Background: an optimization exercise with open tools, aiming at small area. Do not read the settings as production practice. Only simulation tests tie the RTL to the original design; equivalence was not proved. The series may have gaps, and a smaller design here may also do less where the tests do not look. Power is estimated from default activity; no workload was simulated.

## flow/config.mk

```make
export PLATFORM = sky130hd
export DESIGN_NAME = rifl_link
export DESIGN_NICKNAME = rifl_link
export VERILOG_FILES = /design/flow/design.v
export SDC_FILE = /design/flow/constraint.sdc
export NUM_CORES = 8
export LEC_CHECK = 0
export CAP_MARGIN = 20
export CORE_MARGIN = 2
export CORE_UTILIZATION = 45
export SLEW_MARGIN = 20
export SYNTH_MEMORY_MAX_BITS = 16384
```

## flow/constraint.sdc

```tcl
create_clock -name core_clock -period 8.0 [get_ports {clk}]
set_input_delay 1.6000 -clock core_clock [delete_from_list [all_inputs] [get_ports {clk}]]
set_output_delay 1.6000 -clock core_clock [all_outputs]
set_load 0.01 [all_outputs]
```

## flow/design.v

```verilog
`timescale 1ns/1ps
module graycntr #
(
    parameter int SIZE = 4
)
(
    input logic rst,
    input logic clk,
    input logic inc,
    output logic [SIZE-1:0] gray
);
    logic [SIZE-1:0] bin;
    logic [SIZE-1:0] bin_reg;
    always_ff @(posedge clk) begin
        if (rst) begin
            bin_reg <= {SIZE{1'b0}};
            gray <= {SIZE{1'b0}};
        end
        else begin
            bin_reg <= bin;
            gray <= (bin>>1) ^ bin;
        end
    end
    assign bin = bin_reg + inc;
endmodule
module gray2bin #
(
    parameter int SIZE = 4
)
(
    input logic [SIZE-1:0] gray,
    output logic [SIZE-1:0] bin
);
    genvar i;
    for (i=0; i<SIZE; i=i+1) begin
        assign bin[i] = ^(gray>>i);
    end
endmodule
`timescale 1ns/1ps
module simple_dp_ram #
(
    parameter int DWIDTH = 64,
    parameter int DEPTH = 16
)
(
    input logic wr_clk,
    input logic [DWIDTH-1:0] wr_data,
    input logic [$clog2(DEPTH)-1:0] wr_addr,
    input logic wr_en,
    input logic [$clog2(DEPTH)-1:0] rd_addr,
    output logic [DWIDTH-1:0] rd_data
);
    logic [DWIDTH-1:0] mem_int[DEPTH-1:0];
    always_ff @(posedge wr_clk) begin
        if (wr_en) mem_int[wr_addr] <= wr_data;
    end
    assign rd_data = mem_int[rd_addr];
endmodule
`timescale 1ns/1ps
module sync_signle_bit #
(
    parameter int SIZE = 1,
    parameter int N_STAGE = 2,
    parameter int INPUT_REG = 0
)
(
    input logic clk_in,
    input logic clk_out,
    input logic rst,
    input logic [SIZE-1:0] din,
    output logic [SIZE-1:0] dout
);
    logic [SIZE-1:0] dint;
    (* ASYNC_REG = "TRUE" *) logic [SIZE*N_STAGE-1:0] d_meta;
    if (INPUT_REG) begin
        always_ff @(posedge clk_in) begin
            if (rst)
                dint <= {SIZE{1'b0}};
            else
                dint <= din;
        end
    end
    else begin
        assign dint = din;
    end
    always_ff @(posedge clk_out) begin
        if (rst)
            d_meta[SIZE-1:0] <= {SIZE{1'b0}};
        else
            d_meta[SIZE-1:0] <= dint;
    end
    if (N_STAGE > 1) begin
        always_ff @(posedge clk_out) begin
            if (rst)
                d_meta[SIZE*N_STAGE-1:SIZE] <= {(SIZE*(N_STAGE-1)){1'b0}};
            else
                d_meta[SIZE*N_STAGE-1:SIZE] <= d_meta[SIZE*(N_STAGE-1)-1:0];
        end
    end
    assign dout = d_meta[SIZE*N_STAGE-1-:SIZE];
endmodule
`timescale 1ns/1ps
module sync_reset # (
	parameter int N_STAGE = 4
)(
	input logic clk,
	input logic rst_in,
	output logic rst_out
);
	(* ASYNC_REG = "TRUE" *) logic [N_STAGE-1:0] rst_meta;
	always_ff @(posedge clk) begin
		if (rst_in)
			rst_meta <= {N_STAGE{1'b1}};
		else
			rst_meta <= {rst_meta[N_STAGE-2:0],1'b0};
	end
	assign rst_out = rst_meta[N_STAGE-1];
endmodule
`timescale 1ns/1ps
module async_rd_ctrl #
(
    parameter int DEPTH = 4
)
(
    input logic rst,
    input logic rd_clk,
    input logic rd_en,
    input logic [$clog2(DEPTH):0] wr_ptr_rsync,
    output logic [$clog2(DEPTH)-1:0] rd_addr,
    output logic [$clog2(DEPTH):0] rd_ptr,
    output logic rd_empty,
	output logic [$clog2(DEPTH):0] fifo_cnt_rd_synced
);
    localparam AWIDTH = $clog2(DEPTH);
    logic [AWIDTH:0] rd_ptr_bin;
    logic [AWIDTH:0] wr_ptr_rsync_bin;
    graycntr #(
        .SIZE (AWIDTH+1)
    ) u_graycntr (
    	.rst  (rst),
        .clk  (rd_clk),
        .inc  (rd_en&~rd_empty),
        .gray (rd_ptr)
    );
    gray2bin #(
        .SIZE (AWIDTH+1)
    ) u_gray2bin1 (
    	.gray (wr_ptr_rsync),
        .bin  (wr_ptr_rsync_bin)
    );
    gray2bin #(
        .SIZE (AWIDTH+1)
    ) u_gray2bin2 (
    	.gray (rd_ptr),
        .bin  (rd_ptr_bin)
    );
	always_ff @(posedge rd_clk) begin
		if (rst)
			fifo_cnt_rd_synced <= {($clog2(DEPTH)+1){1'b0}};
		else
			fifo_cnt_rd_synced <= wr_ptr_rsync_bin - rd_ptr_bin;
	end
    assign rd_empty = rd_ptr_bin == wr_ptr_rsync_bin;
    assign rd_addr = rd_ptr_bin[AWIDTH-1:0];
endmodule
`timescale 1ns/1ps
module async_wr_ctrl #
(
    parameter int DEPTH = 4
)
(
    input logic rst,
    input logic wr_clk,
    input logic wr_en,
    input logic [$clog2(DEPTH):0] rd_ptr_wsync,
    output logic [$clog2(DEPTH)-1:0] wr_addr,
    output logic [$clog2(DEPTH):0] wr_ptr,
    output logic wr_full,
	output logic [$clog2(DEPTH):0] fifo_cnt_wr_synced
);
    localparam AWIDTH = $clog2(DEPTH);
    logic [AWIDTH:0] wr_ptr_bin;
    logic [AWIDTH:0] rd_ptr_wsync_bin;
    graycntr #(
        .SIZE (AWIDTH+1)
    ) u_graycntr (
    	.rst  (rst),
        .clk  (wr_clk),
        .inc  (wr_en&~wr_full),
        .gray (wr_ptr)
    );
    gray2bin #(
        .SIZE (AWIDTH+1)
    ) u_gray2bin1 (
    	.gray (rd_ptr_wsync),
        .bin  (rd_ptr_wsync_bin)
    );
    gray2bin #(
        .SIZE (AWIDTH+1)
    ) u_gray2bin2 (
    	.gray (wr_ptr),
        .bin  (wr_ptr_bin)
    );
	always_ff @(posedge wr_clk) begin
		if (rst)
			fifo_cnt_wr_synced <= {($clog2(DEPTH)+1){1'b0}};
		else
			fifo_cnt_wr_synced <= wr_ptr_bin - rd_ptr_wsync_bin;
	end
    always_ff @(posedge wr_clk) begin
        if (rst) begin
            wr_full <= 1'b0;
        end
        else begin
            wr_full <= (wr_ptr_bin+(wr_en&~wr_full)) == {~rd_ptr_wsync_bin[AWIDTH],rd_ptr_wsync_bin[AWIDTH-1:0]};
        end
    end
    assign wr_addr = wr_ptr_bin[AWIDTH-1:0];
endmodule
`timescale 1ns/1ps
module async_fifo #
(
    parameter int DWIDTH = 64,
    parameter int DEPTH = 16
)
(
    input logic rst,
    input logic wr_rst,
    input logic rd_rst,
    input logic wr_clk,
    input logic rd_clk,
    input logic wr_en,
    input logic rd_en,
    input logic [DWIDTH-1:0] wr_data,
    output logic wr_full,
    output logic [DWIDTH-1:0] rd_data,
    output logic rd_empty,
	output logic [$clog2(DEPTH):0] fifo_cnt_wr_synced,
	output logic [$clog2(DEPTH):0] fifo_cnt_rd_synced
);
    logic [$clog2(DEPTH)-1:0] wr_addr, rd_addr;
    logic [$clog2(DEPTH):0] wr_ptr, rd_ptr, wr_ptr_rsync, rd_ptr_wsync;
    sync_signle_bit #(
        .SIZE      ($clog2(DEPTH)+1),
        .N_STAGE   (2),
        .INPUT_REG (0)
    ) u_sync_signle_bit1 (
    	.clk_in  (wr_clk),
        .clk_out (rd_clk),
        .rst     (rst),
        .din     (wr_ptr),
        .dout    (wr_ptr_rsync)
    );
    sync_signle_bit #(
        .SIZE      ($clog2(DEPTH)+1),
        .N_STAGE   (2),
        .INPUT_REG (0)
    ) u_sync_signle_bit2 (
    	.clk_in  (rd_clk),
        .clk_out (wr_clk),
        .rst     (rst),
        .din     (rd_ptr),
        .dout    (rd_ptr_wsync)
    );
    simple_dp_ram #(
        .DWIDTH (DWIDTH),
        .DEPTH  (DEPTH)
    ) u_simple_dp_ram (
        .*,
        .wr_en(wr_en&~wr_full)
    );
    async_rd_ctrl #(
        .DEPTH  (DEPTH)
    ) u_async_rd_ctrl (
        .*,
        .rst(rd_rst)
    );
    async_wr_ctrl #(
        .DEPTH  (DEPTH)
    ) u_async_wr_ctrl(
        .*,
        .rst(wr_rst)
    );
endmodule
`timescale 1ns/1ps
module rst_cntrl (
    input logic rst,
    input logic wr_clk,
    input logic rd_clk,
    output logic wr_rst,
    output logic rd_rst
);
    logic wr_rst_request, rd_rst_request;
    logic wr_rst_rd_synced, rd_rst_wr_synced;
    sync_reset # (
        .N_STAGE(4)
    ) u_sync_reset_wr (
    	.clk        (wr_clk),
        .rst_in     (rst),
        .rst_out    (wr_rst_request)
    );
    sync_reset # (
        .N_STAGE(4)
    ) u_sync_reset_rd (
    	.clk        (rd_clk),
        .rst_in     (rst),
        .rst_out    (rd_rst_request)
    );
    sync_reset # (
        .N_STAGE(6)
    ) u_sync_reset_rd2wr (
    	.clk        (wr_clk),
        .rst_in     (rd_rst),
        .rst_out    (rd_rst_wr_synced)
    );
    sync_reset # (
        .N_STAGE(6)
    ) u_sync_reset_wr2rd (
    	.clk        (rd_clk),
        .rst_in     (wr_rst),
        .rst_out    (wr_rst_rd_synced)
    );
    always_ff @(posedge wr_clk) begin
        if (wr_rst_request)
            wr_rst <= 1'b1;
        else if (rd_rst_wr_synced)
            wr_rst <= 1'b0;
    end
    always_ff @(posedge rd_clk) begin
        if (rd_rst_request)
            rd_rst <= 1'b1;
        else if (wr_rst_rd_synced)
            rd_rst <= 1'b0;
    end
endmodule
`timescale 1ns/1ps
module rifl_axis_async_fifo #
(
    parameter int DWIDTH = 32,
    parameter int DEPTH = 16
)
(
    input logic rst,
    input logic s_axis_aclk,
    input logic m_axis_aclk,
    input logic [DWIDTH-1:0] s_axis_tdata,
    input logic s_axis_tvalid,
    output logic s_axis_tready,
    output logic [DWIDTH-1:0] m_axis_tdata,
    output logic m_axis_tvalid,
    input logic m_axis_tready
);
    logic wr_rst, rd_rst;
    logic wr_clk, rd_clk;
    logic [DWIDTH-1:0] wr_data_int, rd_data_int;
    logic wr_en_int, rd_en_int;
    logic wr_full_int, rd_empty_int;
    logic [DWIDTH-1:0] rd_data_async;
    logic wr_full_async, rd_empty_async;
    assign wr_clk = s_axis_aclk;
    assign rd_clk = m_axis_aclk;
    assign wr_data_int = s_axis_tdata;
    assign wr_en_int = s_axis_tvalid;
    assign s_axis_tready = ~wr_full_int & ~wr_rst;
    assign m_axis_tdata = rd_data_int;
    assign m_axis_tvalid = ~rd_empty_int & ~rd_rst;
    assign rd_en_int = m_axis_tready;
    async_fifo #(
        .DWIDTH (DWIDTH),
        .DEPTH  (DEPTH)
    ) u_async_fifo (
        .*,
        .wr_en    (wr_en_int),
        .rd_en    (rd_en_int),
        .wr_data  (wr_data_int),
        .wr_full  (wr_full_int),
        .rd_data  (rd_data_int),
        .rd_empty (rd_empty_int),
        .fifo_cnt_wr_synced(),
        .fifo_cnt_rd_synced()
    );
    rst_cntrl u_rst_cntrl(.*);
endmodule
`timescale 1ns/1ps
module rifl_sync_fifo #
(
    parameter int DWIDTH = 32,
    parameter int DEPTH = 512
)
(
    input logic clk,
    input logic rst,
    input logic [DWIDTH-1:0] wr_data,
    input logic wr_en,
    input logic rd_en,
    output logic [DWIDTH-1:0] rd_data,
    output logic wr_full,
    output logic rd_empty,
    output logic [$clog2(DEPTH):0] fifo_cnt
);
    localparam int LUT_DEPTH = DEPTH < 16 ? DEPTH : 16;
    localparam int BRAM_DEPTH = 1 << $clog2(DEPTH-LUT_DEPTH);
    localparam RAM_STYLE = BRAM_DEPTH > 32 ? "block" : "distributed";
    logic [DWIDTH-1:0] fifo_lutram[LUT_DEPTH-1:0];
    logic [$clog2(LUT_DEPTH)-1:0] lutram_rd_addr;
    logic [$clog2(LUT_DEPTH)-1:0] lutram_wr_addr;
    logic [$clog2(LUT_DEPTH):0] lutram_rd_ptr;
    logic [$clog2(LUT_DEPTH):0] lutram_wr_ptr;
    logic [DWIDTH-1:0] data_from_fifo;
    logic lutram_empty;
    logic lutram_full;
    logic input_to_output;
    logic input_to_lutram;
    logic [$clog2(LUT_DEPTH):0] lutram_cnt;
    if (DEPTH > 16) begin
        (* ram_style = RAM_STYLE *) logic [DWIDTH-1:0] fifo_bram[BRAM_DEPTH-1:0];
        logic [$clog2(BRAM_DEPTH)-1:0] bram_rd_addr;
        logic [$clog2(BRAM_DEPTH)-1:0] bram_wr_addr;
        logic [$clog2(BRAM_DEPTH):0] bram_rd_ptr;
        logic [$clog2(BRAM_DEPTH):0] bram_wr_ptr;
        logic [DWIDTH-1:0] bram_reg_1, bram_reg_2;
        logic bram_valid_1, bram_valid_2;
        logic bram_to_lutram, bram_to_lutram_1, bram_to_lutram_2;
        logic input_to_bram;
        logic bram_full;
        logic bram_empty;
        logic [$clog2(BRAM_DEPTH):0] bram_cnt;
        always_ff @(posedge clk) begin
            bram_reg_1 <= fifo_bram[bram_rd_addr];
            bram_reg_2 <= bram_reg_1;
        end
        always_ff @(posedge clk) begin
            if (rst) begin
                lutram_rd_ptr <= {{$clog2(LUT_DEPTH)+1}{1'b0}};
                lutram_wr_ptr <= {{$clog2(LUT_DEPTH)+1}{1'b0}};
                bram_rd_ptr <= {{$clog2(BRAM_DEPTH)+1}{1'b0}};
                bram_wr_ptr <= {{$clog2(BRAM_DEPTH)+1}{1'b0}};
                bram_valid_1 <= 1'b0;
                bram_valid_2 <= 1'b0;
                bram_to_lutram <= 1'b0;
                bram_to_lutram_1 <= 1'b0;
                bram_to_lutram_2 <= 1'b0;
                fifo_cnt <= {($clog2(DEPTH)+1){1'b0}};
            end
            else begin
                fifo_cnt <= bram_cnt+lutram_cnt;
                if (~bram_full & input_to_bram) begin
                    fifo_bram[bram_wr_addr] <= wr_data;
                    bram_wr_ptr <= bram_wr_ptr + 1'b1;
                end
                if (input_to_lutram)
                    fifo_lutram[lutram_wr_addr] <= wr_data;
                else if (bram_to_lutram_2 & bram_valid_2)
                    fifo_lutram[lutram_wr_addr] <= bram_reg_2;
                if (input_to_lutram | (bram_to_lutram_2 & bram_valid_2))
                    lutram_wr_ptr <= lutram_wr_ptr + 1'b1;
                if (bram_rd_ptr != bram_wr_ptr && bram_to_lutram)
                    bram_rd_ptr <= bram_rd_ptr + 1'b1;
                bram_valid_1 <= bram_rd_ptr != bram_wr_ptr;
                bram_valid_2 <= bram_valid_1;
                bram_to_lutram_1 <= bram_to_lutram;
                bram_to_lutram_2 <= bram_to_lutram_1;
                if (lutram_wr_ptr-lutram_rd_ptr <= 5'd8)
                    bram_to_lutram <= 1'b1;
                else
                    bram_to_lutram <= 1'b0;
                if (rd_en && lutram_rd_ptr != lutram_wr_ptr)
                    lutram_rd_ptr <= lutram_rd_ptr + 1'b1;
            end
        end
        assign wr_full = bram_full;
        assign bram_full = bram_rd_ptr == {~bram_wr_ptr[$clog2(BRAM_DEPTH)], bram_wr_addr};
        assign bram_empty = bram_rd_ptr == bram_wr_ptr && ~bram_valid_1 && ~bram_valid_2;
        assign bram_wr_addr = bram_wr_ptr[$clog2(BRAM_DEPTH)-1:0];
        assign bram_rd_addr = bram_rd_ptr[$clog2(BRAM_DEPTH)-1:0];
        assign input_to_output = lutram_empty & bram_empty & rd_en;
        assign input_to_bram = wr_en && (~bram_empty || lutram_full);
        assign input_to_lutram = (~lutram_empty | ~rd_en) & bram_empty & wr_en & ~lutram_full;
        assign bram_cnt = bram_wr_ptr-bram_rd_ptr;
        assign rd_data = (lutram_empty & bram_empty) ? wr_data : data_from_fifo;
        assign rd_empty = lutram_empty & (~wr_en | ~bram_empty);
    end
    else begin
        always_ff @(posedge clk) begin
            if (rst) begin
                lutram_rd_ptr <= {($clog2(LUT_DEPTH)+1){1'b0}};
                lutram_wr_ptr <= {($clog2(LUT_DEPTH)+1){1'b0}};
                fifo_cnt <= {($clog2(DEPTH)+1){1'b0}};
            end
            else begin
                fifo_cnt <= lutram_cnt;
                if (input_to_lutram) begin
                    fifo_lutram[lutram_wr_addr] <= wr_data;
                    lutram_wr_ptr <= lutram_wr_ptr + 1'b1;
                end
                if (rd_en && lutram_rd_ptr != lutram_wr_ptr)
                    lutram_rd_ptr <= lutram_rd_ptr + 1'b1;
            end
        end
        assign wr_full = lutram_full;
        assign input_to_output = lutram_empty & rd_en;
        assign input_to_lutram = ~input_to_output & wr_en & ~lutram_full;
        assign rd_data = lutram_empty ? wr_data : data_from_fifo;
        assign rd_empty = lutram_empty & ~wr_en;
    end
    assign lutram_wr_addr = lutram_wr_ptr[$clog2(LUT_DEPTH)-1:0];
    assign lutram_rd_addr = lutram_rd_ptr[$clog2(LUT_DEPTH)-1:0];
    assign lutram_full = lutram_rd_ptr == {~lutram_wr_ptr[$clog2(LUT_DEPTH)],lutram_wr_addr};
    assign lutram_empty = lutram_rd_ptr == lutram_wr_ptr;
    assign data_from_fifo = fifo_lutram[lutram_rd_addr];
    assign lutram_cnt = lutram_wr_ptr - lutram_rd_ptr;
endmodule
`timescale 1ns/1ps
module rifl_axis_sync_fifo #
(
    parameter int DWIDTH = 32,
    parameter int DEPTH = 1,
    parameter bit OUTPUT_REG = 0
)
(
    input logic rst,
    input logic clk,
    input logic [DWIDTH-1:0] s_axis_tdata,
    input logic [DWIDTH/8-1:0] s_axis_tkeep,
    input logic s_axis_tlast,
    input logic s_axis_tvalid,
    output logic s_axis_tready,
    output logic [DWIDTH-1:0] m_axis_tdata,
    output logic [DWIDTH/8-1:0] m_axis_tkeep,
    output logic m_axis_tlast,
    output logic m_axis_tvalid,
    input logic m_axis_tready,
	output logic [$clog2(DEPTH):0] fifo_cnt
);
    logic [DWIDTH*9/8:0] wr_data_int, rd_data_int;
    logic wr_en_int, rd_en_int;
    logic wr_full_int, rd_empty_int;
    rifl_sync_fifo #(
        .DWIDTH   (DWIDTH*9/8+1),
        .DEPTH    (DEPTH)
    ) u_sync_fifo (
    	.clk      (clk),
        .rst      (rst),
        .wr_data  (wr_data_int),
        .wr_en    (wr_en_int),
        .rd_en    (rd_en_int),
        .rd_data  (rd_data_int),
        .wr_full  (wr_full_int),
        .rd_empty (rd_empty_int),
		.fifo_cnt (fifo_cnt)
    );
    if (OUTPUT_REG) begin
        always_ff @(posedge clk) begin
            if (rst) begin
                m_axis_tdata <= {DWIDTH{1'b0}};
                m_axis_tkeep <= {DWIDTH/8{1'b0}};
                m_axis_tlast <= 1'b0;
                m_axis_tvalid <= 1'b0;
            end
            else if (rd_en_int) begin
                m_axis_tdata <= rd_data_int[DWIDTH-1:0];
                m_axis_tkeep <= rd_data_int[DWIDTH*9/8-1-:DWIDTH/8];
                m_axis_tlast <= rd_data_int[DWIDTH*9/8];
                m_axis_tvalid <= ~rd_empty_int;            
            end
        end
        assign rd_en_int = m_axis_tready | ~m_axis_tvalid;
    end
    else begin
        assign m_axis_tdata = rd_data_int[DWIDTH-1:0];
        assign m_axis_tkeep = rd_data_int[DWIDTH*9/8-1-:DWIDTH/8];
        assign m_axis_tlast = rd_data_int[DWIDTH*9/8];
        assign m_axis_tvalid = ~rd_empty_int;
        assign rd_en_int = m_axis_tready;        
    end
    assign wr_data_int = {s_axis_tlast,s_axis_tkeep,s_axis_tdata};
    assign wr_en_int = s_axis_tvalid;
    assign s_axis_tready = ~wr_full_int;
endmodule
module scrambler # (
    parameter int DWIDTH = 64,
    parameter int N1 = 13,
    parameter int N2 = 33,
    parameter bit DIRECTION = 1'b0
)
(
    input logic [N2-1:0] scrambler_in,
    input logic [DWIDTH-1:0] data_in,
    output logic [DWIDTH-1:0] data_out,
    output logic [N2-1:0] scrambler_out
);
    logic [DWIDTH+N2-1:0] scrambler_wire;
    logic [DWIDTH-1:0] data_out_wire;
    assign scrambler_out = scrambler_wire[N2-1:0];
    assign data_out = data_in ^ scrambler_wire[DWIDTH-1+N2:N2] ^ scrambler_wire[DWIDTH-1+N1:N1];
    if (DIRECTION == 0)
        assign scrambler_wire = {scrambler_in,data_out};
    else
        assign scrambler_wire = {scrambler_in,data_in};
endmodule
module rifl_scramble_cntrl #
(
    parameter int FRAME_WIDTH = 256,
    parameter int DWIDTH = 64,
    parameter int CRC_WIDTH = 12,
    parameter bit DIRECTION = 1'b0,
    parameter int N1 = 13,
    parameter int N2 = 33
)
(
    input logic clk,
    input logic rst,
    input logic sof,
    input logic [DWIDTH-1:0] data_in,
    output logic sof_out,
    output logic [DWIDTH-1:0] data_out
);
    localparam PIP_CYCLES = FRAME_WIDTH/DWIDTH;
    localparam CNT_WIDTH = PIP_CYCLES > 1 ? $clog2(PIP_CYCLES) : 1;
    logic [N2-1:0] scrambler_in;
    logic [N2-1:0] scrambler_out_head, scrambler_out_tail, scrambler_out_body;
    logic [DWIDTH-3-CRC_WIDTH:0] data_out_head_narrow;
    logic [DWIDTH-3:0] data_out_head;
    logic [DWIDTH-CRC_WIDTH-1:0] data_out_tail;
    logic [DWIDTH-1:0] data_out_body;
    logic [CNT_WIDTH-1:0] cnt;
    always_ff @(posedge clk) begin
        sof_out <= sof;
    end
    if (PIP_CYCLES != 1) begin
        always_ff @(posedge clk) begin
            if (sof)
                cnt <= 'b1;
            else if (cnt != 'b0)
                cnt <= cnt + 1'b1;
        end
    end
    else
        assign cnt = 1'b0;
    if (PIP_CYCLES == 1) begin
        always_ff @(posedge clk) begin
            if (rst)
                scrambler_in <= {N2{1'b0}};
            else
                scrambler_in <= scrambler_out_head;
        end
        always_ff @(posedge clk) begin
            data_out <= {data_in[DWIDTH-1:DWIDTH-2],data_out_head_narrow,{CRC_WIDTH{1'b0}}};
        end
    end
    else if (PIP_CYCLES == 2) begin
        always_ff @(posedge clk) begin
            if (rst)
                scrambler_in <= {N2{1'b0}};
            else if (cnt == 'b0)
                scrambler_in <= scrambler_out_head;
            else
                scrambler_in <= scrambler_out_tail;
        end
        always_ff @(posedge clk) begin
            if (cnt == 'b0)
                data_out <= {data_in[DWIDTH-1:DWIDTH-2],data_out_head};
            else
                data_out <= {data_out_tail,{CRC_WIDTH{1'b0}}};
        end
    end
    else begin
        always_ff @(posedge clk) begin
            if (rst)
                scrambler_in <= {N2{1'b0}};
            else if (cnt == 'b0)
                scrambler_in <= scrambler_out_head;
            else if (cnt == PIP_CYCLES-1)
                scrambler_in <= scrambler_out_tail;
            else
                scrambler_in <= scrambler_out_body;
        end
        always_ff @(posedge clk) begin
            if (cnt == 'b0)
                data_out <= {data_in[DWIDTH-1:DWIDTH-2],data_out_head};
            else if (cnt == PIP_CYCLES-1)
                data_out <= {data_out_tail,{CRC_WIDTH{1'b0}}};
            else
                data_out <= data_out_body;
        end
    end
    if (PIP_CYCLES == 1) begin
        scrambler #(
            .DWIDTH(DWIDTH-2-CRC_WIDTH),
            .DIRECTION(DIRECTION),
            .N1(N1),
            .N2(N2)
        ) u_scrambler_head (
            .*,
            .data_in       (data_in[DWIDTH-3:CRC_WIDTH]),
            .data_out      (data_out_head_narrow),
            .scrambler_out (scrambler_out_head)
        );
    end
    else begin
        scrambler #(
            .DWIDTH(DWIDTH-2),
            .DIRECTION(DIRECTION),
            .N1(N1),
            .N2(N2)
        ) u_scrambler_head (
            .*,
            .data_in       (data_in[DWIDTH-3:0]),
            .data_out      (data_out_head),
            .scrambler_out (scrambler_out_head)
        );
    end
    if (PIP_CYCLES >= 2) begin
        scrambler #(
            .DWIDTH(DWIDTH-CRC_WIDTH),
            .DIRECTION(DIRECTION),
            .N1(N1),
            .N2(N2)
        ) u_scrambler_tail (
            .*,
            .data_in       (data_in[DWIDTH-1:CRC_WIDTH]),
            .data_out      (data_out_tail),
            .scrambler_out (scrambler_out_tail)
        );
    end
    if (PIP_CYCLES > 2) begin
        scrambler #(
            .DWIDTH(DWIDTH),
            .DIRECTION(DIRECTION),
            .N1(N1),
            .N2(N2)
        ) u_scrambler_body (
            .*,
            .data_in       (data_in),
            .data_out      (data_out_body),
            .scrambler_out (scrambler_out_body)
        );
    end
endmodule
`timescale 1ns/1ps
module rifl_encode #(
    parameter int PAYLOAD_WIDTH = 240
)
(
    input logic [PAYLOAD_WIDTH-1:0] tx_lane_tdata,
    input logic [PAYLOAD_WIDTH/8-1:0] tx_lane_tkeep,
    input logic tx_lane_tlast,
    input logic tx_lane_tvalid,
    output logic tx_lane_tready,
    output logic [PAYLOAD_WIDTH+1:0] rifl_tx_payload,
    input logic rifl_tx_ready
);
    logic [1:0] rifl_tx_meta;
    logic [7:0] tx_lane_byte_cnt;
    assign rifl_tx_meta[0] = tx_lane_tkeep[0] & tx_lane_tvalid;
    assign rifl_tx_meta[1] = tx_lane_tlast & tx_lane_tvalid;
    always_comb begin
        tx_lane_byte_cnt = 8'b0;
        for (int i = 0; i < PAYLOAD_WIDTH/8; i++)
            tx_lane_byte_cnt = tx_lane_byte_cnt + tx_lane_tkeep[i];
    end
    always_comb begin
        if (~tx_lane_tvalid)
            rifl_tx_payload = {{PAYLOAD_WIDTH+2}{1'b0}};
        else if (tx_lane_tkeep[0])
            rifl_tx_payload = {rifl_tx_meta,tx_lane_tdata};
        else
            rifl_tx_payload = {rifl_tx_meta,tx_lane_tdata[PAYLOAD_WIDTH-1:8],tx_lane_byte_cnt};
    end
    assign tx_lane_tready = rifl_tx_ready;
endmodule
`timescale 1ns/1ps
module tx_controller # (
    parameter int FRAME_WIDTH = 256,
    parameter int PAYLOAD_WIDTH = 240,
    parameter int CRC_WIDTH = 12,
    parameter int FRAME_ID_WIDTH = 8
)
(
    input logic clk,
    input logic rst,
    input logic rx_up,
    input logic rx_error,
    input logic pause_req,
    input logic retrans_req,
    input logic compensate,
    input logic local_fc,
    input logic remote_fc,
    input logic [PAYLOAD_WIDTH+1:0] rifl_tx_payload,
    output logic rifl_tx_ready,
    output logic [FRAME_WIDTH-1:0] rifl_tx_data,
    output logic [2:0] state
);
    localparam bit [15:0] IDLE_KEY = 16'h0001;
    localparam bit [15:0] PAUSE_KEY = 16'h0010;
    localparam bit [15:0] RETRANS_KEY = 16'h1000;
    localparam bit [PAYLOAD_WIDTH+3:0] IDLE_CODE = {2'b10,IDLE_KEY,{(PAYLOAD_WIDTH-14){1'b0}}};
    localparam bit [PAYLOAD_WIDTH+3:0] PAUSE_CODE = {2'b10,PAUSE_KEY,{(PAYLOAD_WIDTH-14){1'b0}}};
    localparam bit [PAYLOAD_WIDTH+3:0] RETRANS_CODE = {2'b10,RETRANS_KEY,{(PAYLOAD_WIDTH-14){1'b0}}};
    localparam bit [7:0] FC_ON_KEY = 8'h01;
    localparam bit [7:0] FC_OFF_KEY = 8'h02;
    localparam bit [PAYLOAD_WIDTH+3:0] FC_ON_CODE = {4'b0100,{{(PAYLOAD_WIDTH-8){1'b0}},FC_ON_KEY}};
    localparam bit [PAYLOAD_WIDTH+3:0] FC_OFF_CODE = {4'b0100,{{(PAYLOAD_WIDTH-8){1'b0}},FC_OFF_KEY}};
    localparam bit [2:0] INIT = 3'd0;
    localparam bit [2:0] SEND_PAUSE = 3'd1;
    localparam bit [2:0] PAUSE = 3'd2;
    localparam bit [2:0] RETRANS = 3'd3;
    localparam bit [2:0] SEND_RESTRANS = 3'd4;
    localparam bit [2:0] NORMAL = 3'd5;
    logic shiftreg_ready;
    logic retrans_data_in_vld;
    logic [PAYLOAD_WIDTH+1:0] retrans_data_in;
    logic [PAYLOAD_WIDTH+1:0] retrans_data_out;
    logic [FRAME_ID_WIDTH+1:0] retrans_counter;
    logic [FRAME_ID_WIDTH:0] rollback_counter;
    logic [FRAME_ID_WIDTH:0] resume_counter;
    logic local_fc_on;
    logic [PAYLOAD_WIDTH+3:0] rifl_tx_data_reg;
    rifl_shiftreg #(
        .PAYLOAD_WIDTH  (PAYLOAD_WIDTH),
        .FRAME_ID_WIDTH (FRAME_ID_WIDTH)
    ) u_rifl_shiftreg(
        .*,
        .enable         (retrans_data_in_vld),
        .data_in        (retrans_data_in),
        .data_out       (retrans_data_out),
        .shiftreg_ready (shiftreg_ready)
    );
    always_comb begin
        if (~shiftreg_ready)
            state = INIT;
        else if (~rx_up)
            state = SEND_PAUSE;
        else if (pause_req)
            state = PAUSE;
        else if (retrans_req | (|retrans_counter))
            state = RETRANS;
        else if (rx_error)
            state = SEND_RESTRANS;
        else
            state = NORMAL;
    end
    always_ff @(posedge clk) begin
        if (rst)
            rollback_counter <= {(FRAME_ID_WIDTH+1){1'b0}};
        else if (state == NORMAL && ~rollback_counter[FRAME_ID_WIDTH] && ~compensate && ~remote_fc && ~(local_fc ^ local_fc_on))
            rollback_counter <= rollback_counter + 1'b1;
    end
    always @(posedge clk) begin
        if (rst)
            retrans_counter <= {(FRAME_ID_WIDTH+2){1'b0}};
        else if (state == RETRANS) begin
            if (retrans_counter[FRAME_ID_WIDTH+1-:3] != 3'b101)
                retrans_counter <= retrans_counter + 1'd1;
            else
                retrans_counter <= {(FRAME_ID_WIDTH+2){1'b0}};
        end
    end
    always_comb begin
        if (state == RETRANS && ~retrans_counter[FRAME_ID_WIDTH+1] && ~retrans_counter[0]) begin
            retrans_data_in = retrans_data_out;
            retrans_data_in_vld = 1'b1;
        end
        else if (state == NORMAL && ~compensate) begin
            if (~local_fc_on & local_fc) begin
                retrans_data_in = FC_ON_CODE[PAYLOAD_WIDTH+1:0];
                retrans_data_in_vld = 1'b1;
            end
            else if (local_fc_on & ~local_fc) begin
                retrans_data_in = FC_OFF_CODE[PAYLOAD_WIDTH+1:0];
                retrans_data_in_vld = 1'b1;
            end
            else if (~remote_fc & resume_counter[FRAME_ID_WIDTH]) begin
                retrans_data_in = rifl_tx_payload;
                retrans_data_in_vld = 1'b1;
            end
            else begin
                retrans_data_in = {(PAYLOAD_WIDTH+2){1'b0}};
                retrans_data_in_vld = 1'b0;
            end
        end
        else begin
            retrans_data_in = {(PAYLOAD_WIDTH+2){1'b0}};
            retrans_data_in_vld = 1'b0;
        end
    end
    always_ff @(posedge clk) begin
        if (rst)
            resume_counter <= {1'b1,{FRAME_ID_WIDTH{1'b0}}};
        else if (rx_error)
            resume_counter <= {(FRAME_ID_WIDTH+1){1'b0}};
        else if (state == NORMAL && ~resume_counter[FRAME_ID_WIDTH])
            resume_counter <= resume_counter + 1'b1;
    end
    always_ff @(posedge clk) begin
        if (rst) begin
            rifl_tx_data_reg <= PAUSE_CODE;
            local_fc_on <= 1'b0;
        end
        else begin
            if (state == INIT)
                rifl_tx_data_reg <= PAUSE_CODE;
            else if (state == SEND_PAUSE)
                rifl_tx_data_reg <= PAUSE_CODE;
            else if (state == PAUSE)
                rifl_tx_data_reg <= IDLE_CODE;
            else if (state == RETRANS) begin
                if (retrans_counter[FRAME_ID_WIDTH+1])
                    rifl_tx_data_reg <= rx_error ? RETRANS_CODE : IDLE_CODE;
                else if (~retrans_counter[0])
                    rifl_tx_data_reg <= {2'b01,retrans_data_out};
                else
                    rifl_tx_data_reg <= rx_error ? RETRANS_CODE : IDLE_CODE;
            end
            else if (state == SEND_RESTRANS)
                rifl_tx_data_reg <= RETRANS_CODE;
            else if (state == NORMAL) begin
                if (compensate)
                    rifl_tx_data_reg <= IDLE_CODE;
                else if (~local_fc_on & local_fc) begin
                    rifl_tx_data_reg <= FC_ON_CODE;
                    local_fc_on <= 1'b1;
                end
                else if (local_fc_on & ~local_fc) begin
                    rifl_tx_data_reg <= FC_OFF_CODE;
                    local_fc_on <= 1'b0;
                end
                else if (remote_fc | ~resume_counter[FRAME_ID_WIDTH])
                    rifl_tx_data_reg <= IDLE_CODE;
                else
                    rifl_tx_data_reg <= {2'b01,rifl_tx_payload};
            end
            else
                rifl_tx_data_reg <= IDLE_CODE;
        end
    end
    assign rifl_tx_data = {rifl_tx_data_reg,{CRC_WIDTH{1'b0}}};
    assign rifl_tx_ready = state == NORMAL && 
                            ~(local_fc ^ local_fc_on) &&
                           rollback_counter[FRAME_ID_WIDTH] &&
                            ~compensate && ~remote_fc && resume_counter[FRAME_ID_WIDTH];
endmodule
module rifl_shiftreg #(
    parameter int PAYLOAD_WIDTH = 240,
    parameter int FRAME_ID_WIDTH = 8
)
(
    input logic clk,
    input logic rst,
    input logic enable,
    input logic [PAYLOAD_WIDTH+1:0] data_in,
    output logic [PAYLOAD_WIDTH+1:0] data_out,
    output logic shiftreg_ready
);
    localparam int DEPTH = 1 << FRAME_ID_WIDTH;
    logic [FRAME_ID_WIDTH:0] rdy_cnt;
    logic [PAYLOAD_WIDTH+1:0] shiftreg[DEPTH-1:0];
    always_ff @(posedge clk) begin
        if (rst)
            rdy_cnt <= {(FRAME_ID_WIDTH+1){1'b0}};
        else if (~shiftreg_ready)
            rdy_cnt <= rdy_cnt + 1'b1;
    end
    always_ff @(posedge clk) begin
        if (~shiftreg_ready)
            shiftreg[0] <= {2'b01,{(PAYLOAD_WIDTH+2){1'b0}}};
        else if (enable)
            shiftreg[0] <= data_in;
        if (~shiftreg_ready | enable)
            for (int i = 0; i < DEPTH-1; i++)
                shiftreg[i+1] <= shiftreg[i];
    end
    assign data_out = shiftreg[DEPTH-1];
    assign shiftreg_ready = rdy_cnt[FRAME_ID_WIDTH];
endmodule
`timescale 1ns / 1ps
module tx_dwidth_conv # (
   parameter int DWIDTH_IN = 256,
   parameter int DWIDTH_OUT = 64,
   parameter int CNT_WIDTH = 2
)
(
   input logic clk,
   input logic [CNT_WIDTH-1:0] clk_cnt,
   input logic [DWIDTH_IN-1:0] din,
   output logic [DWIDTH_OUT-1:0] dout,
   output logic sof_out
);
    if (DWIDTH_IN > DWIDTH_OUT) begin
        localparam int RATIO = DWIDTH_IN / DWIDTH_OUT;
        logic [DWIDTH_IN-1:0] din_reg;
        always_ff @(posedge clk) begin
            if (clk_cnt == 'b0) begin
                din_reg <= din;
                sof_out <= 1'b1;
            end
            else begin
                din_reg <= din_reg << DWIDTH_OUT;
                sof_out <= 1'b0;
            end
        end
        assign dout = din_reg[DWIDTH_IN-1-:DWIDTH_OUT];
    end
    else begin
        assign dout = din;
        always_comb begin
            sof_out = 1'b1;
        end
    end
endmodule
`timescale 1ns/1ps
module vcode_gen #
(
    parameter int FRAME_WIDTH = 256,
    parameter int DWIDTH = 64,
    parameter int CRC_WIDTH = 12,
    parameter int CRC_POLY = 12'h02f,
    parameter int FRAME_ID_WIDTH = 8
)
(
    input logic clk,
    input logic rst,
    input logic sof,
    input logic [DWIDTH-1:0] data_in,
    output logic [DWIDTH-1:0] data_out
);
    (* keep = "true" *) logic [FRAME_ID_WIDTH-1:0] frame_id;
    logic [CRC_WIDTH-1:0] crc_int_in, crc_int_out;
    (* keep = "true" *) logic [CRC_WIDTH-1:0] crc_previous;
    always_comb begin
        crc_int_in = crc_previous;
        for (int i = 0; i < DWIDTH; i++) begin
            crc_int_out[0] = crc_int_in[CRC_WIDTH-1] ^ data_in[DWIDTH-1-i];
            for (int j = 1; j < CRC_WIDTH; j++) begin
                crc_int_out[j] = crc_int_in[j-1];
                if (CRC_POLY[j])
                    crc_int_out[j] = crc_int_out[j] ^ crc_int_out[0];
            end
            crc_int_in = crc_int_out;
        end
    end
    if (FRAME_WIDTH == DWIDTH) begin
        assign crc_previous = {CRC_WIDTH{1'b0}};
        always_ff @(posedge clk) begin
            if (rst)
                frame_id <= {FRAME_ID_WIDTH{1'b0}};
            else if (sof && data_in[DWIDTH-1-:2] == 2'b01)
                frame_id <= frame_id + 1'b1;
        end
        always_ff @(posedge clk) begin
            data_out <= {data_in[DWIDTH-1:CRC_WIDTH],crc_int_out ^ frame_id};
        end
    end
    else begin
        localparam int CNT_WIDTH = $clog2(FRAME_WIDTH/DWIDTH) == 0 ? 1 : $clog2(FRAME_WIDTH/DWIDTH);
        localparam bit [CNT_WIDTH-1:0] TAIL_CNT = (1 << $clog2(FRAME_WIDTH/DWIDTH)) - 1;
        (* keep = "true" *) logic [CNT_WIDTH-1:0] cnt;
        logic isdata;
        always_ff @(posedge clk) begin
            if (sof)
                cnt <= 'b1;
            else if (cnt != 'b0)
                cnt <= cnt + 1'b1;
        end
        always_ff @(posedge clk) begin
            if (cnt == TAIL_CNT)
                isdata <= 1'b0;
            else if (sof)
                isdata <= data_in[DWIDTH-1-:2] == 2'b01 ? 1'b1 : 1'b0;
        end
        always_ff @(posedge clk) begin
            if (rst)
                frame_id <= {FRAME_ID_WIDTH{1'b0}};
            else if (cnt == TAIL_CNT && isdata)
                frame_id <= frame_id + 1'b1;
        end
        always_ff @(posedge clk) begin
            if (cnt == TAIL_CNT)
                crc_previous <= {CRC_WIDTH{1'b0}};
            else
                crc_previous <= crc_int_out;
        end
        always_ff @(posedge clk) begin
            if (cnt == TAIL_CNT)
                data_out <= {data_in[DWIDTH-1:CRC_WIDTH],crc_int_out ^ frame_id};
            else
                data_out <= data_in;
        end
    end
endmodule
`timescale 1ns / 1ps
module rifl_tx #
(
    parameter int FRAME_WIDTH = 256,
    parameter int PAYLOAD_WIDTH = 240,
    parameter int GT_WIDTH = 64,
    parameter int CNT_WIDTH = 2,
    parameter int CRC_WIDTH = 12,
    parameter int CRC_POLY = 12'h02f,
    parameter int FRAME_ID_WIDTH = 8,
    parameter int SCRAMBLER_N1 = 13,
    parameter int SCRAMBLER_N2 = 33
)
(
    input logic tx_frame_clk,
    input logic tx_gt_clk,
    input logic rst,
    input logic tx_frame_rst,
    output logic [GT_WIDTH-1:0] gt_tx_data,
    input logic [PAYLOAD_WIDTH-1:0] tx_lane_tdata,
    input logic [PAYLOAD_WIDTH/8-1:0] tx_lane_tkeep,
    input logic tx_lane_tlast,
    input logic tx_lane_tvalid,
    output logic tx_lane_tready,
    input logic [CNT_WIDTH-1:0] clk_cnt,
    input logic rx_up,
    input logic rx_error,
    input logic pause_req,
    input logic retrans_req,
    input logic compensate,
    input logic local_fc,
    input logic remote_fc,
    output logic [2:0] tx_state
);
    logic [PAYLOAD_WIDTH+1:0] rifl_tx_payload;
    logic rifl_tx_ready;
    logic [FRAME_WIDTH-1:0] rifl_tx_data;
    logic sof_dwith_conv;
    logic [GT_WIDTH-1:0] dwidth_conv_data;
    logic [GT_WIDTH-1:0] scrambled_data;
    logic sof_scrambler;
    rifl_encode #(
        .PAYLOAD_WIDTH (PAYLOAD_WIDTH )
    ) u_rifl_encode(
        .tx_lane_tdata   (tx_lane_tdata   ),
        .tx_lane_tkeep   (tx_lane_tkeep   ),
        .tx_lane_tlast   (tx_lane_tlast   ),
        .tx_lane_tvalid  (tx_lane_tvalid  ),
        .tx_lane_tready  (tx_lane_tready  ),
        .rifl_tx_payload (rifl_tx_payload ),
        .rifl_tx_ready   (rifl_tx_ready   )
    );
    tx_controller #(
        .FRAME_WIDTH    (FRAME_WIDTH),
        .PAYLOAD_WIDTH  (PAYLOAD_WIDTH),
        .CRC_WIDTH      (CRC_WIDTH),
        .FRAME_ID_WIDTH (FRAME_ID_WIDTH)
    ) u_tx_controller(
        .*,
        .clk(tx_frame_clk),
        .rst(tx_frame_rst),
        .state(tx_state)
    );
    tx_dwidth_conv #(
        .DWIDTH_IN  (FRAME_WIDTH),
        .DWIDTH_OUT (GT_WIDTH),
        .CNT_WIDTH  (CNT_WIDTH)
    ) u_tx_dwidth_conv(
        .clk      (tx_gt_clk),
        .clk_cnt  (clk_cnt),
        .din      (rifl_tx_data),
        .dout     (dwidth_conv_data),
        .sof_out  (sof_dwith_conv)
    );
    rifl_scramble_cntrl #(
        .FRAME_WIDTH (FRAME_WIDTH),
        .DWIDTH      (GT_WIDTH),
        .CRC_WIDTH   (CRC_WIDTH),
        .DIRECTION   (1'b0),
        .N1          (SCRAMBLER_N1),
        .N2          (SCRAMBLER_N2)
    ) u_rifl_scramble_cntrl(
        .clk      (tx_gt_clk),
        .rst      (rst),
        .sof      (sof_dwith_conv),
        .data_in  (dwidth_conv_data),
        .sof_out  (sof_scrambler),
        .data_out (scrambled_data)
    );
    vcode_gen #(
        .FRAME_WIDTH    (FRAME_WIDTH    ),
        .DWIDTH         (GT_WIDTH       ),
        .CRC_WIDTH      (CRC_WIDTH      ),
        .CRC_POLY       (CRC_POLY       ),
        .FRAME_ID_WIDTH (FRAME_ID_WIDTH )
    ) u_vcode_gen(
    	.clk      (tx_gt_clk),
        .rst      (tx_frame_rst),
        .sof      (sof_scrambler),
        .data_in  (scrambled_data),
        .data_out (gt_tx_data)
    );
endmodule
`timescale 1ns / 1ps
module rx_aligner # (
	parameter int DWIDTH = 64,
	parameter int FRAME_WIDTH = 256,
	parameter bit LITTLE_ENDIAN = 1
)
(
    input logic rst,
	input logic clk,
	input logic [DWIDTH-1:0] rxdata_unaligned_in,
	output logic [DWIDTH-1:0] rxdata_aligned_out,
	output logic sof,
	output logic rx_aligned,
	output logic rx_up
);
	localparam N_FRAME_CYCLE = FRAME_WIDTH / DWIDTH;
	localparam N_INPUT1 = 1 << ($clog2(DWIDTH)/2);
	localparam DWIDTH_IN1 = 2*DWIDTH-1; 
	localparam DWIDTH_OUT1 = 2*DWIDTH-N_INPUT1;
	localparam N_INPUT2 = 1 << ($clog2(DWIDTH) - $clog2(DWIDTH)/2);
	logic [DWIDTH-2:0] rxdata_unaligned_reg;
	logic [DWIDTH_IN1-1:0] rxdata_combined;
	logic [DWIDTH_OUT1-1:0] p1_out;
	logic p1_slide;
	logic p2_slide;
	logic [$clog2(N_INPUT1)-1:0] p1_selector;
	logic [$clog2(N_INPUT2)-1:0] p2_selector;
	rx_aligner_mux #(
		.N_INPUT    (N_INPUT1),
		.DWIDTH_IN  (DWIDTH_IN1),
		.DWIDTH_OUT (DWIDTH_OUT1)
	) phase1_selector (
		.rst      (rst),
		.clk      (clk),
		.data_in  (rxdata_combined),
		.slide_in (p1_slide),
		.data_out (p1_out),
		.selector_out (p1_selector)
	);
	rx_aligner_mux #(
		.N_INPUT    (N_INPUT2),
		.DWIDTH_IN  (DWIDTH_OUT1),
		.DWIDTH_OUT (DWIDTH)
	) phase2_selector (
		.rst      (rst),
		.clk      (clk),
		.data_in  (p1_out),
		.slide_in (p2_slide),
		.data_out (rxdata_aligned_out),
		.selector_out (p2_selector)
	);
	rx_align_detector #(
		.N_FRAME_CYCLE (N_FRAME_CYCLE),
		.DWIDTH     (DWIDTH),
		.P1_SEL_WIDTH  ($clog2(N_INPUT1)),
		.P2_SEL_WIDTH  ($clog2(N_INPUT2))
	) rx_align_detector_inst (
		.rst(rst),
		.clk(clk),
		.rxdata_aligned(rxdata_aligned_out),
		.p1_selector(p1_selector),
		.p2_selector(p2_selector),
		.p1_slide(p1_slide),
		.p2_slide(p2_slide),
		.sof(sof),
		.rx_aligned(rx_aligned)
	);
	rx_up_detector rx_up_detector_inst (
		.rst        (rst        ),
		.clk        (clk        ),
		.rx_aligned (rx_aligned ),
		.rx_up      (rx_up      )
	);
	genvar i;
	if (LITTLE_ENDIAN) begin
		always_ff @(posedge clk) begin
			rxdata_unaligned_reg <= rxdata_unaligned_in[DWIDTH-1:1];
			rxdata_combined <= {rxdata_unaligned_in,rxdata_unaligned_reg};
		end
	end
	else begin
		always_ff @(posedge clk) begin
			rxdata_unaligned_reg <= rxdata_unaligned_in[DWIDTH-2:0];
			rxdata_combined <= {rxdata_unaligned_reg,rxdata_unaligned_in};
		end
	end
endmodule
module rx_aligner_mux #
(
    parameter int N_INPUT = 8,
    parameter int DWIDTH_IN = 127,
    parameter int DWIDTH_OUT= 120
)
(
	input logic rst,
	input logic clk,
	input logic [DWIDTH_IN-1:0] data_in,
	input logic slide_in,
	output logic [DWIDTH_OUT-1:0] data_out,
	output logic [$clog2(N_INPUT)-1:0] selector_out
);
	localparam N_STRIDE = (DWIDTH_IN - DWIDTH_OUT)/(N_INPUT-1);
	logic [$clog2(N_INPUT)-1:0] selector;
	logic [DWIDTH_IN-1:0] data_tmp_w;
	always_ff @(posedge clk) begin
		if (rst)
			selector <= {$clog2(N_INPUT){1'b0}};
		else if (slide_in)
			selector <= selector + 1'b1;
	end
	always_ff @(posedge clk) begin
		data_out <= data_tmp_w[DWIDTH_IN-1:DWIDTH_IN-DWIDTH_OUT];
	end
	assign data_tmp_w = data_in << N_STRIDE*selector;
	assign selector_out = selector;
endmodule
module rx_up_detector (
	input logic rst,
	input logic clk,
	input logic rx_aligned,
	output logic rx_up
);
	logic [20:0] rx_up_counter;
		always_ff @(posedge clk) begin
			if (rst) begin
				rx_up_counter <= 21'd0;
				rx_up <= 1'b0;
			end
			else begin
				rx_up <= rx_up_counter[12];
				if (~rx_aligned) begin
					if (rx_up_counter != 0)
						rx_up_counter <= rx_up_counter - 21'd1;
					else
						rx_up_counter <= 21'd0;
				end
				else if (~rx_up_counter[12])
					rx_up_counter <= rx_up_counter + 21'd1;
			end
		end
endmodule
module rx_align_detector #
(
	parameter int N_FRAME_CYCLE = 1,
	parameter int DWIDTH = 64,
	parameter int P1_SEL_WIDTH = 1,
	parameter int P2_SEL_WIDTH = 1
)
(
	input logic rst,
	input logic clk,
	input logic [DWIDTH-1:0] rxdata_aligned,
	input logic [P1_SEL_WIDTH-1:0] p1_selector,
	input logic [P2_SEL_WIDTH-1:0] p2_selector,
	output logic p1_slide,
	output logic p2_slide,
	output logic sof,
	output logic rx_aligned
);
	localparam WIDTH_ALIGN_CHECK = $clog2(N_FRAME_CYCLE) == 0 ? 1 : $clog2(N_FRAME_CYCLE);
	logic [4:0] slide_cnt;
	logic [1:0] header_invalid_cnt;
	logic [4:0] header_valid_cnt;
	logic p1_slide_int;
	logic cycle_slide;
	logic [WIDTH_ALIGN_CHECK-1:0] do_align_check_cnt;
	logic do_align_check;
	logic [1:0] pause_align_check_cnt;
	always_ff @(posedge clk) begin
		if (rst)
			pause_align_check_cnt <= 2'b0;
		else if (p1_slide_int)
			pause_align_check_cnt <= 2'd2;
		else if (|pause_align_check_cnt)
			pause_align_check_cnt <= pause_align_check_cnt - 1'b1;
	end
	if (N_FRAME_CYCLE > 1) begin
		always_ff @(posedge clk) begin
			if (rst)
				do_align_check_cnt <= {WIDTH_ALIGN_CHECK{1'b0}};
			else if (~cycle_slide) begin
				do_align_check_cnt <= do_align_check_cnt + 1'b1;
			end
		end
		assign do_align_check = (do_align_check_cnt == {WIDTH_ALIGN_CHECK{1'b0}} && ~|pause_align_check_cnt) ? 1'b1 : 1'b0;
	end
	else begin
		assign do_align_check_cnt = {WIDTH_ALIGN_CHECK{1'b0}};
		assign do_align_check = ~|pause_align_check_cnt;
	end
	always_ff @(posedge clk) begin
		if (rst) begin
			slide_cnt <= 5'b0;
			header_invalid_cnt <= 2'b0;
			header_valid_cnt <= 5'b0;
			p1_slide_int <= 1'b0;
			rx_aligned <= 1'b0;
		end
		else if(do_align_check) begin
			if (slide_cnt[4]) begin
				slide_cnt <= 5'b0;
			end
			else begin
				slide_cnt <= slide_cnt + 1'b1;
			end
			if (slide_cnt[4] | header_invalid_cnt[1]) begin
				header_invalid_cnt <= 2'd0;
				header_valid_cnt <= 5'd0;
			end
			else if (rxdata_aligned[DWIDTH-1] ^ rxdata_aligned[DWIDTH-2]) begin
				header_valid_cnt <= header_valid_cnt + 1'b1;
			end
			else begin
				header_invalid_cnt <= header_invalid_cnt + 1'b1;
			end
			p1_slide_int <= header_invalid_cnt[1];
			if (header_invalid_cnt[1])
				rx_aligned <= 1'b0;
			else if (header_valid_cnt[4])
				rx_aligned <= 1'b1;
		end
		else begin
			p1_slide_int <= 1'b0;
		end
	end
	assign p1_slide = p1_slide_int;
	assign p2_slide = p1_slide_int && p1_selector == {P1_SEL_WIDTH{1'b0}};
	assign sof = do_align_check_cnt == {WIDTH_ALIGN_CHECK{1'b0}} ? 1'b1 : 1'b0;
	if (N_FRAME_CYCLE > 1)
		assign cycle_slide = p1_slide_int && p1_selector == {P1_SEL_WIDTH{1'b0}} && p2_selector == {P2_SEL_WIDTH{1'b0}};
	else
		assign cycle_slide = 1'b0;
endmodule
`timescale 1ns/1ps
module vcode_val #
(
    parameter int FRAME_WIDTH = 256,
    parameter int DWIDTH = 64,
    parameter int CRC_WIDTH = 12,
    parameter int CRC_POLY = 12'h02f,
    parameter int FRAME_ID_WIDTH = 8
)
(
    input logic clk,
    input logic rst,
    input logic sof,
    input logic rx_up,
    input logic [DWIDTH-1:0] data_in,
    (* keep = "true" *) output logic crc_good_out,
    (* keep = "true" *) output logic rx_error,
    (* keep = "true" *) output logic isdata
);
    localparam bit [FRAME_ID_WIDTH-1:0] ROLLBACK_CYCLES = 'd16;
    logic [DWIDTH-1:0] data_int;
    logic [CRC_WIDTH-1:0] crc_golden;
    (* keep = "true" *) logic [FRAME_ID_WIDTH-1:0] frame_id;
    (* keep = "true" *) logic [FRAME_ID_WIDTH-1:0] frame_id_threshold;
    logic [CRC_WIDTH-1:0] crc_int_in, crc_int_out;
    (* keep = "true" *) logic [CRC_WIDTH-1:0] crc_previous;
    logic crc_good;
    always_comb begin
        crc_int_in = crc_previous;
        for (int i = 0; i < DWIDTH; i++) begin
            crc_int_out[0] = crc_int_in[CRC_WIDTH-1] ^ data_int[DWIDTH-1-i];
            for (int j = 1; j < CRC_WIDTH; j++) begin
                crc_int_out[j] = crc_int_in[j-1];
                if (CRC_POLY[j])
                    crc_int_out[j] = crc_int_out[j] ^ crc_int_out[0];
            end
            crc_int_in = crc_int_out;
        end
    end
    if (FRAME_WIDTH == DWIDTH) begin
        always_ff @(posedge clk) begin
            if (rst) begin
                frame_id <= {FRAME_ID_WIDTH{1'b0}};
                frame_id_threshold <= ROLLBACK_CYCLES;
                rx_error <= 1'b0;
            end
            else if (rx_up) begin
                if (crc_good && data_in[DWIDTH-1-:2] == 2'b01)
                    frame_id <= frame_id + 1'b1;
                else if (~crc_good)
                    frame_id <= frame_id_threshold - ROLLBACK_CYCLES;
                if (~crc_good)
                    rx_error <= 1'b1;
                else if (frame_id_threshold === (frame_id + 1'b1) && crc_good)
                    rx_error <= 1'b0;
                if (frame_id_threshold == frame_id && crc_good && data_in[DWIDTH-1-:2] == 2'b01)
                    frame_id_threshold <= frame_id_threshold + 1'b1;
            end
        end
        always_ff @(posedge clk) begin
            if (rst)
                crc_good_out <= 1'b0;
            else
                crc_good_out <= frame_id_threshold == frame_id && crc_good && data_in[DWIDTH-1-:2] == 2'b01;
        end
        always_ff @(posedge clk) begin
            if (rst)
                isdata <= 1'b0;
            else if (~rx_up)
                isdata <= 1'b0;
            else
                isdata <= data_in[DWIDTH-1-:2] == 2'b01 ? 1'b1 : 1'b0;
        end
        assign crc_previous = {CRC_WIDTH{1'b0}};
        assign data_int = {data_in[DWIDTH-1:CRC_WIDTH],{CRC_WIDTH{1'b0}}};
        assign crc_good = ~(|(crc_golden ^ crc_int_out ^ frame_id));
        assign crc_golden = data_in[CRC_WIDTH-1:0];
    end
    else begin
        localparam int CNT_WIDTH = $clog2(FRAME_WIDTH/DWIDTH) == 0 ? 1 : $clog2(FRAME_WIDTH/DWIDTH);
        localparam bit [CNT_WIDTH-1:0] TAIL_CNT = (1 << $clog2(FRAME_WIDTH/DWIDTH)) - 1;
        (* keep = "true" *) logic [CNT_WIDTH-1:0] cnt;
        always_ff @(posedge clk) begin
            if (rst)
                cnt <= 'b0;
            else if (sof & rx_up)
                cnt <= 'b1;
            else if (|cnt)
                cnt <= cnt + 1'b1;
        end
        always_ff @(posedge clk) begin
            if (rst)
                isdata <= 1'b0;
            else if (sof & rx_up)
                isdata <= data_in[DWIDTH-1-:2] == 2'b01 ? 1'b1 : 1'b0;
            else if (cnt == 'b0)
                isdata <= 1'b0;
        end
        always_ff @(posedge clk) begin
            if (rst)
                crc_previous <= {CRC_WIDTH{1'b0}};
            else if (cnt == TAIL_CNT)
                crc_previous <= {CRC_WIDTH{1'b0}};
            else if ((|cnt) || (sof & rx_up))
                crc_previous <= crc_int_out;
        end
        always_ff @(posedge clk) begin
            if (rst) begin
                frame_id <= {FRAME_ID_WIDTH{1'b0}};
                frame_id_threshold <= ROLLBACK_CYCLES;
                rx_error <= 1'b0;
            end
            else if (cnt == TAIL_CNT) begin
                if (crc_good & isdata)
                    frame_id <= frame_id + 1'b1;
                else if (~crc_good)
                    frame_id <= frame_id_threshold - ROLLBACK_CYCLES;
                if (~crc_good)
                    rx_error <= 1'b1;
                else if ((frame_id_threshold == frame_id + 1'b1) && crc_good)
                    rx_error <= 1'b0;
                if (frame_id_threshold == frame_id && crc_good && isdata)
                    frame_id_threshold <= frame_id_threshold + 1'b1;
            end
        end
        always_ff @(posedge clk) begin
            if (rst)
                crc_good_out <= 1'b0;
            else if (cnt == TAIL_CNT)
                crc_good_out <= frame_id_threshold == frame_id && crc_good;
            else
                crc_good_out <= 1'b0;
        end
        assign data_int = (cnt == TAIL_CNT) ? {data_in[DWIDTH-1:CRC_WIDTH],{CRC_WIDTH{1'b0}}} : data_in;
        assign crc_golden = data_in[CRC_WIDTH-1:0];
        assign crc_good = ~(|(crc_golden ^ crc_int_out ^ frame_id));
    end
endmodule
`timescale 1ns/1ps
module rx_controller (
    input logic clk,
    input logic rst,
    input logic sof,
    input logic rx_aligned,
    input logic [17:0] code,
    output logic pause_req,
    output logic retrans_req
);
    localparam bit [15:0] IDLE_KEY = 16'h001;
    localparam bit [15:0] PAUSE_KEY = 16'h0010;
    localparam bit [15:0] RETRANS_KEY = 16'h1000;
    logic [3:0] pause_cnt;
    logic [3:0] retrans_cnt;
    logic [4:0] regular_cnt;
    always_ff @(posedge clk) begin
        if (rst) begin
            pause_cnt <= 4'b0;
            retrans_cnt <= 4'b0;
            regular_cnt <= 5'b0;
        end
        else if (~rx_aligned) begin
            pause_cnt <= 4'b0;
            retrans_cnt <= 4'b0;
            regular_cnt <= 5'b0;
        end
        else if (sof) begin
            if (code[17:16] == 2'b10) begin
                if (code[15:0] != PAUSE_KEY)
                    pause_cnt <= 4'b0;
                else if (~pause_cnt[3])
                    pause_cnt <= pause_cnt + 1'b1;
                if (code[15:0] != RETRANS_KEY)
                    retrans_cnt <= 4'b0;
                else if (~retrans_cnt[3])
                    retrans_cnt <= retrans_cnt + 1'b1;
            end
            else if (regular_cnt[4]) begin
                pause_cnt <= 4'b0;
                retrans_cnt <= 4'b0;
            end
            if (code[15:0] != IDLE_KEY && code[17:16] != 2'b01)
                regular_cnt <= 5'b0;
            else if (~regular_cnt[4])
                regular_cnt <= regular_cnt + 1'b1;
        end        
    end
    assign retrans_req = retrans_cnt[3];
    assign pause_req = pause_cnt[3];
endmodule
module rx_cdc (
    input logic tx_frame_clk,
    input logic rst,
    input logic pause_req_rx,
    input logic retrans_req_rx,
    input logic rx_aligned_rx,
    input logic rx_up_rx,
    input logic rx_error_rx,
    output logic pause_req_tx,
    output logic retrans_req_tx,
    output logic rx_aligned_tx,
    output logic rx_up_tx,
    output logic rx_error_tx   
);
    sync_signle_bit sync_pause(
        .clk_in  (1'b0),
    	.clk_out (tx_frame_clk),
        .rst     (rst),
        .din     (pause_req_rx),
        .dout    (pause_req_tx)
    );
    sync_signle_bit sync_retrans(
        .clk_in  (1'b0),
    	.clk_out (tx_frame_clk),
        .rst     (rst),
        .din     (retrans_req_rx),
        .dout    (retrans_req_tx)
    );
    sync_signle_bit sync_rx_up(
        .clk_in  (1'b0),
    	.clk_out (tx_frame_clk),
        .rst     (rst),
        .din     (rx_up_rx),
        .dout    (rx_up_tx)
    );
    sync_signle_bit sync_rx_aligned(
        .clk_in  (1'b0),
    	.clk_out (tx_frame_clk),
        .rst     (rst),
        .din     (rx_aligned_rx),
        .dout    (rx_aligned_tx)
    );
    sync_signle_bit sync_rx_error(
        .clk_in  (1'b0),
    	.clk_out (tx_frame_clk),
        .rst     (rst),
        .din     (rx_error_rx),
        .dout    (rx_error_tx)
    );    
endmodule
`timescale 1ns / 1ps
module remote_fc_detector # 
(
   parameter int DWIDTH = 64,
   parameter int FRAME_WIDTH = 256,
   parameter int CRC_WIDTH = 12
)
(
    input logic tx_gt_clk,
    input logic tx_frame_clk,
    input logic rst,
    input logic [DWIDTH-1:0] din,
    input logic data_sof,
    input logic crc_good,
    input logic din_valid,
    output logic remote_fc
);
    localparam bit [7:0] FC_ON_KEY = 8'h01;
    localparam bit [7:0] FC_OFF_KEY = 8'h02;
    if (DWIDTH == FRAME_WIDTH) begin
        logic [1:0] rifl_rx_meta;
        always_ff @(posedge tx_gt_clk) begin
            if (rst)
                remote_fc <= 1'b0;
            else if (din_valid && rifl_rx_meta == 2'b00 && crc_good && din[CRC_WIDTH+7-:8] == FC_ON_KEY)
                remote_fc <= 1'b1;
            else if (din_valid && rifl_rx_meta == 2'b00 && crc_good && din[CRC_WIDTH+7-:8] == FC_OFF_KEY)
                remote_fc <= 1'b0;
        end
        assign rifl_rx_meta = din[DWIDTH-3-:2];
    end
    else begin
        localparam int RATIO = FRAME_WIDTH / DWIDTH;
        localparam bit [$clog2(RATIO)-1:0] EOF_CNT = RATIO-1;
        logic [1:0] rifl_rx_meta;
        logic remote_fc_int;
        logic [$clog2(RATIO)-1:0] cnt;
        always_ff @(posedge tx_gt_clk) begin
            if (din_valid) begin
                if (data_sof)
                    cnt <= {{($clog2(RATIO)-1){1'b0}},1'b1};
                else
                    cnt <= cnt + 1'b1;
            end
        end
        always_ff @(posedge tx_gt_clk) begin
            if (rst)
                remote_fc_int <= 1'b0;
            else if (din_valid) begin
                if (data_sof)
                    rifl_rx_meta <= din[DWIDTH-3-:2];
                if (cnt == EOF_CNT) begin
                    if (rifl_rx_meta == 2'b00 && crc_good && din[CRC_WIDTH+7-:8] == FC_ON_KEY)
                        remote_fc_int <= 1'b1;
                    else if (rifl_rx_meta == 2'b00 && crc_good && din[CRC_WIDTH+7-:8] == FC_OFF_KEY)
                        remote_fc_int <= 1'b0;
                end
            end
        end
        always_ff @(posedge tx_frame_clk) begin
            remote_fc <= remote_fc_int;
        end
    end
endmodule
`timescale 1ns / 1ps
module rx_dwidth_conv # 
(
   parameter int DWIDTH = 64,
   parameter int FRAME_WIDTH = 256,
   parameter int PAYLOAD_WIDTH = 240,
   parameter int CNT_WIDTH = 1
)
(
    input logic clk,
    input logic rst,
    input logic [CNT_WIDTH-1:0] clk_cnt,
    input logic [DWIDTH-1:0] din,
    input logic data_sof,
    input logic crc_good,
    input logic din_valid,
    output logic [PAYLOAD_WIDTH-1:0] dwidth_conv_out_tdata,
    output logic [PAYLOAD_WIDTH/8-1:0] dwidth_conv_out_tkeep,
    output logic dwidth_conv_out_tlast,
    output logic dwidth_conv_out_tvalid
);
    logic [1:0] rifl_rx_meta;
    if (DWIDTH == FRAME_WIDTH) begin
        genvar i;
        assign dwidth_conv_out_tdata = din[DWIDTH-5-:PAYLOAD_WIDTH];
        for (i = 0; i < PAYLOAD_WIDTH/8; i++)
            assign dwidth_conv_out_tkeep[PAYLOAD_WIDTH/8-1-i] = (din[DWIDTH+3-PAYLOAD_WIDTH-:8] > i && |rifl_rx_meta) || rifl_rx_meta[0];
        assign dwidth_conv_out_tlast = rifl_rx_meta[1];
        always_comb begin
            rifl_rx_meta = din[DWIDTH-3-:2];
            dwidth_conv_out_tvalid = (|rifl_rx_meta) & crc_good & din_valid;
        end
    end
    else begin
        localparam int RATIO = FRAME_WIDTH / DWIDTH;
        localparam bit [$clog2(RATIO)-1:0] EOF_CNT = RATIO-1;
        localparam int DWIDTH_INT = FRAME_WIDTH - DWIDTH;
        localparam bit [CNT_WIDTH-1:0] SAMPLE_EDGE_IDX = (1 << CNT_WIDTH) - 1;
        logic [PAYLOAD_WIDTH-1:0] int_tdata;
        logic [PAYLOAD_WIDTH/8-1:0] int_tkeep;
        logic int_tlast;
        logic int_tvalid;
        logic [$clog2(RATIO)-1:0] cnt;
        logic [DWIDTH_INT-1:0] int_reg;
        logic buffer_wr_flag;
        logic buffer_rd_flag;
        if (2*DWIDTH == FRAME_WIDTH) begin
            always_ff @(posedge clk) begin
                if (din_valid) begin
                    if (data_sof)
                        cnt <= 1'b1;
                    else
                        cnt <= ~cnt;
                end
            end
            always_ff @(posedge clk) begin
                if (rst) begin
                    buffer_wr_flag <= 1'b0;
                end
                else if (din_valid) begin
                    if (data_sof) begin
                        int_reg <= din;
                        rifl_rx_meta <= din[DWIDTH-3-:2];
                    end
                    if (cnt & ~clk_cnt) begin
                        int_tdata <= {int_reg[DWIDTH-5:0],din[DWIDTH-1:FRAME_WIDTH-4-PAYLOAD_WIDTH]};
                        for (int i = 0; i < PAYLOAD_WIDTH/8; i++)
                            int_tkeep[PAYLOAD_WIDTH/8-1-i] <= rifl_rx_meta[0] || (din[FRAME_WIDTH+3-PAYLOAD_WIDTH-:8] > i && |rifl_rx_meta);
                        int_tlast <= rifl_rx_meta[1];
                        int_tvalid <= (|rifl_rx_meta) & crc_good;
                        buffer_wr_flag <= ~buffer_wr_flag;
                    end
                end
            end
        end
        else begin
            always_ff @(posedge clk) begin
                if (din_valid) begin
                    if (data_sof)
                        cnt <= {{($clog2(RATIO)-1){1'b0}},1'b1};
                    else
                        cnt <= cnt + 1'b1;
                end
            end
            always_ff @(posedge clk) begin
                if (rst) begin
                    buffer_wr_flag <= 1'b0;
                end
                else if (din_valid) begin
                    if (data_sof) begin
                        int_reg <= {{(DWIDTH_INT-DWIDTH){1'b0}},din};
                        rifl_rx_meta <= din[DWIDTH-3-:2];
                    end
                    else
                        int_reg <= {int_reg[DWIDTH_INT-DWIDTH-1:0],din};
                    if (cnt == EOF_CNT && clk_cnt != SAMPLE_EDGE_IDX) begin
                        int_tdata <= {int_reg[DWIDTH_INT-5:0],din[DWIDTH-1:FRAME_WIDTH-4-PAYLOAD_WIDTH]};
                        for (int i = 0; i < PAYLOAD_WIDTH/8; i++)
                            int_tkeep[PAYLOAD_WIDTH/8-1-i] <= rifl_rx_meta[0] || (din[FRAME_WIDTH+3-PAYLOAD_WIDTH-:8] > i && |rifl_rx_meta);
                        int_tlast <= rifl_rx_meta[1];
                        int_tvalid <= (|rifl_rx_meta) && crc_good;
                        buffer_wr_flag <= ~buffer_wr_flag;
                    end
                end
            end
        end
        always_ff @(posedge clk) begin
            if (rst) begin
                buffer_rd_flag <= 1'b0;
                dwidth_conv_out_tvalid <= 1'b0;
            end
            else if (clk_cnt == SAMPLE_EDGE_IDX) begin
                if (buffer_wr_flag ^ buffer_rd_flag) begin
                    dwidth_conv_out_tdata <= int_tdata;
                    dwidth_conv_out_tkeep <= int_tkeep;
                    dwidth_conv_out_tlast <= int_tlast;
                    dwidth_conv_out_tvalid <= int_tvalid;
                    buffer_rd_flag <= ~buffer_rd_flag;
                end
                else if (cnt == EOF_CNT) begin
                    dwidth_conv_out_tdata <= {int_reg[DWIDTH_INT-5:0],din[DWIDTH-1:FRAME_WIDTH-4-PAYLOAD_WIDTH]};
                    for (int i = 0; i < PAYLOAD_WIDTH/8; i++)
                        dwidth_conv_out_tkeep[PAYLOAD_WIDTH/8-1-i] <= rifl_rx_meta[0] || (din[FRAME_WIDTH+3-PAYLOAD_WIDTH-:8] > i && |rifl_rx_meta);
                    dwidth_conv_out_tlast <= rifl_rx_meta[1];
                    dwidth_conv_out_tvalid <= (|rifl_rx_meta) && crc_good && din_valid;
                end
                else begin
                    dwidth_conv_out_tvalid <= 1'b0;
                end
            end
        end        
    end
endmodule
`timescale 1ns/1ps
module rifl_rx # 
(
    parameter int FRAME_WIDTH = 256,
    parameter int PAYLOAD_WIDTH = 240,
    parameter int GT_WIDTH = 64,
    parameter int CNT_WIDTH = 2,
    parameter int CRC_WIDTH = 12,
    parameter int CRC_POLY = 12'h02f,
    parameter int FRAME_ID_WIDTH = 8,
    parameter int SCRAMBLER_N1 = 13,
    parameter int SCRAMBLER_N2 = 33,
    parameter int FRAME_FREQ = 100
)
(
    input logic tx_frame_clk,
    input logic tx_gt_clk,
    input logic rx_gt_clk,
    input logic rst,
    input logic tx_frame_rst,
    input logic rx_frame_rst,
    input logic [CNT_WIDTH-1:0] clk_cnt,
    input logic [GT_WIDTH-1:0] gt_rx_data,
    output logic [PAYLOAD_WIDTH-1:0] rx_lane_tdata,
    output logic [PAYLOAD_WIDTH/8-1:0] rx_lane_tkeep,
    output logic rx_lane_tlast,
    output logic rx_lane_tvalid,
    input logic rx_lane_tready,
    output logic rx_aligned_tx,
    output logic rx_aligned_rx,
    output logic rx_up,
    output logic rx_error,
    output logic pause_req,
    output logic retrans_req,
    output logic local_fc,
    output logic remote_fc
);
    localparam int BUFFER_DEPTH = 1 << (FRAME_ID_WIDTH+1);
    localparam int PAUSE_ON_VAL = 2*BUFFER_DEPTH/3;
    localparam int PAUSE_OFF_VAL = BUFFER_DEPTH/3;
    localparam bit RX_BUFFER_REG = FRAME_FREQ >= 200 ? 1'b1 : 1'b0;
    logic rx_up_rx, rx_up_tx;
    logic rx_error_tx, rx_error_rx;
    logic pause_req_tx, pause_req_rx;
    logic retrans_req_tx, retrans_req_rx;
    logic [GT_WIDTH-1:0] gt_rx_data_aligned;
    logic sof_aligner;
    logic crc_good, isdata;
    logic sof_descrambler;
    logic [GT_WIDTH-1:0] descrambled_data;
    logic [GT_WIDTH+1:0] dwidth_conv_in;
    logic dwidth_conv_in_vld;
    logic [PAYLOAD_WIDTH-1:0] dwidth_conv_out_tdata;
    logic [PAYLOAD_WIDTH/8-1:0] dwidth_conv_out_tkeep;
    logic dwidth_conv_out_tlast;
    logic dwidth_conv_out_tvalid;
    logic [$clog2(BUFFER_DEPTH):0] rxbuffer_cnt;
    logic s_ready;
    rx_aligner #(
        .DWIDTH        (GT_WIDTH),
        .FRAME_WIDTH   (FRAME_WIDTH)
    ) u_rx_aligner(
        .rst                 (rx_frame_rst),
        .clk                 (rx_gt_clk),
        .rxdata_unaligned_in (gt_rx_data),
        .rxdata_aligned_out  (gt_rx_data_aligned),
        .sof                 (sof_aligner),
	    .rx_up               (rx_up_rx),
        .rx_aligned          (rx_aligned_rx)
    );
    vcode_val #(
        .FRAME_WIDTH     (FRAME_WIDTH),
        .DWIDTH          (GT_WIDTH),
        .CRC_WIDTH       (CRC_WIDTH),
        .CRC_POLY        (CRC_POLY),
        .FRAME_ID_WIDTH  (FRAME_ID_WIDTH)
    ) u_vcode_val(
        .clk          (rx_gt_clk),
        .rst          (rx_frame_rst),
        .sof          (sof_aligner),
        .rx_up        (rx_up_rx),
        .data_in      (gt_rx_data_aligned),
        .crc_good_out (crc_good),
        .rx_error     (rx_error_rx),
        .isdata       (isdata)
    );
    rifl_scramble_cntrl #(
        .FRAME_WIDTH (FRAME_WIDTH),
        .DWIDTH      (GT_WIDTH),
        .CRC_WIDTH   (CRC_WIDTH),
        .DIRECTION   (1'b1),
        .N1          (SCRAMBLER_N1),
        .N2          (SCRAMBLER_N2)
    ) u_rifl_scramble_cntrl(
        .clk      (rx_gt_clk),
        .rst      (rst),
        .sof      (sof_aligner),
        .data_in  (gt_rx_data_aligned),
        .sof_out  (sof_descrambler),
        .data_out (descrambled_data)
    );
    rx_controller u_rx_controller(
        .clk         (rx_gt_clk),
        .rst         (rx_frame_rst),
        .sof         (sof_descrambler),
        .rx_aligned  (rx_aligned_rx),
        .code        (descrambled_data[GT_WIDTH-1-:18]),
        .pause_req   (pause_req_rx),
        .retrans_req (retrans_req_rx)
    );
    rifl_axis_async_fifo #(
        .DWIDTH (GT_WIDTH+2),
        .DEPTH  (32)
    ) u_rifl_axis_async_fifo(
        .rst           (rst),
        .s_axis_aclk   (rx_gt_clk),
        .m_axis_aclk   (tx_gt_clk),
        .s_axis_tdata  ({crc_good,sof_descrambler,descrambled_data}),
        .s_axis_tvalid (isdata),
        .s_axis_tready (),
        .m_axis_tdata  (dwidth_conv_in),
        .m_axis_tvalid (dwidth_conv_in_vld),
        .m_axis_tready (1'b1)
    );
    remote_fc_detector #(
        .DWIDTH      (GT_WIDTH),
        .FRAME_WIDTH (FRAME_WIDTH),
        .CRC_WIDTH   (CRC_WIDTH)
    ) u_remote_fc_detector(
    	.tx_gt_clk    (tx_gt_clk),
        .tx_frame_clk (tx_frame_clk),
        .rst          (tx_frame_rst),
        .din          (dwidth_conv_in[GT_WIDTH-1:0]),
        .data_sof     (dwidth_conv_in[GT_WIDTH]),
        .crc_good     (dwidth_conv_in[GT_WIDTH+1]),
        .din_valid    (dwidth_conv_in_vld),
        .remote_fc    (remote_fc)
    );
    rx_dwidth_conv #(
        .DWIDTH (GT_WIDTH),
        .FRAME_WIDTH (FRAME_WIDTH),
        .PAYLOAD_WIDTH (PAYLOAD_WIDTH),
        .CNT_WIDTH(CNT_WIDTH)
    ) u_rx_dwidth_conv(
        .*,
        .clk      (tx_gt_clk),
        .rst      (tx_frame_rst),
        .din      (dwidth_conv_in[GT_WIDTH-1:0]),
        .data_sof (dwidth_conv_in[GT_WIDTH]),
        .crc_good (dwidth_conv_in[GT_WIDTH+1]),
        .din_valid(dwidth_conv_in_vld)
    );
    rifl_axis_sync_fifo #(
        .DWIDTH (PAYLOAD_WIDTH),
        .DEPTH  (BUFFER_DEPTH),
        .OUTPUT_REG (RX_BUFFER_REG)
    ) u_rifl_axis_sync_fifo(
    	.rst           (tx_frame_rst),
        .clk           (tx_frame_clk),
        .s_axis_tdata  (dwidth_conv_out_tdata),
        .s_axis_tkeep  (dwidth_conv_out_tkeep),
        .s_axis_tlast  (dwidth_conv_out_tlast),
        .s_axis_tvalid (dwidth_conv_out_tvalid),
        .s_axis_tready (s_ready),
        .m_axis_tdata  (rx_lane_tdata),
        .m_axis_tkeep  (rx_lane_tkeep),
        .m_axis_tlast  (rx_lane_tlast),
        .m_axis_tvalid (rx_lane_tvalid),
        .m_axis_tready (rx_lane_tready),
        .fifo_cnt      (rxbuffer_cnt)
    );
    rx_cdc u_rx_cdc(.*);
    always_ff @(posedge tx_frame_clk) begin
        if (tx_frame_rst)
            local_fc <= 1'b0;
        else if (rxbuffer_cnt > PAUSE_ON_VAL)
            local_fc <= 1'b1;
        else if (rxbuffer_cnt < PAUSE_OFF_VAL)
            local_fc <= 1'b0;
    end
    assign rx_up = rx_up_tx;
    assign rx_error = rx_error_tx;
    assign pause_req = pause_req_tx;
    assign retrans_req = retrans_req_tx;
endmodule
`timescale 1ns/1ps
module tx_spatial_cb #
(
    parameter int DWIDTH_IN = 240,
    parameter int DWIDTH_OUT = 240,
    parameter int N_CHANNEL = 1
)
(
    input logic clk,
    input logic rst,
    input logic [DWIDTH_IN-1:0] s_axis_tdata,
    input logic [DWIDTH_IN/8-1:0] s_axis_tkeep,
    input logic s_axis_tlast,
    input logic s_axis_tvalid,
    output logic s_axis_tready,
    output logic [N_CHANNEL*DWIDTH_OUT-1:0] m_axis_tdata,
    output logic [N_CHANNEL*DWIDTH_OUT/8-1:0] m_axis_tkeep,
    output logic [N_CHANNEL-1:0] m_axis_tlast,
    output logic [N_CHANNEL-1:0] m_axis_tvalid,
    input logic [N_CHANNEL-1:0] m_axis_tready
);
    logic [N_CHANNEL-1:0] lane_mask;
    logic [N_CHANNEL-1:0] m_axis_tvalid_int;
    always_comb begin
        lane_mask = {N_CHANNEL{1'b1}};
        for (int i = N_CHANNEL-2; i >= 0; i--)
            for (int j = N_CHANNEL-1; j > i; j--)
                lane_mask[i] = lane_mask[i] & ~(m_axis_tlast[j]&m_axis_tvalid_int[j]);
    end
    genvar i;
    for (i = 0; i < N_CHANNEL; i++) begin
        assign m_axis_tdata[(i+1)*DWIDTH_OUT-1-:DWIDTH_OUT] = s_axis_tdata[(i+1)*DWIDTH_OUT-1-:DWIDTH_OUT];
        assign m_axis_tkeep[(i+1)*DWIDTH_OUT/8-1-:DWIDTH_OUT/8] = s_axis_tkeep[(i+1)*DWIDTH_OUT/8-1-:DWIDTH_OUT/8];
        assign m_axis_tvalid_int[i] = s_axis_tvalid & s_axis_tkeep[(i+1)*DWIDTH_OUT/8-1];
    end
    assign m_axis_tlast[0] = s_axis_tvalid & s_axis_tlast & s_axis_tkeep[DWIDTH_OUT/8-1];
    for (i = 1; i < N_CHANNEL; i++) begin
       assign m_axis_tlast[i] = s_axis_tvalid & s_axis_tlast & s_axis_tkeep[(i+1)*DWIDTH_OUT/8-1] & ~s_axis_tkeep[i*DWIDTH_OUT/8-1];
    end 
    assign m_axis_tvalid = m_axis_tvalid_int & {N_CHANNEL{s_axis_tready}};
    assign s_axis_tready = &(m_axis_tready | ~lane_mask);
endmodule
`timescale 1ns/1ps
module rx_spatial_cb #
(
    parameter int DWIDTH_IN = 240,
    parameter int DWIDTH_OUT = 240,
    parameter int N_CHANNEL = 1
)
(
    input logic clk,
    input logic rst,
    input logic [N_CHANNEL*DWIDTH_IN-1:0] s_axis_tdata,
    input logic [N_CHANNEL*DWIDTH_IN/8-1:0] s_axis_tkeep,
    input logic [N_CHANNEL-1:0] s_axis_tlast,
    input logic [N_CHANNEL-1:0] s_axis_tvalid,
    output logic [N_CHANNEL-1:0] s_axis_tready,
    output logic [DWIDTH_OUT-1:0] m_axis_tdata,
    output logic [DWIDTH_OUT/8-1:0] m_axis_tkeep,
    output logic m_axis_tlast,
    output logic m_axis_tvalid,
    input logic m_axis_tready
);
    logic [N_CHANNEL-1:0] lane_mask;
    always_comb begin
        lane_mask = {N_CHANNEL{1'b1}};
        for (int i = N_CHANNEL-2; i >= 0; i--)
            for (int j = N_CHANNEL-1; j > i; j--)
                lane_mask[i] = lane_mask[i] & ~(s_axis_tlast[j]&s_axis_tvalid[j]);
    end
    assign s_axis_tready = {N_CHANNEL{m_axis_tready}} & lane_mask & {N_CHANNEL{m_axis_tvalid}};
    genvar i;
    for (i = 0; i < N_CHANNEL; i++) begin
        assign m_axis_tdata[(i+1)*DWIDTH_IN-1-:DWIDTH_IN] = s_axis_tdata[(i+1)*DWIDTH_IN-1-:DWIDTH_IN];
        assign m_axis_tkeep[(i+1)*DWIDTH_IN/8-1-:DWIDTH_IN/8] = s_axis_tkeep[(i+1)*DWIDTH_IN/8-1-:DWIDTH_IN/8] & {DWIDTH_IN/8{lane_mask[i]}};
    end
    assign m_axis_tlast = |(s_axis_tvalid & s_axis_tlast);
    assign m_axis_tvalid = &(s_axis_tvalid | ~lane_mask);
endmodule
`timescale 1ns / 1ps
module rifl_core #
(
    parameter int N_CHANNEL = 1,
    parameter int GT_WIDTH = 64,
    parameter int FRAME_WIDTH = 256,
    parameter int PAYLOAD_WIDTH = 240,
    parameter int CRC_WIDTH = 12,
    parameter int CRC_POLY = 12'h02f,
    parameter int FRAME_ID_WIDTH = 8,
    parameter int SCRAMBLER_N1 = 13,
    parameter int SCRAMBLER_N2 = 33,
    parameter int CNT_WIDTH = 2,
    parameter int FRAME_FREQ = 100
)
(
    input logic tx_frame_clk,
    input logic rst,
    input logic tx_frame_rst,
    input logic rx_frame_rst,
    input logic [N_CHANNEL*PAYLOAD_WIDTH-1:0] rifl_core_tx_tdata,
    input logic [N_CHANNEL*PAYLOAD_WIDTH/8-1:0] rifl_core_tx_tkeep,
    input logic rifl_core_tx_tlast,
    input logic rifl_core_tx_tvalid,
    output logic rifl_core_tx_tready,
    output logic [N_CHANNEL*PAYLOAD_WIDTH-1:0] rifl_core_rx_tdata,
    output logic [N_CHANNEL*PAYLOAD_WIDTH/8-1:0] rifl_core_rx_tkeep,
    output logic rifl_core_rx_tlast,
    output logic rifl_core_rx_tvalid,
    input logic rifl_core_rx_tready,
    input logic tx_gt_clk,
    input logic rx_gt_clk,
    input logic [N_CHANNEL*GT_WIDTH-1:0] gt_rx_data,
    output logic [N_CHANNEL*GT_WIDTH-1:0] gt_tx_data,
    input logic [CNT_WIDTH-1:0] clk_cnt,
    input logic compensate,
    output logic [3*N_CHANNEL-1:0] tx_state,
    output logic [N_CHANNEL-1:0] rx_up,
    output logic [N_CHANNEL-1:0] rx_aligned_tx,
    output logic [N_CHANNEL-1:0] rx_aligned_rx,
    output logic [N_CHANNEL-1:0] rx_error,
    output logic [N_CHANNEL-1:0] rx_pause_request,
    output logic [N_CHANNEL-1:0] rx_retrans_request,
    output logic [N_CHANNEL-1:0] local_fc,
    output logic [N_CHANNEL-1:0] remote_fc
);
    logic [N_CHANNEL*PAYLOAD_WIDTH-1:0] tx_lane_tdata;
    logic [N_CHANNEL*PAYLOAD_WIDTH/8-1:0] tx_lane_tkeep;
    logic [N_CHANNEL-1:0] tx_lane_tlast;
    logic [N_CHANNEL-1:0] tx_lane_tvalid;
    logic [N_CHANNEL-1:0] tx_lane_tready;
    logic [N_CHANNEL*PAYLOAD_WIDTH-1:0] rx_lane_tdata;
    logic [N_CHANNEL*PAYLOAD_WIDTH/8-1:0] rx_lane_tkeep;
    logic [N_CHANNEL-1:0] rx_lane_tlast;
    logic [N_CHANNEL-1:0] rx_lane_tvalid;
    logic [N_CHANNEL-1:0] rx_lane_tready;
    tx_spatial_cb #(
        .DWIDTH_IN  (N_CHANNEL*PAYLOAD_WIDTH),
        .DWIDTH_OUT (PAYLOAD_WIDTH),
        .N_CHANNEL  (N_CHANNEL)
    ) u_tx_spatial_cb(
    	.clk             (tx_frame_clk),
        .rst             (tx_frame_rst),
        .s_axis_tdata    (rifl_core_tx_tdata),
        .s_axis_tkeep    (rifl_core_tx_tkeep),
        .s_axis_tlast    (rifl_core_tx_tlast),
        .s_axis_tvalid   (rifl_core_tx_tvalid),
        .s_axis_tready   (rifl_core_tx_tready),
        .m_axis_tdata    (tx_lane_tdata),
        .m_axis_tkeep    (tx_lane_tkeep),
        .m_axis_tlast    (tx_lane_tlast),
        .m_axis_tvalid   (tx_lane_tvalid),
        .m_axis_tready   (tx_lane_tready)
    );
    genvar i;
    for (i = 0; i < N_CHANNEL; i++) begin
        rifl_tx #(
            .FRAME_WIDTH    (FRAME_WIDTH),
            .PAYLOAD_WIDTH  (PAYLOAD_WIDTH),
            .GT_WIDTH       (GT_WIDTH),
            .CNT_WIDTH      (CNT_WIDTH),
            .CRC_WIDTH      (CRC_WIDTH),
            .CRC_POLY       (CRC_POLY),
            .FRAME_ID_WIDTH (FRAME_ID_WIDTH),
            .SCRAMBLER_N1   (SCRAMBLER_N1),
            .SCRAMBLER_N2   (SCRAMBLER_N2)
        ) u_rifl_tx(
        	.tx_frame_clk     (tx_frame_clk),
            .tx_gt_clk        (tx_gt_clk),
            .rst              (rst),
            .tx_frame_rst     (tx_frame_rst),
            .gt_tx_data       (gt_tx_data[(i+1)*GT_WIDTH-1-:GT_WIDTH]),
            .tx_lane_tdata    (tx_lane_tdata[(i+1)*PAYLOAD_WIDTH-1-:PAYLOAD_WIDTH]),
            .tx_lane_tkeep    (tx_lane_tkeep[(i+1)*PAYLOAD_WIDTH/8-1-:PAYLOAD_WIDTH/8]),
            .tx_lane_tlast    (tx_lane_tlast[i]),
            .tx_lane_tvalid   (tx_lane_tvalid[i]),
            .tx_lane_tready   (tx_lane_tready[i]),
            .clk_cnt          (clk_cnt),
            .rx_up            (&rx_up),
            .rx_error         (rx_error[i]),
            .pause_req        (rx_pause_request[i]),
            .retrans_req      (rx_retrans_request[i]),
            .compensate       (compensate),
            .tx_state         (tx_state[3*i+2-:3]),
            .local_fc         (local_fc[i]),
            .remote_fc        (remote_fc[i])
        );
        rifl_rx #(
            .FRAME_WIDTH    (FRAME_WIDTH),
            .PAYLOAD_WIDTH  (PAYLOAD_WIDTH),
            .GT_WIDTH       (GT_WIDTH),
            .CNT_WIDTH      (CNT_WIDTH),
            .CRC_WIDTH      (CRC_WIDTH),
            .CRC_POLY       (CRC_POLY),
            .FRAME_ID_WIDTH (FRAME_ID_WIDTH ),
            .SCRAMBLER_N1   (SCRAMBLER_N1),
            .SCRAMBLER_N2   (SCRAMBLER_N2),
            .FRAME_FREQ     (FRAME_FREQ)
        ) u_rifl_rx(
        	.tx_frame_clk   (tx_frame_clk),
            .tx_gt_clk      (tx_gt_clk),
            .rx_gt_clk      (rx_gt_clk),
            .rst            (rst),
            .tx_frame_rst   (tx_frame_rst),
            .rx_frame_rst   (rx_frame_rst),
            .clk_cnt        (clk_cnt),
            .gt_rx_data     (gt_rx_data[(i+1)*GT_WIDTH-1-:GT_WIDTH]),
            .rx_lane_tdata  (rx_lane_tdata[(i+1)*PAYLOAD_WIDTH-1-:PAYLOAD_WIDTH]),
            .rx_lane_tkeep  (rx_lane_tkeep[(i+1)*PAYLOAD_WIDTH/8-1-:PAYLOAD_WIDTH/8]),
            .rx_lane_tlast  (rx_lane_tlast[i]),
            .rx_lane_tvalid (rx_lane_tvalid[i]),
            .rx_lane_tready (rx_lane_tready[i]),
            .rx_aligned_tx  (rx_aligned_tx[i]),
            .rx_aligned_rx  (rx_aligned_rx[i]),
            .rx_up          (rx_up[i]),
            .rx_error       (rx_error[i]),
            .pause_req      (rx_pause_request[i]),
            .retrans_req    (rx_retrans_request[i]),
            .local_fc       (local_fc[i]),
            .remote_fc      (remote_fc[i])
        );
    end
    rx_spatial_cb #(
        .DWIDTH_IN  (PAYLOAD_WIDTH),
        .DWIDTH_OUT (N_CHANNEL*PAYLOAD_WIDTH),
        .N_CHANNEL  (N_CHANNEL)
    ) u_rx_spatial_cb(
    	.clk           (tx_frame_clk),
        .rst           (tx_frame_rst),
        .s_axis_tdata  (rx_lane_tdata),
        .s_axis_tkeep  (rx_lane_tkeep),
        .s_axis_tlast  (rx_lane_tlast),
        .s_axis_tvalid (rx_lane_tvalid),
        .s_axis_tready (rx_lane_tready),
        .m_axis_tdata  (rifl_core_rx_tdata),
        .m_axis_tkeep  (rifl_core_rx_tkeep),
        .m_axis_tlast  (rifl_core_rx_tlast),
        .m_axis_tvalid (rifl_core_rx_tvalid),
        .m_axis_tready (rifl_core_rx_tready)
    );
endmodule
module rifl_rst_gen (
    input logic init_clk,
    input logic tx_frame_clk,
    input logic rx_frame_clk,
    input logic rst,
    input logic gt_rst,
    output logic tx_frame_rst,
    output logic rx_frame_rst,
    output logic gt_init_rst
);
    sync_reset u_sync_gt_init(
    	.clk     (init_clk),
        .rst_in  (gt_rst),
        .rst_out (gt_init_rst)
    );
    sync_reset u_sync_tx_frame(
    	.clk     (tx_frame_clk),
        .rst_in  (rst),
        .rst_out (tx_frame_rst)
    );
    sync_reset u_sync_rx_frame(
        .clk     (rx_frame_clk),
        .rst_in  (rst),
        .rst_out (rx_frame_rst)
    );
endmodule
module tx_axis_conv #(
    parameter int DWIDTH_IN = 256,
    parameter int DWIDTH_OUT = 240
)
(
    input logic clk,
    input logic rst,
    input logic [DWIDTH_IN-1:0] s_axis_tdata,
    input logic [DWIDTH_IN/8-1:0] s_axis_tkeep,
    input logic s_axis_tlast,
    input logic s_axis_tvalid,
    output logic s_axis_tready,
    output logic [DWIDTH_OUT-1:0] m_axis_tdata,
    output logic [DWIDTH_OUT/8-1:0] m_axis_tkeep,
    output logic m_axis_tlast,
    output logic m_axis_tvalid,
    input logic m_axis_tready
);
    localparam int DWIDTH_UNIT = DWIDTH_IN-DWIDTH_OUT;
    localparam int KEEP_UNIT = DWIDTH_UNIT/8;
    localparam bit [$clog2(DWIDTH_IN/DWIDTH_UNIT):0] N = DWIDTH_IN/DWIDTH_UNIT;
    localparam bit [$clog2(DWIDTH_IN/DWIDTH_UNIT):0] M = N - 1;
    logic [DWIDTH_OUT*2-1:0] data_vector;
    logic [DWIDTH_OUT/4-1:0] keep_vector;
    logic [$clog2(N)-1:0] cnt;
    logic [DWIDTH_OUT-1:0] data_tail_reg;
    logic [DWIDTH_OUT/8-1:0] keep_tail_reg;
    logic tail_eop;
    logic core_pause;
    assign s_axis_tready = m_axis_tready && ~core_pause;  
    always_ff @(posedge clk) begin
        if (rst)
            core_pause <= 1'b0;
        else if (m_axis_tready) begin
            if (core_pause)
                core_pause <= 1'b0;
            else if (s_axis_tvalid && s_axis_tkeep[KEEP_UNIT*(cnt+1)-1] && (s_axis_tlast || (cnt+1'b1) == M[$clog2(N)-1:0]))
                core_pause <= 1'b1;
        end
    end
    always_ff @(posedge clk) begin
        if (rst)
            cnt <= {$clog2(N){1'b0}};
        else if (m_axis_tready) begin
            if (core_pause)
                cnt <= {$clog2(N){1'b0}};
            else if (s_axis_tvalid && s_axis_tlast && ~s_axis_tkeep[KEEP_UNIT*(cnt+1)-1])
                cnt <= {$clog2(N){1'b0}};
            else if (s_axis_tvalid)
                cnt <= cnt + 1'b1;
        end
    end
    always_ff @(posedge clk) begin
        if (rst)
            tail_eop <= 1'b0;
        else if (m_axis_tready) begin
            tail_eop <= ~tail_eop && s_axis_tvalid && s_axis_tlast && s_axis_tkeep[KEEP_UNIT*(cnt+1)-1] && ~core_pause;
        end
    end
    always_ff @(posedge clk) begin
        if (rst) begin
            data_tail_reg <= {DWIDTH_OUT{1'b0}};
            keep_tail_reg <= {DWIDTH_OUT/8{1'b0}};
        end
        else if (m_axis_tready && s_axis_tvalid) begin
            data_tail_reg <= s_axis_tdata[DWIDTH_OUT-1:0];
            keep_tail_reg <= s_axis_tkeep[DWIDTH_OUT/8-1:0];
        end
    end
    assign data_vector = {data_tail_reg,s_axis_tdata[DWIDTH_IN-1:DWIDTH_UNIT]};
    assign keep_vector = {keep_tail_reg,({DWIDTH_OUT/8{~tail_eop}}&s_axis_tkeep[DWIDTH_IN/8-1:KEEP_UNIT])};
    assign m_axis_tdata = data_vector[DWIDTH_OUT-1+DWIDTH_UNIT*cnt-:DWIDTH_OUT];
    assign m_axis_tkeep = keep_vector[DWIDTH_OUT/8-1+KEEP_UNIT*cnt-:DWIDTH_OUT/8];
    assign m_axis_tlast = (tail_eop || (s_axis_tlast && ~s_axis_tkeep[KEEP_UNIT*(cnt+1)-1])) && (s_axis_tvalid | core_pause);
    assign m_axis_tvalid = s_axis_tvalid | core_pause;
endmodule
`timescale 1ns/1ps
module rx_axis_conv #(
    parameter int DWIDTH_IN = 240,
    parameter int DWIDTH_OUT = 256
)
(
    input logic clk,
    input logic rst,
    input logic [DWIDTH_IN-1:0] s_axis_tdata,
    input logic [DWIDTH_IN/8-1:0] s_axis_tkeep,
    input logic s_axis_tlast,
    input logic s_axis_tvalid,
    output logic s_axis_tready,
    output logic [DWIDTH_OUT-1:0] m_axis_tdata,
    output logic [DWIDTH_OUT/8-1:0] m_axis_tkeep,
    output logic m_axis_tlast,
    output logic m_axis_tvalid,
    input logic m_axis_tready
);
    localparam int DWIDTH_UNIT = DWIDTH_OUT-DWIDTH_IN;
    localparam int KEEP_UNIT = DWIDTH_UNIT/8;
    localparam bit [$clog2(DWIDTH_OUT/DWIDTH_UNIT):0] N = DWIDTH_OUT/DWIDTH_UNIT;
    localparam bit [$clog2(DWIDTH_OUT/DWIDTH_UNIT):0] M = N - 1;
    logic [DWIDTH_IN*2-1:0] data_vector;
    logic [DWIDTH_IN/4-1:0] keep_vector;
    logic [DWIDTH_IN-1:0] tdata_reg;
    logic [DWIDTH_IN/8-1:0] tkeep_reg;
    logic tlast_reg;
    logic tvalid_reg;
    logic [$clog2(N)-1:0] cnt;
    logic buffer_loaded;
    logic pass_through;
    logic buffer_store, buffer_consume;
    always_ff @(posedge clk) begin
        if (rst) begin
            tdata_reg <= {DWIDTH_IN{1'b0}};
            tkeep_reg <= {DWIDTH_IN/8{1'b0}};
            tlast_reg <= 1'b0;
            tvalid_reg <= 1'b0;
        end
        else if (s_axis_tready) begin
            if (buffer_store) begin
                tdata_reg <= s_axis_tdata;
                tkeep_reg <= s_axis_tkeep;
                tlast_reg <= s_axis_tlast && (cnt == M || tlast_reg || s_axis_tkeep[DWIDTH_IN/8-1-cnt*KEEP_UNIT]);
                tvalid_reg <= 1'b1;
            end
            else if (buffer_consume) begin
                tdata_reg <= {DWIDTH_IN{1'b0}};
                tkeep_reg <= {DWIDTH_IN/8{1'b0}};
                tlast_reg <= 1'b0;
                tvalid_reg <= 1'b0;
            end
        end
    end
    always_ff @(posedge clk) begin
        if (rst)
            cnt <= 'b0;
        else if (s_axis_tready) begin
            if (buffer_store) begin
                if (buffer_loaded & tlast_reg)
                    cnt <= 'b1;
                else
                    cnt <= cnt + 1'b1;
            end
            else if (buffer_consume)
                cnt <= 'b0;
        end
    end
    always_ff @(posedge clk) begin
        if (rst)
            buffer_loaded <= 1'b0;
        else if (s_axis_tready) begin
            if (buffer_store)
                buffer_loaded <= 1'b1;
            else if (buffer_consume)
                buffer_loaded <= 1'b0;
        end
    end
    assign data_vector = {tdata_reg,s_axis_tdata};
    assign keep_vector = {tkeep_reg,{(DWIDTH_IN/8){~tlast_reg}}&s_axis_tkeep};
    always_ff @(posedge clk) begin
        if (rst) begin
            m_axis_tdata <= {DWIDTH_OUT{1'b0}};
            m_axis_tkeep <= {(DWIDTH_OUT/8){1'b0}};
            m_axis_tlast <= 1'b0;
            m_axis_tvalid <= 1'b0;
        end
        else if (m_axis_tready | ~m_axis_tvalid) begin
            if (pass_through) begin
                m_axis_tdata <= {s_axis_tdata,{DWIDTH_UNIT{1'b0}}};
                m_axis_tkeep <= {s_axis_tkeep,{KEEP_UNIT{1'b0}}};
                m_axis_tlast <= 1'b1;
                m_axis_tvalid <= 1'b1;
            end
            else if (~buffer_loaded) begin
                m_axis_tdata <= {DWIDTH_OUT{1'b0}};
                m_axis_tkeep <= {(DWIDTH_OUT/8){1'b0}};
                m_axis_tlast <= 1'b0;
                m_axis_tvalid <= 1'b0;
            end
            else begin
                m_axis_tdata <= data_vector[DWIDTH_IN*2-1-(cnt-1'b1)*DWIDTH_UNIT-:DWIDTH_OUT];
                m_axis_tkeep <= keep_vector[DWIDTH_IN/4-1-(cnt-1'b1)*KEEP_UNIT-:DWIDTH_OUT/8];
                m_axis_tlast <= tlast_reg | (s_axis_tlast&~buffer_store);
                m_axis_tvalid <= tlast_reg | s_axis_tvalid;
            end
        end
    end
    assign pass_through = ~buffer_loaded && s_axis_tvalid && s_axis_tlast;
    assign buffer_store = s_axis_tvalid && (tlast_reg || (cnt != M &&
                        (cnt == 'b0 ? ~pass_through : s_axis_tkeep[DWIDTH_IN/8-1-cnt*KEEP_UNIT])));
    assign buffer_consume = buffer_loaded & (tlast_reg | s_axis_tvalid);
    assign s_axis_tready = m_axis_tready | (~buffer_loaded & ~pass_through) | ~m_axis_tvalid;
endmodule
`timescale 1ns / 1ps
module rifl_link #
(
    parameter int GT_WIDTH = 64,
    parameter int USER_WIDTH = 64,
    parameter int FRAME_WIDTH = 64,
    parameter int FRAME_ID_WIDTH = 6,
    parameter int FRAME_FREQ = 161
)
(
    input logic clk,
    input logic rst,
    input logic [GT_WIDTH-1:0] gt_rx_data,
    output logic [GT_WIDTH-1:0] gt_tx_data,
    input logic [USER_WIDTH-1:0] s_axis_tdata,
    input logic [USER_WIDTH/8-1:0] s_axis_tkeep,
    input logic s_axis_tlast,
    input logic s_axis_tvalid,
    output logic s_axis_tready,
    output logic [USER_WIDTH-1:0] m_axis_tdata,
    output logic [USER_WIDTH/8-1:0] m_axis_tkeep,
    output logic m_axis_tlast,
    output logic m_axis_tvalid,
    input logic m_axis_tready,
    input logic compensate,
    output logic tx_state_init,
    output logic tx_state_send_pause,
    output logic tx_state_pause,
    output logic tx_state_send_retrans,
    output logic tx_state_retrans,
    output logic tx_state_normal,
    output logic rx_up,
    output logic rx_aligned,
    output logic rx_error,
    output logic rx_pause_request,
    output logic rx_retrans_request,
    output logic local_fc,
    output logic remote_fc
);
    localparam int CRC_WIDTH = 12;
    localparam int CRC_POLY = 12'h02f;
    localparam int SCRAMBLER_N1 = 13;
    localparam int SCRAMBLER_N2 = 33;
    localparam int PAYLOAD_WIDTH = FRAME_WIDTH-4-CRC_WIDTH;
    logic tx_frame_rst;
    logic rx_frame_rst;
    logic gt_init_rst;
    logic tx_poweron_rst;
    logic core_tx_rst;
    logic [2:0] tx_state;
    logic rx_aligned_tx;
    logic rx_aligned_rx;
    logic [PAYLOAD_WIDTH-1:0] tx_narrow_tdata;
    logic [PAYLOAD_WIDTH/8-1:0] tx_narrow_tkeep;
    logic tx_narrow_tlast;
    logic tx_narrow_tvalid;
    logic tx_narrow_tready;
    logic [PAYLOAD_WIDTH-1:0] rx_narrow_tdata;
    logic [PAYLOAD_WIDTH/8-1:0] rx_narrow_tkeep;
    logic rx_narrow_tlast;
    logic rx_narrow_tvalid;
    logic rx_narrow_tready;
    rifl_rst_gen u_rifl_rst_gen(
        .init_clk     (clk),
        .tx_frame_clk (clk),
        .rx_frame_clk (clk),
        .rst          (rst),
        .gt_rst       (rst),
        .tx_frame_rst (tx_frame_rst),
        .rx_frame_rst (rx_frame_rst),
        .gt_init_rst  (gt_init_rst)
    );
    assign core_tx_rst = tx_frame_rst | tx_poweron_rst;
    tx_axis_conv #(
        .DWIDTH_IN   (USER_WIDTH),
        .DWIDTH_OUT  (PAYLOAD_WIDTH)
    ) u_tx_axis_conv(
        .clk           (clk),
        .rst           (core_tx_rst),
        .s_axis_tdata  (s_axis_tdata),
        .s_axis_tkeep  (s_axis_tkeep),
        .s_axis_tlast  (s_axis_tlast),
        .s_axis_tvalid (s_axis_tvalid),
        .s_axis_tready (s_axis_tready),
        .m_axis_tdata  (tx_narrow_tdata),
        .m_axis_tkeep  (tx_narrow_tkeep),
        .m_axis_tlast  (tx_narrow_tlast),
        .m_axis_tvalid (tx_narrow_tvalid),
        .m_axis_tready (tx_narrow_tready)
    );
    rifl_core #(
        .N_CHANNEL      (1),
        .GT_WIDTH       (GT_WIDTH),
        .FRAME_WIDTH    (FRAME_WIDTH),
        .PAYLOAD_WIDTH  (PAYLOAD_WIDTH),
        .CRC_WIDTH      (CRC_WIDTH),
        .CRC_POLY       (CRC_POLY),
        .FRAME_ID_WIDTH (FRAME_ID_WIDTH),
        .SCRAMBLER_N1   (SCRAMBLER_N1),
        .SCRAMBLER_N2   (SCRAMBLER_N2),
        .CNT_WIDTH      (1),
        .FRAME_FREQ     (FRAME_FREQ)
    ) u_rifl_core(
        .tx_frame_clk          (clk),
        .rst                   (rst),
        .tx_frame_rst          (core_tx_rst),
        .rx_frame_rst          (rx_frame_rst),
        .rifl_core_tx_tdata    (tx_narrow_tdata),
        .rifl_core_tx_tkeep    (tx_narrow_tkeep),
        .rifl_core_tx_tlast    (tx_narrow_tlast),
        .rifl_core_tx_tvalid   (tx_narrow_tvalid),
        .rifl_core_tx_tready   (tx_narrow_tready),
        .rifl_core_rx_tdata    (rx_narrow_tdata),
        .rifl_core_rx_tkeep    (rx_narrow_tkeep),
        .rifl_core_rx_tlast    (rx_narrow_tlast),
        .rifl_core_rx_tvalid   (rx_narrow_tvalid),
        .rifl_core_rx_tready   (rx_narrow_tready),
        .tx_gt_clk             (clk),
        .rx_gt_clk             (clk),
        .gt_rx_data            (gt_rx_data),
        .gt_tx_data            (gt_tx_data),
        .clk_cnt               (1'b0),
        .compensate            (compensate),
        .tx_state              (tx_state),
        .rx_up                 (rx_up),
        .rx_aligned_tx         (rx_aligned_tx),
        .rx_aligned_rx         (rx_aligned_rx),
        .rx_error              (rx_error),
        .rx_pause_request      (rx_pause_request),
        .rx_retrans_request    (rx_retrans_request),
        .local_fc              (local_fc),
        .remote_fc             (remote_fc)
    );
    rx_axis_conv #(
        .DWIDTH_IN   (PAYLOAD_WIDTH),
        .DWIDTH_OUT  (USER_WIDTH)
    ) u_rx_axis_conv(
        .clk           (clk),
        .rst           (core_tx_rst),
        .s_axis_tdata  (rx_narrow_tdata),
        .s_axis_tkeep  (rx_narrow_tkeep),
        .s_axis_tlast  (rx_narrow_tlast),
        .s_axis_tvalid (rx_narrow_tvalid),
        .s_axis_tready (rx_narrow_tready),
        .m_axis_tdata  (m_axis_tdata),
        .m_axis_tkeep  (m_axis_tkeep),
        .m_axis_tlast  (m_axis_tlast),
        .m_axis_tvalid (m_axis_tvalid),
        .m_axis_tready (m_axis_tready)
    );
    always_ff @(posedge clk) begin
        if (tx_frame_rst)
            tx_poweron_rst <= 1'b1;
        else if (rx_aligned_tx)
            tx_poweron_rst <= 1'b0;
    end
    assign rx_aligned = rx_aligned_tx;
    assign tx_state_init = tx_state == 3'd0;
    assign tx_state_send_pause = tx_state == 3'd1;
    assign tx_state_pause = tx_state == 3'd2;
    assign tx_state_retrans = tx_state == 3'd3;
    assign tx_state_send_retrans = tx_state == 3'd4;
    assign tx_state_normal = tx_state == 3'd5;
endmodule
```

## flow/run.sh

```bash
#!/bin/bash
# synth_recipe.tcl (not shown) runs the flow's synth.tcl, then flattens the netlist and writes it again
# the make line also repeats each setting of config.mk as NAME=value (left out here)
make -C /OpenROAD-flow-scripts/flow DESIGN_CONFIG=/design/flow/config.mk WORK_HOME=/design/flow/orfs CLKGATE_MAP_FILE= SYNTH_SCRIPT=/design/flow/synth_recipe.tcl finish
```

**Run 1: placed cells, one color a class**

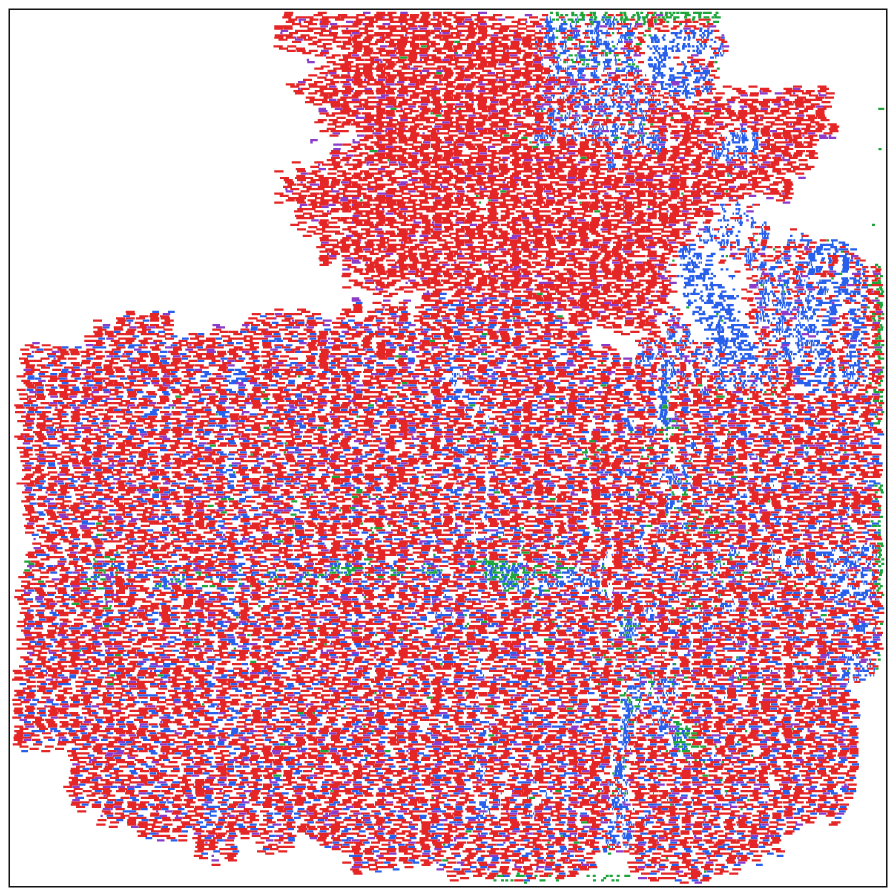
purple -> clock drivers and dummy loads  # cells 2590
blue -> all other logic  # cells 7505
green -> other buffers and delay cells  # cells 962
red -> flip-flops  # cells 13877

**Run 1: the clock network**

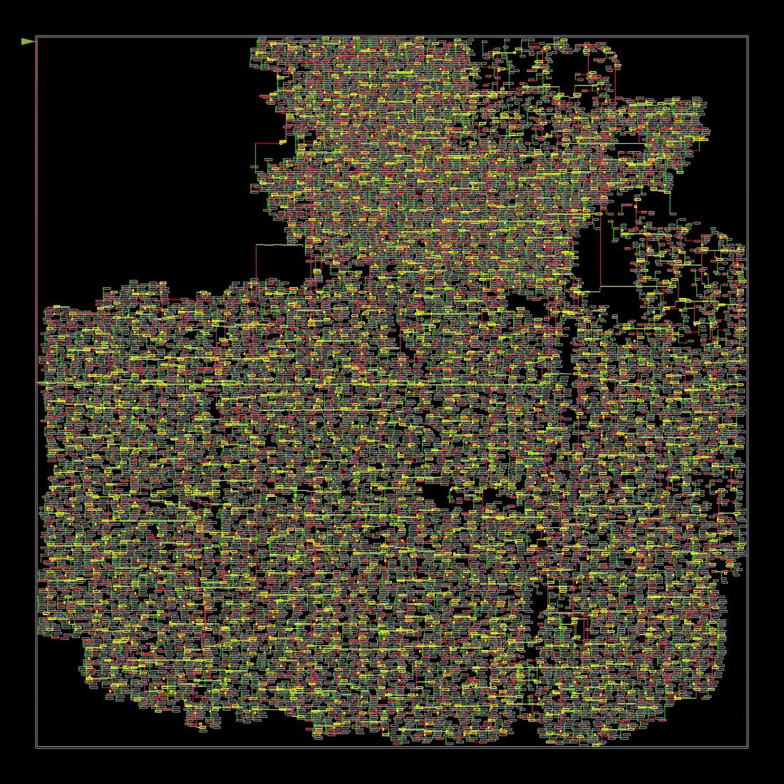
Clock Sink Count: 13900
CTS Buf Count: 1471
Worst Clk Skew: 0.166 ns
sequential cell count: 13900

**Run 1: signal wires by layer**

The bar under the picture is 200 um long. Two of the layers only.
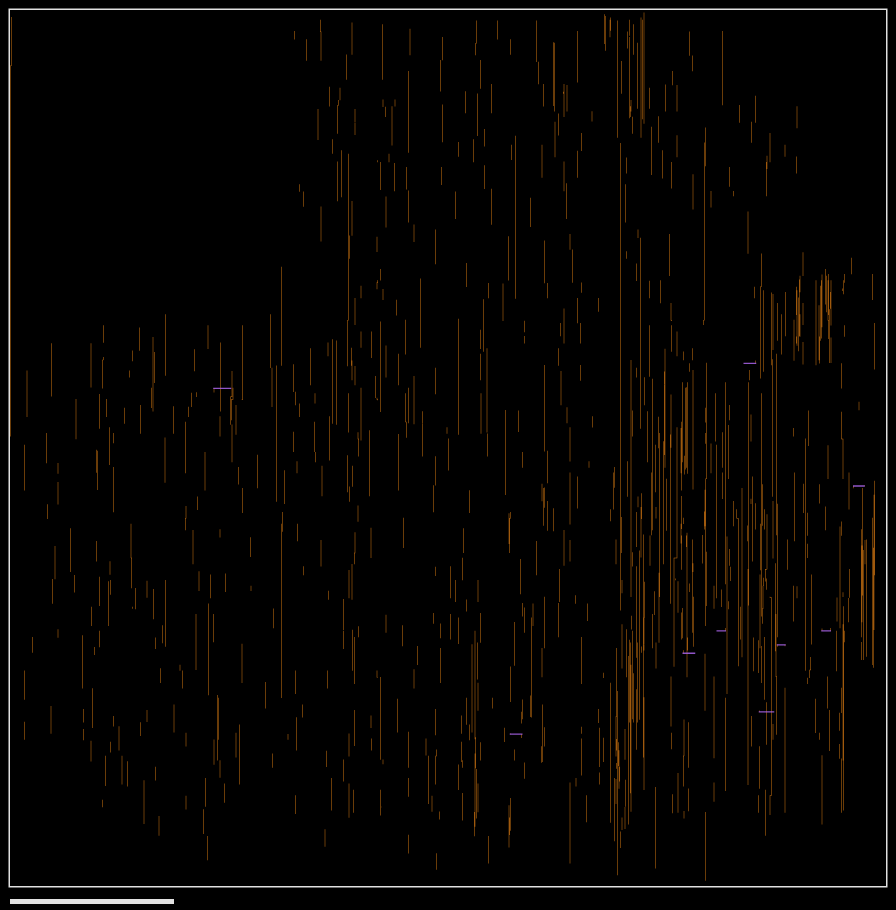
purple -> met5  # wire length 121 um
orange -> met4  # wire length 36.8 mm

run 1: worst min-delay path by stage:
stage | start | to | slack [ns] | cells past startpoint
after global placement | register | register | 0.31 | 0
final | register | register | 0.31 | 0
after floorplan | register | register | 0.31 | 0
after detailed placement | register | register | 0.31 | 0
after CTS | register | register | 0.30 | 0
after global routing | register | register | 0.31 | 0
run 1: area by class of cell:
class | instances | share of cell area
Clock buffer | 1852 | 0.0670
Tap cell | 15100 | 0.0325
Timing Repair Buffer | 962 | 0.0177
Clock inverter | 738 | 0.0115
Inverter | 132 | 0.000948
Multi-Input combinational cell | 7373 | 0.176
Sequential cell | 13900 | 0.695
Antenna cell | 39 | 0.000167
run 1: through the flow:
stage	total power, W	hold WS (ns)	cell area (sq um)
global route	0.212	0.308	583000
global placement	0.145	0.311	536000
CTS	0.210	0.303	583000
floorplan	0.144	0.310	510000
detailed placement	0.144	0.312	537000
finish	0.208	0.312	583000
run 1: worst max-delay path, stage by stage (launching register included):
cell and delay, ns:
dfxtp_1 0.45, inv_1 0.08, ha_1 0.60, xnor2_4 0.19, xnor2_2 0.27, xnor3_2 0.57
xnor2_1 0.35, xor3_1 0.60, xnor2_1 0.34, xnor3_1 0.57, xnor2_1 0.30, xnor3_1 0.32
xnor3_1 0.62, xnor3_1 0.39, nand2b_1 0.16, o22ai_1 0.30, o2111ai_4 0.29, or2_1 0.47
or3_1 0.41, a31oi_1 0.17
run 1: routing by layer:
metal / wire length [um] / global-route usage
met1: 528000 / 0.314
met4: 36800 / 0.0596
met5: 121 / 0
met3: 91200 / 0.0347
met2: 574000 / 0.326
run 1: power by group through the flow:
stage	Combinational (W)	Clock [W]	Sequential [W]
detailed placement	0.0627	0	0.0816
finish	0.0629	0.0652	0.0801
CTS	0.0629	0.0666	0.0801
global placement	0.0630	0	0.0816
floorplan	0.0623	0	0.0814
global route	0.0627	0.0693	0.0801
==> flow_summary.ini, run 1 <==
[floorplanning]
rows = 391
dieArea_sq_mm = 1.14
dieHeight_um = 1070
die_x_um = 1070
io_pins = 294
start_util = 0.451
coreArea_sq_mm = 1.13

[cts]
cts_max_level = 7
hold_buffers = 0
cts_tree = built
cts_buffer_depth = 6
cts_repair_resize_count = 0
clk_latency_ns = 1.31
cts_root_buf = clkbuf_16
post-cts-setup-buffers = 0
clk_pin_slew_ns = 0.06

[power]
ir_drop_v = 0.00293
clkPwrFrac = 0.313
p_leak_nw = 186
power_density_mw_per_mm2 = 357
p_int_w = 0.148
switchingPower_w = 0.0606
power_frac_seq = 0.385
netSwitchingFraction = 0.291
power_frac_comb = 0.302

[timing]
slew_headroom = 0.0983
setup_viol = 0
fmax_mhz = 133
worstMarginPinSlew_ns = 1.35
min_period_ns = 7.53
setup_tns_ns = 0
period_share = 0.942
setup_ws_ns = 0.466
drv_slew = 0
grt_setup_unrepaired = no
hold_viol_final = 0

[global_route]
grt-ovfl-total = 0
antenna_found_initial = 97
grt_first_pass_wirelength_um = 1740000
grtUsageTotal = 0.211
grt_pass1_vias = 231000
grt_max_degree = 223

[finish]
mostFrequentLayoutCells = edfxtp_1, mux4_2, clkbuf_16, dfxtp_1, nand2_1
area_growth_pct = 14.3
fill_cells = 87200
multi_input_area_sq_mm = 0.102
finalCoreUtilization = 0.515
stdcell_count = 40100
nNetsFinal = 24000
drive_gt1_frac = 0.259
final_common_cell = edfxtp_1
final-seq-area_sq_mm = 0.405

[worst_setup_path]
critical_path_class = reg -> reg
worstPathArrival_ns = 8.67
start_kind = register
critPathCaptureType = register
rrSetupSlack_ns = 0.47
reg2reg_depth = 19
path_max_fanout = 13
required_ns = 9.14

[route]
route.detailed.drc = 0
wirelength_um = 1230000
wl_per_cell_um = 30.7
dr.pass1.iters = 6
vias = 234000
vias_per_cell = 5.82
antenna_left = 0
drt_iter0_drc = 28800

[job]
drv_cap = 0

[placement]
dp_cells = 37500
dp_slack_ns = 0.450
dp_hpwl_um = 725000
portBuffers = 293
gp_congestion = 0.833

[hold_path]
hold_path.class = reg -> reg

[yosys]
avgSynthCellArea_sq_um = 22.7
syn-cell-area_sq_mm = 0.510
yosysWarningCount = 34
syn-num-nets = 22700
netlist_instances = 22500

[status]
outcome = finished clean
--- run 2 (changed files replaced; the others as in run 1) ---
==> flow/design.v <==
`timescale 1ns/1ps
module sync_signle_bit #
(
    parameter int SIZE = 1,
    parameter int N_STAGE = 2,
    parameter int INPUT_REG = 0
)
(
    input logic clk_in,
    input logic clk_out,
    input logic rst,
    input logic [SIZE-1:0] din,
    output logic [SIZE-1:0] dout
);
    logic [SIZE-1:0] dint;
    (* ASYNC_REG = "TRUE" *) logic [SIZE*N_STAGE-1:0] d_meta;
    if (INPUT_REG) begin
        always_ff @(posedge clk_in) begin
            if (rst)
                dint <= {SIZE{1'b0}};
            else
                dint <= din;
        end
    end
    else begin
        assign dint = din;
    end
    always_ff @(posedge clk_out) begin
        if (rst)
            d_meta[SIZE-1:0] <= {SIZE{1'b0}};
        else
            d_meta[SIZE-1:0] <= dint;
    end
    if (N_STAGE > 1) begin
        always_ff @(posedge clk_out) begin
            if (rst)
                d_meta[SIZE*N_STAGE-1:SIZE] <= {(SIZE*(N_STAGE-1)){1'b0}};
            else
                d_meta[SIZE*N_STAGE-1:SIZE] <= d_meta[SIZE*(N_STAGE-1)-1:0];
        end
    end
    assign dout = d_meta[SIZE*N_STAGE-1-:SIZE];
endmodule
`timescale 1ns/1ps
module sync_reset # (
	parameter int N_STAGE = 4
)(
	input logic clk,
	input logic rst_in,
	output logic rst_out
);
	(* ASYNC_REG = "TRUE" *) logic [N_STAGE-1:0] rst_meta;
	always_ff @(posedge clk) begin
		if (rst_in)
			rst_meta <= {N_STAGE{1'b1}};
		else
			rst_meta <= {rst_meta[N_STAGE-2:0],1'b0};
	end
	assign rst_out = rst_meta[N_STAGE-1];
endmodule
`timescale 1ns/1ps
module rifl_sync_fifo #
(
    parameter int DWIDTH = 50,
    parameter int NSLOT = 144
)
(
    input logic clk,
    input logic rst,
    input logic [DWIDTH-1:0] wr_data,
    input logic wr_en,
    input logic rd_en,
    output logic [DWIDTH-1:0] rd_data,
    output logic rd_empty,
    output logic [7:0] fifo_cnt
);
    localparam int AW = $clog2(NSLOT);
    logic [4:0] lutram_rd_ptr, lutram_wr_ptr;
    logic [7:0] bram_rd_ptr, bram_wr_ptr;
    logic bram_valid_1, bram_valid_2;
    logic bram_to_lutram, bram_to_lutram_1, bram_to_lutram_2;
    logic lutram_empty, lutram_full, bram_empty, bram_full;
    logic input_to_bram, input_to_lutram, store;
    logic [4:0] lutram_cnt;
    logic [7:0] bram_cnt;
    logic [AW:0] last;       
    logic [NSLOT-1:0][DWIDTH-1:0] mem;
    logic [DWIDTH-1:0] head_data;
    assign lutram_empty = lutram_rd_ptr == lutram_wr_ptr;
    assign lutram_full = lutram_rd_ptr == {~lutram_wr_ptr[4], lutram_wr_ptr[3:0]};
    assign bram_full = bram_rd_ptr == {~bram_wr_ptr[7], bram_wr_ptr[6:0]};
    assign bram_empty = bram_rd_ptr == bram_wr_ptr && ~bram_valid_1 && ~bram_valid_2;
    assign input_to_bram = wr_en && (~bram_empty || lutram_full);
    assign input_to_lutram = (~lutram_empty | ~rd_en) & bram_empty & wr_en & ~lutram_full;
    assign store = input_to_lutram | (input_to_bram & ~bram_full);
    assign lutram_cnt = lutram_wr_ptr - lutram_rd_ptr;
    assign bram_cnt = bram_wr_ptr - bram_rd_ptr;
    always_ff @(posedge clk) begin
        if (rst) begin
            lutram_rd_ptr <= 5'd0;
            lutram_wr_ptr <= 5'd0;
            bram_rd_ptr <= 8'd0;
            bram_wr_ptr <= 8'd0;
            bram_valid_1 <= 1'b0;
            bram_valid_2 <= 1'b0;
            bram_to_lutram <= 1'b0;
            bram_to_lutram_1 <= 1'b0;
            bram_to_lutram_2 <= 1'b0;
            fifo_cnt <= 8'd0;
            last <= {(AW+1){1'b1}};
        end
        else begin
            fifo_cnt <= bram_cnt + lutram_cnt;
            if (~bram_full & input_to_bram)
                bram_wr_ptr <= bram_wr_ptr + 1'b1;
            if (input_to_lutram | (bram_to_lutram_2 & bram_valid_2))
                lutram_wr_ptr <= lutram_wr_ptr + 1'b1;
            if (bram_rd_ptr != bram_wr_ptr && bram_to_lutram)
                bram_rd_ptr <= bram_rd_ptr + 1'b1;
            bram_valid_1 <= bram_rd_ptr != bram_wr_ptr;
            bram_valid_2 <= bram_valid_1;
            bram_to_lutram_1 <= bram_to_lutram;
            bram_to_lutram_2 <= bram_to_lutram_1;
            bram_to_lutram <= lutram_cnt <= 5'd8;
            if (rd_en && ~lutram_empty)
                lutram_rd_ptr <= lutram_rd_ptr + 1'b1;
            if (store & ~(rd_en & ~lutram_empty))
                last <= last + 1'b1;
            else if (~store & (rd_en & ~lutram_empty))
                last <= last - 1'b1;
        end
    end
    always_ff @(posedge clk) begin
        if (store)
            mem <= {mem[NSLOT-2:0], wr_data};
    end
    always_comb begin
        head_data = {DWIDTH{1'b0}};
        for (int i = 0; i < NSLOT; i++)
            head_data = head_data | (mem[i] & {DWIDTH{last == i}});
    end
    assign rd_data = (lutram_empty & bram_empty) ? wr_data : head_data;
    assign rd_empty = lutram_empty & (~wr_en | ~bram_empty);
endmodule
module scrambler # (
    parameter int DWIDTH = 64,
    parameter int N1 = 13,
    parameter int N2 = 33,
    parameter bit DIRECTION = 1'b0
)
(
    input logic [N2-1:0] scrambler_in,
    input logic [DWIDTH-1:0] data_in,
    output logic [DWIDTH-1:0] data_out,
    output logic [N2-1:0] scrambler_out
);
    logic [DWIDTH+N2-1:0] scrambler_wire;
    logic [DWIDTH-1:0] data_out_wire;
    assign scrambler_out = scrambler_wire[N2-1:0];
    assign data_out = data_in ^ scrambler_wire[DWIDTH-1+N2:N2] ^ scrambler_wire[DWIDTH-1+N1:N1];
    if (DIRECTION == 0)
        assign scrambler_wire = {scrambler_in,data_out};
    else
        assign scrambler_wire = {scrambler_in,data_in};
endmodule
module rifl_scramble_cntrl #
(
    parameter int FRAME_WIDTH = 256,
    parameter int DWIDTH = 64,
    parameter int CRC_WIDTH = 12,
    parameter bit DIRECTION = 1'b0,
    parameter int N1 = 13,
    parameter int N2 = 33
)
(
    input logic clk,
    input logic rst,
    input logic sof,
    input logic [DWIDTH-1:0] data_in,
    output logic sof_out,
    output logic [DWIDTH-1:0] data_out
);
    localparam PIP_CYCLES = FRAME_WIDTH/DWIDTH;
    localparam CNT_WIDTH = PIP_CYCLES > 1 ? $clog2(PIP_CYCLES) : 1;
    logic [N2-1:0] scrambler_in;
    logic [N2-1:0] scrambler_out_head, scrambler_out_tail, scrambler_out_body;
    logic [DWIDTH-3-CRC_WIDTH:0] data_out_head_narrow;
    logic [DWIDTH-3:0] data_out_head;
    logic [DWIDTH-CRC_WIDTH-1:0] data_out_tail;
    logic [DWIDTH-1:0] data_out_body;
    logic [CNT_WIDTH-1:0] cnt;
    always_ff @(posedge clk) begin
        sof_out <= sof;
    end
    if (PIP_CYCLES != 1) begin
        always_ff @(posedge clk) begin
            if (sof)
                cnt <= 'b1;
            else if (cnt != 'b0)
                cnt <= cnt + 1'b1;
        end
    end
    else
        assign cnt = 1'b0;
    if (PIP_CYCLES == 1) begin
        always_ff @(posedge clk) begin
            data_out <= {data_in[DWIDTH-1:DWIDTH-2],data_out_head_narrow,{CRC_WIDTH{1'b0}}};
        end
        if (DIRECTION == 1'b0) begin
            logic rst_q;
            always_ff @(posedge clk)
                rst_q <= rst;
            assign scrambler_in = rst_q ? {N2{1'b0}} : data_out[CRC_WIDTH+N2-1:CRC_WIDTH];
        end
        else begin
            always_ff @(posedge clk)
                scrambler_in <= scrambler_out_head;
        end
    end
    else if (PIP_CYCLES == 2) begin
        always_ff @(posedge clk) begin
            if (rst)
                scrambler_in <= {N2{1'b0}};
            else if (cnt == 'b0)
                scrambler_in <= scrambler_out_head;
            else
                scrambler_in <= scrambler_out_tail;
        end
        always_ff @(posedge clk) begin
            if (cnt == 'b0)
                data_out <= {data_in[DWIDTH-1:DWIDTH-2],data_out_head};
            else
                data_out <= {data_out_tail,{CRC_WIDTH{1'b0}}};
        end
    end
    else begin
        always_ff @(posedge clk) begin
            if (rst)
                scrambler_in <= {N2{1'b0}};
            else if (cnt == 'b0)
                scrambler_in <= scrambler_out_head;
            else if (cnt == PIP_CYCLES-1)
                scrambler_in <= scrambler_out_tail;
            else
                scrambler_in <= scrambler_out_body;
        end
        always_ff @(posedge clk) begin
            if (cnt == 'b0)
                data_out <= {data_in[DWIDTH-1:DWIDTH-2],data_out_head};
            else if (cnt == PIP_CYCLES-1)
                data_out <= {data_out_tail,{CRC_WIDTH{1'b0}}};
            else
                data_out <= data_out_body;
        end
    end
    if (PIP_CYCLES == 1) begin
        scrambler #(
            .DWIDTH(DWIDTH-2-CRC_WIDTH),
            .DIRECTION(DIRECTION),
            .N1(N1),
            .N2(N2)
        ) u_scrambler_head (
            .*,
            .data_in       (data_in[DWIDTH-3:CRC_WIDTH]),
            .data_out      (data_out_head_narrow),
            .scrambler_out (scrambler_out_head)
        );
    end
    else begin
        scrambler #(
            .DWIDTH(DWIDTH-2),
            .DIRECTION(DIRECTION),
            .N1(N1),
            .N2(N2)
        ) u_scrambler_head (
            .*,
            .data_in       (data_in[DWIDTH-3:0]),
            .data_out      (data_out_head),
            .scrambler_out (scrambler_out_head)
        );
    end
    if (PIP_CYCLES >= 2) begin
        scrambler #(
            .DWIDTH(DWIDTH-CRC_WIDTH),
            .DIRECTION(DIRECTION),
            .N1(N1),
            .N2(N2)
        ) u_scrambler_tail (
            .*,
            .data_in       (data_in[DWIDTH-1:CRC_WIDTH]),
            .data_out      (data_out_tail),
            .scrambler_out (scrambler_out_tail)
        );
    end
    if (PIP_CYCLES > 2) begin
        scrambler #(
            .DWIDTH(DWIDTH),
            .DIRECTION(DIRECTION),
            .N1(N1),
            .N2(N2)
        ) u_scrambler_body (
            .*,
            .data_in       (data_in),
            .data_out      (data_out_body),
            .scrambler_out (scrambler_out_body)
        );
    end
endmodule
`timescale 1ns/1ps
module rifl_encode #(
    parameter int PAYLOAD_WIDTH = 240
)
(
    input logic [PAYLOAD_WIDTH-1:0] tx_lane_tdata,
    input logic [PAYLOAD_WIDTH/8-1:0] tx_lane_tkeep,
    input logic tx_lane_tlast,
    input logic tx_lane_tvalid,
    output logic tx_lane_tready,
    output logic [PAYLOAD_WIDTH+1:0] rifl_tx_payload,
    input logic rifl_tx_ready
);
    logic [1:0] rifl_tx_meta;
    logic [7:0] tx_lane_byte_cnt;
    assign rifl_tx_meta[0] = tx_lane_tkeep[0] & tx_lane_tvalid;
    assign rifl_tx_meta[1] = tx_lane_tlast & tx_lane_tvalid;
    always_comb begin
        tx_lane_byte_cnt = 8'b0;
        for (int i = 0; i < PAYLOAD_WIDTH/8; i++)
            tx_lane_byte_cnt = tx_lane_byte_cnt + tx_lane_tkeep[i];
    end
    always_comb begin
        if (~tx_lane_tvalid)
            rifl_tx_payload = {{PAYLOAD_WIDTH+2}{1'b0}};
        else if (tx_lane_tkeep[0])
            rifl_tx_payload = {rifl_tx_meta,tx_lane_tdata};
        else
            rifl_tx_payload = {rifl_tx_meta,tx_lane_tdata[PAYLOAD_WIDTH-1:8],tx_lane_byte_cnt};
    end
    assign tx_lane_tready = rifl_tx_ready;
endmodule
`timescale 1ns/1ps
module tx_controller # (
    parameter int FRAME_WIDTH = 256,
    parameter int PAYLOAD_WIDTH = 240,
    parameter int CRC_WIDTH = 12,
    parameter int FRAME_ID_WIDTH = 8
)
(
    input logic clk,
    input logic rst,
    input logic rx_up,
    input logic rx_error,
    input logic pause_req,
    input logic retrans_req,
    input logic compensate,
    input logic local_fc,
    input logic remote_fc,
    input logic [PAYLOAD_WIDTH+1:0] rifl_tx_payload,
    output logic rifl_tx_ready,
    output logic [FRAME_WIDTH-1:0] rifl_tx_data,
    output logic [2:0] state
);
    localparam bit [15:0] IDLE_KEY = 16'h0001;
    localparam bit [15:0] PAUSE_KEY = 16'h0010;
    localparam bit [15:0] RETRANS_KEY = 16'h1000;
    localparam bit [PAYLOAD_WIDTH+3:0] IDLE_CODE = {2'b10,IDLE_KEY,{(PAYLOAD_WIDTH-14){1'b0}}};
    localparam bit [PAYLOAD_WIDTH+3:0] PAUSE_CODE = {2'b10,PAUSE_KEY,{(PAYLOAD_WIDTH-14){1'b0}}};
    localparam bit [PAYLOAD_WIDTH+3:0] RETRANS_CODE = {2'b10,RETRANS_KEY,{(PAYLOAD_WIDTH-14){1'b0}}};
    localparam bit [7:0] FC_ON_KEY = 8'h01;
    localparam bit [7:0] FC_OFF_KEY = 8'h02;
    localparam bit [PAYLOAD_WIDTH+3:0] FC_ON_CODE = {4'b0100,{{(PAYLOAD_WIDTH-8){1'b0}},FC_ON_KEY}};
    localparam bit [PAYLOAD_WIDTH+3:0] FC_OFF_CODE = {4'b0100,{{(PAYLOAD_WIDTH-8){1'b0}},FC_OFF_KEY}};
    localparam bit [2:0] INIT = 3'd0;
    localparam bit [2:0] SEND_PAUSE = 3'd1;
    localparam bit [2:0] PAUSE = 3'd2;
    localparam bit [2:0] RETRANS = 3'd3;
    localparam bit [2:0] SEND_RESTRANS = 3'd4;
    localparam bit [2:0] NORMAL = 3'd5;
    logic shiftreg_ready;
    logic retrans_data_in_vld;
    logic [PAYLOAD_WIDTH+1:0] retrans_data_in;
    logic [PAYLOAD_WIDTH+1:0] retrans_data_out;
    logic [FRAME_ID_WIDTH+1:0] retrans_counter;
    logic [FRAME_ID_WIDTH:0] rollback_counter;
    logic [FRAME_ID_WIDTH:0] resume_counter;
    logic local_fc_on;
    logic [PAYLOAD_WIDTH+3:0] rifl_tx_data_reg;
    logic [PAYLOAD_WIDTH+1:0] sr_head;
    rifl_shiftreg #(
        .PAYLOAD_WIDTH  (PAYLOAD_WIDTH),
        .FRAME_ID_WIDTH (FRAME_ID_WIDTH)
    ) u_rifl_shiftreg(
        .*,
        .enable         (retrans_data_in_vld),
        .data_in        (retrans_data_in),
        .data_out       (retrans_data_out),
        .shiftreg_ready (shiftreg_ready),
        .head           (sr_head)
    );
    always_comb begin
        if (~shiftreg_ready)
            state = INIT;
        else if (~rx_up)
            state = SEND_PAUSE;
        else if (pause_req)
            state = PAUSE;
        else if (retrans_req | (|retrans_counter))
            state = RETRANS;
        else if (rx_error)
            state = SEND_RESTRANS;
        else
            state = NORMAL;
    end
    always_ff @(posedge clk) begin
        if (rst)
            rollback_counter <= {(FRAME_ID_WIDTH+1){1'b0}};
        else if (state == NORMAL && ~rollback_counter[FRAME_ID_WIDTH] && ~compensate && ~remote_fc && ~(local_fc ^ local_fc_on))
            rollback_counter <= rollback_counter + 1'b1;
    end
    always @(posedge clk) begin
        if (rst)
            retrans_counter <= {(FRAME_ID_WIDTH+2){1'b0}};
        else if (state == RETRANS) begin
            if (retrans_counter[FRAME_ID_WIDTH+1-:3] != 3'b101)
                retrans_counter <= retrans_counter + 1'd1;
            else
                retrans_counter <= {(FRAME_ID_WIDTH+2){1'b0}};
        end
    end
    always_comb begin
        if (state == RETRANS && ~retrans_counter[FRAME_ID_WIDTH+1] && ~retrans_counter[0]) begin
            retrans_data_in = retrans_data_out;
            retrans_data_in_vld = 1'b1;
        end
        else if (state == NORMAL && ~compensate) begin
            if (~local_fc_on & local_fc) begin
                retrans_data_in = FC_ON_CODE[PAYLOAD_WIDTH+1:0];
                retrans_data_in_vld = 1'b1;
            end
            else if (local_fc_on & ~local_fc) begin
                retrans_data_in = FC_OFF_CODE[PAYLOAD_WIDTH+1:0];
                retrans_data_in_vld = 1'b1;
            end
            else if (~remote_fc & resume_counter[FRAME_ID_WIDTH]) begin
                retrans_data_in = rifl_tx_payload;
                retrans_data_in_vld = 1'b1;
            end
            else begin
                retrans_data_in = {(PAYLOAD_WIDTH+2){1'b0}};
                retrans_data_in_vld = 1'b0;
            end
        end
        else begin
            retrans_data_in = {(PAYLOAD_WIDTH+2){1'b0}};
            retrans_data_in_vld = 1'b0;
        end
    end
    always_ff @(posedge clk) begin
        if (rst)
            resume_counter <= {1'b1,{FRAME_ID_WIDTH{1'b0}}};
        else if (rx_error)
            resume_counter <= {(FRAME_ID_WIDTH+1){1'b0}};
        else if (state == NORMAL && ~resume_counter[FRAME_ID_WIDTH])
            resume_counter <= resume_counter + 1'b1;
    end
    localparam bit [1:0] C_PAUSE = 2'd0;
    localparam bit [1:0] C_IDLE = 2'd1;
    localparam bit [1:0] C_RETRANS = 2'd2;
    logic tx_is_data;
    logic [1:0] tx_code;
    logic [15:0] tx_key;
    always_ff @(posedge clk) begin
        if (rst) begin
            tx_is_data <= 1'b0;
            tx_code <= C_PAUSE;
            local_fc_on <= 1'b0;
        end
        else begin
            tx_is_data <= retrans_data_in_vld;
            if (state == INIT || state == SEND_PAUSE)
                tx_code <= C_PAUSE;
            else if (state == RETRANS || state == SEND_RESTRANS)
                tx_code <= rx_error ? C_RETRANS : C_IDLE;
            else
                tx_code <= C_IDLE;
            if (state == NORMAL && ~compensate) begin
                if (~local_fc_on & local_fc)
                    local_fc_on <= 1'b1;
                else if (local_fc_on & ~local_fc)
                    local_fc_on <= 1'b0;
            end
        end
    end
    assign tx_key = tx_code == C_PAUSE ? PAUSE_KEY : tx_code == C_RETRANS ? RETRANS_KEY : IDLE_KEY;
    assign rifl_tx_data_reg = tx_is_data ? {2'b01, sr_head} : {2'b10, tx_key, {(PAYLOAD_WIDTH-14){1'b0}}};
    assign rifl_tx_data = {rifl_tx_data_reg,{CRC_WIDTH{1'b0}}};
    assign rifl_tx_ready = state == NORMAL && 
                            ~(local_fc ^ local_fc_on) &&
                           rollback_counter[FRAME_ID_WIDTH] &&
                            ~compensate && ~remote_fc && resume_counter[FRAME_ID_WIDTH];
endmodule
module rifl_shiftreg #(
    parameter int PAYLOAD_WIDTH = 240,
    parameter int FRAME_ID_WIDTH = 8
)
(
    input logic clk,
    input logic rst,
    input logic enable,
    input logic [PAYLOAD_WIDTH+1:0] data_in,
    output logic [PAYLOAD_WIDTH+1:0] data_out,
    output logic shiftreg_ready,
    output logic [PAYLOAD_WIDTH+1:0] head
);
    localparam int DEPTH = 1 << FRAME_ID_WIDTH;
    logic [FRAME_ID_WIDTH:0] rdy_cnt;
    logic [PAYLOAD_WIDTH+1:0] shiftreg[DEPTH-1:0];
    always_ff @(posedge clk) begin
        if (rst)
            rdy_cnt <= {(FRAME_ID_WIDTH+1){1'b0}};
        else if (~shiftreg_ready)
            rdy_cnt <= rdy_cnt + 1'b1;
    end
    always_ff @(posedge clk) begin
        if (~shiftreg_ready)
            shiftreg[0] <= {2'b01,{(PAYLOAD_WIDTH+2){1'b0}}};
        else if (enable)
            shiftreg[0] <= data_in;
        if (~shiftreg_ready | enable)
            for (int i = 0; i < DEPTH-1; i++)
                shiftreg[i+1] <= shiftreg[i];
    end
    assign data_out = shiftreg[DEPTH-1];
    assign head = shiftreg[0];
    assign shiftreg_ready = rdy_cnt[FRAME_ID_WIDTH];
endmodule
`timescale 1ns / 1ps
module tx_dwidth_conv # (
   parameter int DWIDTH_IN = 256,
   parameter int DWIDTH_OUT = 64,
   parameter int CNT_WIDTH = 2
)
(
   input logic clk,
   input logic [CNT_WIDTH-1:0] clk_cnt,
   input logic [DWIDTH_IN-1:0] din,
   output logic [DWIDTH_OUT-1:0] dout,
   output logic sof_out
);
    if (DWIDTH_IN > DWIDTH_OUT) begin
        localparam int RATIO = DWIDTH_IN / DWIDTH_OUT;
        logic [DWIDTH_IN-1:0] din_reg;
        always_ff @(posedge clk) begin
            if (clk_cnt == 'b0) begin
                din_reg <= din;
                sof_out <= 1'b1;
            end
            else begin
                din_reg <= din_reg << DWIDTH_OUT;
                sof_out <= 1'b0;
            end
        end
        assign dout = din_reg[DWIDTH_IN-1-:DWIDTH_OUT];
    end
    else begin
        assign dout = din;
        always_comb begin
            sof_out = 1'b1;
        end
    end
endmodule
`timescale 1ns/1ps
module vcode_gen #
(
    parameter int FRAME_WIDTH = 256,
    parameter int DWIDTH = 64,
    parameter int CRC_WIDTH = 12,
    parameter int CRC_POLY = 12'h02f,
    parameter int FRAME_ID_WIDTH = 8
)
(
    input logic clk,
    input logic rst,
    input logic sof,
    input logic [DWIDTH-1:0] data_in,
    output logic [DWIDTH-1:0] data_out
);
    (* keep = "true" *) logic [FRAME_ID_WIDTH-1:0] frame_id;
    logic [CRC_WIDTH-1:0] crc_int_in, crc_int_out;
    (* keep = "true" *) logic [CRC_WIDTH-1:0] crc_previous;
    always_comb begin
        crc_int_in = crc_previous;
        for (int i = 0; i < DWIDTH; i++) begin
            crc_int_out[0] = crc_int_in[CRC_WIDTH-1] ^ data_in[DWIDTH-1-i];
            for (int j = 1; j < CRC_WIDTH; j++) begin
                crc_int_out[j] = crc_int_in[j-1];
                if (CRC_POLY[j])
                    crc_int_out[j] = crc_int_out[j] ^ crc_int_out[0];
            end
            crc_int_in = crc_int_out;
        end
    end
    if (FRAME_WIDTH == DWIDTH) begin
        assign crc_previous = {CRC_WIDTH{1'b0}};
        always_ff @(posedge clk) begin
            if (rst)
                frame_id <= {FRAME_ID_WIDTH{1'b0}};
            else if (sof && data_in[DWIDTH-1-:2] == 2'b01)
                frame_id <= frame_id + 1'b1;
        end
        always_ff @(posedge clk) begin
            data_out <= {data_in[DWIDTH-1:CRC_WIDTH],crc_int_out ^ frame_id};
        end
    end
    else begin
        localparam int CNT_WIDTH = $clog2(FRAME_WIDTH/DWIDTH) == 0 ? 1 : $clog2(FRAME_WIDTH/DWIDTH);
        localparam bit [CNT_WIDTH-1:0] TAIL_CNT = (1 << $clog2(FRAME_WIDTH/DWIDTH)) - 1;
        (* keep = "true" *) logic [CNT_WIDTH-1:0] cnt;
        logic isdata;
        always_ff @(posedge clk) begin
            if (sof)
                cnt <= 'b1;
            else if (cnt != 'b0)
                cnt <= cnt + 1'b1;
        end
        always_ff @(posedge clk) begin
            if (cnt == TAIL_CNT)
                isdata <= 1'b0;
            else if (sof)
                isdata <= data_in[DWIDTH-1-:2] == 2'b01 ? 1'b1 : 1'b0;
        end
        always_ff @(posedge clk) begin
            if (rst)
                frame_id <= {FRAME_ID_WIDTH{1'b0}};
            else if (cnt == TAIL_CNT && isdata)
                frame_id <= frame_id + 1'b1;
        end
        always_ff @(posedge clk) begin
            if (cnt == TAIL_CNT)
                crc_previous <= {CRC_WIDTH{1'b0}};
            else
                crc_previous <= crc_int_out;
        end
        always_ff @(posedge clk) begin
            if (cnt == TAIL_CNT)
                data_out <= {data_in[DWIDTH-1:CRC_WIDTH],crc_int_out ^ frame_id};
            else
                data_out <= data_in;
        end
    end
endmodule
`timescale 1ns / 1ps
module rifl_tx #
(
    parameter int FRAME_WIDTH = 256,
    parameter int PAYLOAD_WIDTH = 240,
    parameter int GT_WIDTH = 64,
    parameter int CNT_WIDTH = 2,
    parameter int CRC_WIDTH = 12,
    parameter int CRC_POLY = 12'h02f,
    parameter int FRAME_ID_WIDTH = 8,
    parameter int SCRAMBLER_N1 = 13,
    parameter int SCRAMBLER_N2 = 33
)
(
    input logic tx_frame_clk,
    input logic tx_gt_clk,
    input logic rst,
    input logic tx_frame_rst,
    output logic [GT_WIDTH-1:0] gt_tx_data,
    input logic [PAYLOAD_WIDTH-1:0] tx_lane_tdata,
    input logic [PAYLOAD_WIDTH/8-1:0] tx_lane_tkeep,
    input logic tx_lane_tlast,
    input logic tx_lane_tvalid,
    output logic tx_lane_tready,
    input logic [CNT_WIDTH-1:0] clk_cnt,
    input logic rx_up,
    input logic rx_error,
    input logic pause_req,
    input logic retrans_req,
    input logic compensate,
    input logic local_fc,
    input logic remote_fc,
    output logic [2:0] tx_state
);
    logic [PAYLOAD_WIDTH+1:0] rifl_tx_payload;
    logic rifl_tx_ready;
    logic [FRAME_WIDTH-1:0] rifl_tx_data;
    logic sof_dwith_conv;
    logic [GT_WIDTH-1:0] dwidth_conv_data;
    logic [GT_WIDTH-1:0] scrambled_data;
    logic sof_scrambler;
    rifl_encode #(
        .PAYLOAD_WIDTH (PAYLOAD_WIDTH )
    ) u_rifl_encode(
        .tx_lane_tdata   (tx_lane_tdata   ),
        .tx_lane_tkeep   (tx_lane_tkeep   ),
        .tx_lane_tlast   (tx_lane_tlast   ),
        .tx_lane_tvalid  (tx_lane_tvalid  ),
        .tx_lane_tready  (tx_lane_tready  ),
        .rifl_tx_payload (rifl_tx_payload ),
        .rifl_tx_ready   (rifl_tx_ready   )
    );
    tx_controller #(
        .FRAME_WIDTH    (FRAME_WIDTH),
        .PAYLOAD_WIDTH  (PAYLOAD_WIDTH),
        .CRC_WIDTH      (CRC_WIDTH),
        .FRAME_ID_WIDTH (FRAME_ID_WIDTH)
    ) u_tx_controller(
        .*,
        .clk(tx_frame_clk),
        .rst(tx_frame_rst),
        .state(tx_state)
    );
    tx_dwidth_conv #(
        .DWIDTH_IN  (FRAME_WIDTH),
        .DWIDTH_OUT (GT_WIDTH),
        .CNT_WIDTH  (CNT_WIDTH)
    ) u_tx_dwidth_conv(
        .clk      (tx_gt_clk),
        .clk_cnt  (clk_cnt),
        .din      (rifl_tx_data),
        .dout     (dwidth_conv_data),
        .sof_out  (sof_dwith_conv)
    );
    rifl_scramble_cntrl #(
        .FRAME_WIDTH (FRAME_WIDTH),
        .DWIDTH      (GT_WIDTH),
        .CRC_WIDTH   (CRC_WIDTH),
        .DIRECTION   (1'b0),
        .N1          (SCRAMBLER_N1),
        .N2          (SCRAMBLER_N2)
    ) u_rifl_scramble_cntrl(
        .clk      (tx_gt_clk),
        .rst      (rst),
        .sof      (sof_dwith_conv),
        .data_in  (dwidth_conv_data),
        .sof_out  (sof_scrambler),
        .data_out (scrambled_data)
    );
    vcode_gen #(
        .FRAME_WIDTH    (FRAME_WIDTH    ),
        .DWIDTH         (GT_WIDTH       ),
        .CRC_WIDTH      (CRC_WIDTH      ),
        .CRC_POLY       (CRC_POLY       ),
        .FRAME_ID_WIDTH (FRAME_ID_WIDTH )
    ) u_vcode_gen(
    	.clk      (tx_gt_clk),
        .rst      (tx_frame_rst),
        .sof      (sof_scrambler),
        .data_in  (scrambled_data),
        .data_out (gt_tx_data)
    );
endmodule
`timescale 1ns / 1ps
module rx_aligner # (
	parameter int DWIDTH = 64,
	parameter int FRAME_WIDTH = 256,
	parameter bit LITTLE_ENDIAN = 1
)
(
    input logic rst,
	input logic clk,
	input logic [DWIDTH-1:0] rxdata_unaligned_in,
	output logic [DWIDTH-1:0] rxdata_aligned_out,
	output logic sof,
	output logic rx_aligned,
	output logic rx_up
);
	localparam N_FRAME_CYCLE = FRAME_WIDTH / DWIDTH;
	localparam N_INPUT1 = 1 << ($clog2(DWIDTH)/2);
	localparam DWIDTH_IN1 = 2*DWIDTH-1; 
	localparam DWIDTH_OUT1 = 2*DWIDTH-N_INPUT1;
	localparam N_INPUT2 = 1 << ($clog2(DWIDTH) - $clog2(DWIDTH)/2);
	logic [DWIDTH-1:0] rx_data_d1;
	logic [DWIDTH-2:0] rx_data_d2;
	logic [DWIDTH-1:0] aligned_pre;
	logic p1_slide;
	logic p2_slide;
	logic [2:0] p1_selector, p2_selector, p2_selector_next;
	logic [5:0] shift;
	always_ff @(posedge clk) begin
		rx_data_d1 <= rxdata_unaligned_in;
		rx_data_d2 <= rx_data_d1[DWIDTH-1:1];
	end
	always_ff @(posedge clk) begin
		if (rst)
			p1_selector <= 3'd0;
		else if (p1_slide)
			p1_selector <= p1_selector + 1'b1;
	end
	assign p2_selector_next = rst ? 3'd0 : p2_selector + p2_slide;
	always_ff @(posedge clk)
		p2_selector <= p2_selector_next;
	assign shift = {p2_selector_next, p1_selector};
	always_ff @(posedge clk) begin
		aligned_pre <= {rx_data_d1, rx_data_d2} >> (DWIDTH-1-shift);
		rxdata_aligned_out <= aligned_pre;
	end
	rx_align_detector #(
		.N_FRAME_CYCLE (N_FRAME_CYCLE),
		.DWIDTH     (DWIDTH),
		.P1_SEL_WIDTH  ($clog2(N_INPUT1)),
		.P2_SEL_WIDTH  ($clog2(N_INPUT2))
	) rx_align_detector_inst (
		.rst(rst),
		.clk(clk),
		.rxdata_aligned(rxdata_aligned_out),
		.p1_selector(p1_selector),
		.p2_selector(p2_selector),
		.p1_slide(p1_slide),
		.p2_slide(p2_slide),
		.sof(sof),
		.rx_aligned(rx_aligned)
	);
	rx_up_detector rx_up_detector_inst (
		.rst        (rst        ),
		.clk        (clk        ),
		.rx_aligned (rx_aligned ),
		.rx_up      (rx_up      )
	);
endmodule
module rx_up_detector (
	input logic rst,
	input logic clk,
	input logic rx_aligned,
	output logic rx_up
);
		logic [12:0] rx_up_counter;
		always_ff @(posedge clk) begin
			if (rst) begin
				rx_up_counter <= 13'd0;
				rx_up <= 1'b0;
			end
			else begin
				rx_up <= rx_up_counter[12];
				if (~rx_aligned) begin
					if (rx_up_counter != 0)
						rx_up_counter <= rx_up_counter - 13'd1;
				end
				else if (~rx_up_counter[12])
					rx_up_counter <= rx_up_counter + 13'd1;
			end
		end
endmodule
module rx_align_detector #
(
	parameter int N_FRAME_CYCLE = 1,
	parameter int DWIDTH = 64,
	parameter int P1_SEL_WIDTH = 1,
	parameter int P2_SEL_WIDTH = 1
)
(
	input logic rst,
	input logic clk,
	input logic [DWIDTH-1:0] rxdata_aligned,
	input logic [P1_SEL_WIDTH-1:0] p1_selector,
	input logic [P2_SEL_WIDTH-1:0] p2_selector,
	output logic p1_slide,
	output logic p2_slide,
	output logic sof,
	output logic rx_aligned
);
	localparam WIDTH_ALIGN_CHECK = $clog2(N_FRAME_CYCLE) == 0 ? 1 : $clog2(N_FRAME_CYCLE);
	logic [4:0] slide_cnt;
	logic [1:0] header_invalid_cnt;
	logic [4:0] header_valid_cnt;
	logic p1_slide_int;
	logic cycle_slide;
	logic [WIDTH_ALIGN_CHECK-1:0] do_align_check_cnt;
	logic do_align_check;
	logic [1:0] pause_align_check_cnt;
	always_ff @(posedge clk) begin
		if (rst)
			pause_align_check_cnt <= 2'b0;
		else if (p1_slide_int)
			pause_align_check_cnt <= 2'd2;
		else if (|pause_align_check_cnt)
			pause_align_check_cnt <= pause_align_check_cnt - 1'b1;
	end
	if (N_FRAME_CYCLE > 1) begin
		always_ff @(posedge clk) begin
			if (rst)
				do_align_check_cnt <= {WIDTH_ALIGN_CHECK{1'b0}};
			else if (~cycle_slide) begin
				do_align_check_cnt <= do_align_check_cnt + 1'b1;
			end
		end
		assign do_align_check = (do_align_check_cnt == {WIDTH_ALIGN_CHECK{1'b0}} && ~|pause_align_check_cnt) ? 1'b1 : 1'b0;
	end
	else begin
		assign do_align_check_cnt = {WIDTH_ALIGN_CHECK{1'b0}};
		assign do_align_check = ~|pause_align_check_cnt;
	end
	always_ff @(posedge clk) begin
		if (rst) begin
			slide_cnt <= 5'b0;
			header_invalid_cnt <= 2'b0;
			header_valid_cnt <= 5'b0;
			p1_slide_int <= 1'b0;
			rx_aligned <= 1'b0;
		end
		else if(do_align_check) begin
			if (slide_cnt[4]) begin
				slide_cnt <= 5'b0;
			end
			else begin
				slide_cnt <= slide_cnt + 1'b1;
			end
			if (slide_cnt[4] | header_invalid_cnt[1]) begin
				header_invalid_cnt <= 2'd0;
				header_valid_cnt <= 5'd0;
			end
			else if (rxdata_aligned[DWIDTH-1] ^ rxdata_aligned[DWIDTH-2]) begin
				header_valid_cnt <= header_valid_cnt + 1'b1;
			end
			else begin
				header_invalid_cnt <= header_invalid_cnt + 1'b1;
			end
			p1_slide_int <= header_invalid_cnt[1];
			if (header_invalid_cnt[1])
				rx_aligned <= 1'b0;
			else if (header_valid_cnt[4])
				rx_aligned <= 1'b1;
		end
		else begin
			p1_slide_int <= 1'b0;
		end
	end
	assign p1_slide = p1_slide_int;
	assign p2_slide = p1_slide_int && p1_selector == {P1_SEL_WIDTH{1'b0}};
	assign sof = do_align_check_cnt == {WIDTH_ALIGN_CHECK{1'b0}} ? 1'b1 : 1'b0;
	if (N_FRAME_CYCLE > 1)
		assign cycle_slide = p1_slide_int && p1_selector == {P1_SEL_WIDTH{1'b0}} && p2_selector == {P2_SEL_WIDTH{1'b0}};
	else
		assign cycle_slide = 1'b0;
endmodule
`timescale 1ns/1ps
module vcode_val #
(
    parameter int FRAME_WIDTH = 256,
    parameter int DWIDTH = 64,
    parameter int CRC_WIDTH = 12,
    parameter int CRC_POLY = 12'h02f,
    parameter int FRAME_ID_WIDTH = 8
)
(
    input logic clk,
    input logic rst,
    input logic sof,
    input logic rx_up,
    input logic [DWIDTH-1:0] data_in,
    (* keep = "true" *) output logic crc_good_out,
    (* keep = "true" *) output logic rx_error,
    (* keep = "true" *) output logic isdata
);
    localparam bit [FRAME_ID_WIDTH-1:0] ROLLBACK_CYCLES = 'd16;
    logic [DWIDTH-1:0] data_int;
    logic [CRC_WIDTH-1:0] crc_golden;
    (* keep = "true" *) logic [FRAME_ID_WIDTH-1:0] frame_id;
    (* keep = "true" *) logic [FRAME_ID_WIDTH-1:0] frame_id_threshold;
    logic [CRC_WIDTH-1:0] crc_int_in, crc_int_out;
    (* keep = "true" *) logic [CRC_WIDTH-1:0] crc_previous;
    logic crc_good;
    always_comb begin
        crc_int_in = crc_previous;
        for (int i = 0; i < DWIDTH; i++) begin
            crc_int_out[0] = crc_int_in[CRC_WIDTH-1] ^ data_int[DWIDTH-1-i];
            for (int j = 1; j < CRC_WIDTH; j++) begin
                crc_int_out[j] = crc_int_in[j-1];
                if (CRC_POLY[j])
                    crc_int_out[j] = crc_int_out[j] ^ crc_int_out[0];
            end
            crc_int_in = crc_int_out;
        end
    end
    if (FRAME_WIDTH == DWIDTH) begin
        always_ff @(posedge clk) begin
            if (rst) begin
                frame_id <= {FRAME_ID_WIDTH{1'b0}};
                frame_id_threshold <= ROLLBACK_CYCLES;
                rx_error <= 1'b0;
            end
            else if (rx_up) begin
                if (crc_good && data_in[DWIDTH-1-:2] == 2'b01)
                    frame_id <= frame_id + 1'b1;
                else if (~crc_good)
                    frame_id <= frame_id_threshold - ROLLBACK_CYCLES;
                if (~crc_good)
                    rx_error <= 1'b1;
                else if (frame_id_threshold === (frame_id + 1'b1) && crc_good)
                    rx_error <= 1'b0;
                if (frame_id_threshold == frame_id && crc_good && data_in[DWIDTH-1-:2] == 2'b01)
                    frame_id_threshold <= frame_id_threshold + 1'b1;
            end
        end
        always_ff @(posedge clk) begin
            if (rst)
                crc_good_out <= 1'b0;
            else
                crc_good_out <= frame_id_threshold == frame_id && crc_good && data_in[DWIDTH-1-:2] == 2'b01;
        end
        always_ff @(posedge clk) begin
            if (rst)
                isdata <= 1'b0;
            else if (~rx_up)
                isdata <= 1'b0;
            else
                isdata <= data_in[DWIDTH-1-:2] == 2'b01 ? 1'b1 : 1'b0;
        end
        assign crc_previous = {CRC_WIDTH{1'b0}};
        assign data_int = {data_in[DWIDTH-1:CRC_WIDTH],{CRC_WIDTH{1'b0}}};
        assign crc_good = ~(|(crc_golden ^ crc_int_out ^ frame_id));
        assign crc_golden = data_in[CRC_WIDTH-1:0];
    end
    else begin
        localparam int CNT_WIDTH = $clog2(FRAME_WIDTH/DWIDTH) == 0 ? 1 : $clog2(FRAME_WIDTH/DWIDTH);
        localparam bit [CNT_WIDTH-1:0] TAIL_CNT = (1 << $clog2(FRAME_WIDTH/DWIDTH)) - 1;
        (* keep = "true" *) logic [CNT_WIDTH-1:0] cnt;
        always_ff @(posedge clk) begin
            if (rst)
                cnt <= 'b0;
            else if (sof & rx_up)
                cnt <= 'b1;
            else if (|cnt)
                cnt <= cnt + 1'b1;
        end
        always_ff @(posedge clk) begin
            if (rst)
                isdata <= 1'b0;
            else if (sof & rx_up)
                isdata <= data_in[DWIDTH-1-:2] == 2'b01 ? 1'b1 : 1'b0;
            else if (cnt == 'b0)
                isdata <= 1'b0;
        end
        always_ff @(posedge clk) begin
            if (rst)
                crc_previous <= {CRC_WIDTH{1'b0}};
            else if (cnt == TAIL_CNT)
                crc_previous <= {CRC_WIDTH{1'b0}};
            else if ((|cnt) || (sof & rx_up))
                crc_previous <= crc_int_out;
        end
        always_ff @(posedge clk) begin
            if (rst) begin
                frame_id <= {FRAME_ID_WIDTH{1'b0}};
                frame_id_threshold <= ROLLBACK_CYCLES;
                rx_error <= 1'b0;
            end
            else if (cnt == TAIL_CNT) begin
                if (crc_good & isdata)
                    frame_id <= frame_id + 1'b1;
                else if (~crc_good)
                    frame_id <= frame_id_threshold - ROLLBACK_CYCLES;
                if (~crc_good)
                    rx_error <= 1'b1;
                else if ((frame_id_threshold == frame_id + 1'b1) && crc_good)
                    rx_error <= 1'b0;
                if (frame_id_threshold == frame_id && crc_good && isdata)
                    frame_id_threshold <= frame_id_threshold + 1'b1;
            end
        end
        always_ff @(posedge clk) begin
            if (rst)
                crc_good_out <= 1'b0;
            else if (cnt == TAIL_CNT)
                crc_good_out <= frame_id_threshold == frame_id && crc_good;
            else
                crc_good_out <= 1'b0;
        end
        assign data_int = (cnt == TAIL_CNT) ? {data_in[DWIDTH-1:CRC_WIDTH],{CRC_WIDTH{1'b0}}} : data_in;
        assign crc_golden = data_in[CRC_WIDTH-1:0];
        assign crc_good = ~(|(crc_golden ^ crc_int_out ^ frame_id));
    end
endmodule
`timescale 1ns/1ps
module rx_controller (
    input logic clk,
    input logic rst,
    input logic sof,
    input logic rx_aligned,
    input logic [17:0] code,
    output logic pause_req,
    output logic retrans_req
);
    localparam bit [15:0] IDLE_KEY = 16'h001;
    localparam bit [15:0] PAUSE_KEY = 16'h0010;
    localparam bit [15:0] RETRANS_KEY = 16'h1000;
    logic [3:0] pause_cnt;
    logic [3:0] retrans_cnt;
    logic [4:0] regular_cnt;
    always_ff @(posedge clk) begin
        if (rst) begin
            pause_cnt <= 4'b0;
            retrans_cnt <= 4'b0;
            regular_cnt <= 5'b0;
        end
        else if (~rx_aligned) begin
            pause_cnt <= 4'b0;
            retrans_cnt <= 4'b0;
            regular_cnt <= 5'b0;
        end
        else if (sof) begin
            if (code[17:16] == 2'b10) begin
                if (code[15:0] != PAUSE_KEY)
                    pause_cnt <= 4'b0;
                else if (~pause_cnt[3])
                    pause_cnt <= pause_cnt + 1'b1;
                if (code[15:0] != RETRANS_KEY)
                    retrans_cnt <= 4'b0;
                else if (~retrans_cnt[3])
                    retrans_cnt <= retrans_cnt + 1'b1;
            end
            else if (regular_cnt[4]) begin
                pause_cnt <= 4'b0;
                retrans_cnt <= 4'b0;
            end
            if (code[15:0] != IDLE_KEY && code[17:16] != 2'b01)
                regular_cnt <= 5'b0;
            else if (~regular_cnt[4])
                regular_cnt <= regular_cnt + 1'b1;
        end        
    end
    assign retrans_req = retrans_cnt[3];
    assign pause_req = pause_cnt[3];
endmodule
module rx_cdc (
    input logic tx_frame_clk,
    input logic rst,
    input logic pause_req_rx,
    input logic retrans_req_rx,
    input logic rx_aligned_rx,
    input logic rx_up_rx,
    input logic rx_error_rx,
    output logic pause_req_tx,
    output logic retrans_req_tx,
    output logic rx_aligned_tx,
    output logic rx_up_tx,
    output logic rx_error_tx   
);
    sync_signle_bit sync_pause(
        .clk_in  (1'b0),
    	.clk_out (tx_frame_clk),
        .rst     (rst),
        .din     (pause_req_rx),
        .dout    (pause_req_tx)
    );
    sync_signle_bit sync_retrans(
        .clk_in  (1'b0),
    	.clk_out (tx_frame_clk),
        .rst     (rst),
        .din     (retrans_req_rx),
        .dout    (retrans_req_tx)
    );
    sync_signle_bit sync_rx_up(
        .clk_in  (1'b0),
    	.clk_out (tx_frame_clk),
        .rst     (rst),
        .din     (rx_up_rx),
        .dout    (rx_up_tx)
    );
    sync_signle_bit sync_rx_aligned(
        .clk_in  (1'b0),
    	.clk_out (tx_frame_clk),
        .rst     (rst),
        .din     (rx_aligned_rx),
        .dout    (rx_aligned_tx)
    );
    sync_signle_bit sync_rx_error(
        .clk_in  (1'b0),
    	.clk_out (tx_frame_clk),
        .rst     (rst),
        .din     (rx_error_rx),
        .dout    (rx_error_tx)
    );    
endmodule
`timescale 1ns / 1ps
module remote_fc_detector
(
    input logic clk,
    input logic rst,
    input logic [49:0] din,
    input logic din_valid,
    output logic remote_fc
);
    localparam bit [7:0] FC_ON_KEY = 8'h01;
    localparam bit [7:0] FC_OFF_KEY = 8'h02;
    always_ff @(posedge clk) begin
        if (rst)
            remote_fc <= 1'b0;
        else if (din_valid && din[49:48] == 2'b00 && din[7:0] == FC_ON_KEY)
            remote_fc <= 1'b1;
        else if (din_valid && din[49:48] == 2'b00 && din[7:0] == FC_OFF_KEY)
            remote_fc <= 1'b0;
    end
endmodule
`timescale 1ns / 1ps
module rx_dwidth_conv
(
    input logic [49:0] din,
    input logic din_valid,
    output logic wr_en
);
    assign wr_en = (|din[49:48]) & din_valid;
endmodule
`timescale 1ns/1ps
module rifl_rx # 
(
    parameter int FRAME_WIDTH = 256,
    parameter int PAYLOAD_WIDTH = 240,
    parameter int GT_WIDTH = 64,
    parameter int CNT_WIDTH = 2,
    parameter int CRC_WIDTH = 12,
    parameter int CRC_POLY = 12'h02f,
    parameter int FRAME_ID_WIDTH = 8,
    parameter int SCRAMBLER_N1 = 13,
    parameter int SCRAMBLER_N2 = 33,
    parameter int FRAME_FREQ = 100
)
(
    input logic tx_frame_clk,
    input logic tx_gt_clk,
    input logic rx_gt_clk,
    input logic rst,
    input logic tx_frame_rst,
    input logic rx_frame_rst,
    input logic [CNT_WIDTH-1:0] clk_cnt,
    input logic [GT_WIDTH-1:0] gt_rx_data,
    output logic [PAYLOAD_WIDTH-1:0] rx_lane_tdata,
    output logic [PAYLOAD_WIDTH/8-1:0] rx_lane_tkeep,
    output logic rx_lane_tlast,
    output logic rx_lane_tvalid,
    input logic rx_lane_tready,
    output logic rx_aligned_tx,
    output logic rx_aligned_rx,
    output logic rx_up,
    output logic rx_error,
    output logic pause_req,
    output logic retrans_req,
    output logic local_fc,
    output logic remote_fc
);
    localparam int BUFFER_DEPTH = 1 << (FRAME_ID_WIDTH+1);
    localparam int PAUSE_ON_VAL = 2*BUFFER_DEPTH/3;
    localparam int PAUSE_OFF_VAL = BUFFER_DEPTH/3;
    localparam bit RX_BUFFER_REG = FRAME_FREQ >= 200 ? 1'b1 : 1'b0;
    logic rx_up_rx, rx_up_tx;
    logic rx_error_tx, rx_error_rx;
    logic pause_req_tx, pause_req_rx;
    logic retrans_req_tx, retrans_req_rx;
    logic [GT_WIDTH-1:0] gt_rx_data_aligned;
    logic sof_aligner;
    logic crc_good, isdata;
    logic sof_descrambler;
    logic [GT_WIDTH-1:0] descrambled_data;
    logic [PAYLOAD_WIDTH+1:0] dwidth_conv_in;
    logic dwidth_conv_in_vld;
    logic buf_wr_en;
    logic [PAYLOAD_WIDTH+1:0] buf_rd_data;
    logic buf_rd_empty;
    logic [7:0] rxbuffer_cnt;
    logic s_ready;
    rx_aligner #(
        .DWIDTH        (GT_WIDTH),
        .FRAME_WIDTH   (FRAME_WIDTH)
    ) u_rx_aligner(
        .rst                 (rx_frame_rst),
        .clk                 (rx_gt_clk),
        .rxdata_unaligned_in (gt_rx_data),
        .rxdata_aligned_out  (gt_rx_data_aligned),
        .sof                 (sof_aligner),
	    .rx_up               (rx_up_rx),
        .rx_aligned          (rx_aligned_rx)
    );
    vcode_val #(
        .FRAME_WIDTH     (FRAME_WIDTH),
        .DWIDTH          (GT_WIDTH),
        .CRC_WIDTH       (CRC_WIDTH),
        .CRC_POLY        (CRC_POLY),
        .FRAME_ID_WIDTH  (FRAME_ID_WIDTH)
    ) u_vcode_val(
        .clk          (rx_gt_clk),
        .rst          (rx_frame_rst),
        .sof          (sof_aligner),
        .rx_up        (rx_up_rx),
        .data_in      (gt_rx_data_aligned),
        .crc_good_out (crc_good),
        .rx_error     (rx_error_rx),
        .isdata       (isdata)
    );
    rifl_scramble_cntrl #(
        .FRAME_WIDTH (FRAME_WIDTH),
        .DWIDTH      (GT_WIDTH),
        .CRC_WIDTH   (CRC_WIDTH),
        .DIRECTION   (1'b1),
        .N1          (SCRAMBLER_N1),
        .N2          (SCRAMBLER_N2)
    ) u_rifl_scramble_cntrl(
        .clk      (rx_gt_clk),
        .rst      (rst),
        .sof      (sof_aligner),
        .data_in  (gt_rx_data_aligned),
        .sof_out  (sof_descrambler),
        .data_out (descrambled_data)
    );
    rx_controller u_rx_controller(
        .clk         (rx_gt_clk),
        .rst         (rx_frame_rst),
        .sof         (sof_descrambler),
        .rx_aligned  (rx_aligned_rx),
        .code        (descrambled_data[GT_WIDTH-1-:18]),
        .pause_req   (pause_req_rx),
        .retrans_req (retrans_req_rx)
    );
    logic [2:0] dly_vld;
    logic [49:0] dly_data [2:0];
    always_ff @(posedge tx_gt_clk) begin
        dly_vld <= {dly_vld[1:0], isdata & crc_good};
        dly_data[0] <= descrambled_data[GT_WIDTH-3:CRC_WIDTH];
        dly_data[1] <= dly_data[0];
        dly_data[2] <= dly_data[1];
    end
    assign dwidth_conv_in_vld = dly_vld[2];
    assign dwidth_conv_in = dly_data[2];
    remote_fc_detector u_remote_fc_detector(
        .clk          (tx_frame_clk),
        .rst          (tx_frame_rst),
        .din          (dwidth_conv_in),
        .din_valid    (dwidth_conv_in_vld),
        .remote_fc    (remote_fc)
    );
    rx_dwidth_conv u_rx_dwidth_conv(
        .din      (dwidth_conv_in),
        .din_valid(dwidth_conv_in_vld),
        .wr_en    (buf_wr_en)
    );
    rifl_sync_fifo #(
        .DWIDTH (PAYLOAD_WIDTH+2),
        .NSLOT  (144)
    ) u_rx_buffer(
        .clk      (tx_frame_clk),
        .rst      (tx_frame_rst),
        .wr_data  (dwidth_conv_in),
        .wr_en    (buf_wr_en),
        .rd_en    (rx_lane_tready),
        .rd_data  (buf_rd_data),
        .rd_empty (buf_rd_empty),
        .fifo_cnt (rxbuffer_cnt)
    );
    assign rx_lane_tvalid = ~buf_rd_empty;
    assign rx_lane_tlast = buf_rd_data[PAYLOAD_WIDTH+1];
    assign rx_lane_tdata = buf_rd_data[PAYLOAD_WIDTH-1:0];
    for (genvar i = 0; i < PAYLOAD_WIDTH/8; i++)
        assign rx_lane_tkeep[PAYLOAD_WIDTH/8-1-i] = buf_rd_data[PAYLOAD_WIDTH] || buf_rd_data[7:0] > i;
    rx_cdc u_rx_cdc(.*);
    always_ff @(posedge tx_frame_clk) begin
        if (tx_frame_rst)
            local_fc <= 1'b0;
        else if (rxbuffer_cnt > PAUSE_ON_VAL)
            local_fc <= 1'b1;
        else if (rxbuffer_cnt < PAUSE_OFF_VAL)
            local_fc <= 1'b0;
    end
    assign rx_up = rx_up_tx;
    assign rx_error = rx_error_tx;
    assign pause_req = pause_req_tx;
    assign retrans_req = retrans_req_tx;
endmodule
`timescale 1ns/1ps
module tx_spatial_cb #
(
    parameter int DWIDTH_IN = 240,
    parameter int DWIDTH_OUT = 240,
    parameter int N_CHANNEL = 1
)
(
    input logic clk,
    input logic rst,
    input logic [DWIDTH_IN-1:0] s_axis_tdata,
    input logic [DWIDTH_IN/8-1:0] s_axis_tkeep,
    input logic s_axis_tlast,
    input logic s_axis_tvalid,
    output logic s_axis_tready,
    output logic [N_CHANNEL*DWIDTH_OUT-1:0] m_axis_tdata,
    output logic [N_CHANNEL*DWIDTH_OUT/8-1:0] m_axis_tkeep,
    output logic [N_CHANNEL-1:0] m_axis_tlast,
    output logic [N_CHANNEL-1:0] m_axis_tvalid,
    input logic [N_CHANNEL-1:0] m_axis_tready
);
    logic [N_CHANNEL-1:0] lane_mask;
    logic [N_CHANNEL-1:0] m_axis_tvalid_int;
    always_comb begin
        lane_mask = {N_CHANNEL{1'b1}};
        for (int i = N_CHANNEL-2; i >= 0; i--)
            for (int j = N_CHANNEL-1; j > i; j--)
                lane_mask[i] = lane_mask[i] & ~(m_axis_tlast[j]&m_axis_tvalid_int[j]);
    end
    genvar i;
    for (i = 0; i < N_CHANNEL; i++) begin
        assign m_axis_tdata[(i+1)*DWIDTH_OUT-1-:DWIDTH_OUT] = s_axis_tdata[(i+1)*DWIDTH_OUT-1-:DWIDTH_OUT];
        assign m_axis_tkeep[(i+1)*DWIDTH_OUT/8-1-:DWIDTH_OUT/8] = s_axis_tkeep[(i+1)*DWIDTH_OUT/8-1-:DWIDTH_OUT/8];
        assign m_axis_tvalid_int[i] = s_axis_tvalid & s_axis_tkeep[(i+1)*DWIDTH_OUT/8-1];
    end
    assign m_axis_tlast[0] = s_axis_tvalid & s_axis_tlast & s_axis_tkeep[DWIDTH_OUT/8-1];
    for (i = 1; i < N_CHANNEL; i++) begin
       assign m_axis_tlast[i] = s_axis_tvalid & s_axis_tlast & s_axis_tkeep[(i+1)*DWIDTH_OUT/8-1] & ~s_axis_tkeep[i*DWIDTH_OUT/8-1];
    end 
    assign m_axis_tvalid = m_axis_tvalid_int & {N_CHANNEL{s_axis_tready}};
    assign s_axis_tready = &(m_axis_tready | ~lane_mask);
endmodule
`timescale 1ns/1ps
module rx_spatial_cb #
(
    parameter int DWIDTH_IN = 240,
    parameter int DWIDTH_OUT = 240,
    parameter int N_CHANNEL = 1
)
(
    input logic clk,
    input logic rst,
    input logic [N_CHANNEL*DWIDTH_IN-1:0] s_axis_tdata,
    input logic [N_CHANNEL*DWIDTH_IN/8-1:0] s_axis_tkeep,
    input logic [N_CHANNEL-1:0] s_axis_tlast,
    input logic [N_CHANNEL-1:0] s_axis_tvalid,
    output logic [N_CHANNEL-1:0] s_axis_tready,
    output logic [DWIDTH_OUT-1:0] m_axis_tdata,
    output logic [DWIDTH_OUT/8-1:0] m_axis_tkeep,
    output logic m_axis_tlast,
    output logic m_axis_tvalid,
    input logic m_axis_tready
);
    logic [N_CHANNEL-1:0] lane_mask;
    always_comb begin
        lane_mask = {N_CHANNEL{1'b1}};
        for (int i = N_CHANNEL-2; i >= 0; i--)
            for (int j = N_CHANNEL-1; j > i; j--)
                lane_mask[i] = lane_mask[i] & ~(s_axis_tlast[j]&s_axis_tvalid[j]);
    end
    assign s_axis_tready = {N_CHANNEL{m_axis_tready}} & lane_mask & {N_CHANNEL{m_axis_tvalid}};
    genvar i;
    for (i = 0; i < N_CHANNEL; i++) begin
        assign m_axis_tdata[(i+1)*DWIDTH_IN-1-:DWIDTH_IN] = s_axis_tdata[(i+1)*DWIDTH_IN-1-:DWIDTH_IN];
        assign m_axis_tkeep[(i+1)*DWIDTH_IN/8-1-:DWIDTH_IN/8] = s_axis_tkeep[(i+1)*DWIDTH_IN/8-1-:DWIDTH_IN/8] & {DWIDTH_IN/8{lane_mask[i]}};
    end
    assign m_axis_tlast = |(s_axis_tvalid & s_axis_tlast);
    assign m_axis_tvalid = &(s_axis_tvalid | ~lane_mask);
endmodule
`timescale 1ns / 1ps
module rifl_core #
(
    parameter int N_CHANNEL = 1,
    parameter int GT_WIDTH = 64,
    parameter int FRAME_WIDTH = 256,
    parameter int PAYLOAD_WIDTH = 240,
    parameter int CRC_WIDTH = 12,
    parameter int CRC_POLY = 12'h02f,
    parameter int FRAME_ID_WIDTH = 8,
    parameter int SCRAMBLER_N1 = 13,
    parameter int SCRAMBLER_N2 = 33,
    parameter int CNT_WIDTH = 2,
    parameter int FRAME_FREQ = 100
)
(
    input logic tx_frame_clk,
    input logic rst,
    input logic tx_frame_rst,
    input logic rx_frame_rst,
    input logic [N_CHANNEL*PAYLOAD_WIDTH-1:0] rifl_core_tx_tdata,
    input logic [N_CHANNEL*PAYLOAD_WIDTH/8-1:0] rifl_core_tx_tkeep,
    input logic rifl_core_tx_tlast,
    input logic rifl_core_tx_tvalid,
    output logic rifl_core_tx_tready,
    output logic [N_CHANNEL*PAYLOAD_WIDTH-1:0] rifl_core_rx_tdata,
    output logic [N_CHANNEL*PAYLOAD_WIDTH/8-1:0] rifl_core_rx_tkeep,
    output logic rifl_core_rx_tlast,
    output logic rifl_core_rx_tvalid,
    input logic rifl_core_rx_tready,
    input logic tx_gt_clk,
    input logic rx_gt_clk,
    input logic [N_CHANNEL*GT_WIDTH-1:0] gt_rx_data,
    output logic [N_CHANNEL*GT_WIDTH-1:0] gt_tx_data,
    input logic [CNT_WIDTH-1:0] clk_cnt,
    input logic compensate,
    output logic [3*N_CHANNEL-1:0] tx_state,
    output logic [N_CHANNEL-1:0] rx_up,
    output logic [N_CHANNEL-1:0] rx_aligned_tx,
    output logic [N_CHANNEL-1:0] rx_aligned_rx,
    output logic [N_CHANNEL-1:0] rx_error,
    output logic [N_CHANNEL-1:0] rx_pause_request,
    output logic [N_CHANNEL-1:0] rx_retrans_request,
    output logic [N_CHANNEL-1:0] local_fc,
    output logic [N_CHANNEL-1:0] remote_fc
);
    logic [N_CHANNEL*PAYLOAD_WIDTH-1:0] tx_lane_tdata;
    logic [N_CHANNEL*PAYLOAD_WIDTH/8-1:0] tx_lane_tkeep;
    logic [N_CHANNEL-1:0] tx_lane_tlast;
    logic [N_CHANNEL-1:0] tx_lane_tvalid;
    logic [N_CHANNEL-1:0] tx_lane_tready;
    logic [N_CHANNEL*PAYLOAD_WIDTH-1:0] rx_lane_tdata;
    logic [N_CHANNEL*PAYLOAD_WIDTH/8-1:0] rx_lane_tkeep;
    logic [N_CHANNEL-1:0] rx_lane_tlast;
    logic [N_CHANNEL-1:0] rx_lane_tvalid;
    logic [N_CHANNEL-1:0] rx_lane_tready;
    tx_spatial_cb #(
        .DWIDTH_IN  (N_CHANNEL*PAYLOAD_WIDTH),
        .DWIDTH_OUT (PAYLOAD_WIDTH),
        .N_CHANNEL  (N_CHANNEL)
    ) u_tx_spatial_cb(
    	.clk             (tx_frame_clk),
        .rst             (tx_frame_rst),
        .s_axis_tdata    (rifl_core_tx_tdata),
        .s_axis_tkeep    (rifl_core_tx_tkeep),
        .s_axis_tlast    (rifl_core_tx_tlast),
        .s_axis_tvalid   (rifl_core_tx_tvalid),
        .s_axis_tready   (rifl_core_tx_tready),
        .m_axis_tdata    (tx_lane_tdata),
        .m_axis_tkeep    (tx_lane_tkeep),
        .m_axis_tlast    (tx_lane_tlast),
        .m_axis_tvalid   (tx_lane_tvalid),
        .m_axis_tready   (tx_lane_tready)
    );
    genvar i;
    for (i = 0; i < N_CHANNEL; i++) begin
        rifl_tx #(
            .FRAME_WIDTH    (FRAME_WIDTH),
            .PAYLOAD_WIDTH  (PAYLOAD_WIDTH),
            .GT_WIDTH       (GT_WIDTH),
            .CNT_WIDTH      (CNT_WIDTH),
            .CRC_WIDTH      (CRC_WIDTH),
            .CRC_POLY       (CRC_POLY),
            .FRAME_ID_WIDTH (FRAME_ID_WIDTH),
            .SCRAMBLER_N1   (SCRAMBLER_N1),
            .SCRAMBLER_N2   (SCRAMBLER_N2)
        ) u_rifl_tx(
        	.tx_frame_clk     (tx_frame_clk),
            .tx_gt_clk        (tx_gt_clk),
            .rst              (rst),
            .tx_frame_rst     (tx_frame_rst),
            .gt_tx_data       (gt_tx_data[(i+1)*GT_WIDTH-1-:GT_WIDTH]),
            .tx_lane_tdata    (tx_lane_tdata[(i+1)*PAYLOAD_WIDTH-1-:PAYLOAD_WIDTH]),
            .tx_lane_tkeep    (tx_lane_tkeep[(i+1)*PAYLOAD_WIDTH/8-1-:PAYLOAD_WIDTH/8]),
            .tx_lane_tlast    (tx_lane_tlast[i]),
            .tx_lane_tvalid   (tx_lane_tvalid[i]),
            .tx_lane_tready   (tx_lane_tready[i]),
            .clk_cnt          (clk_cnt),
            .rx_up            (&rx_up),
            .rx_error         (rx_error[i]),
            .pause_req        (rx_pause_request[i]),
            .retrans_req      (rx_retrans_request[i]),
            .compensate       (compensate),
            .tx_state         (tx_state[3*i+2-:3]),
            .local_fc         (local_fc[i]),
            .remote_fc        (remote_fc[i])
        );
        rifl_rx #(
            .FRAME_WIDTH    (FRAME_WIDTH),
            .PAYLOAD_WIDTH  (PAYLOAD_WIDTH),
            .GT_WIDTH       (GT_WIDTH),
            .CNT_WIDTH      (CNT_WIDTH),
            .CRC_WIDTH      (CRC_WIDTH),
            .CRC_POLY       (CRC_POLY),
            .FRAME_ID_WIDTH (FRAME_ID_WIDTH ),
            .SCRAMBLER_N1   (SCRAMBLER_N1),
            .SCRAMBLER_N2   (SCRAMBLER_N2),
            .FRAME_FREQ     (FRAME_FREQ)
        ) u_rifl_rx(
        	.tx_frame_clk   (tx_frame_clk),
            .tx_gt_clk      (tx_gt_clk),
            .rx_gt_clk      (rx_gt_clk),
            .rst            (rst),
            .tx_frame_rst   (tx_frame_rst),
            .rx_frame_rst   (rx_frame_rst),
            .clk_cnt        (clk_cnt),
            .gt_rx_data     (gt_rx_data[(i+1)*GT_WIDTH-1-:GT_WIDTH]),
            .rx_lane_tdata  (rx_lane_tdata[(i+1)*PAYLOAD_WIDTH-1-:PAYLOAD_WIDTH]),
            .rx_lane_tkeep  (rx_lane_tkeep[(i+1)*PAYLOAD_WIDTH/8-1-:PAYLOAD_WIDTH/8]),
            .rx_lane_tlast  (rx_lane_tlast[i]),
            .rx_lane_tvalid (rx_lane_tvalid[i]),
            .rx_lane_tready (rx_lane_tready[i]),
            .rx_aligned_tx  (rx_aligned_tx[i]),
            .rx_aligned_rx  (rx_aligned_rx[i]),
            .rx_up          (rx_up[i]),
            .rx_error       (rx_error[i]),
            .pause_req      (rx_pause_request[i]),
            .retrans_req    (rx_retrans_request[i]),
            .local_fc       (local_fc[i]),
            .remote_fc      (remote_fc[i])
        );
    end
    rx_spatial_cb #(
        .DWIDTH_IN  (PAYLOAD_WIDTH),
        .DWIDTH_OUT (N_CHANNEL*PAYLOAD_WIDTH),
        .N_CHANNEL  (N_CHANNEL)
    ) u_rx_spatial_cb(
    	.clk           (tx_frame_clk),
        .rst           (tx_frame_rst),
        .s_axis_tdata  (rx_lane_tdata),
        .s_axis_tkeep  (rx_lane_tkeep),
        .s_axis_tlast  (rx_lane_tlast),
        .s_axis_tvalid (rx_lane_tvalid),
        .s_axis_tready (rx_lane_tready),
        .m_axis_tdata  (rifl_core_rx_tdata),
        .m_axis_tkeep  (rifl_core_rx_tkeep),
        .m_axis_tlast  (rifl_core_rx_tlast),
        .m_axis_tvalid (rifl_core_rx_tvalid),
        .m_axis_tready (rifl_core_rx_tready)
    );
endmodule
module rifl_rst_gen (
    input logic init_clk,
    input logic tx_frame_clk,
    input logic rx_frame_clk,
    input logic rst,
    input logic gt_rst,
    output logic tx_frame_rst,
    output logic rx_frame_rst,
    output logic gt_init_rst
);
    sync_reset u_sync_gt_init(
    	.clk     (init_clk),
        .rst_in  (gt_rst),
        .rst_out (gt_init_rst)
    );
    sync_reset u_sync_tx_frame(
    	.clk     (tx_frame_clk),
        .rst_in  (rst),
        .rst_out (tx_frame_rst)
    );
    sync_reset u_sync_rx_frame(
        .clk     (rx_frame_clk),
        .rst_in  (rst),
        .rst_out (rx_frame_rst)
    );
endmodule
module tx_axis_conv #(
    parameter int DWIDTH_IN = 256,
    parameter int DWIDTH_OUT = 240
)
(
    input logic clk,
    input logic rst,
    input logic [DWIDTH_IN-1:0] s_axis_tdata,
    input logic [DWIDTH_IN/8-1:0] s_axis_tkeep,
    input logic s_axis_tlast,
    input logic s_axis_tvalid,
    output logic s_axis_tready,
    output logic [DWIDTH_OUT-1:0] m_axis_tdata,
    output logic [DWIDTH_OUT/8-1:0] m_axis_tkeep,
    output logic m_axis_tlast,
    output logic m_axis_tvalid,
    input logic m_axis_tready
);
    localparam int DWIDTH_UNIT = DWIDTH_IN-DWIDTH_OUT;
    localparam int KEEP_UNIT = DWIDTH_UNIT/8;
    localparam bit [$clog2(DWIDTH_IN/DWIDTH_UNIT):0] N = DWIDTH_IN/DWIDTH_UNIT;
    localparam bit [$clog2(DWIDTH_IN/DWIDTH_UNIT):0] M = N - 1;
    logic [DWIDTH_OUT*2-1:0] data_vector;
    logic [DWIDTH_OUT/4-1:0] keep_vector;
    logic [$clog2(N)-1:0] cnt;
    logic [DWIDTH_OUT-1:0] data_tail_reg;
    logic [DWIDTH_OUT/8-1:0] keep_tail_reg;
    logic tail_eop;
    logic core_pause;
    assign s_axis_tready = m_axis_tready && ~core_pause;  
    always_ff @(posedge clk) begin
        if (rst)
            core_pause <= 1'b0;
        else if (m_axis_tready) begin
            if (core_pause)
                core_pause <= 1'b0;
            else if (s_axis_tvalid && s_axis_tkeep[KEEP_UNIT*(cnt+1)-1] && (s_axis_tlast || (cnt+1'b1) == M[$clog2(N)-1:0]))
                core_pause <= 1'b1;
        end
    end
    always_ff @(posedge clk) begin
        if (rst)
            cnt <= {$clog2(N){1'b0}};
        else if (m_axis_tready) begin
            if (core_pause)
                cnt <= {$clog2(N){1'b0}};
            else if (s_axis_tvalid && s_axis_tlast && ~s_axis_tkeep[KEEP_UNIT*(cnt+1)-1])
                cnt <= {$clog2(N){1'b0}};
            else if (s_axis_tvalid)
                cnt <= cnt + 1'b1;
        end
    end
    always_ff @(posedge clk) begin
        if (rst)
            tail_eop <= 1'b0;
        else if (m_axis_tready) begin
            tail_eop <= ~tail_eop && s_axis_tvalid && s_axis_tlast && s_axis_tkeep[KEEP_UNIT*(cnt+1)-1] && ~core_pause;
        end
    end
    always_ff @(posedge clk) begin
        if (m_axis_tready && s_axis_tvalid) begin
            data_tail_reg <= s_axis_tdata[DWIDTH_OUT-1:0];
            keep_tail_reg <= s_axis_tkeep[DWIDTH_OUT/8-1:0];
        end
    end
    assign data_vector = {data_tail_reg,s_axis_tdata[DWIDTH_IN-1:DWIDTH_UNIT]};
    assign keep_vector = {keep_tail_reg,({DWIDTH_OUT/8{~tail_eop}}&s_axis_tkeep[DWIDTH_IN/8-1:KEEP_UNIT])};
    assign m_axis_tdata = data_vector[DWIDTH_OUT-1+DWIDTH_UNIT*cnt-:DWIDTH_OUT];
    assign m_axis_tkeep = keep_vector[DWIDTH_OUT/8-1+KEEP_UNIT*cnt-:DWIDTH_OUT/8];
    assign m_axis_tlast = (tail_eop || (s_axis_tlast && ~s_axis_tkeep[KEEP_UNIT*(cnt+1)-1])) && (s_axis_tvalid | core_pause);
    assign m_axis_tvalid = s_axis_tvalid | core_pause;
endmodule
`timescale 1ns/1ps
module rx_axis_conv #(
    parameter int DWIDTH_IN = 240,
    parameter int DWIDTH_OUT = 256
)
(
    input logic clk,
    input logic rst,
    input logic [DWIDTH_IN-1:0] s_axis_tdata,
    input logic [DWIDTH_IN/8-1:0] s_axis_tkeep,
    input logic s_axis_tlast,
    input logic s_axis_tvalid,
    output logic s_axis_tready,
    output logic [DWIDTH_OUT-1:0] m_axis_tdata,
    output logic [DWIDTH_OUT/8-1:0] m_axis_tkeep,
    output logic m_axis_tlast,
    output logic m_axis_tvalid,
    input logic m_axis_tready
);
    localparam int DWIDTH_UNIT = DWIDTH_OUT-DWIDTH_IN;
    localparam int KEEP_UNIT = DWIDTH_UNIT/8;
    localparam bit [$clog2(DWIDTH_OUT/DWIDTH_UNIT):0] N = DWIDTH_OUT/DWIDTH_UNIT;
    localparam bit [$clog2(DWIDTH_OUT/DWIDTH_UNIT):0] M = N - 1;
    logic [DWIDTH_IN*2-1:0] data_vector;
    logic [DWIDTH_IN/4-1:0] keep_vector;
    logic [DWIDTH_IN-1:0] tdata_reg;
    logic [DWIDTH_IN/8-1:0] tkeep_reg;
    logic tlast_reg;
    logic [$clog2(N)-1:0] cnt;
    logic buffer_loaded;
    logic pass_through;
    logic buffer_store, buffer_consume;
    always_ff @(posedge clk) begin
        if (s_axis_tready && buffer_store) begin
            tdata_reg <= s_axis_tdata;
            tkeep_reg <= s_axis_tkeep;
        end
    end
    always_ff @(posedge clk) begin
        if (rst)
            tlast_reg <= 1'b0;
        else if (s_axis_tready) begin
            if (buffer_store)
                tlast_reg <= s_axis_tlast && (cnt == M || tlast_reg || s_axis_tkeep[DWIDTH_IN/8-1-cnt*KEEP_UNIT]);
            else if (buffer_consume)
                tlast_reg <= 1'b0;
        end
    end
    always_ff @(posedge clk) begin
        if (rst)
            cnt <= 'b0;
        else if (s_axis_tready) begin
            if (buffer_store) begin
                if (buffer_loaded & tlast_reg)
                    cnt <= 'b1;
                else
                    cnt <= cnt + 1'b1;
            end
            else if (buffer_consume)
                cnt <= 'b0;
        end
    end
    always_ff @(posedge clk) begin
        if (rst)
            buffer_loaded <= 1'b0;
        else if (s_axis_tready) begin
            if (buffer_store)
                buffer_loaded <= 1'b1;
            else if (buffer_consume)
                buffer_loaded <= 1'b0;
        end
    end
    assign data_vector = {tdata_reg,s_axis_tdata};
    assign keep_vector = {tkeep_reg,{(DWIDTH_IN/8){~tlast_reg}}&s_axis_tkeep};
    always_ff @(posedge clk) begin
        if (rst)
            m_axis_tvalid <= 1'b0;
        else if (m_axis_tready | ~m_axis_tvalid)
            m_axis_tvalid <= pass_through | (buffer_loaded & (tlast_reg | s_axis_tvalid));
    end
    always_ff @(posedge clk) begin
        if (m_axis_tready | ~m_axis_tvalid) begin
            if (pass_through) begin
                m_axis_tdata <= {s_axis_tdata,{DWIDTH_UNIT{1'b0}}};
                m_axis_tkeep <= {s_axis_tkeep,{KEEP_UNIT{1'b0}}};
                m_axis_tlast <= 1'b1;
            end
            else begin
                m_axis_tdata <= data_vector[DWIDTH_IN*2-1-(cnt-1'b1)*DWIDTH_UNIT-:DWIDTH_OUT];
                m_axis_tkeep <= keep_vector[DWIDTH_IN/4-1-(cnt-1'b1)*KEEP_UNIT-:DWIDTH_OUT/8];
                m_axis_tlast <= tlast_reg | (s_axis_tlast&~buffer_store);
            end
        end
    end
    assign pass_through = ~buffer_loaded && s_axis_tvalid && s_axis_tlast;
    assign buffer_store = s_axis_tvalid && (tlast_reg || (cnt != M &&
                        (cnt == 'b0 ? ~pass_through : s_axis_tkeep[DWIDTH_IN/8-1-cnt*KEEP_UNIT])));
    assign buffer_consume = buffer_loaded & (tlast_reg | s_axis_tvalid);
    assign s_axis_tready = m_axis_tready | (~buffer_loaded & ~pass_through) | ~m_axis_tvalid;
endmodule
`timescale 1ns / 1ps
module rifl_link #
(
    parameter int GT_WIDTH = 64,
    parameter int USER_WIDTH = 64,
    parameter int FRAME_WIDTH = 64,
    parameter int FRAME_ID_WIDTH = 6,
    parameter int FRAME_FREQ = 161
)
(
    input logic clk,
    input logic rst,
    input logic [GT_WIDTH-1:0] gt_rx_data,
    output logic [GT_WIDTH-1:0] gt_tx_data,
    input logic [USER_WIDTH-1:0] s_axis_tdata,
    input logic [USER_WIDTH/8-1:0] s_axis_tkeep,
    input logic s_axis_tlast,
    input logic s_axis_tvalid,
    output logic s_axis_tready,
    output logic [USER_WIDTH-1:0] m_axis_tdata,
    output logic [USER_WIDTH/8-1:0] m_axis_tkeep,
    output logic m_axis_tlast,
    output logic m_axis_tvalid,
    input logic m_axis_tready,
    input logic compensate,
    output logic tx_state_init,
    output logic tx_state_send_pause,
    output logic tx_state_pause,
    output logic tx_state_send_retrans,
    output logic tx_state_retrans,
    output logic tx_state_normal,
    output logic rx_up,
    output logic rx_aligned,
    output logic rx_error,
    output logic rx_pause_request,
    output logic rx_retrans_request,
    output logic local_fc,
    output logic remote_fc
);
    localparam int CRC_WIDTH = 12;
    localparam int CRC_POLY = 12'h02f;
    localparam int SCRAMBLER_N1 = 13;
    localparam int SCRAMBLER_N2 = 33;
    localparam int PAYLOAD_WIDTH = FRAME_WIDTH-4-CRC_WIDTH;
    logic tx_frame_rst;
    logic rx_frame_rst;
    logic gt_init_rst;
    logic tx_poweron_rst;
    logic core_tx_rst;
    logic [2:0] tx_state;
    logic rx_aligned_tx;
    logic rx_aligned_rx;
    logic [PAYLOAD_WIDTH-1:0] tx_narrow_tdata;
    logic [PAYLOAD_WIDTH/8-1:0] tx_narrow_tkeep;
    logic tx_narrow_tlast;
    logic tx_narrow_tvalid;
    logic tx_narrow_tready;
    logic [PAYLOAD_WIDTH-1:0] rx_narrow_tdata;
    logic [PAYLOAD_WIDTH/8-1:0] rx_narrow_tkeep;
    logic rx_narrow_tlast;
    logic rx_narrow_tvalid;
    logic rx_narrow_tready;
    rifl_rst_gen u_rifl_rst_gen(
        .init_clk     (clk),
        .tx_frame_clk (clk),
        .rx_frame_clk (clk),
        .rst          (rst),
        .gt_rst       (rst),
        .tx_frame_rst (tx_frame_rst),
        .rx_frame_rst (rx_frame_rst),
        .gt_init_rst  (gt_init_rst)
    );
    assign core_tx_rst = tx_frame_rst | tx_poweron_rst;
    tx_axis_conv #(
        .DWIDTH_IN   (USER_WIDTH),
        .DWIDTH_OUT  (PAYLOAD_WIDTH)
    ) u_tx_axis_conv(
        .clk           (clk),
        .rst           (core_tx_rst),
        .s_axis_tdata  (s_axis_tdata),
        .s_axis_tkeep  (s_axis_tkeep),
        .s_axis_tlast  (s_axis_tlast),
        .s_axis_tvalid (s_axis_tvalid),
        .s_axis_tready (s_axis_tready),
        .m_axis_tdata  (tx_narrow_tdata),
        .m_axis_tkeep  (tx_narrow_tkeep),
        .m_axis_tlast  (tx_narrow_tlast),
        .m_axis_tvalid (tx_narrow_tvalid),
        .m_axis_tready (tx_narrow_tready)
    );
    rifl_core #(
        .N_CHANNEL      (1),
        .GT_WIDTH       (GT_WIDTH),
        .FRAME_WIDTH    (FRAME_WIDTH),
        .PAYLOAD_WIDTH  (PAYLOAD_WIDTH),
        .CRC_WIDTH      (CRC_WIDTH),
        .CRC_POLY       (CRC_POLY),
        .FRAME_ID_WIDTH (FRAME_ID_WIDTH),
        .SCRAMBLER_N1   (SCRAMBLER_N1),
        .SCRAMBLER_N2   (SCRAMBLER_N2),
        .CNT_WIDTH      (1),
        .FRAME_FREQ     (FRAME_FREQ)
    ) u_rifl_core(
        .tx_frame_clk          (clk),
        .rst                   (rst),
        .tx_frame_rst          (core_tx_rst),
        .rx_frame_rst          (rx_frame_rst),
        .rifl_core_tx_tdata    (tx_narrow_tdata),
        .rifl_core_tx_tkeep    (tx_narrow_tkeep),
        .rifl_core_tx_tlast    (tx_narrow_tlast),
        .rifl_core_tx_tvalid   (tx_narrow_tvalid),
        .rifl_core_tx_tready   (tx_narrow_tready),
        .rifl_core_rx_tdata    (rx_narrow_tdata),
        .rifl_core_rx_tkeep    (rx_narrow_tkeep),
        .rifl_core_rx_tlast    (rx_narrow_tlast),
        .rifl_core_rx_tvalid   (rx_narrow_tvalid),
        .rifl_core_rx_tready   (rx_narrow_tready),
        .tx_gt_clk             (clk),
        .rx_gt_clk             (clk),
        .gt_rx_data            (gt_rx_data),
        .gt_tx_data            (gt_tx_data),
        .clk_cnt               (1'b0),
        .compensate            (compensate),
        .tx_state              (tx_state),
        .rx_up                 (rx_up),
        .rx_aligned_tx         (rx_aligned_tx),
        .rx_aligned_rx         (rx_aligned_rx),
        .rx_error              (rx_error),
        .rx_pause_request      (rx_pause_request),
        .rx_retrans_request    (rx_retrans_request),
        .local_fc              (local_fc),
        .remote_fc             (remote_fc)
    );
    rx_axis_conv #(
        .DWIDTH_IN   (PAYLOAD_WIDTH),
        .DWIDTH_OUT  (USER_WIDTH)
    ) u_rx_axis_conv(
        .clk           (clk),
        .rst           (core_tx_rst),
        .s_axis_tdata  (rx_narrow_tdata),
        .s_axis_tkeep  (rx_narrow_tkeep),
        .s_axis_tlast  (rx_narrow_tlast),
        .s_axis_tvalid (rx_narrow_tvalid),
        .s_axis_tready (rx_narrow_tready),
        .m_axis_tdata  (m_axis_tdata),
        .m_axis_tkeep  (m_axis_tkeep),
        .m_axis_tlast  (m_axis_tlast),
        .m_axis_tvalid (m_axis_tvalid),
        .m_axis_tready (m_axis_tready)
    );
    always_ff @(posedge clk) begin
        if (tx_frame_rst)
            tx_poweron_rst <= 1'b1;
        else if (rx_aligned_tx)
            tx_poweron_rst <= 1'b0;
    end
    assign rx_aligned = rx_aligned_tx;
    assign tx_state_init = tx_state == 3'd0;
    assign tx_state_send_pause = tx_state == 3'd1;
    assign tx_state_pause = tx_state == 3'd2;
    assign tx_state_retrans = tx_state == 3'd3;
    assign tx_state_send_retrans = tx_state == 3'd4;
    assign tx_state_normal = tx_state == 3'd5;
endmodule
==> flow/config.mk <==
export PLATFORM = sky130hd
export DESIGN_NAME = rifl_link
export DESIGN_NICKNAME = rifl_link
export VERILOG_FILES = /design/flow/design.v
export SDC_FILE = /design/flow/constraint.sdc
export NUM_CORES = 8
export LEC_CHECK = 0
export CAP_MARGIN = 20
export CORE_MARGIN = 2
export CORE_UTILIZATION = 45
export CTS_CLUSTER_DIAMETER = 100
export CTS_CLUSTER_SIZE = 24
export SLEW_MARGIN = 20
export SYNTH_MEMORY_MAX_BITS = 16384
**Run 2: the clock network**

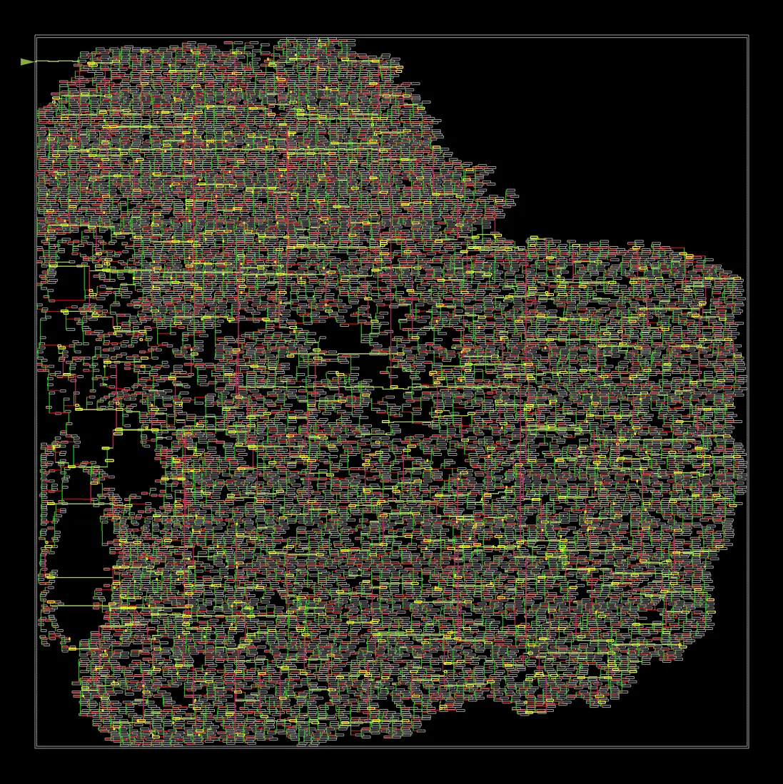
CTS Buf Count: 553
sequential cell count: 11400

**Run 2: PDN straps and rails**

Pins as bars on the die edge. Tap cells in gray.
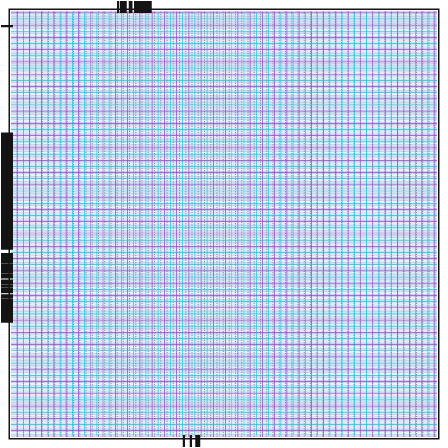
purple -> VSS
cyan -> VDD
met1 rails = 347
signal pins = 294
rows = 346
tap cells = 11832
peak supply drop: 0.00422 V
Die Height: 947 um

==> run 2 against run 1 <==
- the layout now fails its checks (antenna violations)
- synthesized area fell by 21%
- worst hold slack got worse by 0.026 ns
- clock skew fell by 0.036 ns
- cell count fell by 13%
- critical path depth rose by 1
- worst setup slack improved by 0.23 ns
- first-iteration DRC count rose by 100%
- sequential power fell by 18%
- synthesized cell count fell by 4.3%
- critical path type unchanged
- largest cell class unchanged
==> flow_summary.ini, run 2 <==
[worst_setup_path]
rrSetupSlack_ns = 0.69
critical_path_class = reg -> reg
cp_num_buf_inv = 6
critPathCaptureType = register
reg2reg_depth = 20
path_delay_family = simple AND/OR/NAND/NOR gates
cp_slowest_cell = or4b_2
start_kind = register
path_max_fanout = 29
max_stage_delay_ns = 1.11
cp_num_cells = 20
required_ns = 8.83
crit_top_cell = buf_4
endpoint = u_rx_axis_conv.tkeep_reg[5]$_DFFE_PP_
worstPathArrival_ns = 8.13
reg2reg_to = u_rx_axis_conv.tkeep_reg[5]$_DFFE_PP_
cp_cell_sequence = inv_2, ha_1, or4b_2, buf_4, nor2_4, buf_4, a21oi_1, nand4_1, nor4_1, a21oi_1, buf_4, nand2_1, a211oi_1, a2bb2oi_1, o22ai_1, mux2_2, o21ai_0, nand3_1, inv_2, buf_12

[finish]
final_common_cell = edfxtp_1
mostFrequentLayoutCells = edfxtp_1, a22oi_1, nand2_1, dfxtp_1, buf_4
multi_input_area_sq_mm = 0.0651
area_growth_pct = 10.3
final-seq-area_sq_mm = 0.333
drive_gt1_frac = 0.0873
finalCoreUtilization = 0.498
nNetsFinal = 22300
fill_cells = 72200

[global_route]
antenna_found_initial = 267
grt_max_degree = 209
grt_first_pass_wirelength_um = 1980000
grt_pass1_vias = 213000
grt-ovfl-total = 0

[cts]
clk_latency_ns = 1.26
cts_repair_resize_count = 0
cts_sinks = 11400
cts_tree = built
clk_pin_slew_ns = 0.10
cts_root_buf = clkbuf_16
cts_max_level = 6
hold_buffers = 0
post-cts-setup-buffers = 0
cts_buffer_depth = 4

[timing]
fin_skew_ns = 0.130
fmax_mhz = 137
worstMarginPinSlew_ns = 1.36
min_period_ns = 7.31
period_share = 0.913
drv_slew = 0
slew_headroom = 0.0893
setup_ws_ns = 0.695
hold_viol_final = 0
setup_viol = 0
setup_tns_ns = 0
grt_setup_unrepaired = no

[route]
drt_iter0_drc = 58900
dr.pass1.iters = 13
route.detailed.drc = 0
vias_per_cell = 7.09
wl_per_cell_um = 44.1
antenna_left = 11

[placement]
dp_hpwl_um = 929000
gp_congestion = 1.01
dp_slack_ns = 1.00
portBuffers = 293

[floorplanning]
die_x_um = 947
coreArea_sq_mm = 0.887
rows = 346
dieArea_sq_mm = 0.897
start_util = 0.451
io_pins = 294

[yosys]
syn-cell-area_sq_mm = 0.400
netlist_instances = 21500
syn-num-nets = 21700
avgSynthCellArea_sq_um = 18.6
yosysWarningCount = 24

[job]
drv_cap = 0

[status]
violations = antenna violations
outcome = failed layout checks

[power]
power_density_mw_per_mm2 = 346
p_leak_nw = 133

[hold_path]
hold_path.class = reg -> reg
**Run 2: signal wires by layer**

The bar under the picture is 200 um long. Two of the layers only.
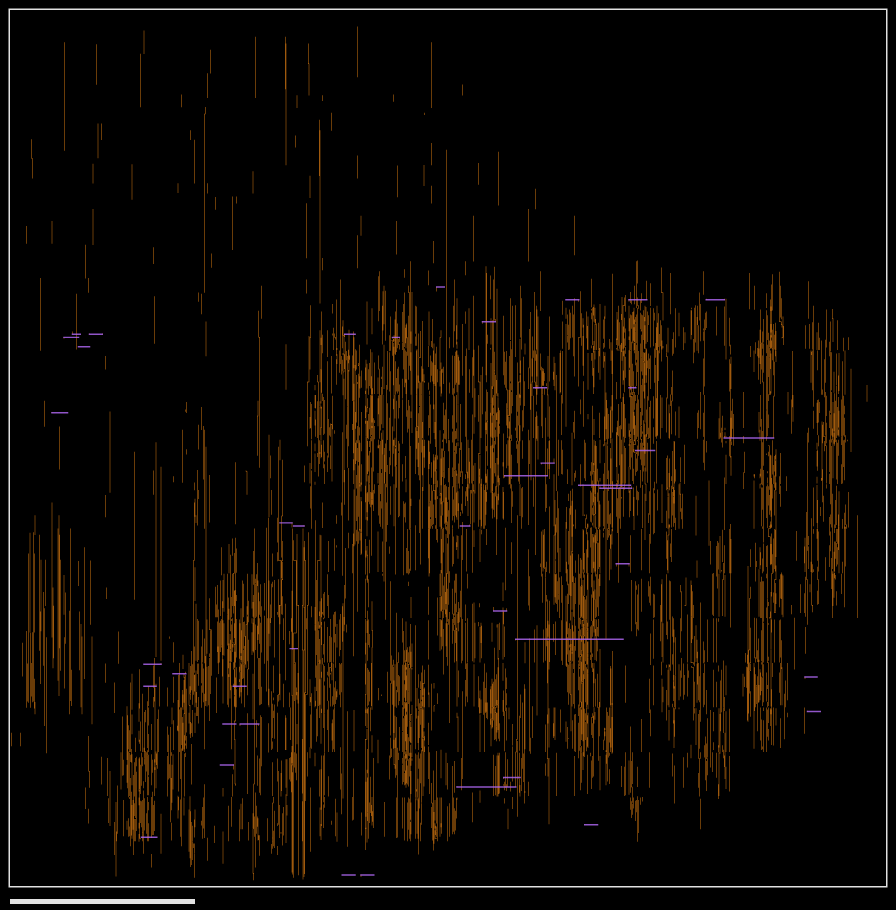
vias: 247000
Routed WL: 1540000 um
total track usage: 0.328

**Run 2: placed cells, one color a class**

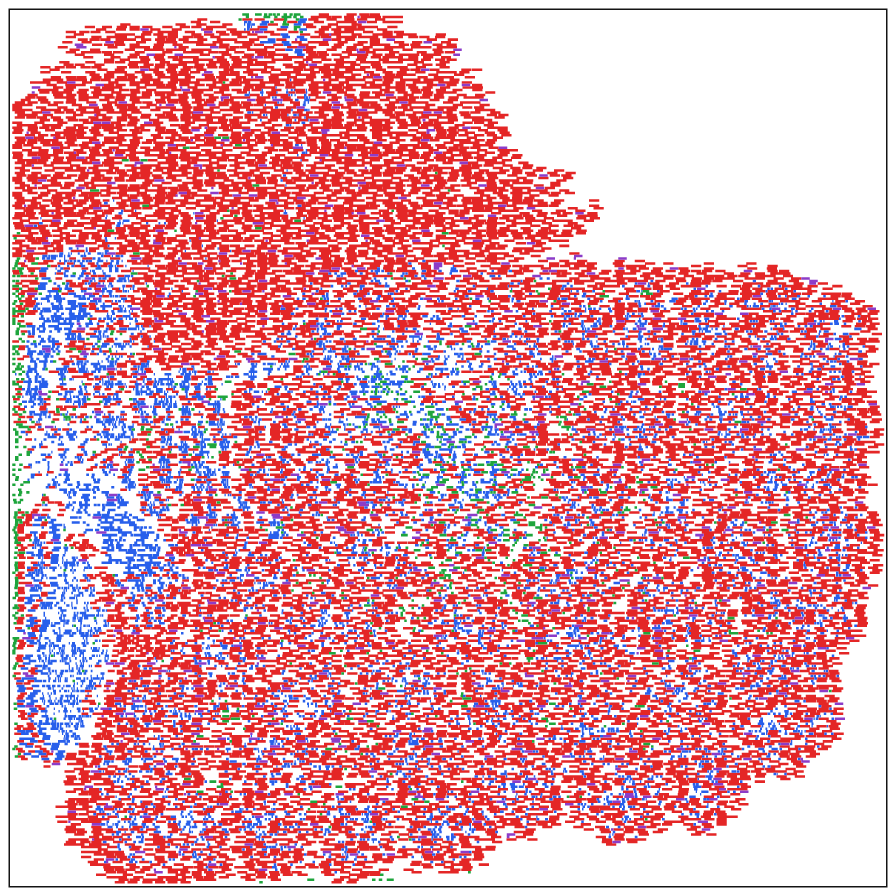
green -> other buffers and delay cells  # cells 1079
purple -> clock drivers and dummy loads  # cells 831
red -> flip-flops  # cells 11366
blue -> all other logic  # cells 9076

run 2: layer usage:
metal	wire [um]	global-route usage
met5	861	0.00175
met4	105000	0.187
met3	278000	0.152
met2	618000	0.440
met1	533000	0.439
run 2: where the power goes:
| part | leakage [nW] | total [W] | internal (W) | switching, W |
|---|---|---|---|---|
| clock | 7.74 | 0.0325 | 0.0134 | 0.0191 |
| combinational | 28.5 | 0.0549 | 0.0257 | 0.0292 |
| sequential | 96.6 | 0.0655 | 0.0648 | 0.000748 |
| total | 133 | 0.153 | 0.104 | 0.0490 |
run 2: metrics by stage:
stage | hold WS, ns | area [sq um] | total power, W | std cells
5_1_grt | 0.301 | 440000 | 0.155 | 34200
3_5_place_dp | 0.312 | 424000 | 0.122 | 33400
4_1_cts | 0.292 | 440000 | 0.153 | 34200
6_report | 0.286 | 442000 | 0.153 | 34800
3_3_place_gp | 0.310 | 424000 | 0.122 | 33300
2_1_floorplan | 0.310 | 401000 | 0.120 | 21500
run 2: worst min path at each step:
stage / startpoint / end / slack, ns / cells past startpoint
2_1_floorplan: register / u_rifl_core.genblk1[0].u_rifl_rx.dly_data[0][0]$_DFF_P_ / 0.31 / 0
3_3_place_gp: u_rifl_core.genblk1[0].u_rifl_rx.dly_data[1][19]$_DFF_P_ / u_rifl_core.genblk1[0].u_rifl_rx.dly_data[2][19]$_DFF_P_ / 0.31 / 0
3_5_place_dp: register / u_rifl_core.genblk1[0].u_rifl_rx.dly_data[0][16]$_DFF_P_ / 0.31 / 0
4_1_cts: u_rifl_core.genblk1[0].u_rifl_rx.dly_data[1][10]$_DFF_P_ / u_rifl_core.genblk1[0].u_rifl_rx.dly_data[2][10]$_DFF_P_ / 0.29 / 0
5_1_grt: u_rifl_core.genblk1[0].u_rifl_rx.dly_data[1][10]$_DFF_P_ / u_rifl_core.genblk1[0].u_rifl_rx.dly_data[2][10]$_DFF_P_ / 0.30 / 0
6_report: u_rifl_core.genblk1[0].u_rifl_rx.dly_data[1][10]$_DFF_P_ / u_rifl_core.genblk1[0].u_rifl_rx.dly_data[2][10]$_DFF_P_ / 0.29 / 0
run 2: cell type report:
type | count | share of cell area
sequential | 11400 | 0.754
multi-input combinational | 8996 | 0.147
tap | 11800 | 0.0335
clock buffer | 747 | 0.0332
timing repair buffer | 1079 | 0.0247
antenna | 634 | 0.00359
clock inverter | 84 | 0.00334
inverter | 80 | 0.000694
==> run 2 -> run 3 <==
--- a/flow/design.v
+++ b/flow/design.v
@@ -357,8 +357,12 @@
     input logic remote_fc,
     input logic [PAYLOAD_WIDTH+1:0] rifl_tx_payload,
     output logic rifl_tx_ready,
-    output logic [FRAME_WIDTH-1:0] rifl_tx_data,
-    output logic [2:0] state
+    output logic [2:0] state,
+    output logic tx_is_data,
+    output logic [1:0] tx_code,
+    output logic [PAYLOAD_WIDTH+1:0] sr_head,
+    output logic [PAYLOAD_WIDTH+1:0] sr_next,
+    output logic sr_shift
 );
     localparam bit [15:0] IDLE_KEY = 16'h0001;
     localparam bit [15:0] PAUSE_KEY = 16'h0010;
@@ -384,8 +388,6 @@
     logic [FRAME_ID_WIDTH:0] rollback_counter;
     logic [FRAME_ID_WIDTH:0] resume_counter;
     logic local_fc_on;
-    logic [PAYLOAD_WIDTH+3:0] rifl_tx_data_reg;
-    logic [PAYLOAD_WIDTH+1:0] sr_head;
     rifl_shiftreg #(
         .PAYLOAD_WIDTH  (PAYLOAD_WIDTH),
         .FRAME_ID_WIDTH (FRAME_ID_WIDTH)
@@ -395,8 +397,10 @@
         .data_in        (retrans_data_in),
         .data_out       (retrans_data_out),
         .shiftreg_ready (shiftreg_ready),
-        .head           (sr_head)
+        .head           (sr_head),
+        .next           (sr_next)
     );
+    assign sr_shift = ~shiftreg_ready | retrans_data_in_vld;
     always_comb begin
         if (~shiftreg_ready)
             state = INIT;
@@ -466,9 +470,6 @@
     localparam bit [1:0] C_PAUSE = 2'd0;
     localparam bit [1:0] C_IDLE = 2'd1;
     localparam bit [1:0] C_RETRANS = 2'd2;
-    logic tx_is_data;
-    logic [1:0] tx_code;
-    logic [15:0] tx_key;
     always_ff @(posedge clk) begin
         if (rst) begin
             tx_is_data <= 1'b0;
@@ -491,9 +492,6 @@
             end
         end
     end
-    assign tx_key = tx_code == C_PAUSE ? PAUSE_KEY : tx_code == C_RETRANS ? RETRANS_KEY : IDLE_KEY;
-    assign rifl_tx_data_reg = tx_is_data ? {2'b01, sr_head} : {2'b10, tx_key, {(PAYLOAD_WIDTH-14){1'b0}}};
-    assign rifl_tx_data = {rifl_tx_data_reg,{CRC_WIDTH{1'b0}}};
     assign rifl_tx_ready = state == NORMAL && 
                             ~(local_fc ^ local_fc_on) &&
                            rollback_counter[FRAME_ID_WIDTH] &&
@@ -510,7 +508,8 @@
     input logic [PAYLOAD_WIDTH+1:0] data_in,
     output logic [PAYLOAD_WIDTH+1:0] data_out,
     output logic shiftreg_ready,
-    output logic [PAYLOAD_WIDTH+1:0] head
+    output logic [PAYLOAD_WIDTH+1:0] head,
+    output logic [PAYLOAD_WIDTH+1:0] next
 );
     localparam int DEPTH = 1 << FRAME_ID_WIDTH;
     logic [FRAME_ID_WIDTH:0] rdy_cnt;
@@ -532,6 +531,7 @@
     end
     assign data_out = shiftreg[DEPTH-1];
     assign head = shiftreg[0];
+    assign next = shiftreg[1];
     assign shiftreg_ready = rdy_cnt[FRAME_ID_WIDTH];
 endmodule
 `timescale 1ns / 1ps
@@ -683,13 +683,16 @@
     input logic remote_fc,
     output logic [2:0] tx_state
 );
+    localparam bit [15:0] IDLE_KEY = 16'h0001;
+    localparam bit [15:0] PAUSE_KEY = 16'h0010;
+    localparam bit [15:0] RETRANS_KEY = 16'h1000;
+    localparam int NARROW = FRAME_WIDTH-2-CRC_WIDTH;
     logic [PAYLOAD_WIDTH+1:0] rifl_tx_payload;
     logic rifl_tx_ready;
-    logic [FRAME_WIDTH-1:0] rifl_tx_data;
-    logic sof_dwith_conv;
-    logic [GT_WIDTH-1:0] dwidth_conv_data;
-    logic [GT_WIDTH-1:0] scrambled_data;
-    logic sof_scrambler;
+    logic tx_is_data;
+    logic [1:0] tx_code;
+    logic [PAYLOAD_WIDTH+1:0] sr_head, sr_next;
+    logic sr_shift;
     rifl_encode #(
         .PAYLOAD_WIDTH (PAYLOAD_WIDTH )
     ) u_rifl_encode(
@@ -712,31 +715,36 @@
         .rst(tx_frame_rst),
         .state(tx_state)
     );
-    tx_dwidth_conv #(
-        .DWIDTH_IN  (FRAME_WIDTH),
-        .DWIDTH_OUT (GT_WIDTH),
-        .CNT_WIDTH  (CNT_WIDTH)
-    ) u_tx_dwidth_conv(
-        .clk      (tx_gt_clk),
-        .clk_cnt  (clk_cnt),
-        .din      (rifl_tx_data),
-        .dout     (dwidth_conv_data),
-        .sof_out  (sof_dwith_conv)
-    );
-    rifl_scramble_cntrl #(
-        .FRAME_WIDTH (FRAME_WIDTH),
-        .DWIDTH      (GT_WIDTH),
-        .CRC_WIDTH   (CRC_WIDTH),
-        .DIRECTION   (1'b0),
-        .N1          (SCRAMBLER_N1),
-        .N2          (SCRAMBLER_N2)
-    ) u_rifl_scramble_cntrl(
-        .clk      (tx_gt_clk),
-        .rst      (rst),
-        .sof      (sof_dwith_conv),
-        .data_in  (dwidth_conv_data),
-        .sof_out  (sof_scrambler),
-        .data_out (scrambled_data)
+    logic is_data_d;
+    logic [1:0] code_d;
+    logic shift_d;
+    logic rst_d1, rst_d2;
+    logic [15:0] key_d;
+    logic [1:0] frame_hdr;
+    logic [NARROW-1:0] frame_narrow;
+    logic [NARROW-1:0] scrambled;
+    logic [SCRAMBLER_N2-1:0] scrambler_state;
+    always_ff @(posedge tx_gt_clk) begin
+        is_data_d <= tx_is_data;
+        code_d <= tx_code;
+        shift_d <= sr_shift;
+        rst_d1 <= rst;
+        rst_d2 <= rst_d1;
+    end
+    assign key_d = code_d == 2'd0 ? PAUSE_KEY : code_d == 2'd2 ? RETRANS_KEY : IDLE_KEY;
+    assign frame_hdr = is_data_d ? 2'b01 : 2'b10;
+    assign frame_narrow = is_data_d ? (shift_d ? sr_next : sr_head) : {key_d, {(NARROW-16){1'b0}}};
+    assign scrambler_state = rst_d2 ? {SCRAMBLER_N2{1'b0}} : gt_tx_data[CRC_WIDTH+SCRAMBLER_N2-1:CRC_WIDTH];
+    scrambler #(
+        .DWIDTH(NARROW),
+        .DIRECTION(1'b0),
+        .N1(SCRAMBLER_N1),
+        .N2(SCRAMBLER_N2)
+    ) u_scrambler (
+        .scrambler_in  (scrambler_state),
+        .data_in       (frame_narrow),
+        .data_out      (scrambled),
+        .scrambler_out ()
     );
     vcode_gen #(
         .FRAME_WIDTH    (FRAME_WIDTH    ),
@@ -747,8 +755,8 @@
     ) u_vcode_gen(
     	.clk      (tx_gt_clk),
         .rst      (tx_frame_rst),
-        .sof      (sof_scrambler),
-        .data_in  (scrambled_data),
+        .sof      (1'b1),
+        .data_in  ({frame_hdr, scrambled, {CRC_WIDTH{1'b0}}}),
         .data_out (gt_tx_data)
     );
 endmodule
@@ -763,6 +771,7 @@
 	input logic clk,
 	input logic [DWIDTH-1:0] rxdata_unaligned_in,
 	output logic [DWIDTH-1:0] rxdata_aligned_out,
+	output logic [DWIDTH-1:0] rxdata_aligned_next,   
 	output logic sof,
 	output logic rx_aligned,
 	output logic rx_up
@@ -793,10 +802,25 @@
 	always_ff @(posedge clk)
 		p2_selector <= p2_selector_next;
 	assign shift = {p2_selector_next, p1_selector};
+	logic [DWIDTH+30:0] sh5;
+	logic [DWIDTH+14:0] sh4;
+	logic [DWIDTH+6:0] sh3;
+	logic [DWIDTH+2:0] sh2;
+	logic [DWIDTH:0] sh1;
+	logic [DWIDTH-1:0] sh0;
+	logic [2*DWIDTH-2:0] window;
+	assign window = {rx_data_d1, rx_data_d2};
+	assign sh5 = shift[5] ? window[DWIDTH+30:0] : window[DWIDTH+62:32];
+	assign sh4 = shift[4] ? sh5[DWIDTH+14:0] : sh5[DWIDTH+30:16];
+	assign sh3 = shift[3] ? sh4[DWIDTH+6:0] : sh4[DWIDTH+14:8];
+	assign sh2 = shift[2] ? sh3[DWIDTH+2:0] : sh3[DWIDTH+6:4];
+	assign sh1 = shift[1] ? sh2[DWIDTH:0] : sh2[DWIDTH+2:2];
+	assign sh0 = shift[0] ? sh1[DWIDTH-1:0] : sh1[DWIDTH:1];
 	always_ff @(posedge clk) begin
-		aligned_pre <= {rx_data_d1, rx_data_d2} >> (DWIDTH-1-shift);
+		aligned_pre <= sh0[DWIDTH-1:0];
 		rxdata_aligned_out <= aligned_pre;
 	end
+	assign rxdata_aligned_next = aligned_pre;
 	rx_align_detector #(
 		.N_FRAME_CYCLE (N_FRAME_CYCLE),
 		.DWIDTH     (DWIDTH),
@@ -950,6 +974,7 @@
     input logic sof,
     input logic rx_up,
     input logic [DWIDTH-1:0] data_in,
+    input logic [DWIDTH-1:0] data_next,      
     (* keep = "true" *) output logic crc_good_out,
     (* keep = "true" *) output logic rx_error,
     (* keep = "true" *) output logic isdata
@@ -1008,10 +1033,13 @@
             else
                 isdata <= data_in[DWIDTH-1-:2] == 2'b01 ? 1'b1 : 1'b0;
         end
+        logic [CRC_WIDTH-1:0] crc_syndrome;
+        always_ff @(posedge clk)
+            crc_syndrome <= crc_golden ^ crc_int_out;
         assign crc_previous = {CRC_WIDTH{1'b0}};
-        assign data_int = {data_in[DWIDTH-1:CRC_WIDTH],{CRC_WIDTH{1'b0}}};
-        assign crc_good = ~(|(crc_golden ^ crc_int_out ^ frame_id));
-        assign crc_golden = data_in[CRC_WIDTH-1:0];
+        assign data_int = {data_next[DWIDTH-1:CRC_WIDTH],{CRC_WIDTH{1'b0}}};
+        assign crc_good = ~(|(crc_syndrome ^ frame_id));
+        assign crc_golden = data_next[CRC_WIDTH-1:0];
     end
     else begin
         localparam int CNT_WIDTH = $clog2(FRAME_WIDTH/DWIDTH) == 0 ? 1 : $clog2(FRAME_WIDTH/DWIDTH);
@@ -1248,7 +1276,7 @@
     logic rx_error_tx, rx_error_rx;
     logic pause_req_tx, pause_req_rx;
     logic retrans_req_tx, retrans_req_rx;
-    logic [GT_WIDTH-1:0] gt_rx_data_aligned;
+    logic [GT_WIDTH-1:0] gt_rx_data_aligned, gt_rx_data_aligned_next;
     logic sof_aligner;
     logic crc_good, isdata;
     logic sof_descrambler;
@@ -1268,6 +1296,7 @@
         .clk                 (rx_gt_clk),
         .rxdata_unaligned_in (gt_rx_data),
         .rxdata_aligned_out  (gt_rx_data_aligned),
+        .rxdata_aligned_next (gt_rx_data_aligned_next),
         .sof                 (sof_aligner),
 	    .rx_up               (rx_up_rx),
         .rx_aligned          (rx_aligned_rx)
@@ -1284,6 +1313,7 @@
         .sof          (sof_aligner),
         .rx_up        (rx_up_rx),
         .data_in      (gt_rx_data_aligned),
+        .data_next    (gt_rx_data_aligned_next),
         .crc_good_out (crc_good),
         .rx_error     (rx_error_rx),
         .isdata       (isdata)
==> flow/flow/run.sh (new file) <==
#!/bin/bash
# Layout flow: the standard layout (standard.sh) with three changes.
#  1. Synthesis maps the logic with an area-oriented ABC script
#     (flow/abc_area.script) in place of ORFS's delay-oriented one; everything
#     else in synth_recipe.tcl is unchanged, so the registers are the same.
#  2. Clock tree synthesis clusters up to 28 sinks within 90 um per leaf
#     buffer and inserts no dummy loads.
#  3. After global routing, antennas are repaired once more with a margin
#     (flow/grt_antenna.tcl), so that detailed routing leaves fewer of them.
# make's output, with every tool's log, goes to flow_make.log; ORFS keeps each
# step's log under orfs/logs/.
set -euo pipefail
W=$(pwd)
cat > "$W/flow_synth.tcl" <<EOT
proc abc {args} {
  set i [lsearch -exact \$args -script]
  if {\$i >= 0} { lset args [expr {\$i + 1}] {$W/flow/abc_area.script} }
  yosys abc {*}\$args
}
source {$W/synth_recipe.tcl}
EOT
sed "s#SYNTH_SCRIPT=[^ ]*#SYNTH_SCRIPT=$W/flow_synth.tcl#" standard.sh > flow_standard.sh
grep -q "SYNTH_SCRIPT=$W/flow_synth.tcl" flow_standard.sh
export CTS_ARGS="-sink_clustering_enable -repair_clock_nets -sink_clustering_size 28 -sink_clustering_max_diameter 90 -dont_use_dummy_load"
export POST_GLOBAL_ROUTE_TCL="$W/flow/grt_antenna.tcl"
bash flow_standard.sh > flow_make.log 2>&1
==> flow/flow/abc_area.script (new file) <==
&get -n
&st
&dc2
&dch
&nf -R 1000
&put
==> flow/flow/grt_antenna.tcl (new file) <==
repair_antennas -ratio_margin 60 -iterations 5
check_placement -verbose
==> flow/standard.sh (new file) <==
#!/bin/bash
# synth_recipe.tcl (not shown) runs the flow's synth.tcl, then flattens the netlist and writes it again
# the make line also repeats each setting of config.mk as NAME=value (left out here)
make -C /OpenROAD-flow-scripts/flow DESIGN_CONFIG=/design/flow/config.mk WORK_HOME=/design/flow/orfs CLKGATE_MAP_FILE= SYNTH_SCRIPT=/design/flow/synth_recipe.tcl "${@:-finish}"
--- a/flow/config.mk
+++ b/flow/config.mk
@@ -7,8 +7,6 @@
 export LEC_CHECK = 0
 export CAP_MARGIN = 20
 export CORE_MARGIN = 2
-export CORE_UTILIZATION = 45
-export CTS_CLUSTER_DIAMETER = 100
-export CTS_CLUSTER_SIZE = 24
+export CORE_UTILIZATION = 30
 export SLEW_MARGIN = 20
 export SYNTH_MEMORY_MAX_BITS = 16384
removed: flow/run.sh
**Run 3: the clock network**

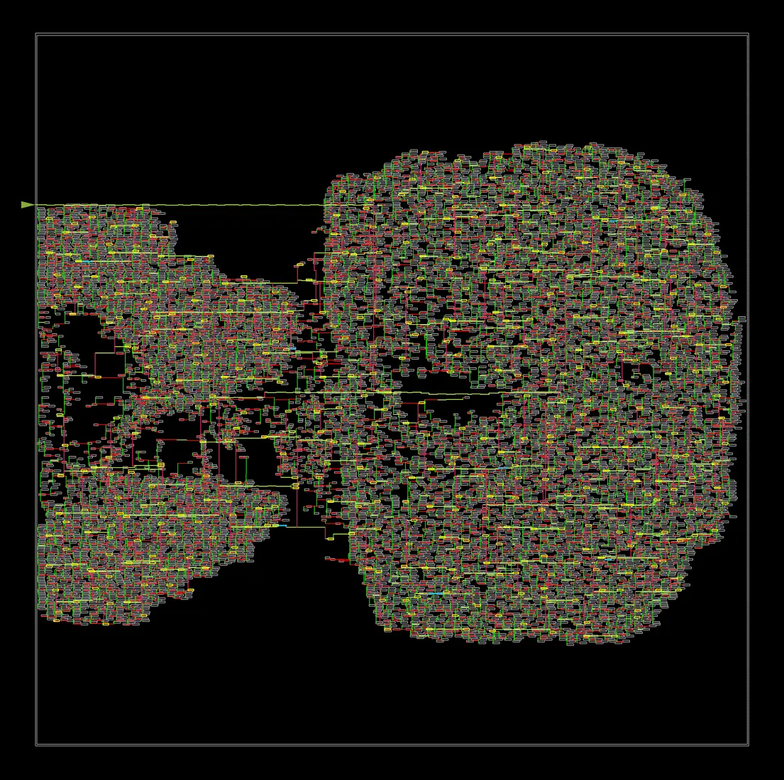
Clock buffer cells: 475
Worst Clk Skew: 0.238 ns

**Run 3: clock distribution**

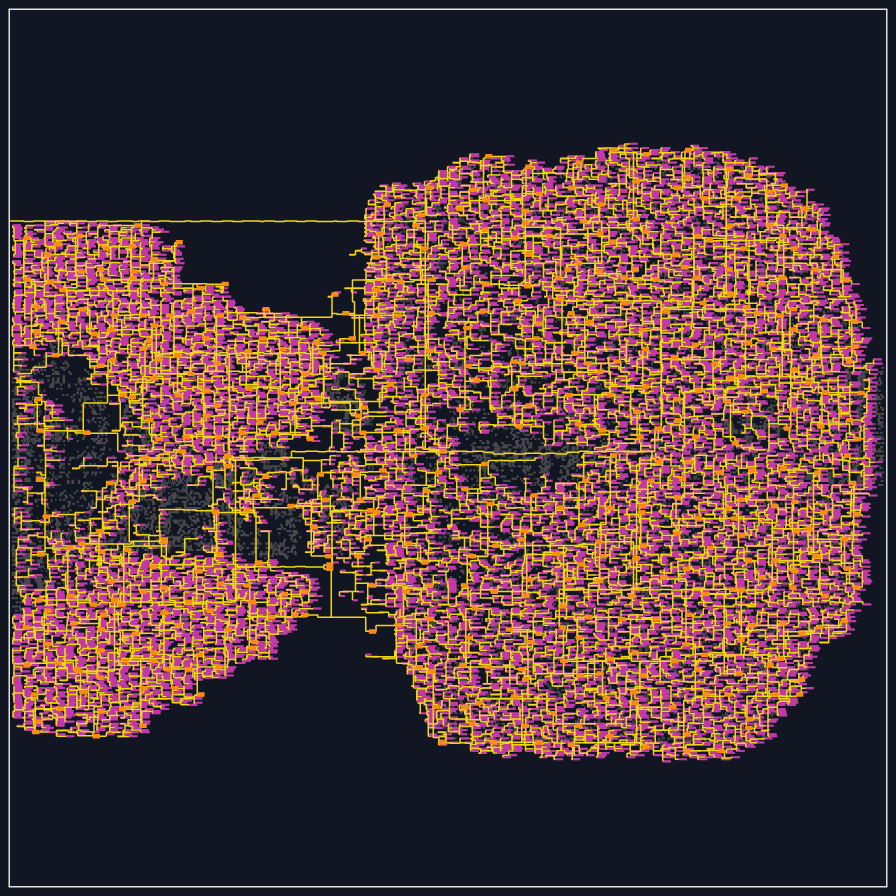
magenta -> flip-flops  # count 11319
orange -> cells driving clock nets  # count 475
yellow -> clock wires  # length 115 mm
routed clock nets = 476

==> run 3 against run 2 <==
- fails the layout checks on max-slew violations
- clock skew grew 0.11 ns
- via count shrank 9.0%
- wire length shrank 11%
- first-iteration DRC count grew 12%
- total power grew 14%
- synthesized cell count shrank 12%
- fmax shrank 4.5%
- clock power shrank 14%
==> flow_summary.ini, run 3 <==
[route]
vias = 224000
dr.pass1.iters = 14
wirelength_um = 1370000
wl_per_cell_um = 35.4
vias_per_cell = 5.80
route.detailed.drc = 0
antenna_left = 0
drt_iter0_drc = 65800

[yosys]
syn-cell-area_sq_mm = 0.386
syn-num-nets = 19000
yosysWarningCount = 23
netlist_instances = 18800
avgSynthCellArea_sq_um = 20.5

[timing]
fmax_mhz = 131
worstMarginPinSlew_ns = 1.51
period_share = 0.956
hold_viol_final = 0
setup_tns_ns = 0
setup_viol = 0
slew_headroom = -0.00811
drv_slew = 8
min_period_ns = 7.65

[job]
drv_cap = 0

[global_route]
grt_first_pass_wirelength_um = 1790000
antenna_found_initial = 221
grtUsageTotal = 0.201
grt_pass1_vias = 198000
grt-ovfl-total = 0
grt_max_degree = 202

[placement]
dp_cells = 37100
place_area_sq_mm = 0.419
gp_congestion = 0.953
dp_hpwl_um = 858000
portBuffers = 293

[finish]
final_common_cell = edfxtp_1
drive_gt1_frac = 0.0760
stdcell_count = 38700
mostFrequentLayoutCells = edfxtp_1, a222oi_1, a22oi_1, nand2_1, dfxtp_1
fill_cells = 120000
fin_area_sq_mm = 0.434
nNetsFinal = 20700
area_growth_pct = 12.4

[cts]
clk_latency_ns = 1.24
post-cts-setup-buffers = 0
cts_tree = built
cts_repair_resize_count = 0
cts_buffer_depth = 5
cts_root_buf = clkbuf_16
cts_buffers = 475
hold_buffers = 0
clk_pin_slew_ns = 0.11
cts_sinks = 11300
cts_max_level = 5

[worst_setup_path]
start_kind = register
worstPathArrival_ns = 8.24
required_ns = 8.60
critical_path_class = reg -> reg
path_max_fanout = 187
critPathCaptureType = register

[floorplanning]
io_pins = 294
dieArea_sq_mm = 1.30
start_util = 0.301
rows = 416

[status]
outcome = failed layout checks
violations = max-slew violations

[power]
p_leak_nw = 123
power_density_mw_per_mm2 = 404
fin_total_pwr_w = 0.175

[hold_path]
hold_path.class = reg -> reg
**Run 3: placed cells, one color a class**

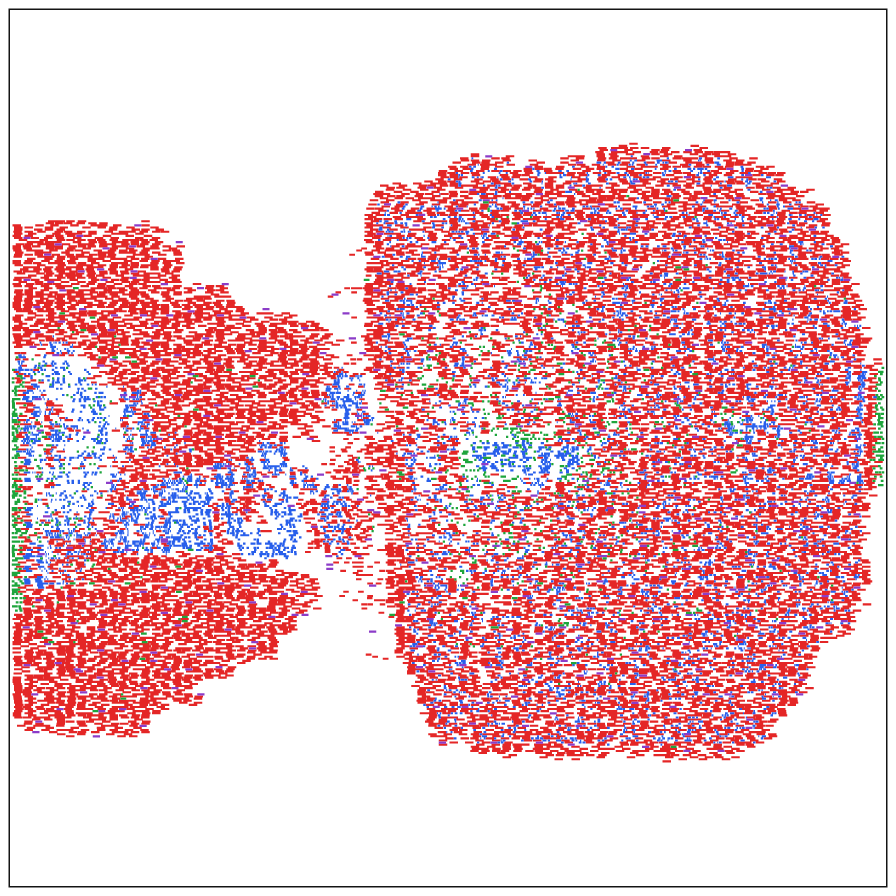
purple -> cells driving clock nets  # cells 475
red -> flip-flops  # cells 11319
blue -> all other logic  # cells 7525
green -> other buffers and delay cells  # cells 1127

**Run 3: PDN straps and rails**

Pins as bars on the die edge. Tap cells in gray.
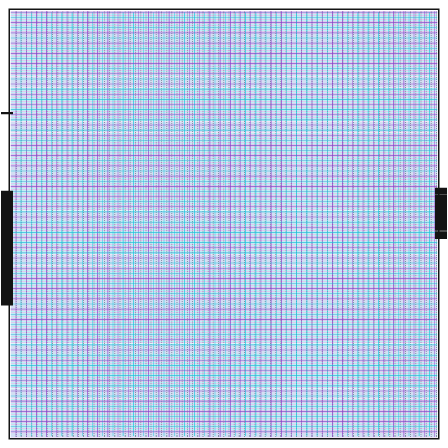
purple -> VSS
cyan -> VDD
met4 straps = 83
rows = 416
met5 straps = 83
Die X: 1140 um
Die Height: 1140 um
peak supply drop: 0.00350 V
core area: 1.28 sq mm

[run 3: per-layer routing]
metal,global-route usage,vias to the layer above,wire [um]
li1,-,84000,-
met1,0.276,114000,490000
met4,0.0865,86,67100
met2,0.280,23000,561000
met5,0.00187,-,778
met3,0.0812,3447,250000
[run 3: worst paths after layout]
check                                 to  slack, ns  cells past startpoint
worst max-delay path            register       0.35                     19
worst min-delay path            register       0.24                      0
worst max register to register  register       0.35                     19
worst min register to register  register       0.24                      0
[run 3: cell type report]
cell class / count / area [sq um] / area share
Sequential cell: 11300 / 332000 / 0.766
Inverter: 145 / 546 / 0.00126
Multi-Input combinational cell: 7380 / 54500 / 0.126
Tap cell: 17100 / 21400 / 0.0494
Clock buffer: 475 / 11900 / 0.0274
Timing Repair Buffer: 1127 / 10400 / 0.0241
Antenna cell: 1118 / 2800 / 0.00645
[run 3: where the power goes]
| group | leakage (nW) | switching (W) | internal, W | total, W |
|---|---|---|---|---|
| Combinational | 22.3 | 0.0438 | 0.0377 | 0.0815 |
| Clock | 5.86 | 0.0174 | 0.0106 | 0.0281 |
| Sequential | 94.6 | 0.000544 | 0.0649 | 0.0655 |
[run 3: critical path: stages, from the launching register on]
cell,delay [ns]
dfxtp_1,0.38
clkinv_1,0.11
ha_1,0.14
nor2b_1,0.28
nand2_1,0.65
nor2_4,1.21
a22oi_1,0.23
nand2_1,0.13
nor4_1,0.07
nand3_1,0.32
nor4_2,0.07
buf_4,0.20
nor2_1,0.16
o21bai_1,0.08
buf_4,0.24
a211oi_1,0.36
or2_4,0.55
buf_12,0.30
buf_12,0.59
buf_12,0.64
[run 3: through the flow]
step / hold WS, ns / util / setup WS, ns
after floorplan: 0.310 / - / -78.29
after global placement: 0.310 / 0.327 / 0.358
after detailed placement: 0.312 / 0.327 / 0.735
after CTS: 0.263 / 0.336 / 0.573
final: 0.244 / 0.338 / 0.353
==> run 3 -> run 4 <==
--- a/flow/flow/run.sh
+++ b/flow/flow/run.sh
@@ -6,7 +6,8 @@
 #  2. Clock tree synthesis clusters up to 28 sinks within 90 um per leaf
 #     buffer and inserts no dummy loads.
 #  3. After global routing, antennas are repaired once more with a margin
-#     (flow/grt_antenna.tcl), so that detailed routing leaves fewer of them.
+#     (flow/grt_antenna.tcl), so that detailed routing leaves fewer of them,
+#     and max slew and capacitance are repaired again after it.
 # make's output, with every tool's log, goes to flow_make.log; ORFS keeps each
 # step's log under orfs/logs/.
 set -euo pipefail
==> flow/flow/grt_antenna.tcl (replaced) <==
repair_antennas -ratio_margin 40 -iterations 5
check_placement -verbose
estimate_parasitics -placement
repair_design_helper
global_route -start_incremental
detailed_placement
global_route -end_incremental -congestion_report_file $::env(REPORTS_DIR)/congestion_post_antenna_margin.rpt
check_placement -verbose
--- a/flow/config.mk
+++ b/flow/config.mk
@@ -7,6 +7,6 @@
 export LEC_CHECK = 0
 export CAP_MARGIN = 20
 export CORE_MARGIN = 2
-export CORE_UTILIZATION = 30
+export CORE_UTILIZATION = 35
 export SLEW_MARGIN = 20
 export SYNTH_MEMORY_MAX_BITS = 16384
==> run 4 against run 3 <==
- the flow now stops in detailed routing
- global-route usage increased by 3.2 points
- synthesized cell count did not move
- synthesized area stayed put
==> flow_summary.ini, run 4 <==
[status]
outcome = did not finish
haltStage = detailed routing
firstError = Error: detail_route.tcl, 8 Global routing failed, run `make gui_grt` and load /design/flow/orfs/reports/sky130hd/rifl_link/base/congestion.rpt  in DRC viewer to view c...

[placement]
gp_congestion = 0.964
dp_hpwl_um = 867000
place_area_sq_mm = 0.417
dp_slack_ns = -0.203
dp_cells = 34800
portBuffers = 293

[cts]
cts_root_buf = clkbuf_16
cts_buffer_depth = 5
cts_sinks = 11300
cts_repair_resize_count = 1
cts_max_level = 5
cts_buffers = 490
hold_buffers = 0
post-cts-setup-buffers = 0

[yosys]
netlist_instances = 18800
syn-cell-area_sq_mm = 0.386
avgSynthCellArea_sq_um = 20.5
syn-num-nets = 19000
yosysWarningCount = 23

[floorplanning]
die_x_um = 1050
rows = 385
dieHeight_um = 1050
start_util = 0.351
io_pins = 294

[timing]
grt_repair_worst_endpoint = u_rifl_core.genblk1[0].u_rifl_tx.u_vcode_gen.data_out[5]$_DFF_P_/D
endpoint_type = register data pin

[global_route]
grt-ovfl-total = 0
grtUsageTotal = 0.233
grt_pass1_vias = 201000
grt_max_degree = 205
grt_first_pass_wirelength_um = 1780000
antenna_found_initial = 155
## run 4: metal layers
| metal | track usage |
|---|---|
| met1 | 0.308 |
| met5 | 0.00425 |
| met4 | 0.130 |
| met2 | 0.331 |
| met3 | 0.0868 |
## run 4: metrics by stage
stage | total power [W] | utilization
after CTS | 0.173 | 0.390
after detailed placement | 0.147 | 0.379
after global placement | 0.145 | 0.379
after floorplan | 0.132 | -
## run 4: how the worst max path moves through the flow
stage	from	end	slack (ns)	cells past startpoint
floorplan	compensate	register	-78.29	4
global placement	register	u_rx_axis_conv.tdata_reg[42]$_DFFE_PP_	-0.36	21
detailed placement	register	u_rx_axis_conv.tdata_reg[26]$_DFFE_PP_	-0.20	21
CTS	register	u_rx_axis_conv.tdata_reg[14]$_DFFE_PP_	0.23	21
## run 4: power groups by stage
| stage | clock, W | combinational (W) | sequential (W) |
|---|---|---|---|
| 3_3_place_gp | 0 | 0.0779 | 0.0667 |
| 4_1_cts | 0.0289 | 0.0789 | 0.0654 |
| 2_1_floorplan | 0 | 0.0650 | 0.0666 |
| 3_5_place_dp | 0 | 0.0798 | 0.0668 |
==> run 4 -> run 5 <==
--- a/flow/config.mk
+++ b/flow/config.mk
@@ -7,6 +7,7 @@
 export LEC_CHECK = 0
 export CAP_MARGIN = 20
 export CORE_MARGIN = 2
-export CORE_UTILIZATION = 35
+export CORE_UTILIZATION = 30
+export SETUP_SLACK_MARGIN = 0.3
 export SLEW_MARGIN = 20
 export SYNTH_MEMORY_MAX_BITS = 16384
==> run 5 against run 4 <==
- the run again fails in detailed routing
- synthesized cell count stayed put
- synthesized area stayed put
- global-route usage is 3.2 points lower
==> flow_summary.ini, run 5 <==
[status]
outcome = did not finish
haltStage = detailed routing
firstError = Error: detail_route.tcl, 8 Global routing failed, run `make gui_grt` and load /design/flow/orfs/reports/sky130hd/rifl_link/base/congestion.rpt  in DRC viewer to view c...

[yosys]
avgSynthCellArea_sq_um = 20.5
syn-cell-area_sq_mm = 0.386
yosysWarningCount = 23
syn-num-nets = 19000
netlist_instances = 18800

[floorplanning]
start_util = 0.301
io_pins = 294
rows = 416
dieHeight_um = 1140
die_x_um = 1140

[placement]
portBuffers = 293
gp_congestion = 0.953
dp_hpwl_um = 858000

[timing]
endpoint_type = register data pin
grt_repair_worst_endpoint = u_rifl_core.genblk1[0].u_rifl_tx.u_vcode_gen.data_out[3]$_DFF_P_/D

[cts]
post-cts-setup-buffers = 0
cts_max_level = 5
cts_buffer_depth = 5
cts_repair_resize_count = 0
cts_sinks = 11300
cts_root_buf = clkbuf_16
cts_buffers = 475
hold_buffers = 0

[global_route]
grt_first_pass_wirelength_um = 1790000
grt_pass1_vias = 198000
antenna_found_initial = 221
grt-ovfl-total = 0
grt_max_degree = 202
grtUsageTotal = 0.201
==> run 5: layer usage <==
metal	track usage
met5	0.00187
met4	0.0865
met3	0.0812
met2	0.280
met1	0.276
==> run 5: power groups by stage <==
stage	combinational [W]	clock [W]	sequential, W
2_1_floorplan	0.0650	0	0.0666
3_3_place_gp	0.0799	0	0.0668
3_5_place_dp	0.0822	0	0.0668
4_1_cts	0.0814	0.0284	0.0654
==> run 5: through the flow <==
step	std cells	cell area [sq um]	setup WS [ns]	utilization	hold slack, ns
CTS	37600	431000	0.573	0.336	0.263
global placement	37100	419000	0.358	0.327	0.310
floorplan	18800	386000	-78.29	-	0.310
detailed placement	37100	419000	0.735	0.327	0.312
==> run 5: worst max-delay path by stage <==
stage,slack [ns],startpoint,end
CTS,0.57,u_rifl_core.genblk1[0].u_rifl_tx.is_data_d$_DFF_P_,register
detailed placement,0.73,u_rifl_core.genblk1[0].u_rifl_tx.is_data_d$_DFF_P_,register
global placement,0.36,u_rifl_core.genblk1[0].u_rifl_tx.is_data_d$_DFF_P_,register
floorplan,-78.29,compensate,register
==> run 5 -> run 6 <==
--- a/flow/design.v
+++ b/flow/design.v
@@ -84,6 +84,10 @@
     logic [4:0] lutram_cnt;
     logic [7:0] bram_cnt;
     logic [AW:0] last;       
+    logic [AW:0] last_next;
+    logic consume;
+    logic [(NSLOT+15)/16-1:0] last_hi;
+    logic [15:0] last_lo;
     logic [NSLOT-1:0][DWIDTH-1:0] mem;
     logic [DWIDTH-1:0] head_data;
     assign lutram_empty = lutram_rd_ptr == lutram_wr_ptr;
@@ -124,12 +128,17 @@
             bram_to_lutram <= lutram_cnt <= 5'd8;
             if (rd_en && ~lutram_empty)
                 lutram_rd_ptr <= lutram_rd_ptr + 1'b1;
-            if (store & ~(rd_en & ~lutram_empty))
-                last <= last + 1'b1;
-            else if (~store & (rd_en & ~lutram_empty))
-                last <= last - 1'b1;
+            last <= last_next;
         end
     end
+    assign consume = rd_en & ~lutram_empty;
+    assign last_next = store & ~consume ? last + 1'b1 : ~store & consume ? last - 1'b1 : last;
+    always_ff @(posedge clk) begin
+        for (int h = 0; h < (NSLOT+15)/16; h++)
+            last_hi[h] <= ~rst && last_next[AW:4] == h;
+        for (int l = 0; l < 16; l++)
+            last_lo[l] <= last_next[3:0] == l;
+    end
     always_ff @(posedge clk) begin
         if (store)
             mem <= {mem[NSLOT-2:0], wr_data};
@@ -137,7 +146,7 @@
     always_comb begin
         head_data = {DWIDTH{1'b0}};
         for (int i = 0; i < NSLOT; i++)
-            head_data = head_data | (mem[i] & {DWIDTH{last == i}});
+            head_data = head_data | (mem[i] & {DWIDTH{last_hi[i/16] & last_lo[i%16]}});
     end
     assign rd_data = (lutram_empty & bram_empty) ? wr_data : head_data;
     assign rd_empty = lutram_empty & (~wr_en | ~bram_empty);
==> flow/flow/run.sh (replaced) <==
#!/bin/bash
# Layout flow: the standard layout (standard.sh) with three changes.
#  1. Synthesis maps the logic with an area-oriented ABC script
#     (flow/abc_area.script) in place of ORFS's delay-oriented one; everything
#     else in synth_recipe.tcl is unchanged, so the registers are the same.
#  2. Clock tree synthesis clusters up to 24 sinks within 80 um per leaf
#     buffer and inserts no dummy loads.
#  3. After global routing, antennas are repaired once more with a margin
#     (flow/grt_antenna.tcl), so that detailed routing leaves fewer of them.
# make's output, with every tool's log, goes to flow_make.log; ORFS keeps each
# step's log under orfs/logs/.
set -euo pipefail
W=$(pwd)
cat > "$W/flow_synth.tcl" <<EOT
proc abc {args} {
  set i [lsearch -exact \$args -script]
  if {\$i >= 0} { lset args [expr {\$i + 1}] {$W/flow/abc_area.script} }
  yosys abc {*}\$args
}
source {$W/synth_recipe.tcl}
EOT
sed "s#SYNTH_SCRIPT=[^ ]*#SYNTH_SCRIPT=$W/flow_synth.tcl#" standard.sh > flow_standard.sh
grep -q "SYNTH_SCRIPT=$W/flow_synth.tcl" flow_standard.sh
export CTS_ARGS="-sink_clustering_enable -repair_clock_nets -sink_clustering_size 24 -sink_clustering_max_diameter 80 -dont_use_dummy_load"
export POST_GLOBAL_ROUTE_TCL="$W/flow/grt_antenna.tcl"
bash flow_standard.sh > flow_make.log 2>&1
==> flow/flow/grt_antenna.tcl (replaced) <==
repair_antennas -ratio_margin 40 -iterations 5
check_placement -verbose
--- a/flow/config.mk
+++ b/flow/config.mk
@@ -7,7 +7,7 @@
 export LEC_CHECK = 0
 export CAP_MARGIN = 20
 export CORE_MARGIN = 2
-export CORE_UTILIZATION = 30
-export SETUP_SLACK_MARGIN = 0.3
+export CORE_UTILIZATION = 35
+export SETUP_SLACK_MARGIN = 0.2
 export SLEW_MARGIN = 20
 export SYNTH_MEMORY_MAX_BITS = 16384
**Run 6: PDN straps and rails**

Pins as bars on the die edge. Tap cells in gray.
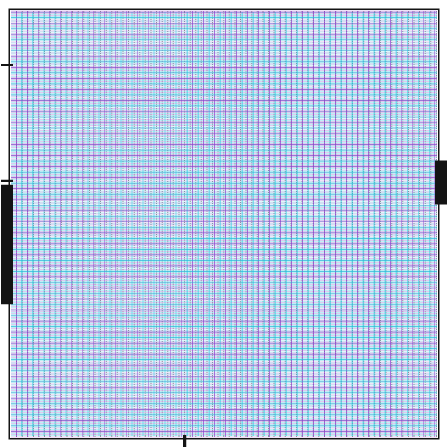
cyan -> VDD
purple -> VSS
met1 rails = 387
tap cells = 14744
met5 straps = 77

**Run 6: the clock network**

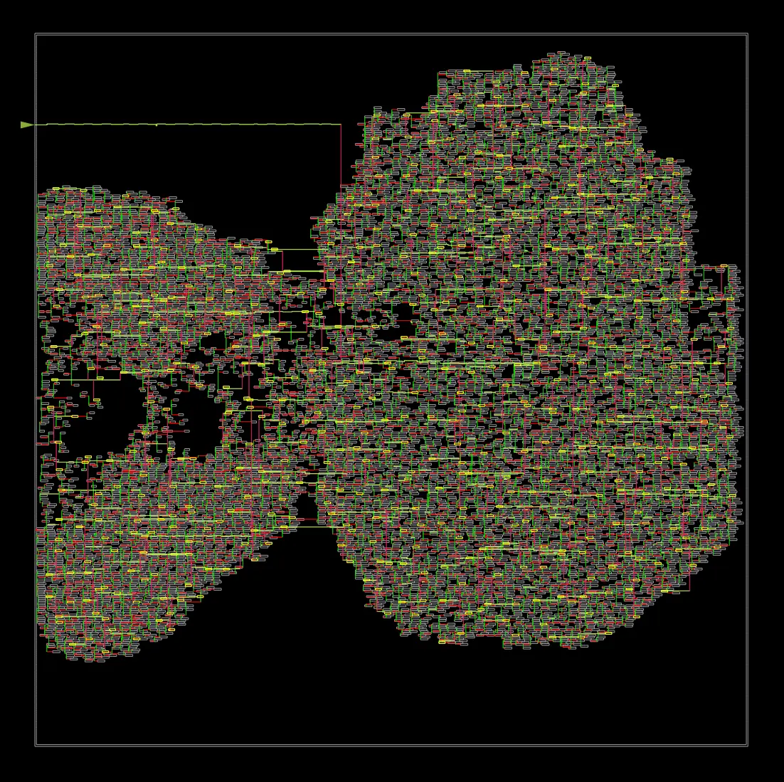
Clock buffer cells: 581
clock group power: 0.0312 W
Clock Sink Count: 11300

==> run 6 against run 5 <==
- synthesized cell count grew 0.22%
- global-route usage is 3.1 points higher
- synthesized area increased by 0.27%
- the layout now fails its checks (antenna violations, max-capacitance violations, max-slew violations)
==> flow_summary.ini, run 6 <==
[placement]
dp_hpwl_um = 836000
portBuffers = 293
gp_congestion = 0.960
place_area_sq_mm = 0.415
dp_cells = 34700

[yosys]
yosysWarningCount = 23
syn-cell-area_sq_mm = 0.387
netlist_instances = 18900
avgSynthCellArea_sq_um = 20.5
syn-num-nets = 19100

[global_route]
grt-ovfl-total = 0
antenna_found_initial = 198
grt_max_degree = 197
grt_first_pass_wirelength_um = 1770000
grt_pass1_vias = 201000

[timing]
fmax_mhz = 138
setup_tns_ns = 0
slew_headroom = -0.266
setup_viol = 0
fin_skew_ns = 0.159
worstMarginPinSlew_ns = 1.90
min_period_ns = 7.24
hold_viol_final = 0
period_share = 0.906
drv_slew = 57

[status]
outcome = failed layout checks
violations = antenna violations, max-capacitance violations, max-slew violations

[route]
drt_iter0_drc = 64900
dr.pass1.iters = 14
vias_per_cell = 6.32
route.detailed.drc = 0
antenna_left = 1

[cts]
cts_tree = built
cts_buffers = 581
clk_latency_ns = 1.14
hold_buffers = 0
cts_repair_resize_count = 0
cts_root_buf = clkbuf_16
cts_max_level = 6
clk_pin_slew_ns = 0.09
cts_buffer_depth = 5
post-cts-setup-buffers = 0

[worst_setup_path]
path_max_fanout = 36
max_stage_delay_ns = 0.58
start_kind = register
worstPathArrival_ns = 8.20
cp_slowest_cell = dfxtp_4
critical_path_class = reg -> reg
cp_num_buf_inv = 4
crit_top_cell = xnor2_1
required_ns = 8.96
path_delay_family = XOR/XNOR gates
critPathCaptureType = register

[finish]
area_growth_pct = 11.5
nNetsFinal = 20700
mostFrequentLayoutCells = edfxtp_1, a222oi_1, dfxtp_1, nand2_1, a22oi_1
drive_gt1_frac = 0.0780
fin_area_sq_mm = 0.431
final_common_cell = edfxtp_1

[job]
drv_cap = 1

[power]
fin_total_pwr_w = 0.186
p_leak_nw = 139
ir_drop_v = 0.00452
power_density_mw_per_mm2 = 432

[floorplanning]
dieHeight_um = 1060
io_pins = 294
start_util = 0.351
dieArea_sq_mm = 1.11

[hold_path]
hold_path.class = reg -> reg
**Run 6: signal wires by layer**

The bar under the picture is 200 um long. Two of the layers only.
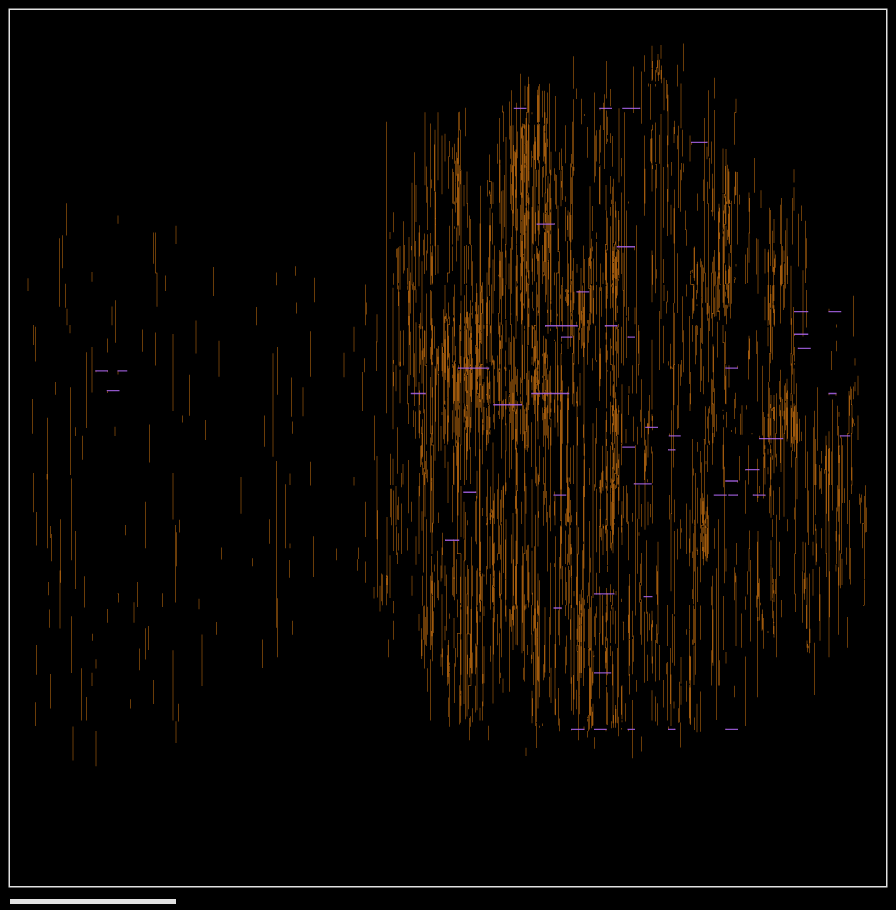
purple -> met5  # wire length 774 um
orange -> met4  # wire length 87.1 mm
vias: 226000
total track usage: 0.232
routed length per instance: 37.9 um
Routed WL: 1350000 um

**Run 6: placed cells, one color a class**

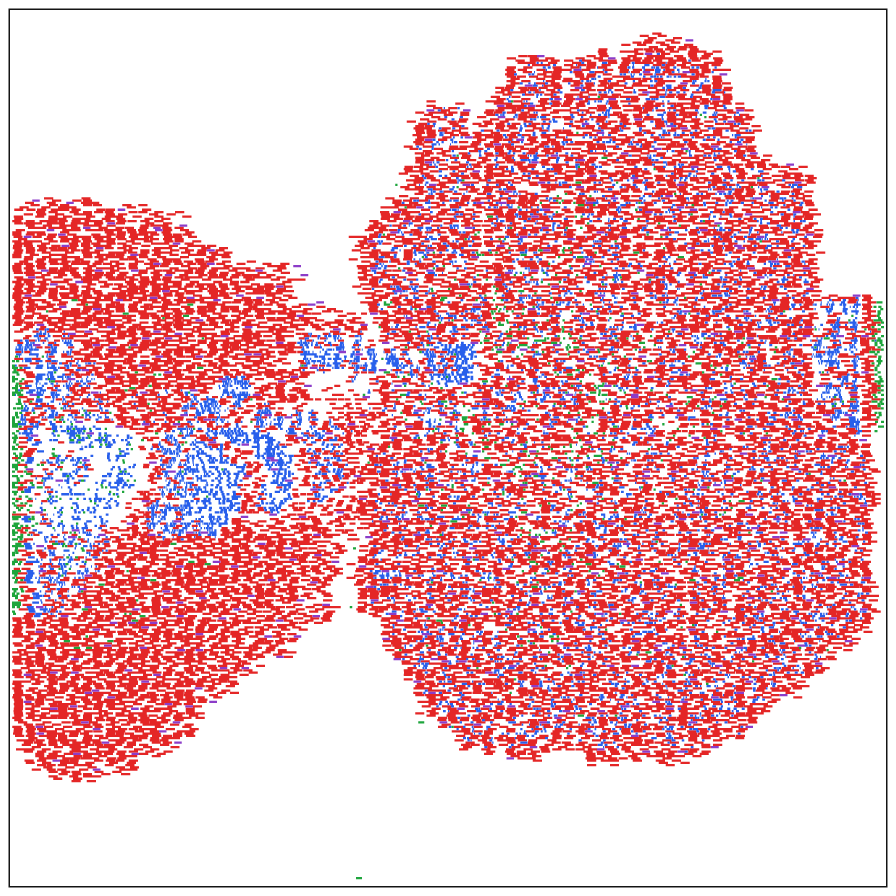
purple -> cells driving clock nets  # cells 581
blue -> all other logic  # cells 7541
green -> other buffers and delay cells  # cells 1027
red -> flip-flops  # cells 11344
Final Util: 0.391
core area: 1.10 sq mm
row count: 386

==> run 6: worst register-to-register path, delay by kind of cell (launching register included) <==
kind | cells | cell delay, ns
AO/OA/AOI/OAI | 2 | 0.45
flip-flops | 1 | 0.58
XOR/XNOR | 22 | 5.37
buffers and inverters | 4 | 0.78
==> run 6: worst paths after layout <==
kind | to | cells past startpoint | slack [ns] | from
worst max-delay path | register | 28 | 0.76 | u_rifl_core.genblk1[0].u_rifl_tx.shift_d$_DFF_P_
worst min-delay path | u_rifl_core.genblk1[0].u_rifl_rx.dly_data[2][1]$_DFF_P_ | 0 | 0.30 | u_rifl_core.genblk1[0].u_rifl_rx.dly_data[1][1]$_DFF_P_
worst max register to register | register | 28 | 0.76 | u_rifl_core.genblk1[0].u_rifl_tx.shift_d$_DFF_P_
worst min register to register | u_rifl_core.genblk1[0].u_rifl_rx.dly_data[2][1]$_DFF_P_ | 0 | 0.30 | u_rifl_core.genblk1[0].u_rifl_rx.dly_data[1][1]$_DFF_P_
==> run 6: power breakdown <==
group          switching, W  internal (W)
registers          0.000573        0.0651
clock network        0.0181        0.0130
logic                0.0472        0.0423
total                0.0659         0.120
==> run 6: layout make-up <==
type | instances | area, sq um | share of cell area
clock buffer | 581 | 14500 | 0.0337
multi-input combinational | 7396 | 54600 | 0.127
antenna | 479 | 1200 | 0.00278
tap | 14700 | 18400 | 0.0428
timing repair buffer | 1027 | 9360 | 0.0217
inverter | 145 | 572 | 0.00133
sequential | 11300 | 333000 | 0.771
==> run 6: stage by stage <==
stage / setup WS, ns / hold slack, ns
3_5_place_dp: 0.468 / 0.312
3_3_place_gp: 0.146 / 0.311
6_report: 0.756 / 0.297
2_1_floorplan: -52.35 / 0.310
4_1_cts: 0.367 / 0.300
==> run 6: metal layers <==
layer,global-route usage,up-vias,wire [um]
met5,0.00777,-,773
met4,0.131,97,87100
met3,0.0945,4598,243000
met2,0.318,23900,553000
met1,0.309,114000,470000
li1,-,83300,-
==> run 6 -> run 7 <==
--- a/flow/flow/run.sh
+++ b/flow/flow/run.sh
@@ -3,7 +3,7 @@
 #  1. Synthesis maps the logic with an area-oriented ABC script
 #     (flow/abc_area.script) in place of ORFS's delay-oriented one; everything
 #     else in synth_recipe.tcl is unchanged, so the registers are the same.
-#  2. Clock tree synthesis clusters up to 24 sinks within 80 um per leaf
+#  2. Clock tree synthesis clusters up to 22 sinks within 80 um per leaf
 #     buffer and inserts no dummy loads.
 #  3. After global routing, antennas are repaired once more with a margin
 #     (flow/grt_antenna.tcl), so that detailed routing leaves fewer of them.
@@ -21,6 +21,6 @@
 EOT
 sed "s#SYNTH_SCRIPT=[^ ]*#SYNTH_SCRIPT=$W/flow_synth.tcl#" standard.sh > flow_standard.sh
 grep -q "SYNTH_SCRIPT=$W/flow_synth.tcl" flow_standard.sh
-export CTS_ARGS="-sink_clustering_enable -repair_clock_nets -sink_clustering_size 24 -sink_clustering_max_diameter 80 -dont_use_dummy_load"
+export CTS_ARGS="-sink_clustering_enable -repair_clock_nets -sink_clustering_size 22 -sink_clustering_max_diameter 80 -dont_use_dummy_load"
 export POST_GLOBAL_ROUTE_TCL="$W/flow/grt_antenna.tcl"
 bash flow_standard.sh > flow_make.log 2>&1
--- a/flow/config.mk
+++ b/flow/config.mk
@@ -7,7 +7,7 @@
 export LEC_CHECK = 0
 export CAP_MARGIN = 20
 export CORE_MARGIN = 2
-export CORE_UTILIZATION = 35
+export CORE_UTILIZATION = 30
 export SETUP_SLACK_MARGIN = 0.2
 export SLEW_MARGIN = 20
 export SYNTH_MEMORY_MAX_BITS = 16384
**Run 7: signal wires by layer**

The bar under the picture is 200 um long. Two of the layers only.
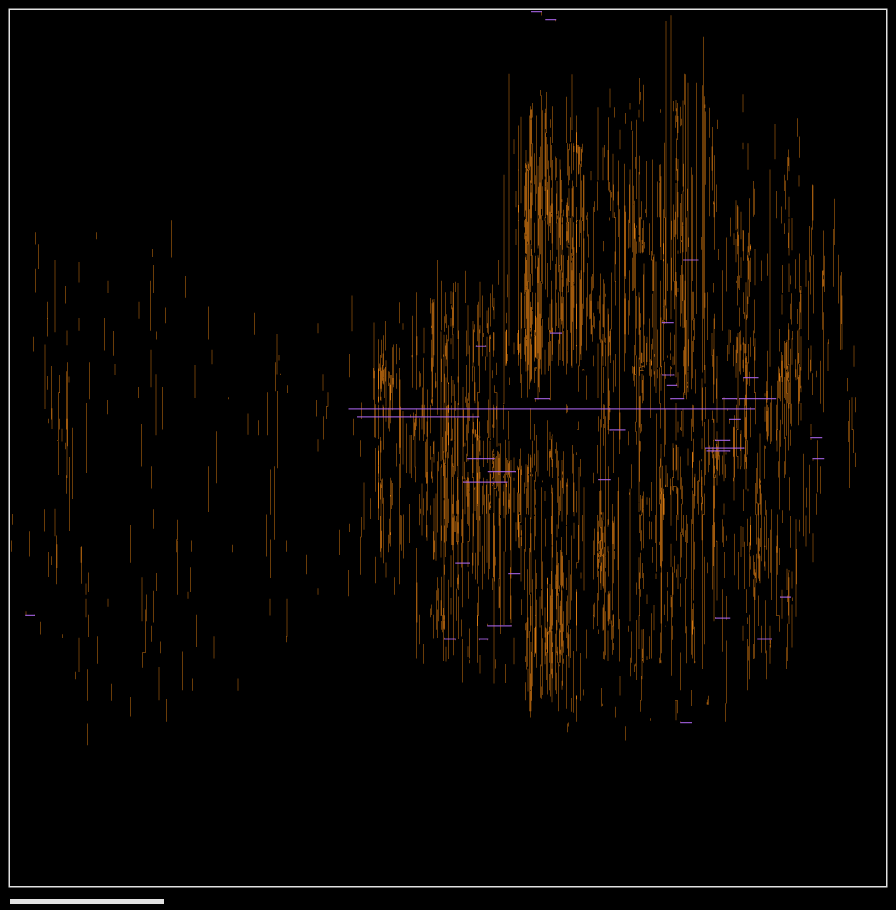
purple -> met5  # wire length 1370 um
orange -> met4  # wire length 81.1 mm

**Run 7: placed cells, one color a class**

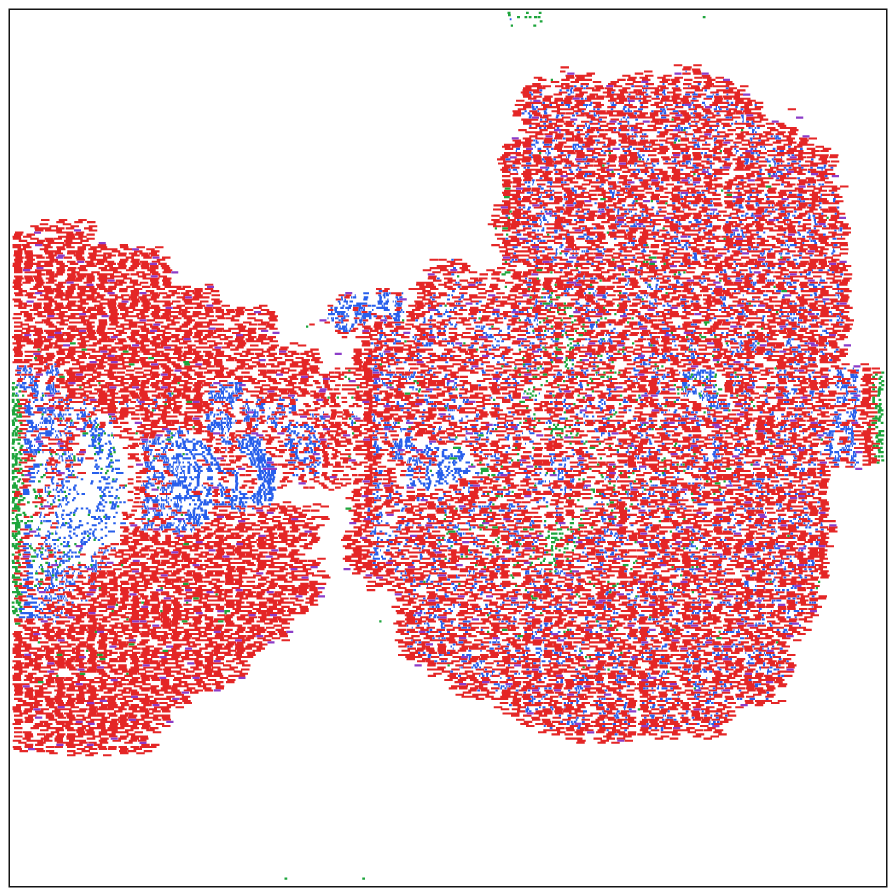
green -> other buffers and delay cells  # cells 1010
blue -> all other logic  # cells 7541
red -> flip-flops  # cells 11344
purple -> cells driving clock nets  # cells 620
Final Util: 0.338
row count: 417
sequential share of cell area: 0.764
post-route cell area: 0.435 sq mm

==> run 7 against run 6 <==
- fails the layout checks on max-capacitance violations, max-slew violations
- non-clock buffer count down 17
- sequential share of layout area down 0.70 points
- synthesized cell count unchanged
- largest cell class unchanged
- largest power group unchanged
==> flow_summary.ini, run 7 <==
[status]
outcome = failed layout checks
violations = max-capacitance violations, max-slew violations

[timing]
setup_viol = 0
fin_skew_ns = 0.196
fmax_mhz = 134
hold_viol_final = 0
period_share = 0.935
min_period_ns = 7.48
drv_slew = 24
setup_tns_ns = 0
worstMarginPinSlew_ns = 1.50

[worst_setup_path]
start_kind = register
path_max_fanout = 51

[hold_path]
hold_path.class = reg -> reg

[route]
antenna_left = 0
wl_per_cell_um = 35.7
vias = 224000
dr.pass1.iters = 17
route.detailed.drc = 0
vias_per_cell = 5.87
drt_iter0_drc = 65800
wirelength_um = 1370000

[cts]
cts_tree = built
post-cts-setup-buffers = 0
clk_pin_slew_ns = 0.09
cts_buffer_depth = 5
cts_repair_resize_count = 0
hold_buffers = 0

[power]
p_int_w = 0.116
clkPwrFrac = 0.181
netSwitchingFraction = 0.348
power_frac_comb = 0.449
power_density_mw_per_mm2 = 408
ir_drop_v = 0.00376

[yosys]
avgSynthCellArea_sq_um = 20.5
syn-num-nets = 19100
yosysWarningCount = 23
netlist_instances = 18900

[floorplanning]
coreArea_sq_mm = 1.29
dieArea_sq_mm = 1.30
dieHeight_um = 1140
die_x_um = 1140

[job]
drv_cap = 1

[global_route]
grt_pass1_vias = 201000
grt_first_pass_wirelength_um = 1790000
grtUsageTotal = 0.199
grt-ovfl-total = 0
grt_max_degree = 201
antenna_found_initial = 213

[finish]
area_growth_pct = 12.5
drive_gt1_frac = 0.0793
final_common_cell = edfxtp_1

[placement]
portBuffers = 293
dp_hpwl_um = 834000
dp_slack_ns = 0.435
**Run 7: PDN straps and rails**

Pins as bars on the die edge. Tap cells in gray.
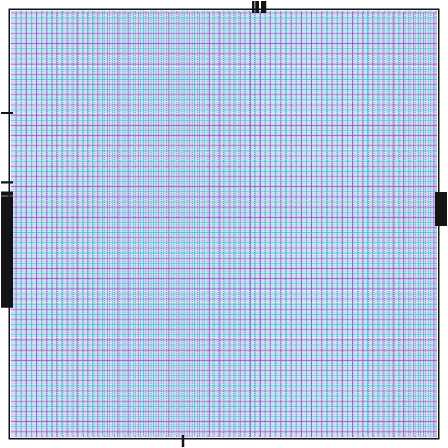
purple -> VSS
cyan -> VDD
met5 straps = 83
tap cells = 17179

**Run 7: the clock network**

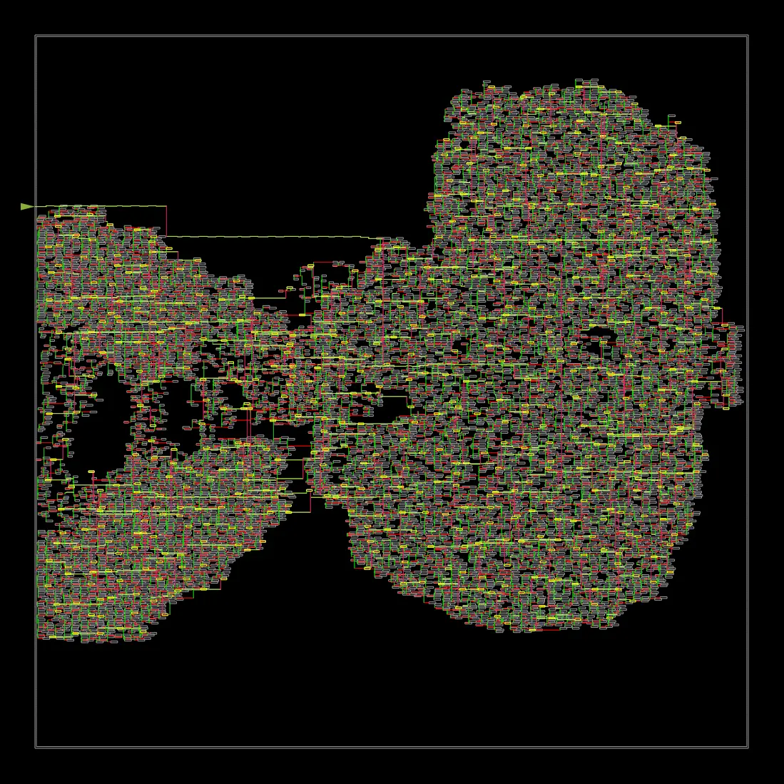
Clock buffer cells: 620
clock group power: 0.0322 W
CTS Buf Count: 620

==> run 7: critical path, stage by stage (launching register included) <==
cell and delay (ns):
dfxtp_1 0.78, and2_4 1.01, buf_4 0.70, a22oi_1 0.14, nand4_1 0.16, nor4_1 0.07
nand3_1 0.06, nor4_1 0.10, a21oi_1 0.96, or2_0 0.38, clkinv_1 0.22, nand2_1 0.16
clkinv_1 0.11, a2111oi_0 0.67, o21ai_0 0.17, a21boi_0 0.30, nand2_1 0.18, inv_2 0.15
buf_4 0.61
==> run 7: routing by layer <==
layer	routed length, um	vias to the layer above	global-route usage	share of wire
met2	554000	23400	0.275	0.41
met3	246000	4043	0.0840	0.18
met1	482000	113000	0.265	0.35
met5	1370	-	0.00584	0.0010
met4	81100	72	0.101	0.059
li1	-	83500	-	-
==> run 7: path summary, 6_finish.rpt <==
path	start	endpoint	slack, ns	depth (start not counted)
max reg2reg	register	u_rx_axis_conv.tdata_reg[45]$_DFFE_PP_	0.52	18
min	u_rifl_core.genblk1[0].u_rifl_rx.dly_data[0][7]$_DFF_P_	u_rifl_core.genblk1[0].u_rifl_rx.dly_data[1][7]$_DFF_P_	0.30	0
min reg2reg	u_rifl_core.genblk1[0].u_rifl_rx.dly_data[0][7]$_DFF_P_	u_rifl_core.genblk1[0].u_rifl_rx.dly_data[1][7]$_DFF_P_	0.30	0
max	register	u_rx_axis_conv.tdata_reg[45]$_DFFE_PP_	0.52	18
==> run 7: final cells by class <==
type,instances,area (sq um)
well taps,17200,21500
repair buffers,1010,9100
clock buffers,620,15500
fillers,120000,852000
flip-flops and latches,11300,333000
multi-input cells,7396,54600
diodes,561,1400
inverters,145,571
==> run 7: through the flow <==
stage / std cells / hold slack [ns]
after floorplan: 18900 / 0.310
final: 38300 / 0.298
after global placement: 37100 / 0.312
after CTS: 37700 / 0.300
after detailed placement: 37100 / 0.312
==> run 7: power by group through the flow <==
stage | clock, W | combinational [W] | sequential, W
floorplan | 0 | 0.0656 | 0.0668
global placement | 0 | 0.0773 | 0.0669
detailed placement | 0 | 0.0794 | 0.0670
CTS | 0.0326 | 0.0789 | 0.0656
finish | 0.0322 | 0.0797 | 0.0656

[separate check: timing with driven ports]
In the flow no input, the clock included, has a driving cell. The finished layouts below were timed again as built, in two steps. Step 1 assumes that a clkbuf_16 drives the clock port and a buf_2 every other input. Step 2, shift: input delay + t, output delay - t, t = (earliest + latest rising clock arrival at the registers) / 2. This alone moves slack from input paths to output paths. a / b / c = no drivers / after step 1 / after step 2; a / b = the first two.
| run | shift t [ns] | setup slack, ns | worst setup path at the end | worst register clock-pin slew, ns |
|---|---|---|---|---|
| run 1 | 1.385 | 0.466 / 0.466 / 0.466 | register to register | 0.07 / 0.07 |
| run 2 | 1.349 | 0.695 / 0.695 / 0.695 | register to register | 0.11 / 0.11 |
| run 3 | 1.253 | 0.353 / 0.353 / 0.353 | register to register | 0.12 / 0.12 |
| run 6 | 1.185 | 0.756 / 0.756 / 0.756 | register to register | 0.11 / 0.11 |
| run 7 | 1.173 | 0.520 / 0.520 / 0.520 | register to register | 0.10 / 0.10 |
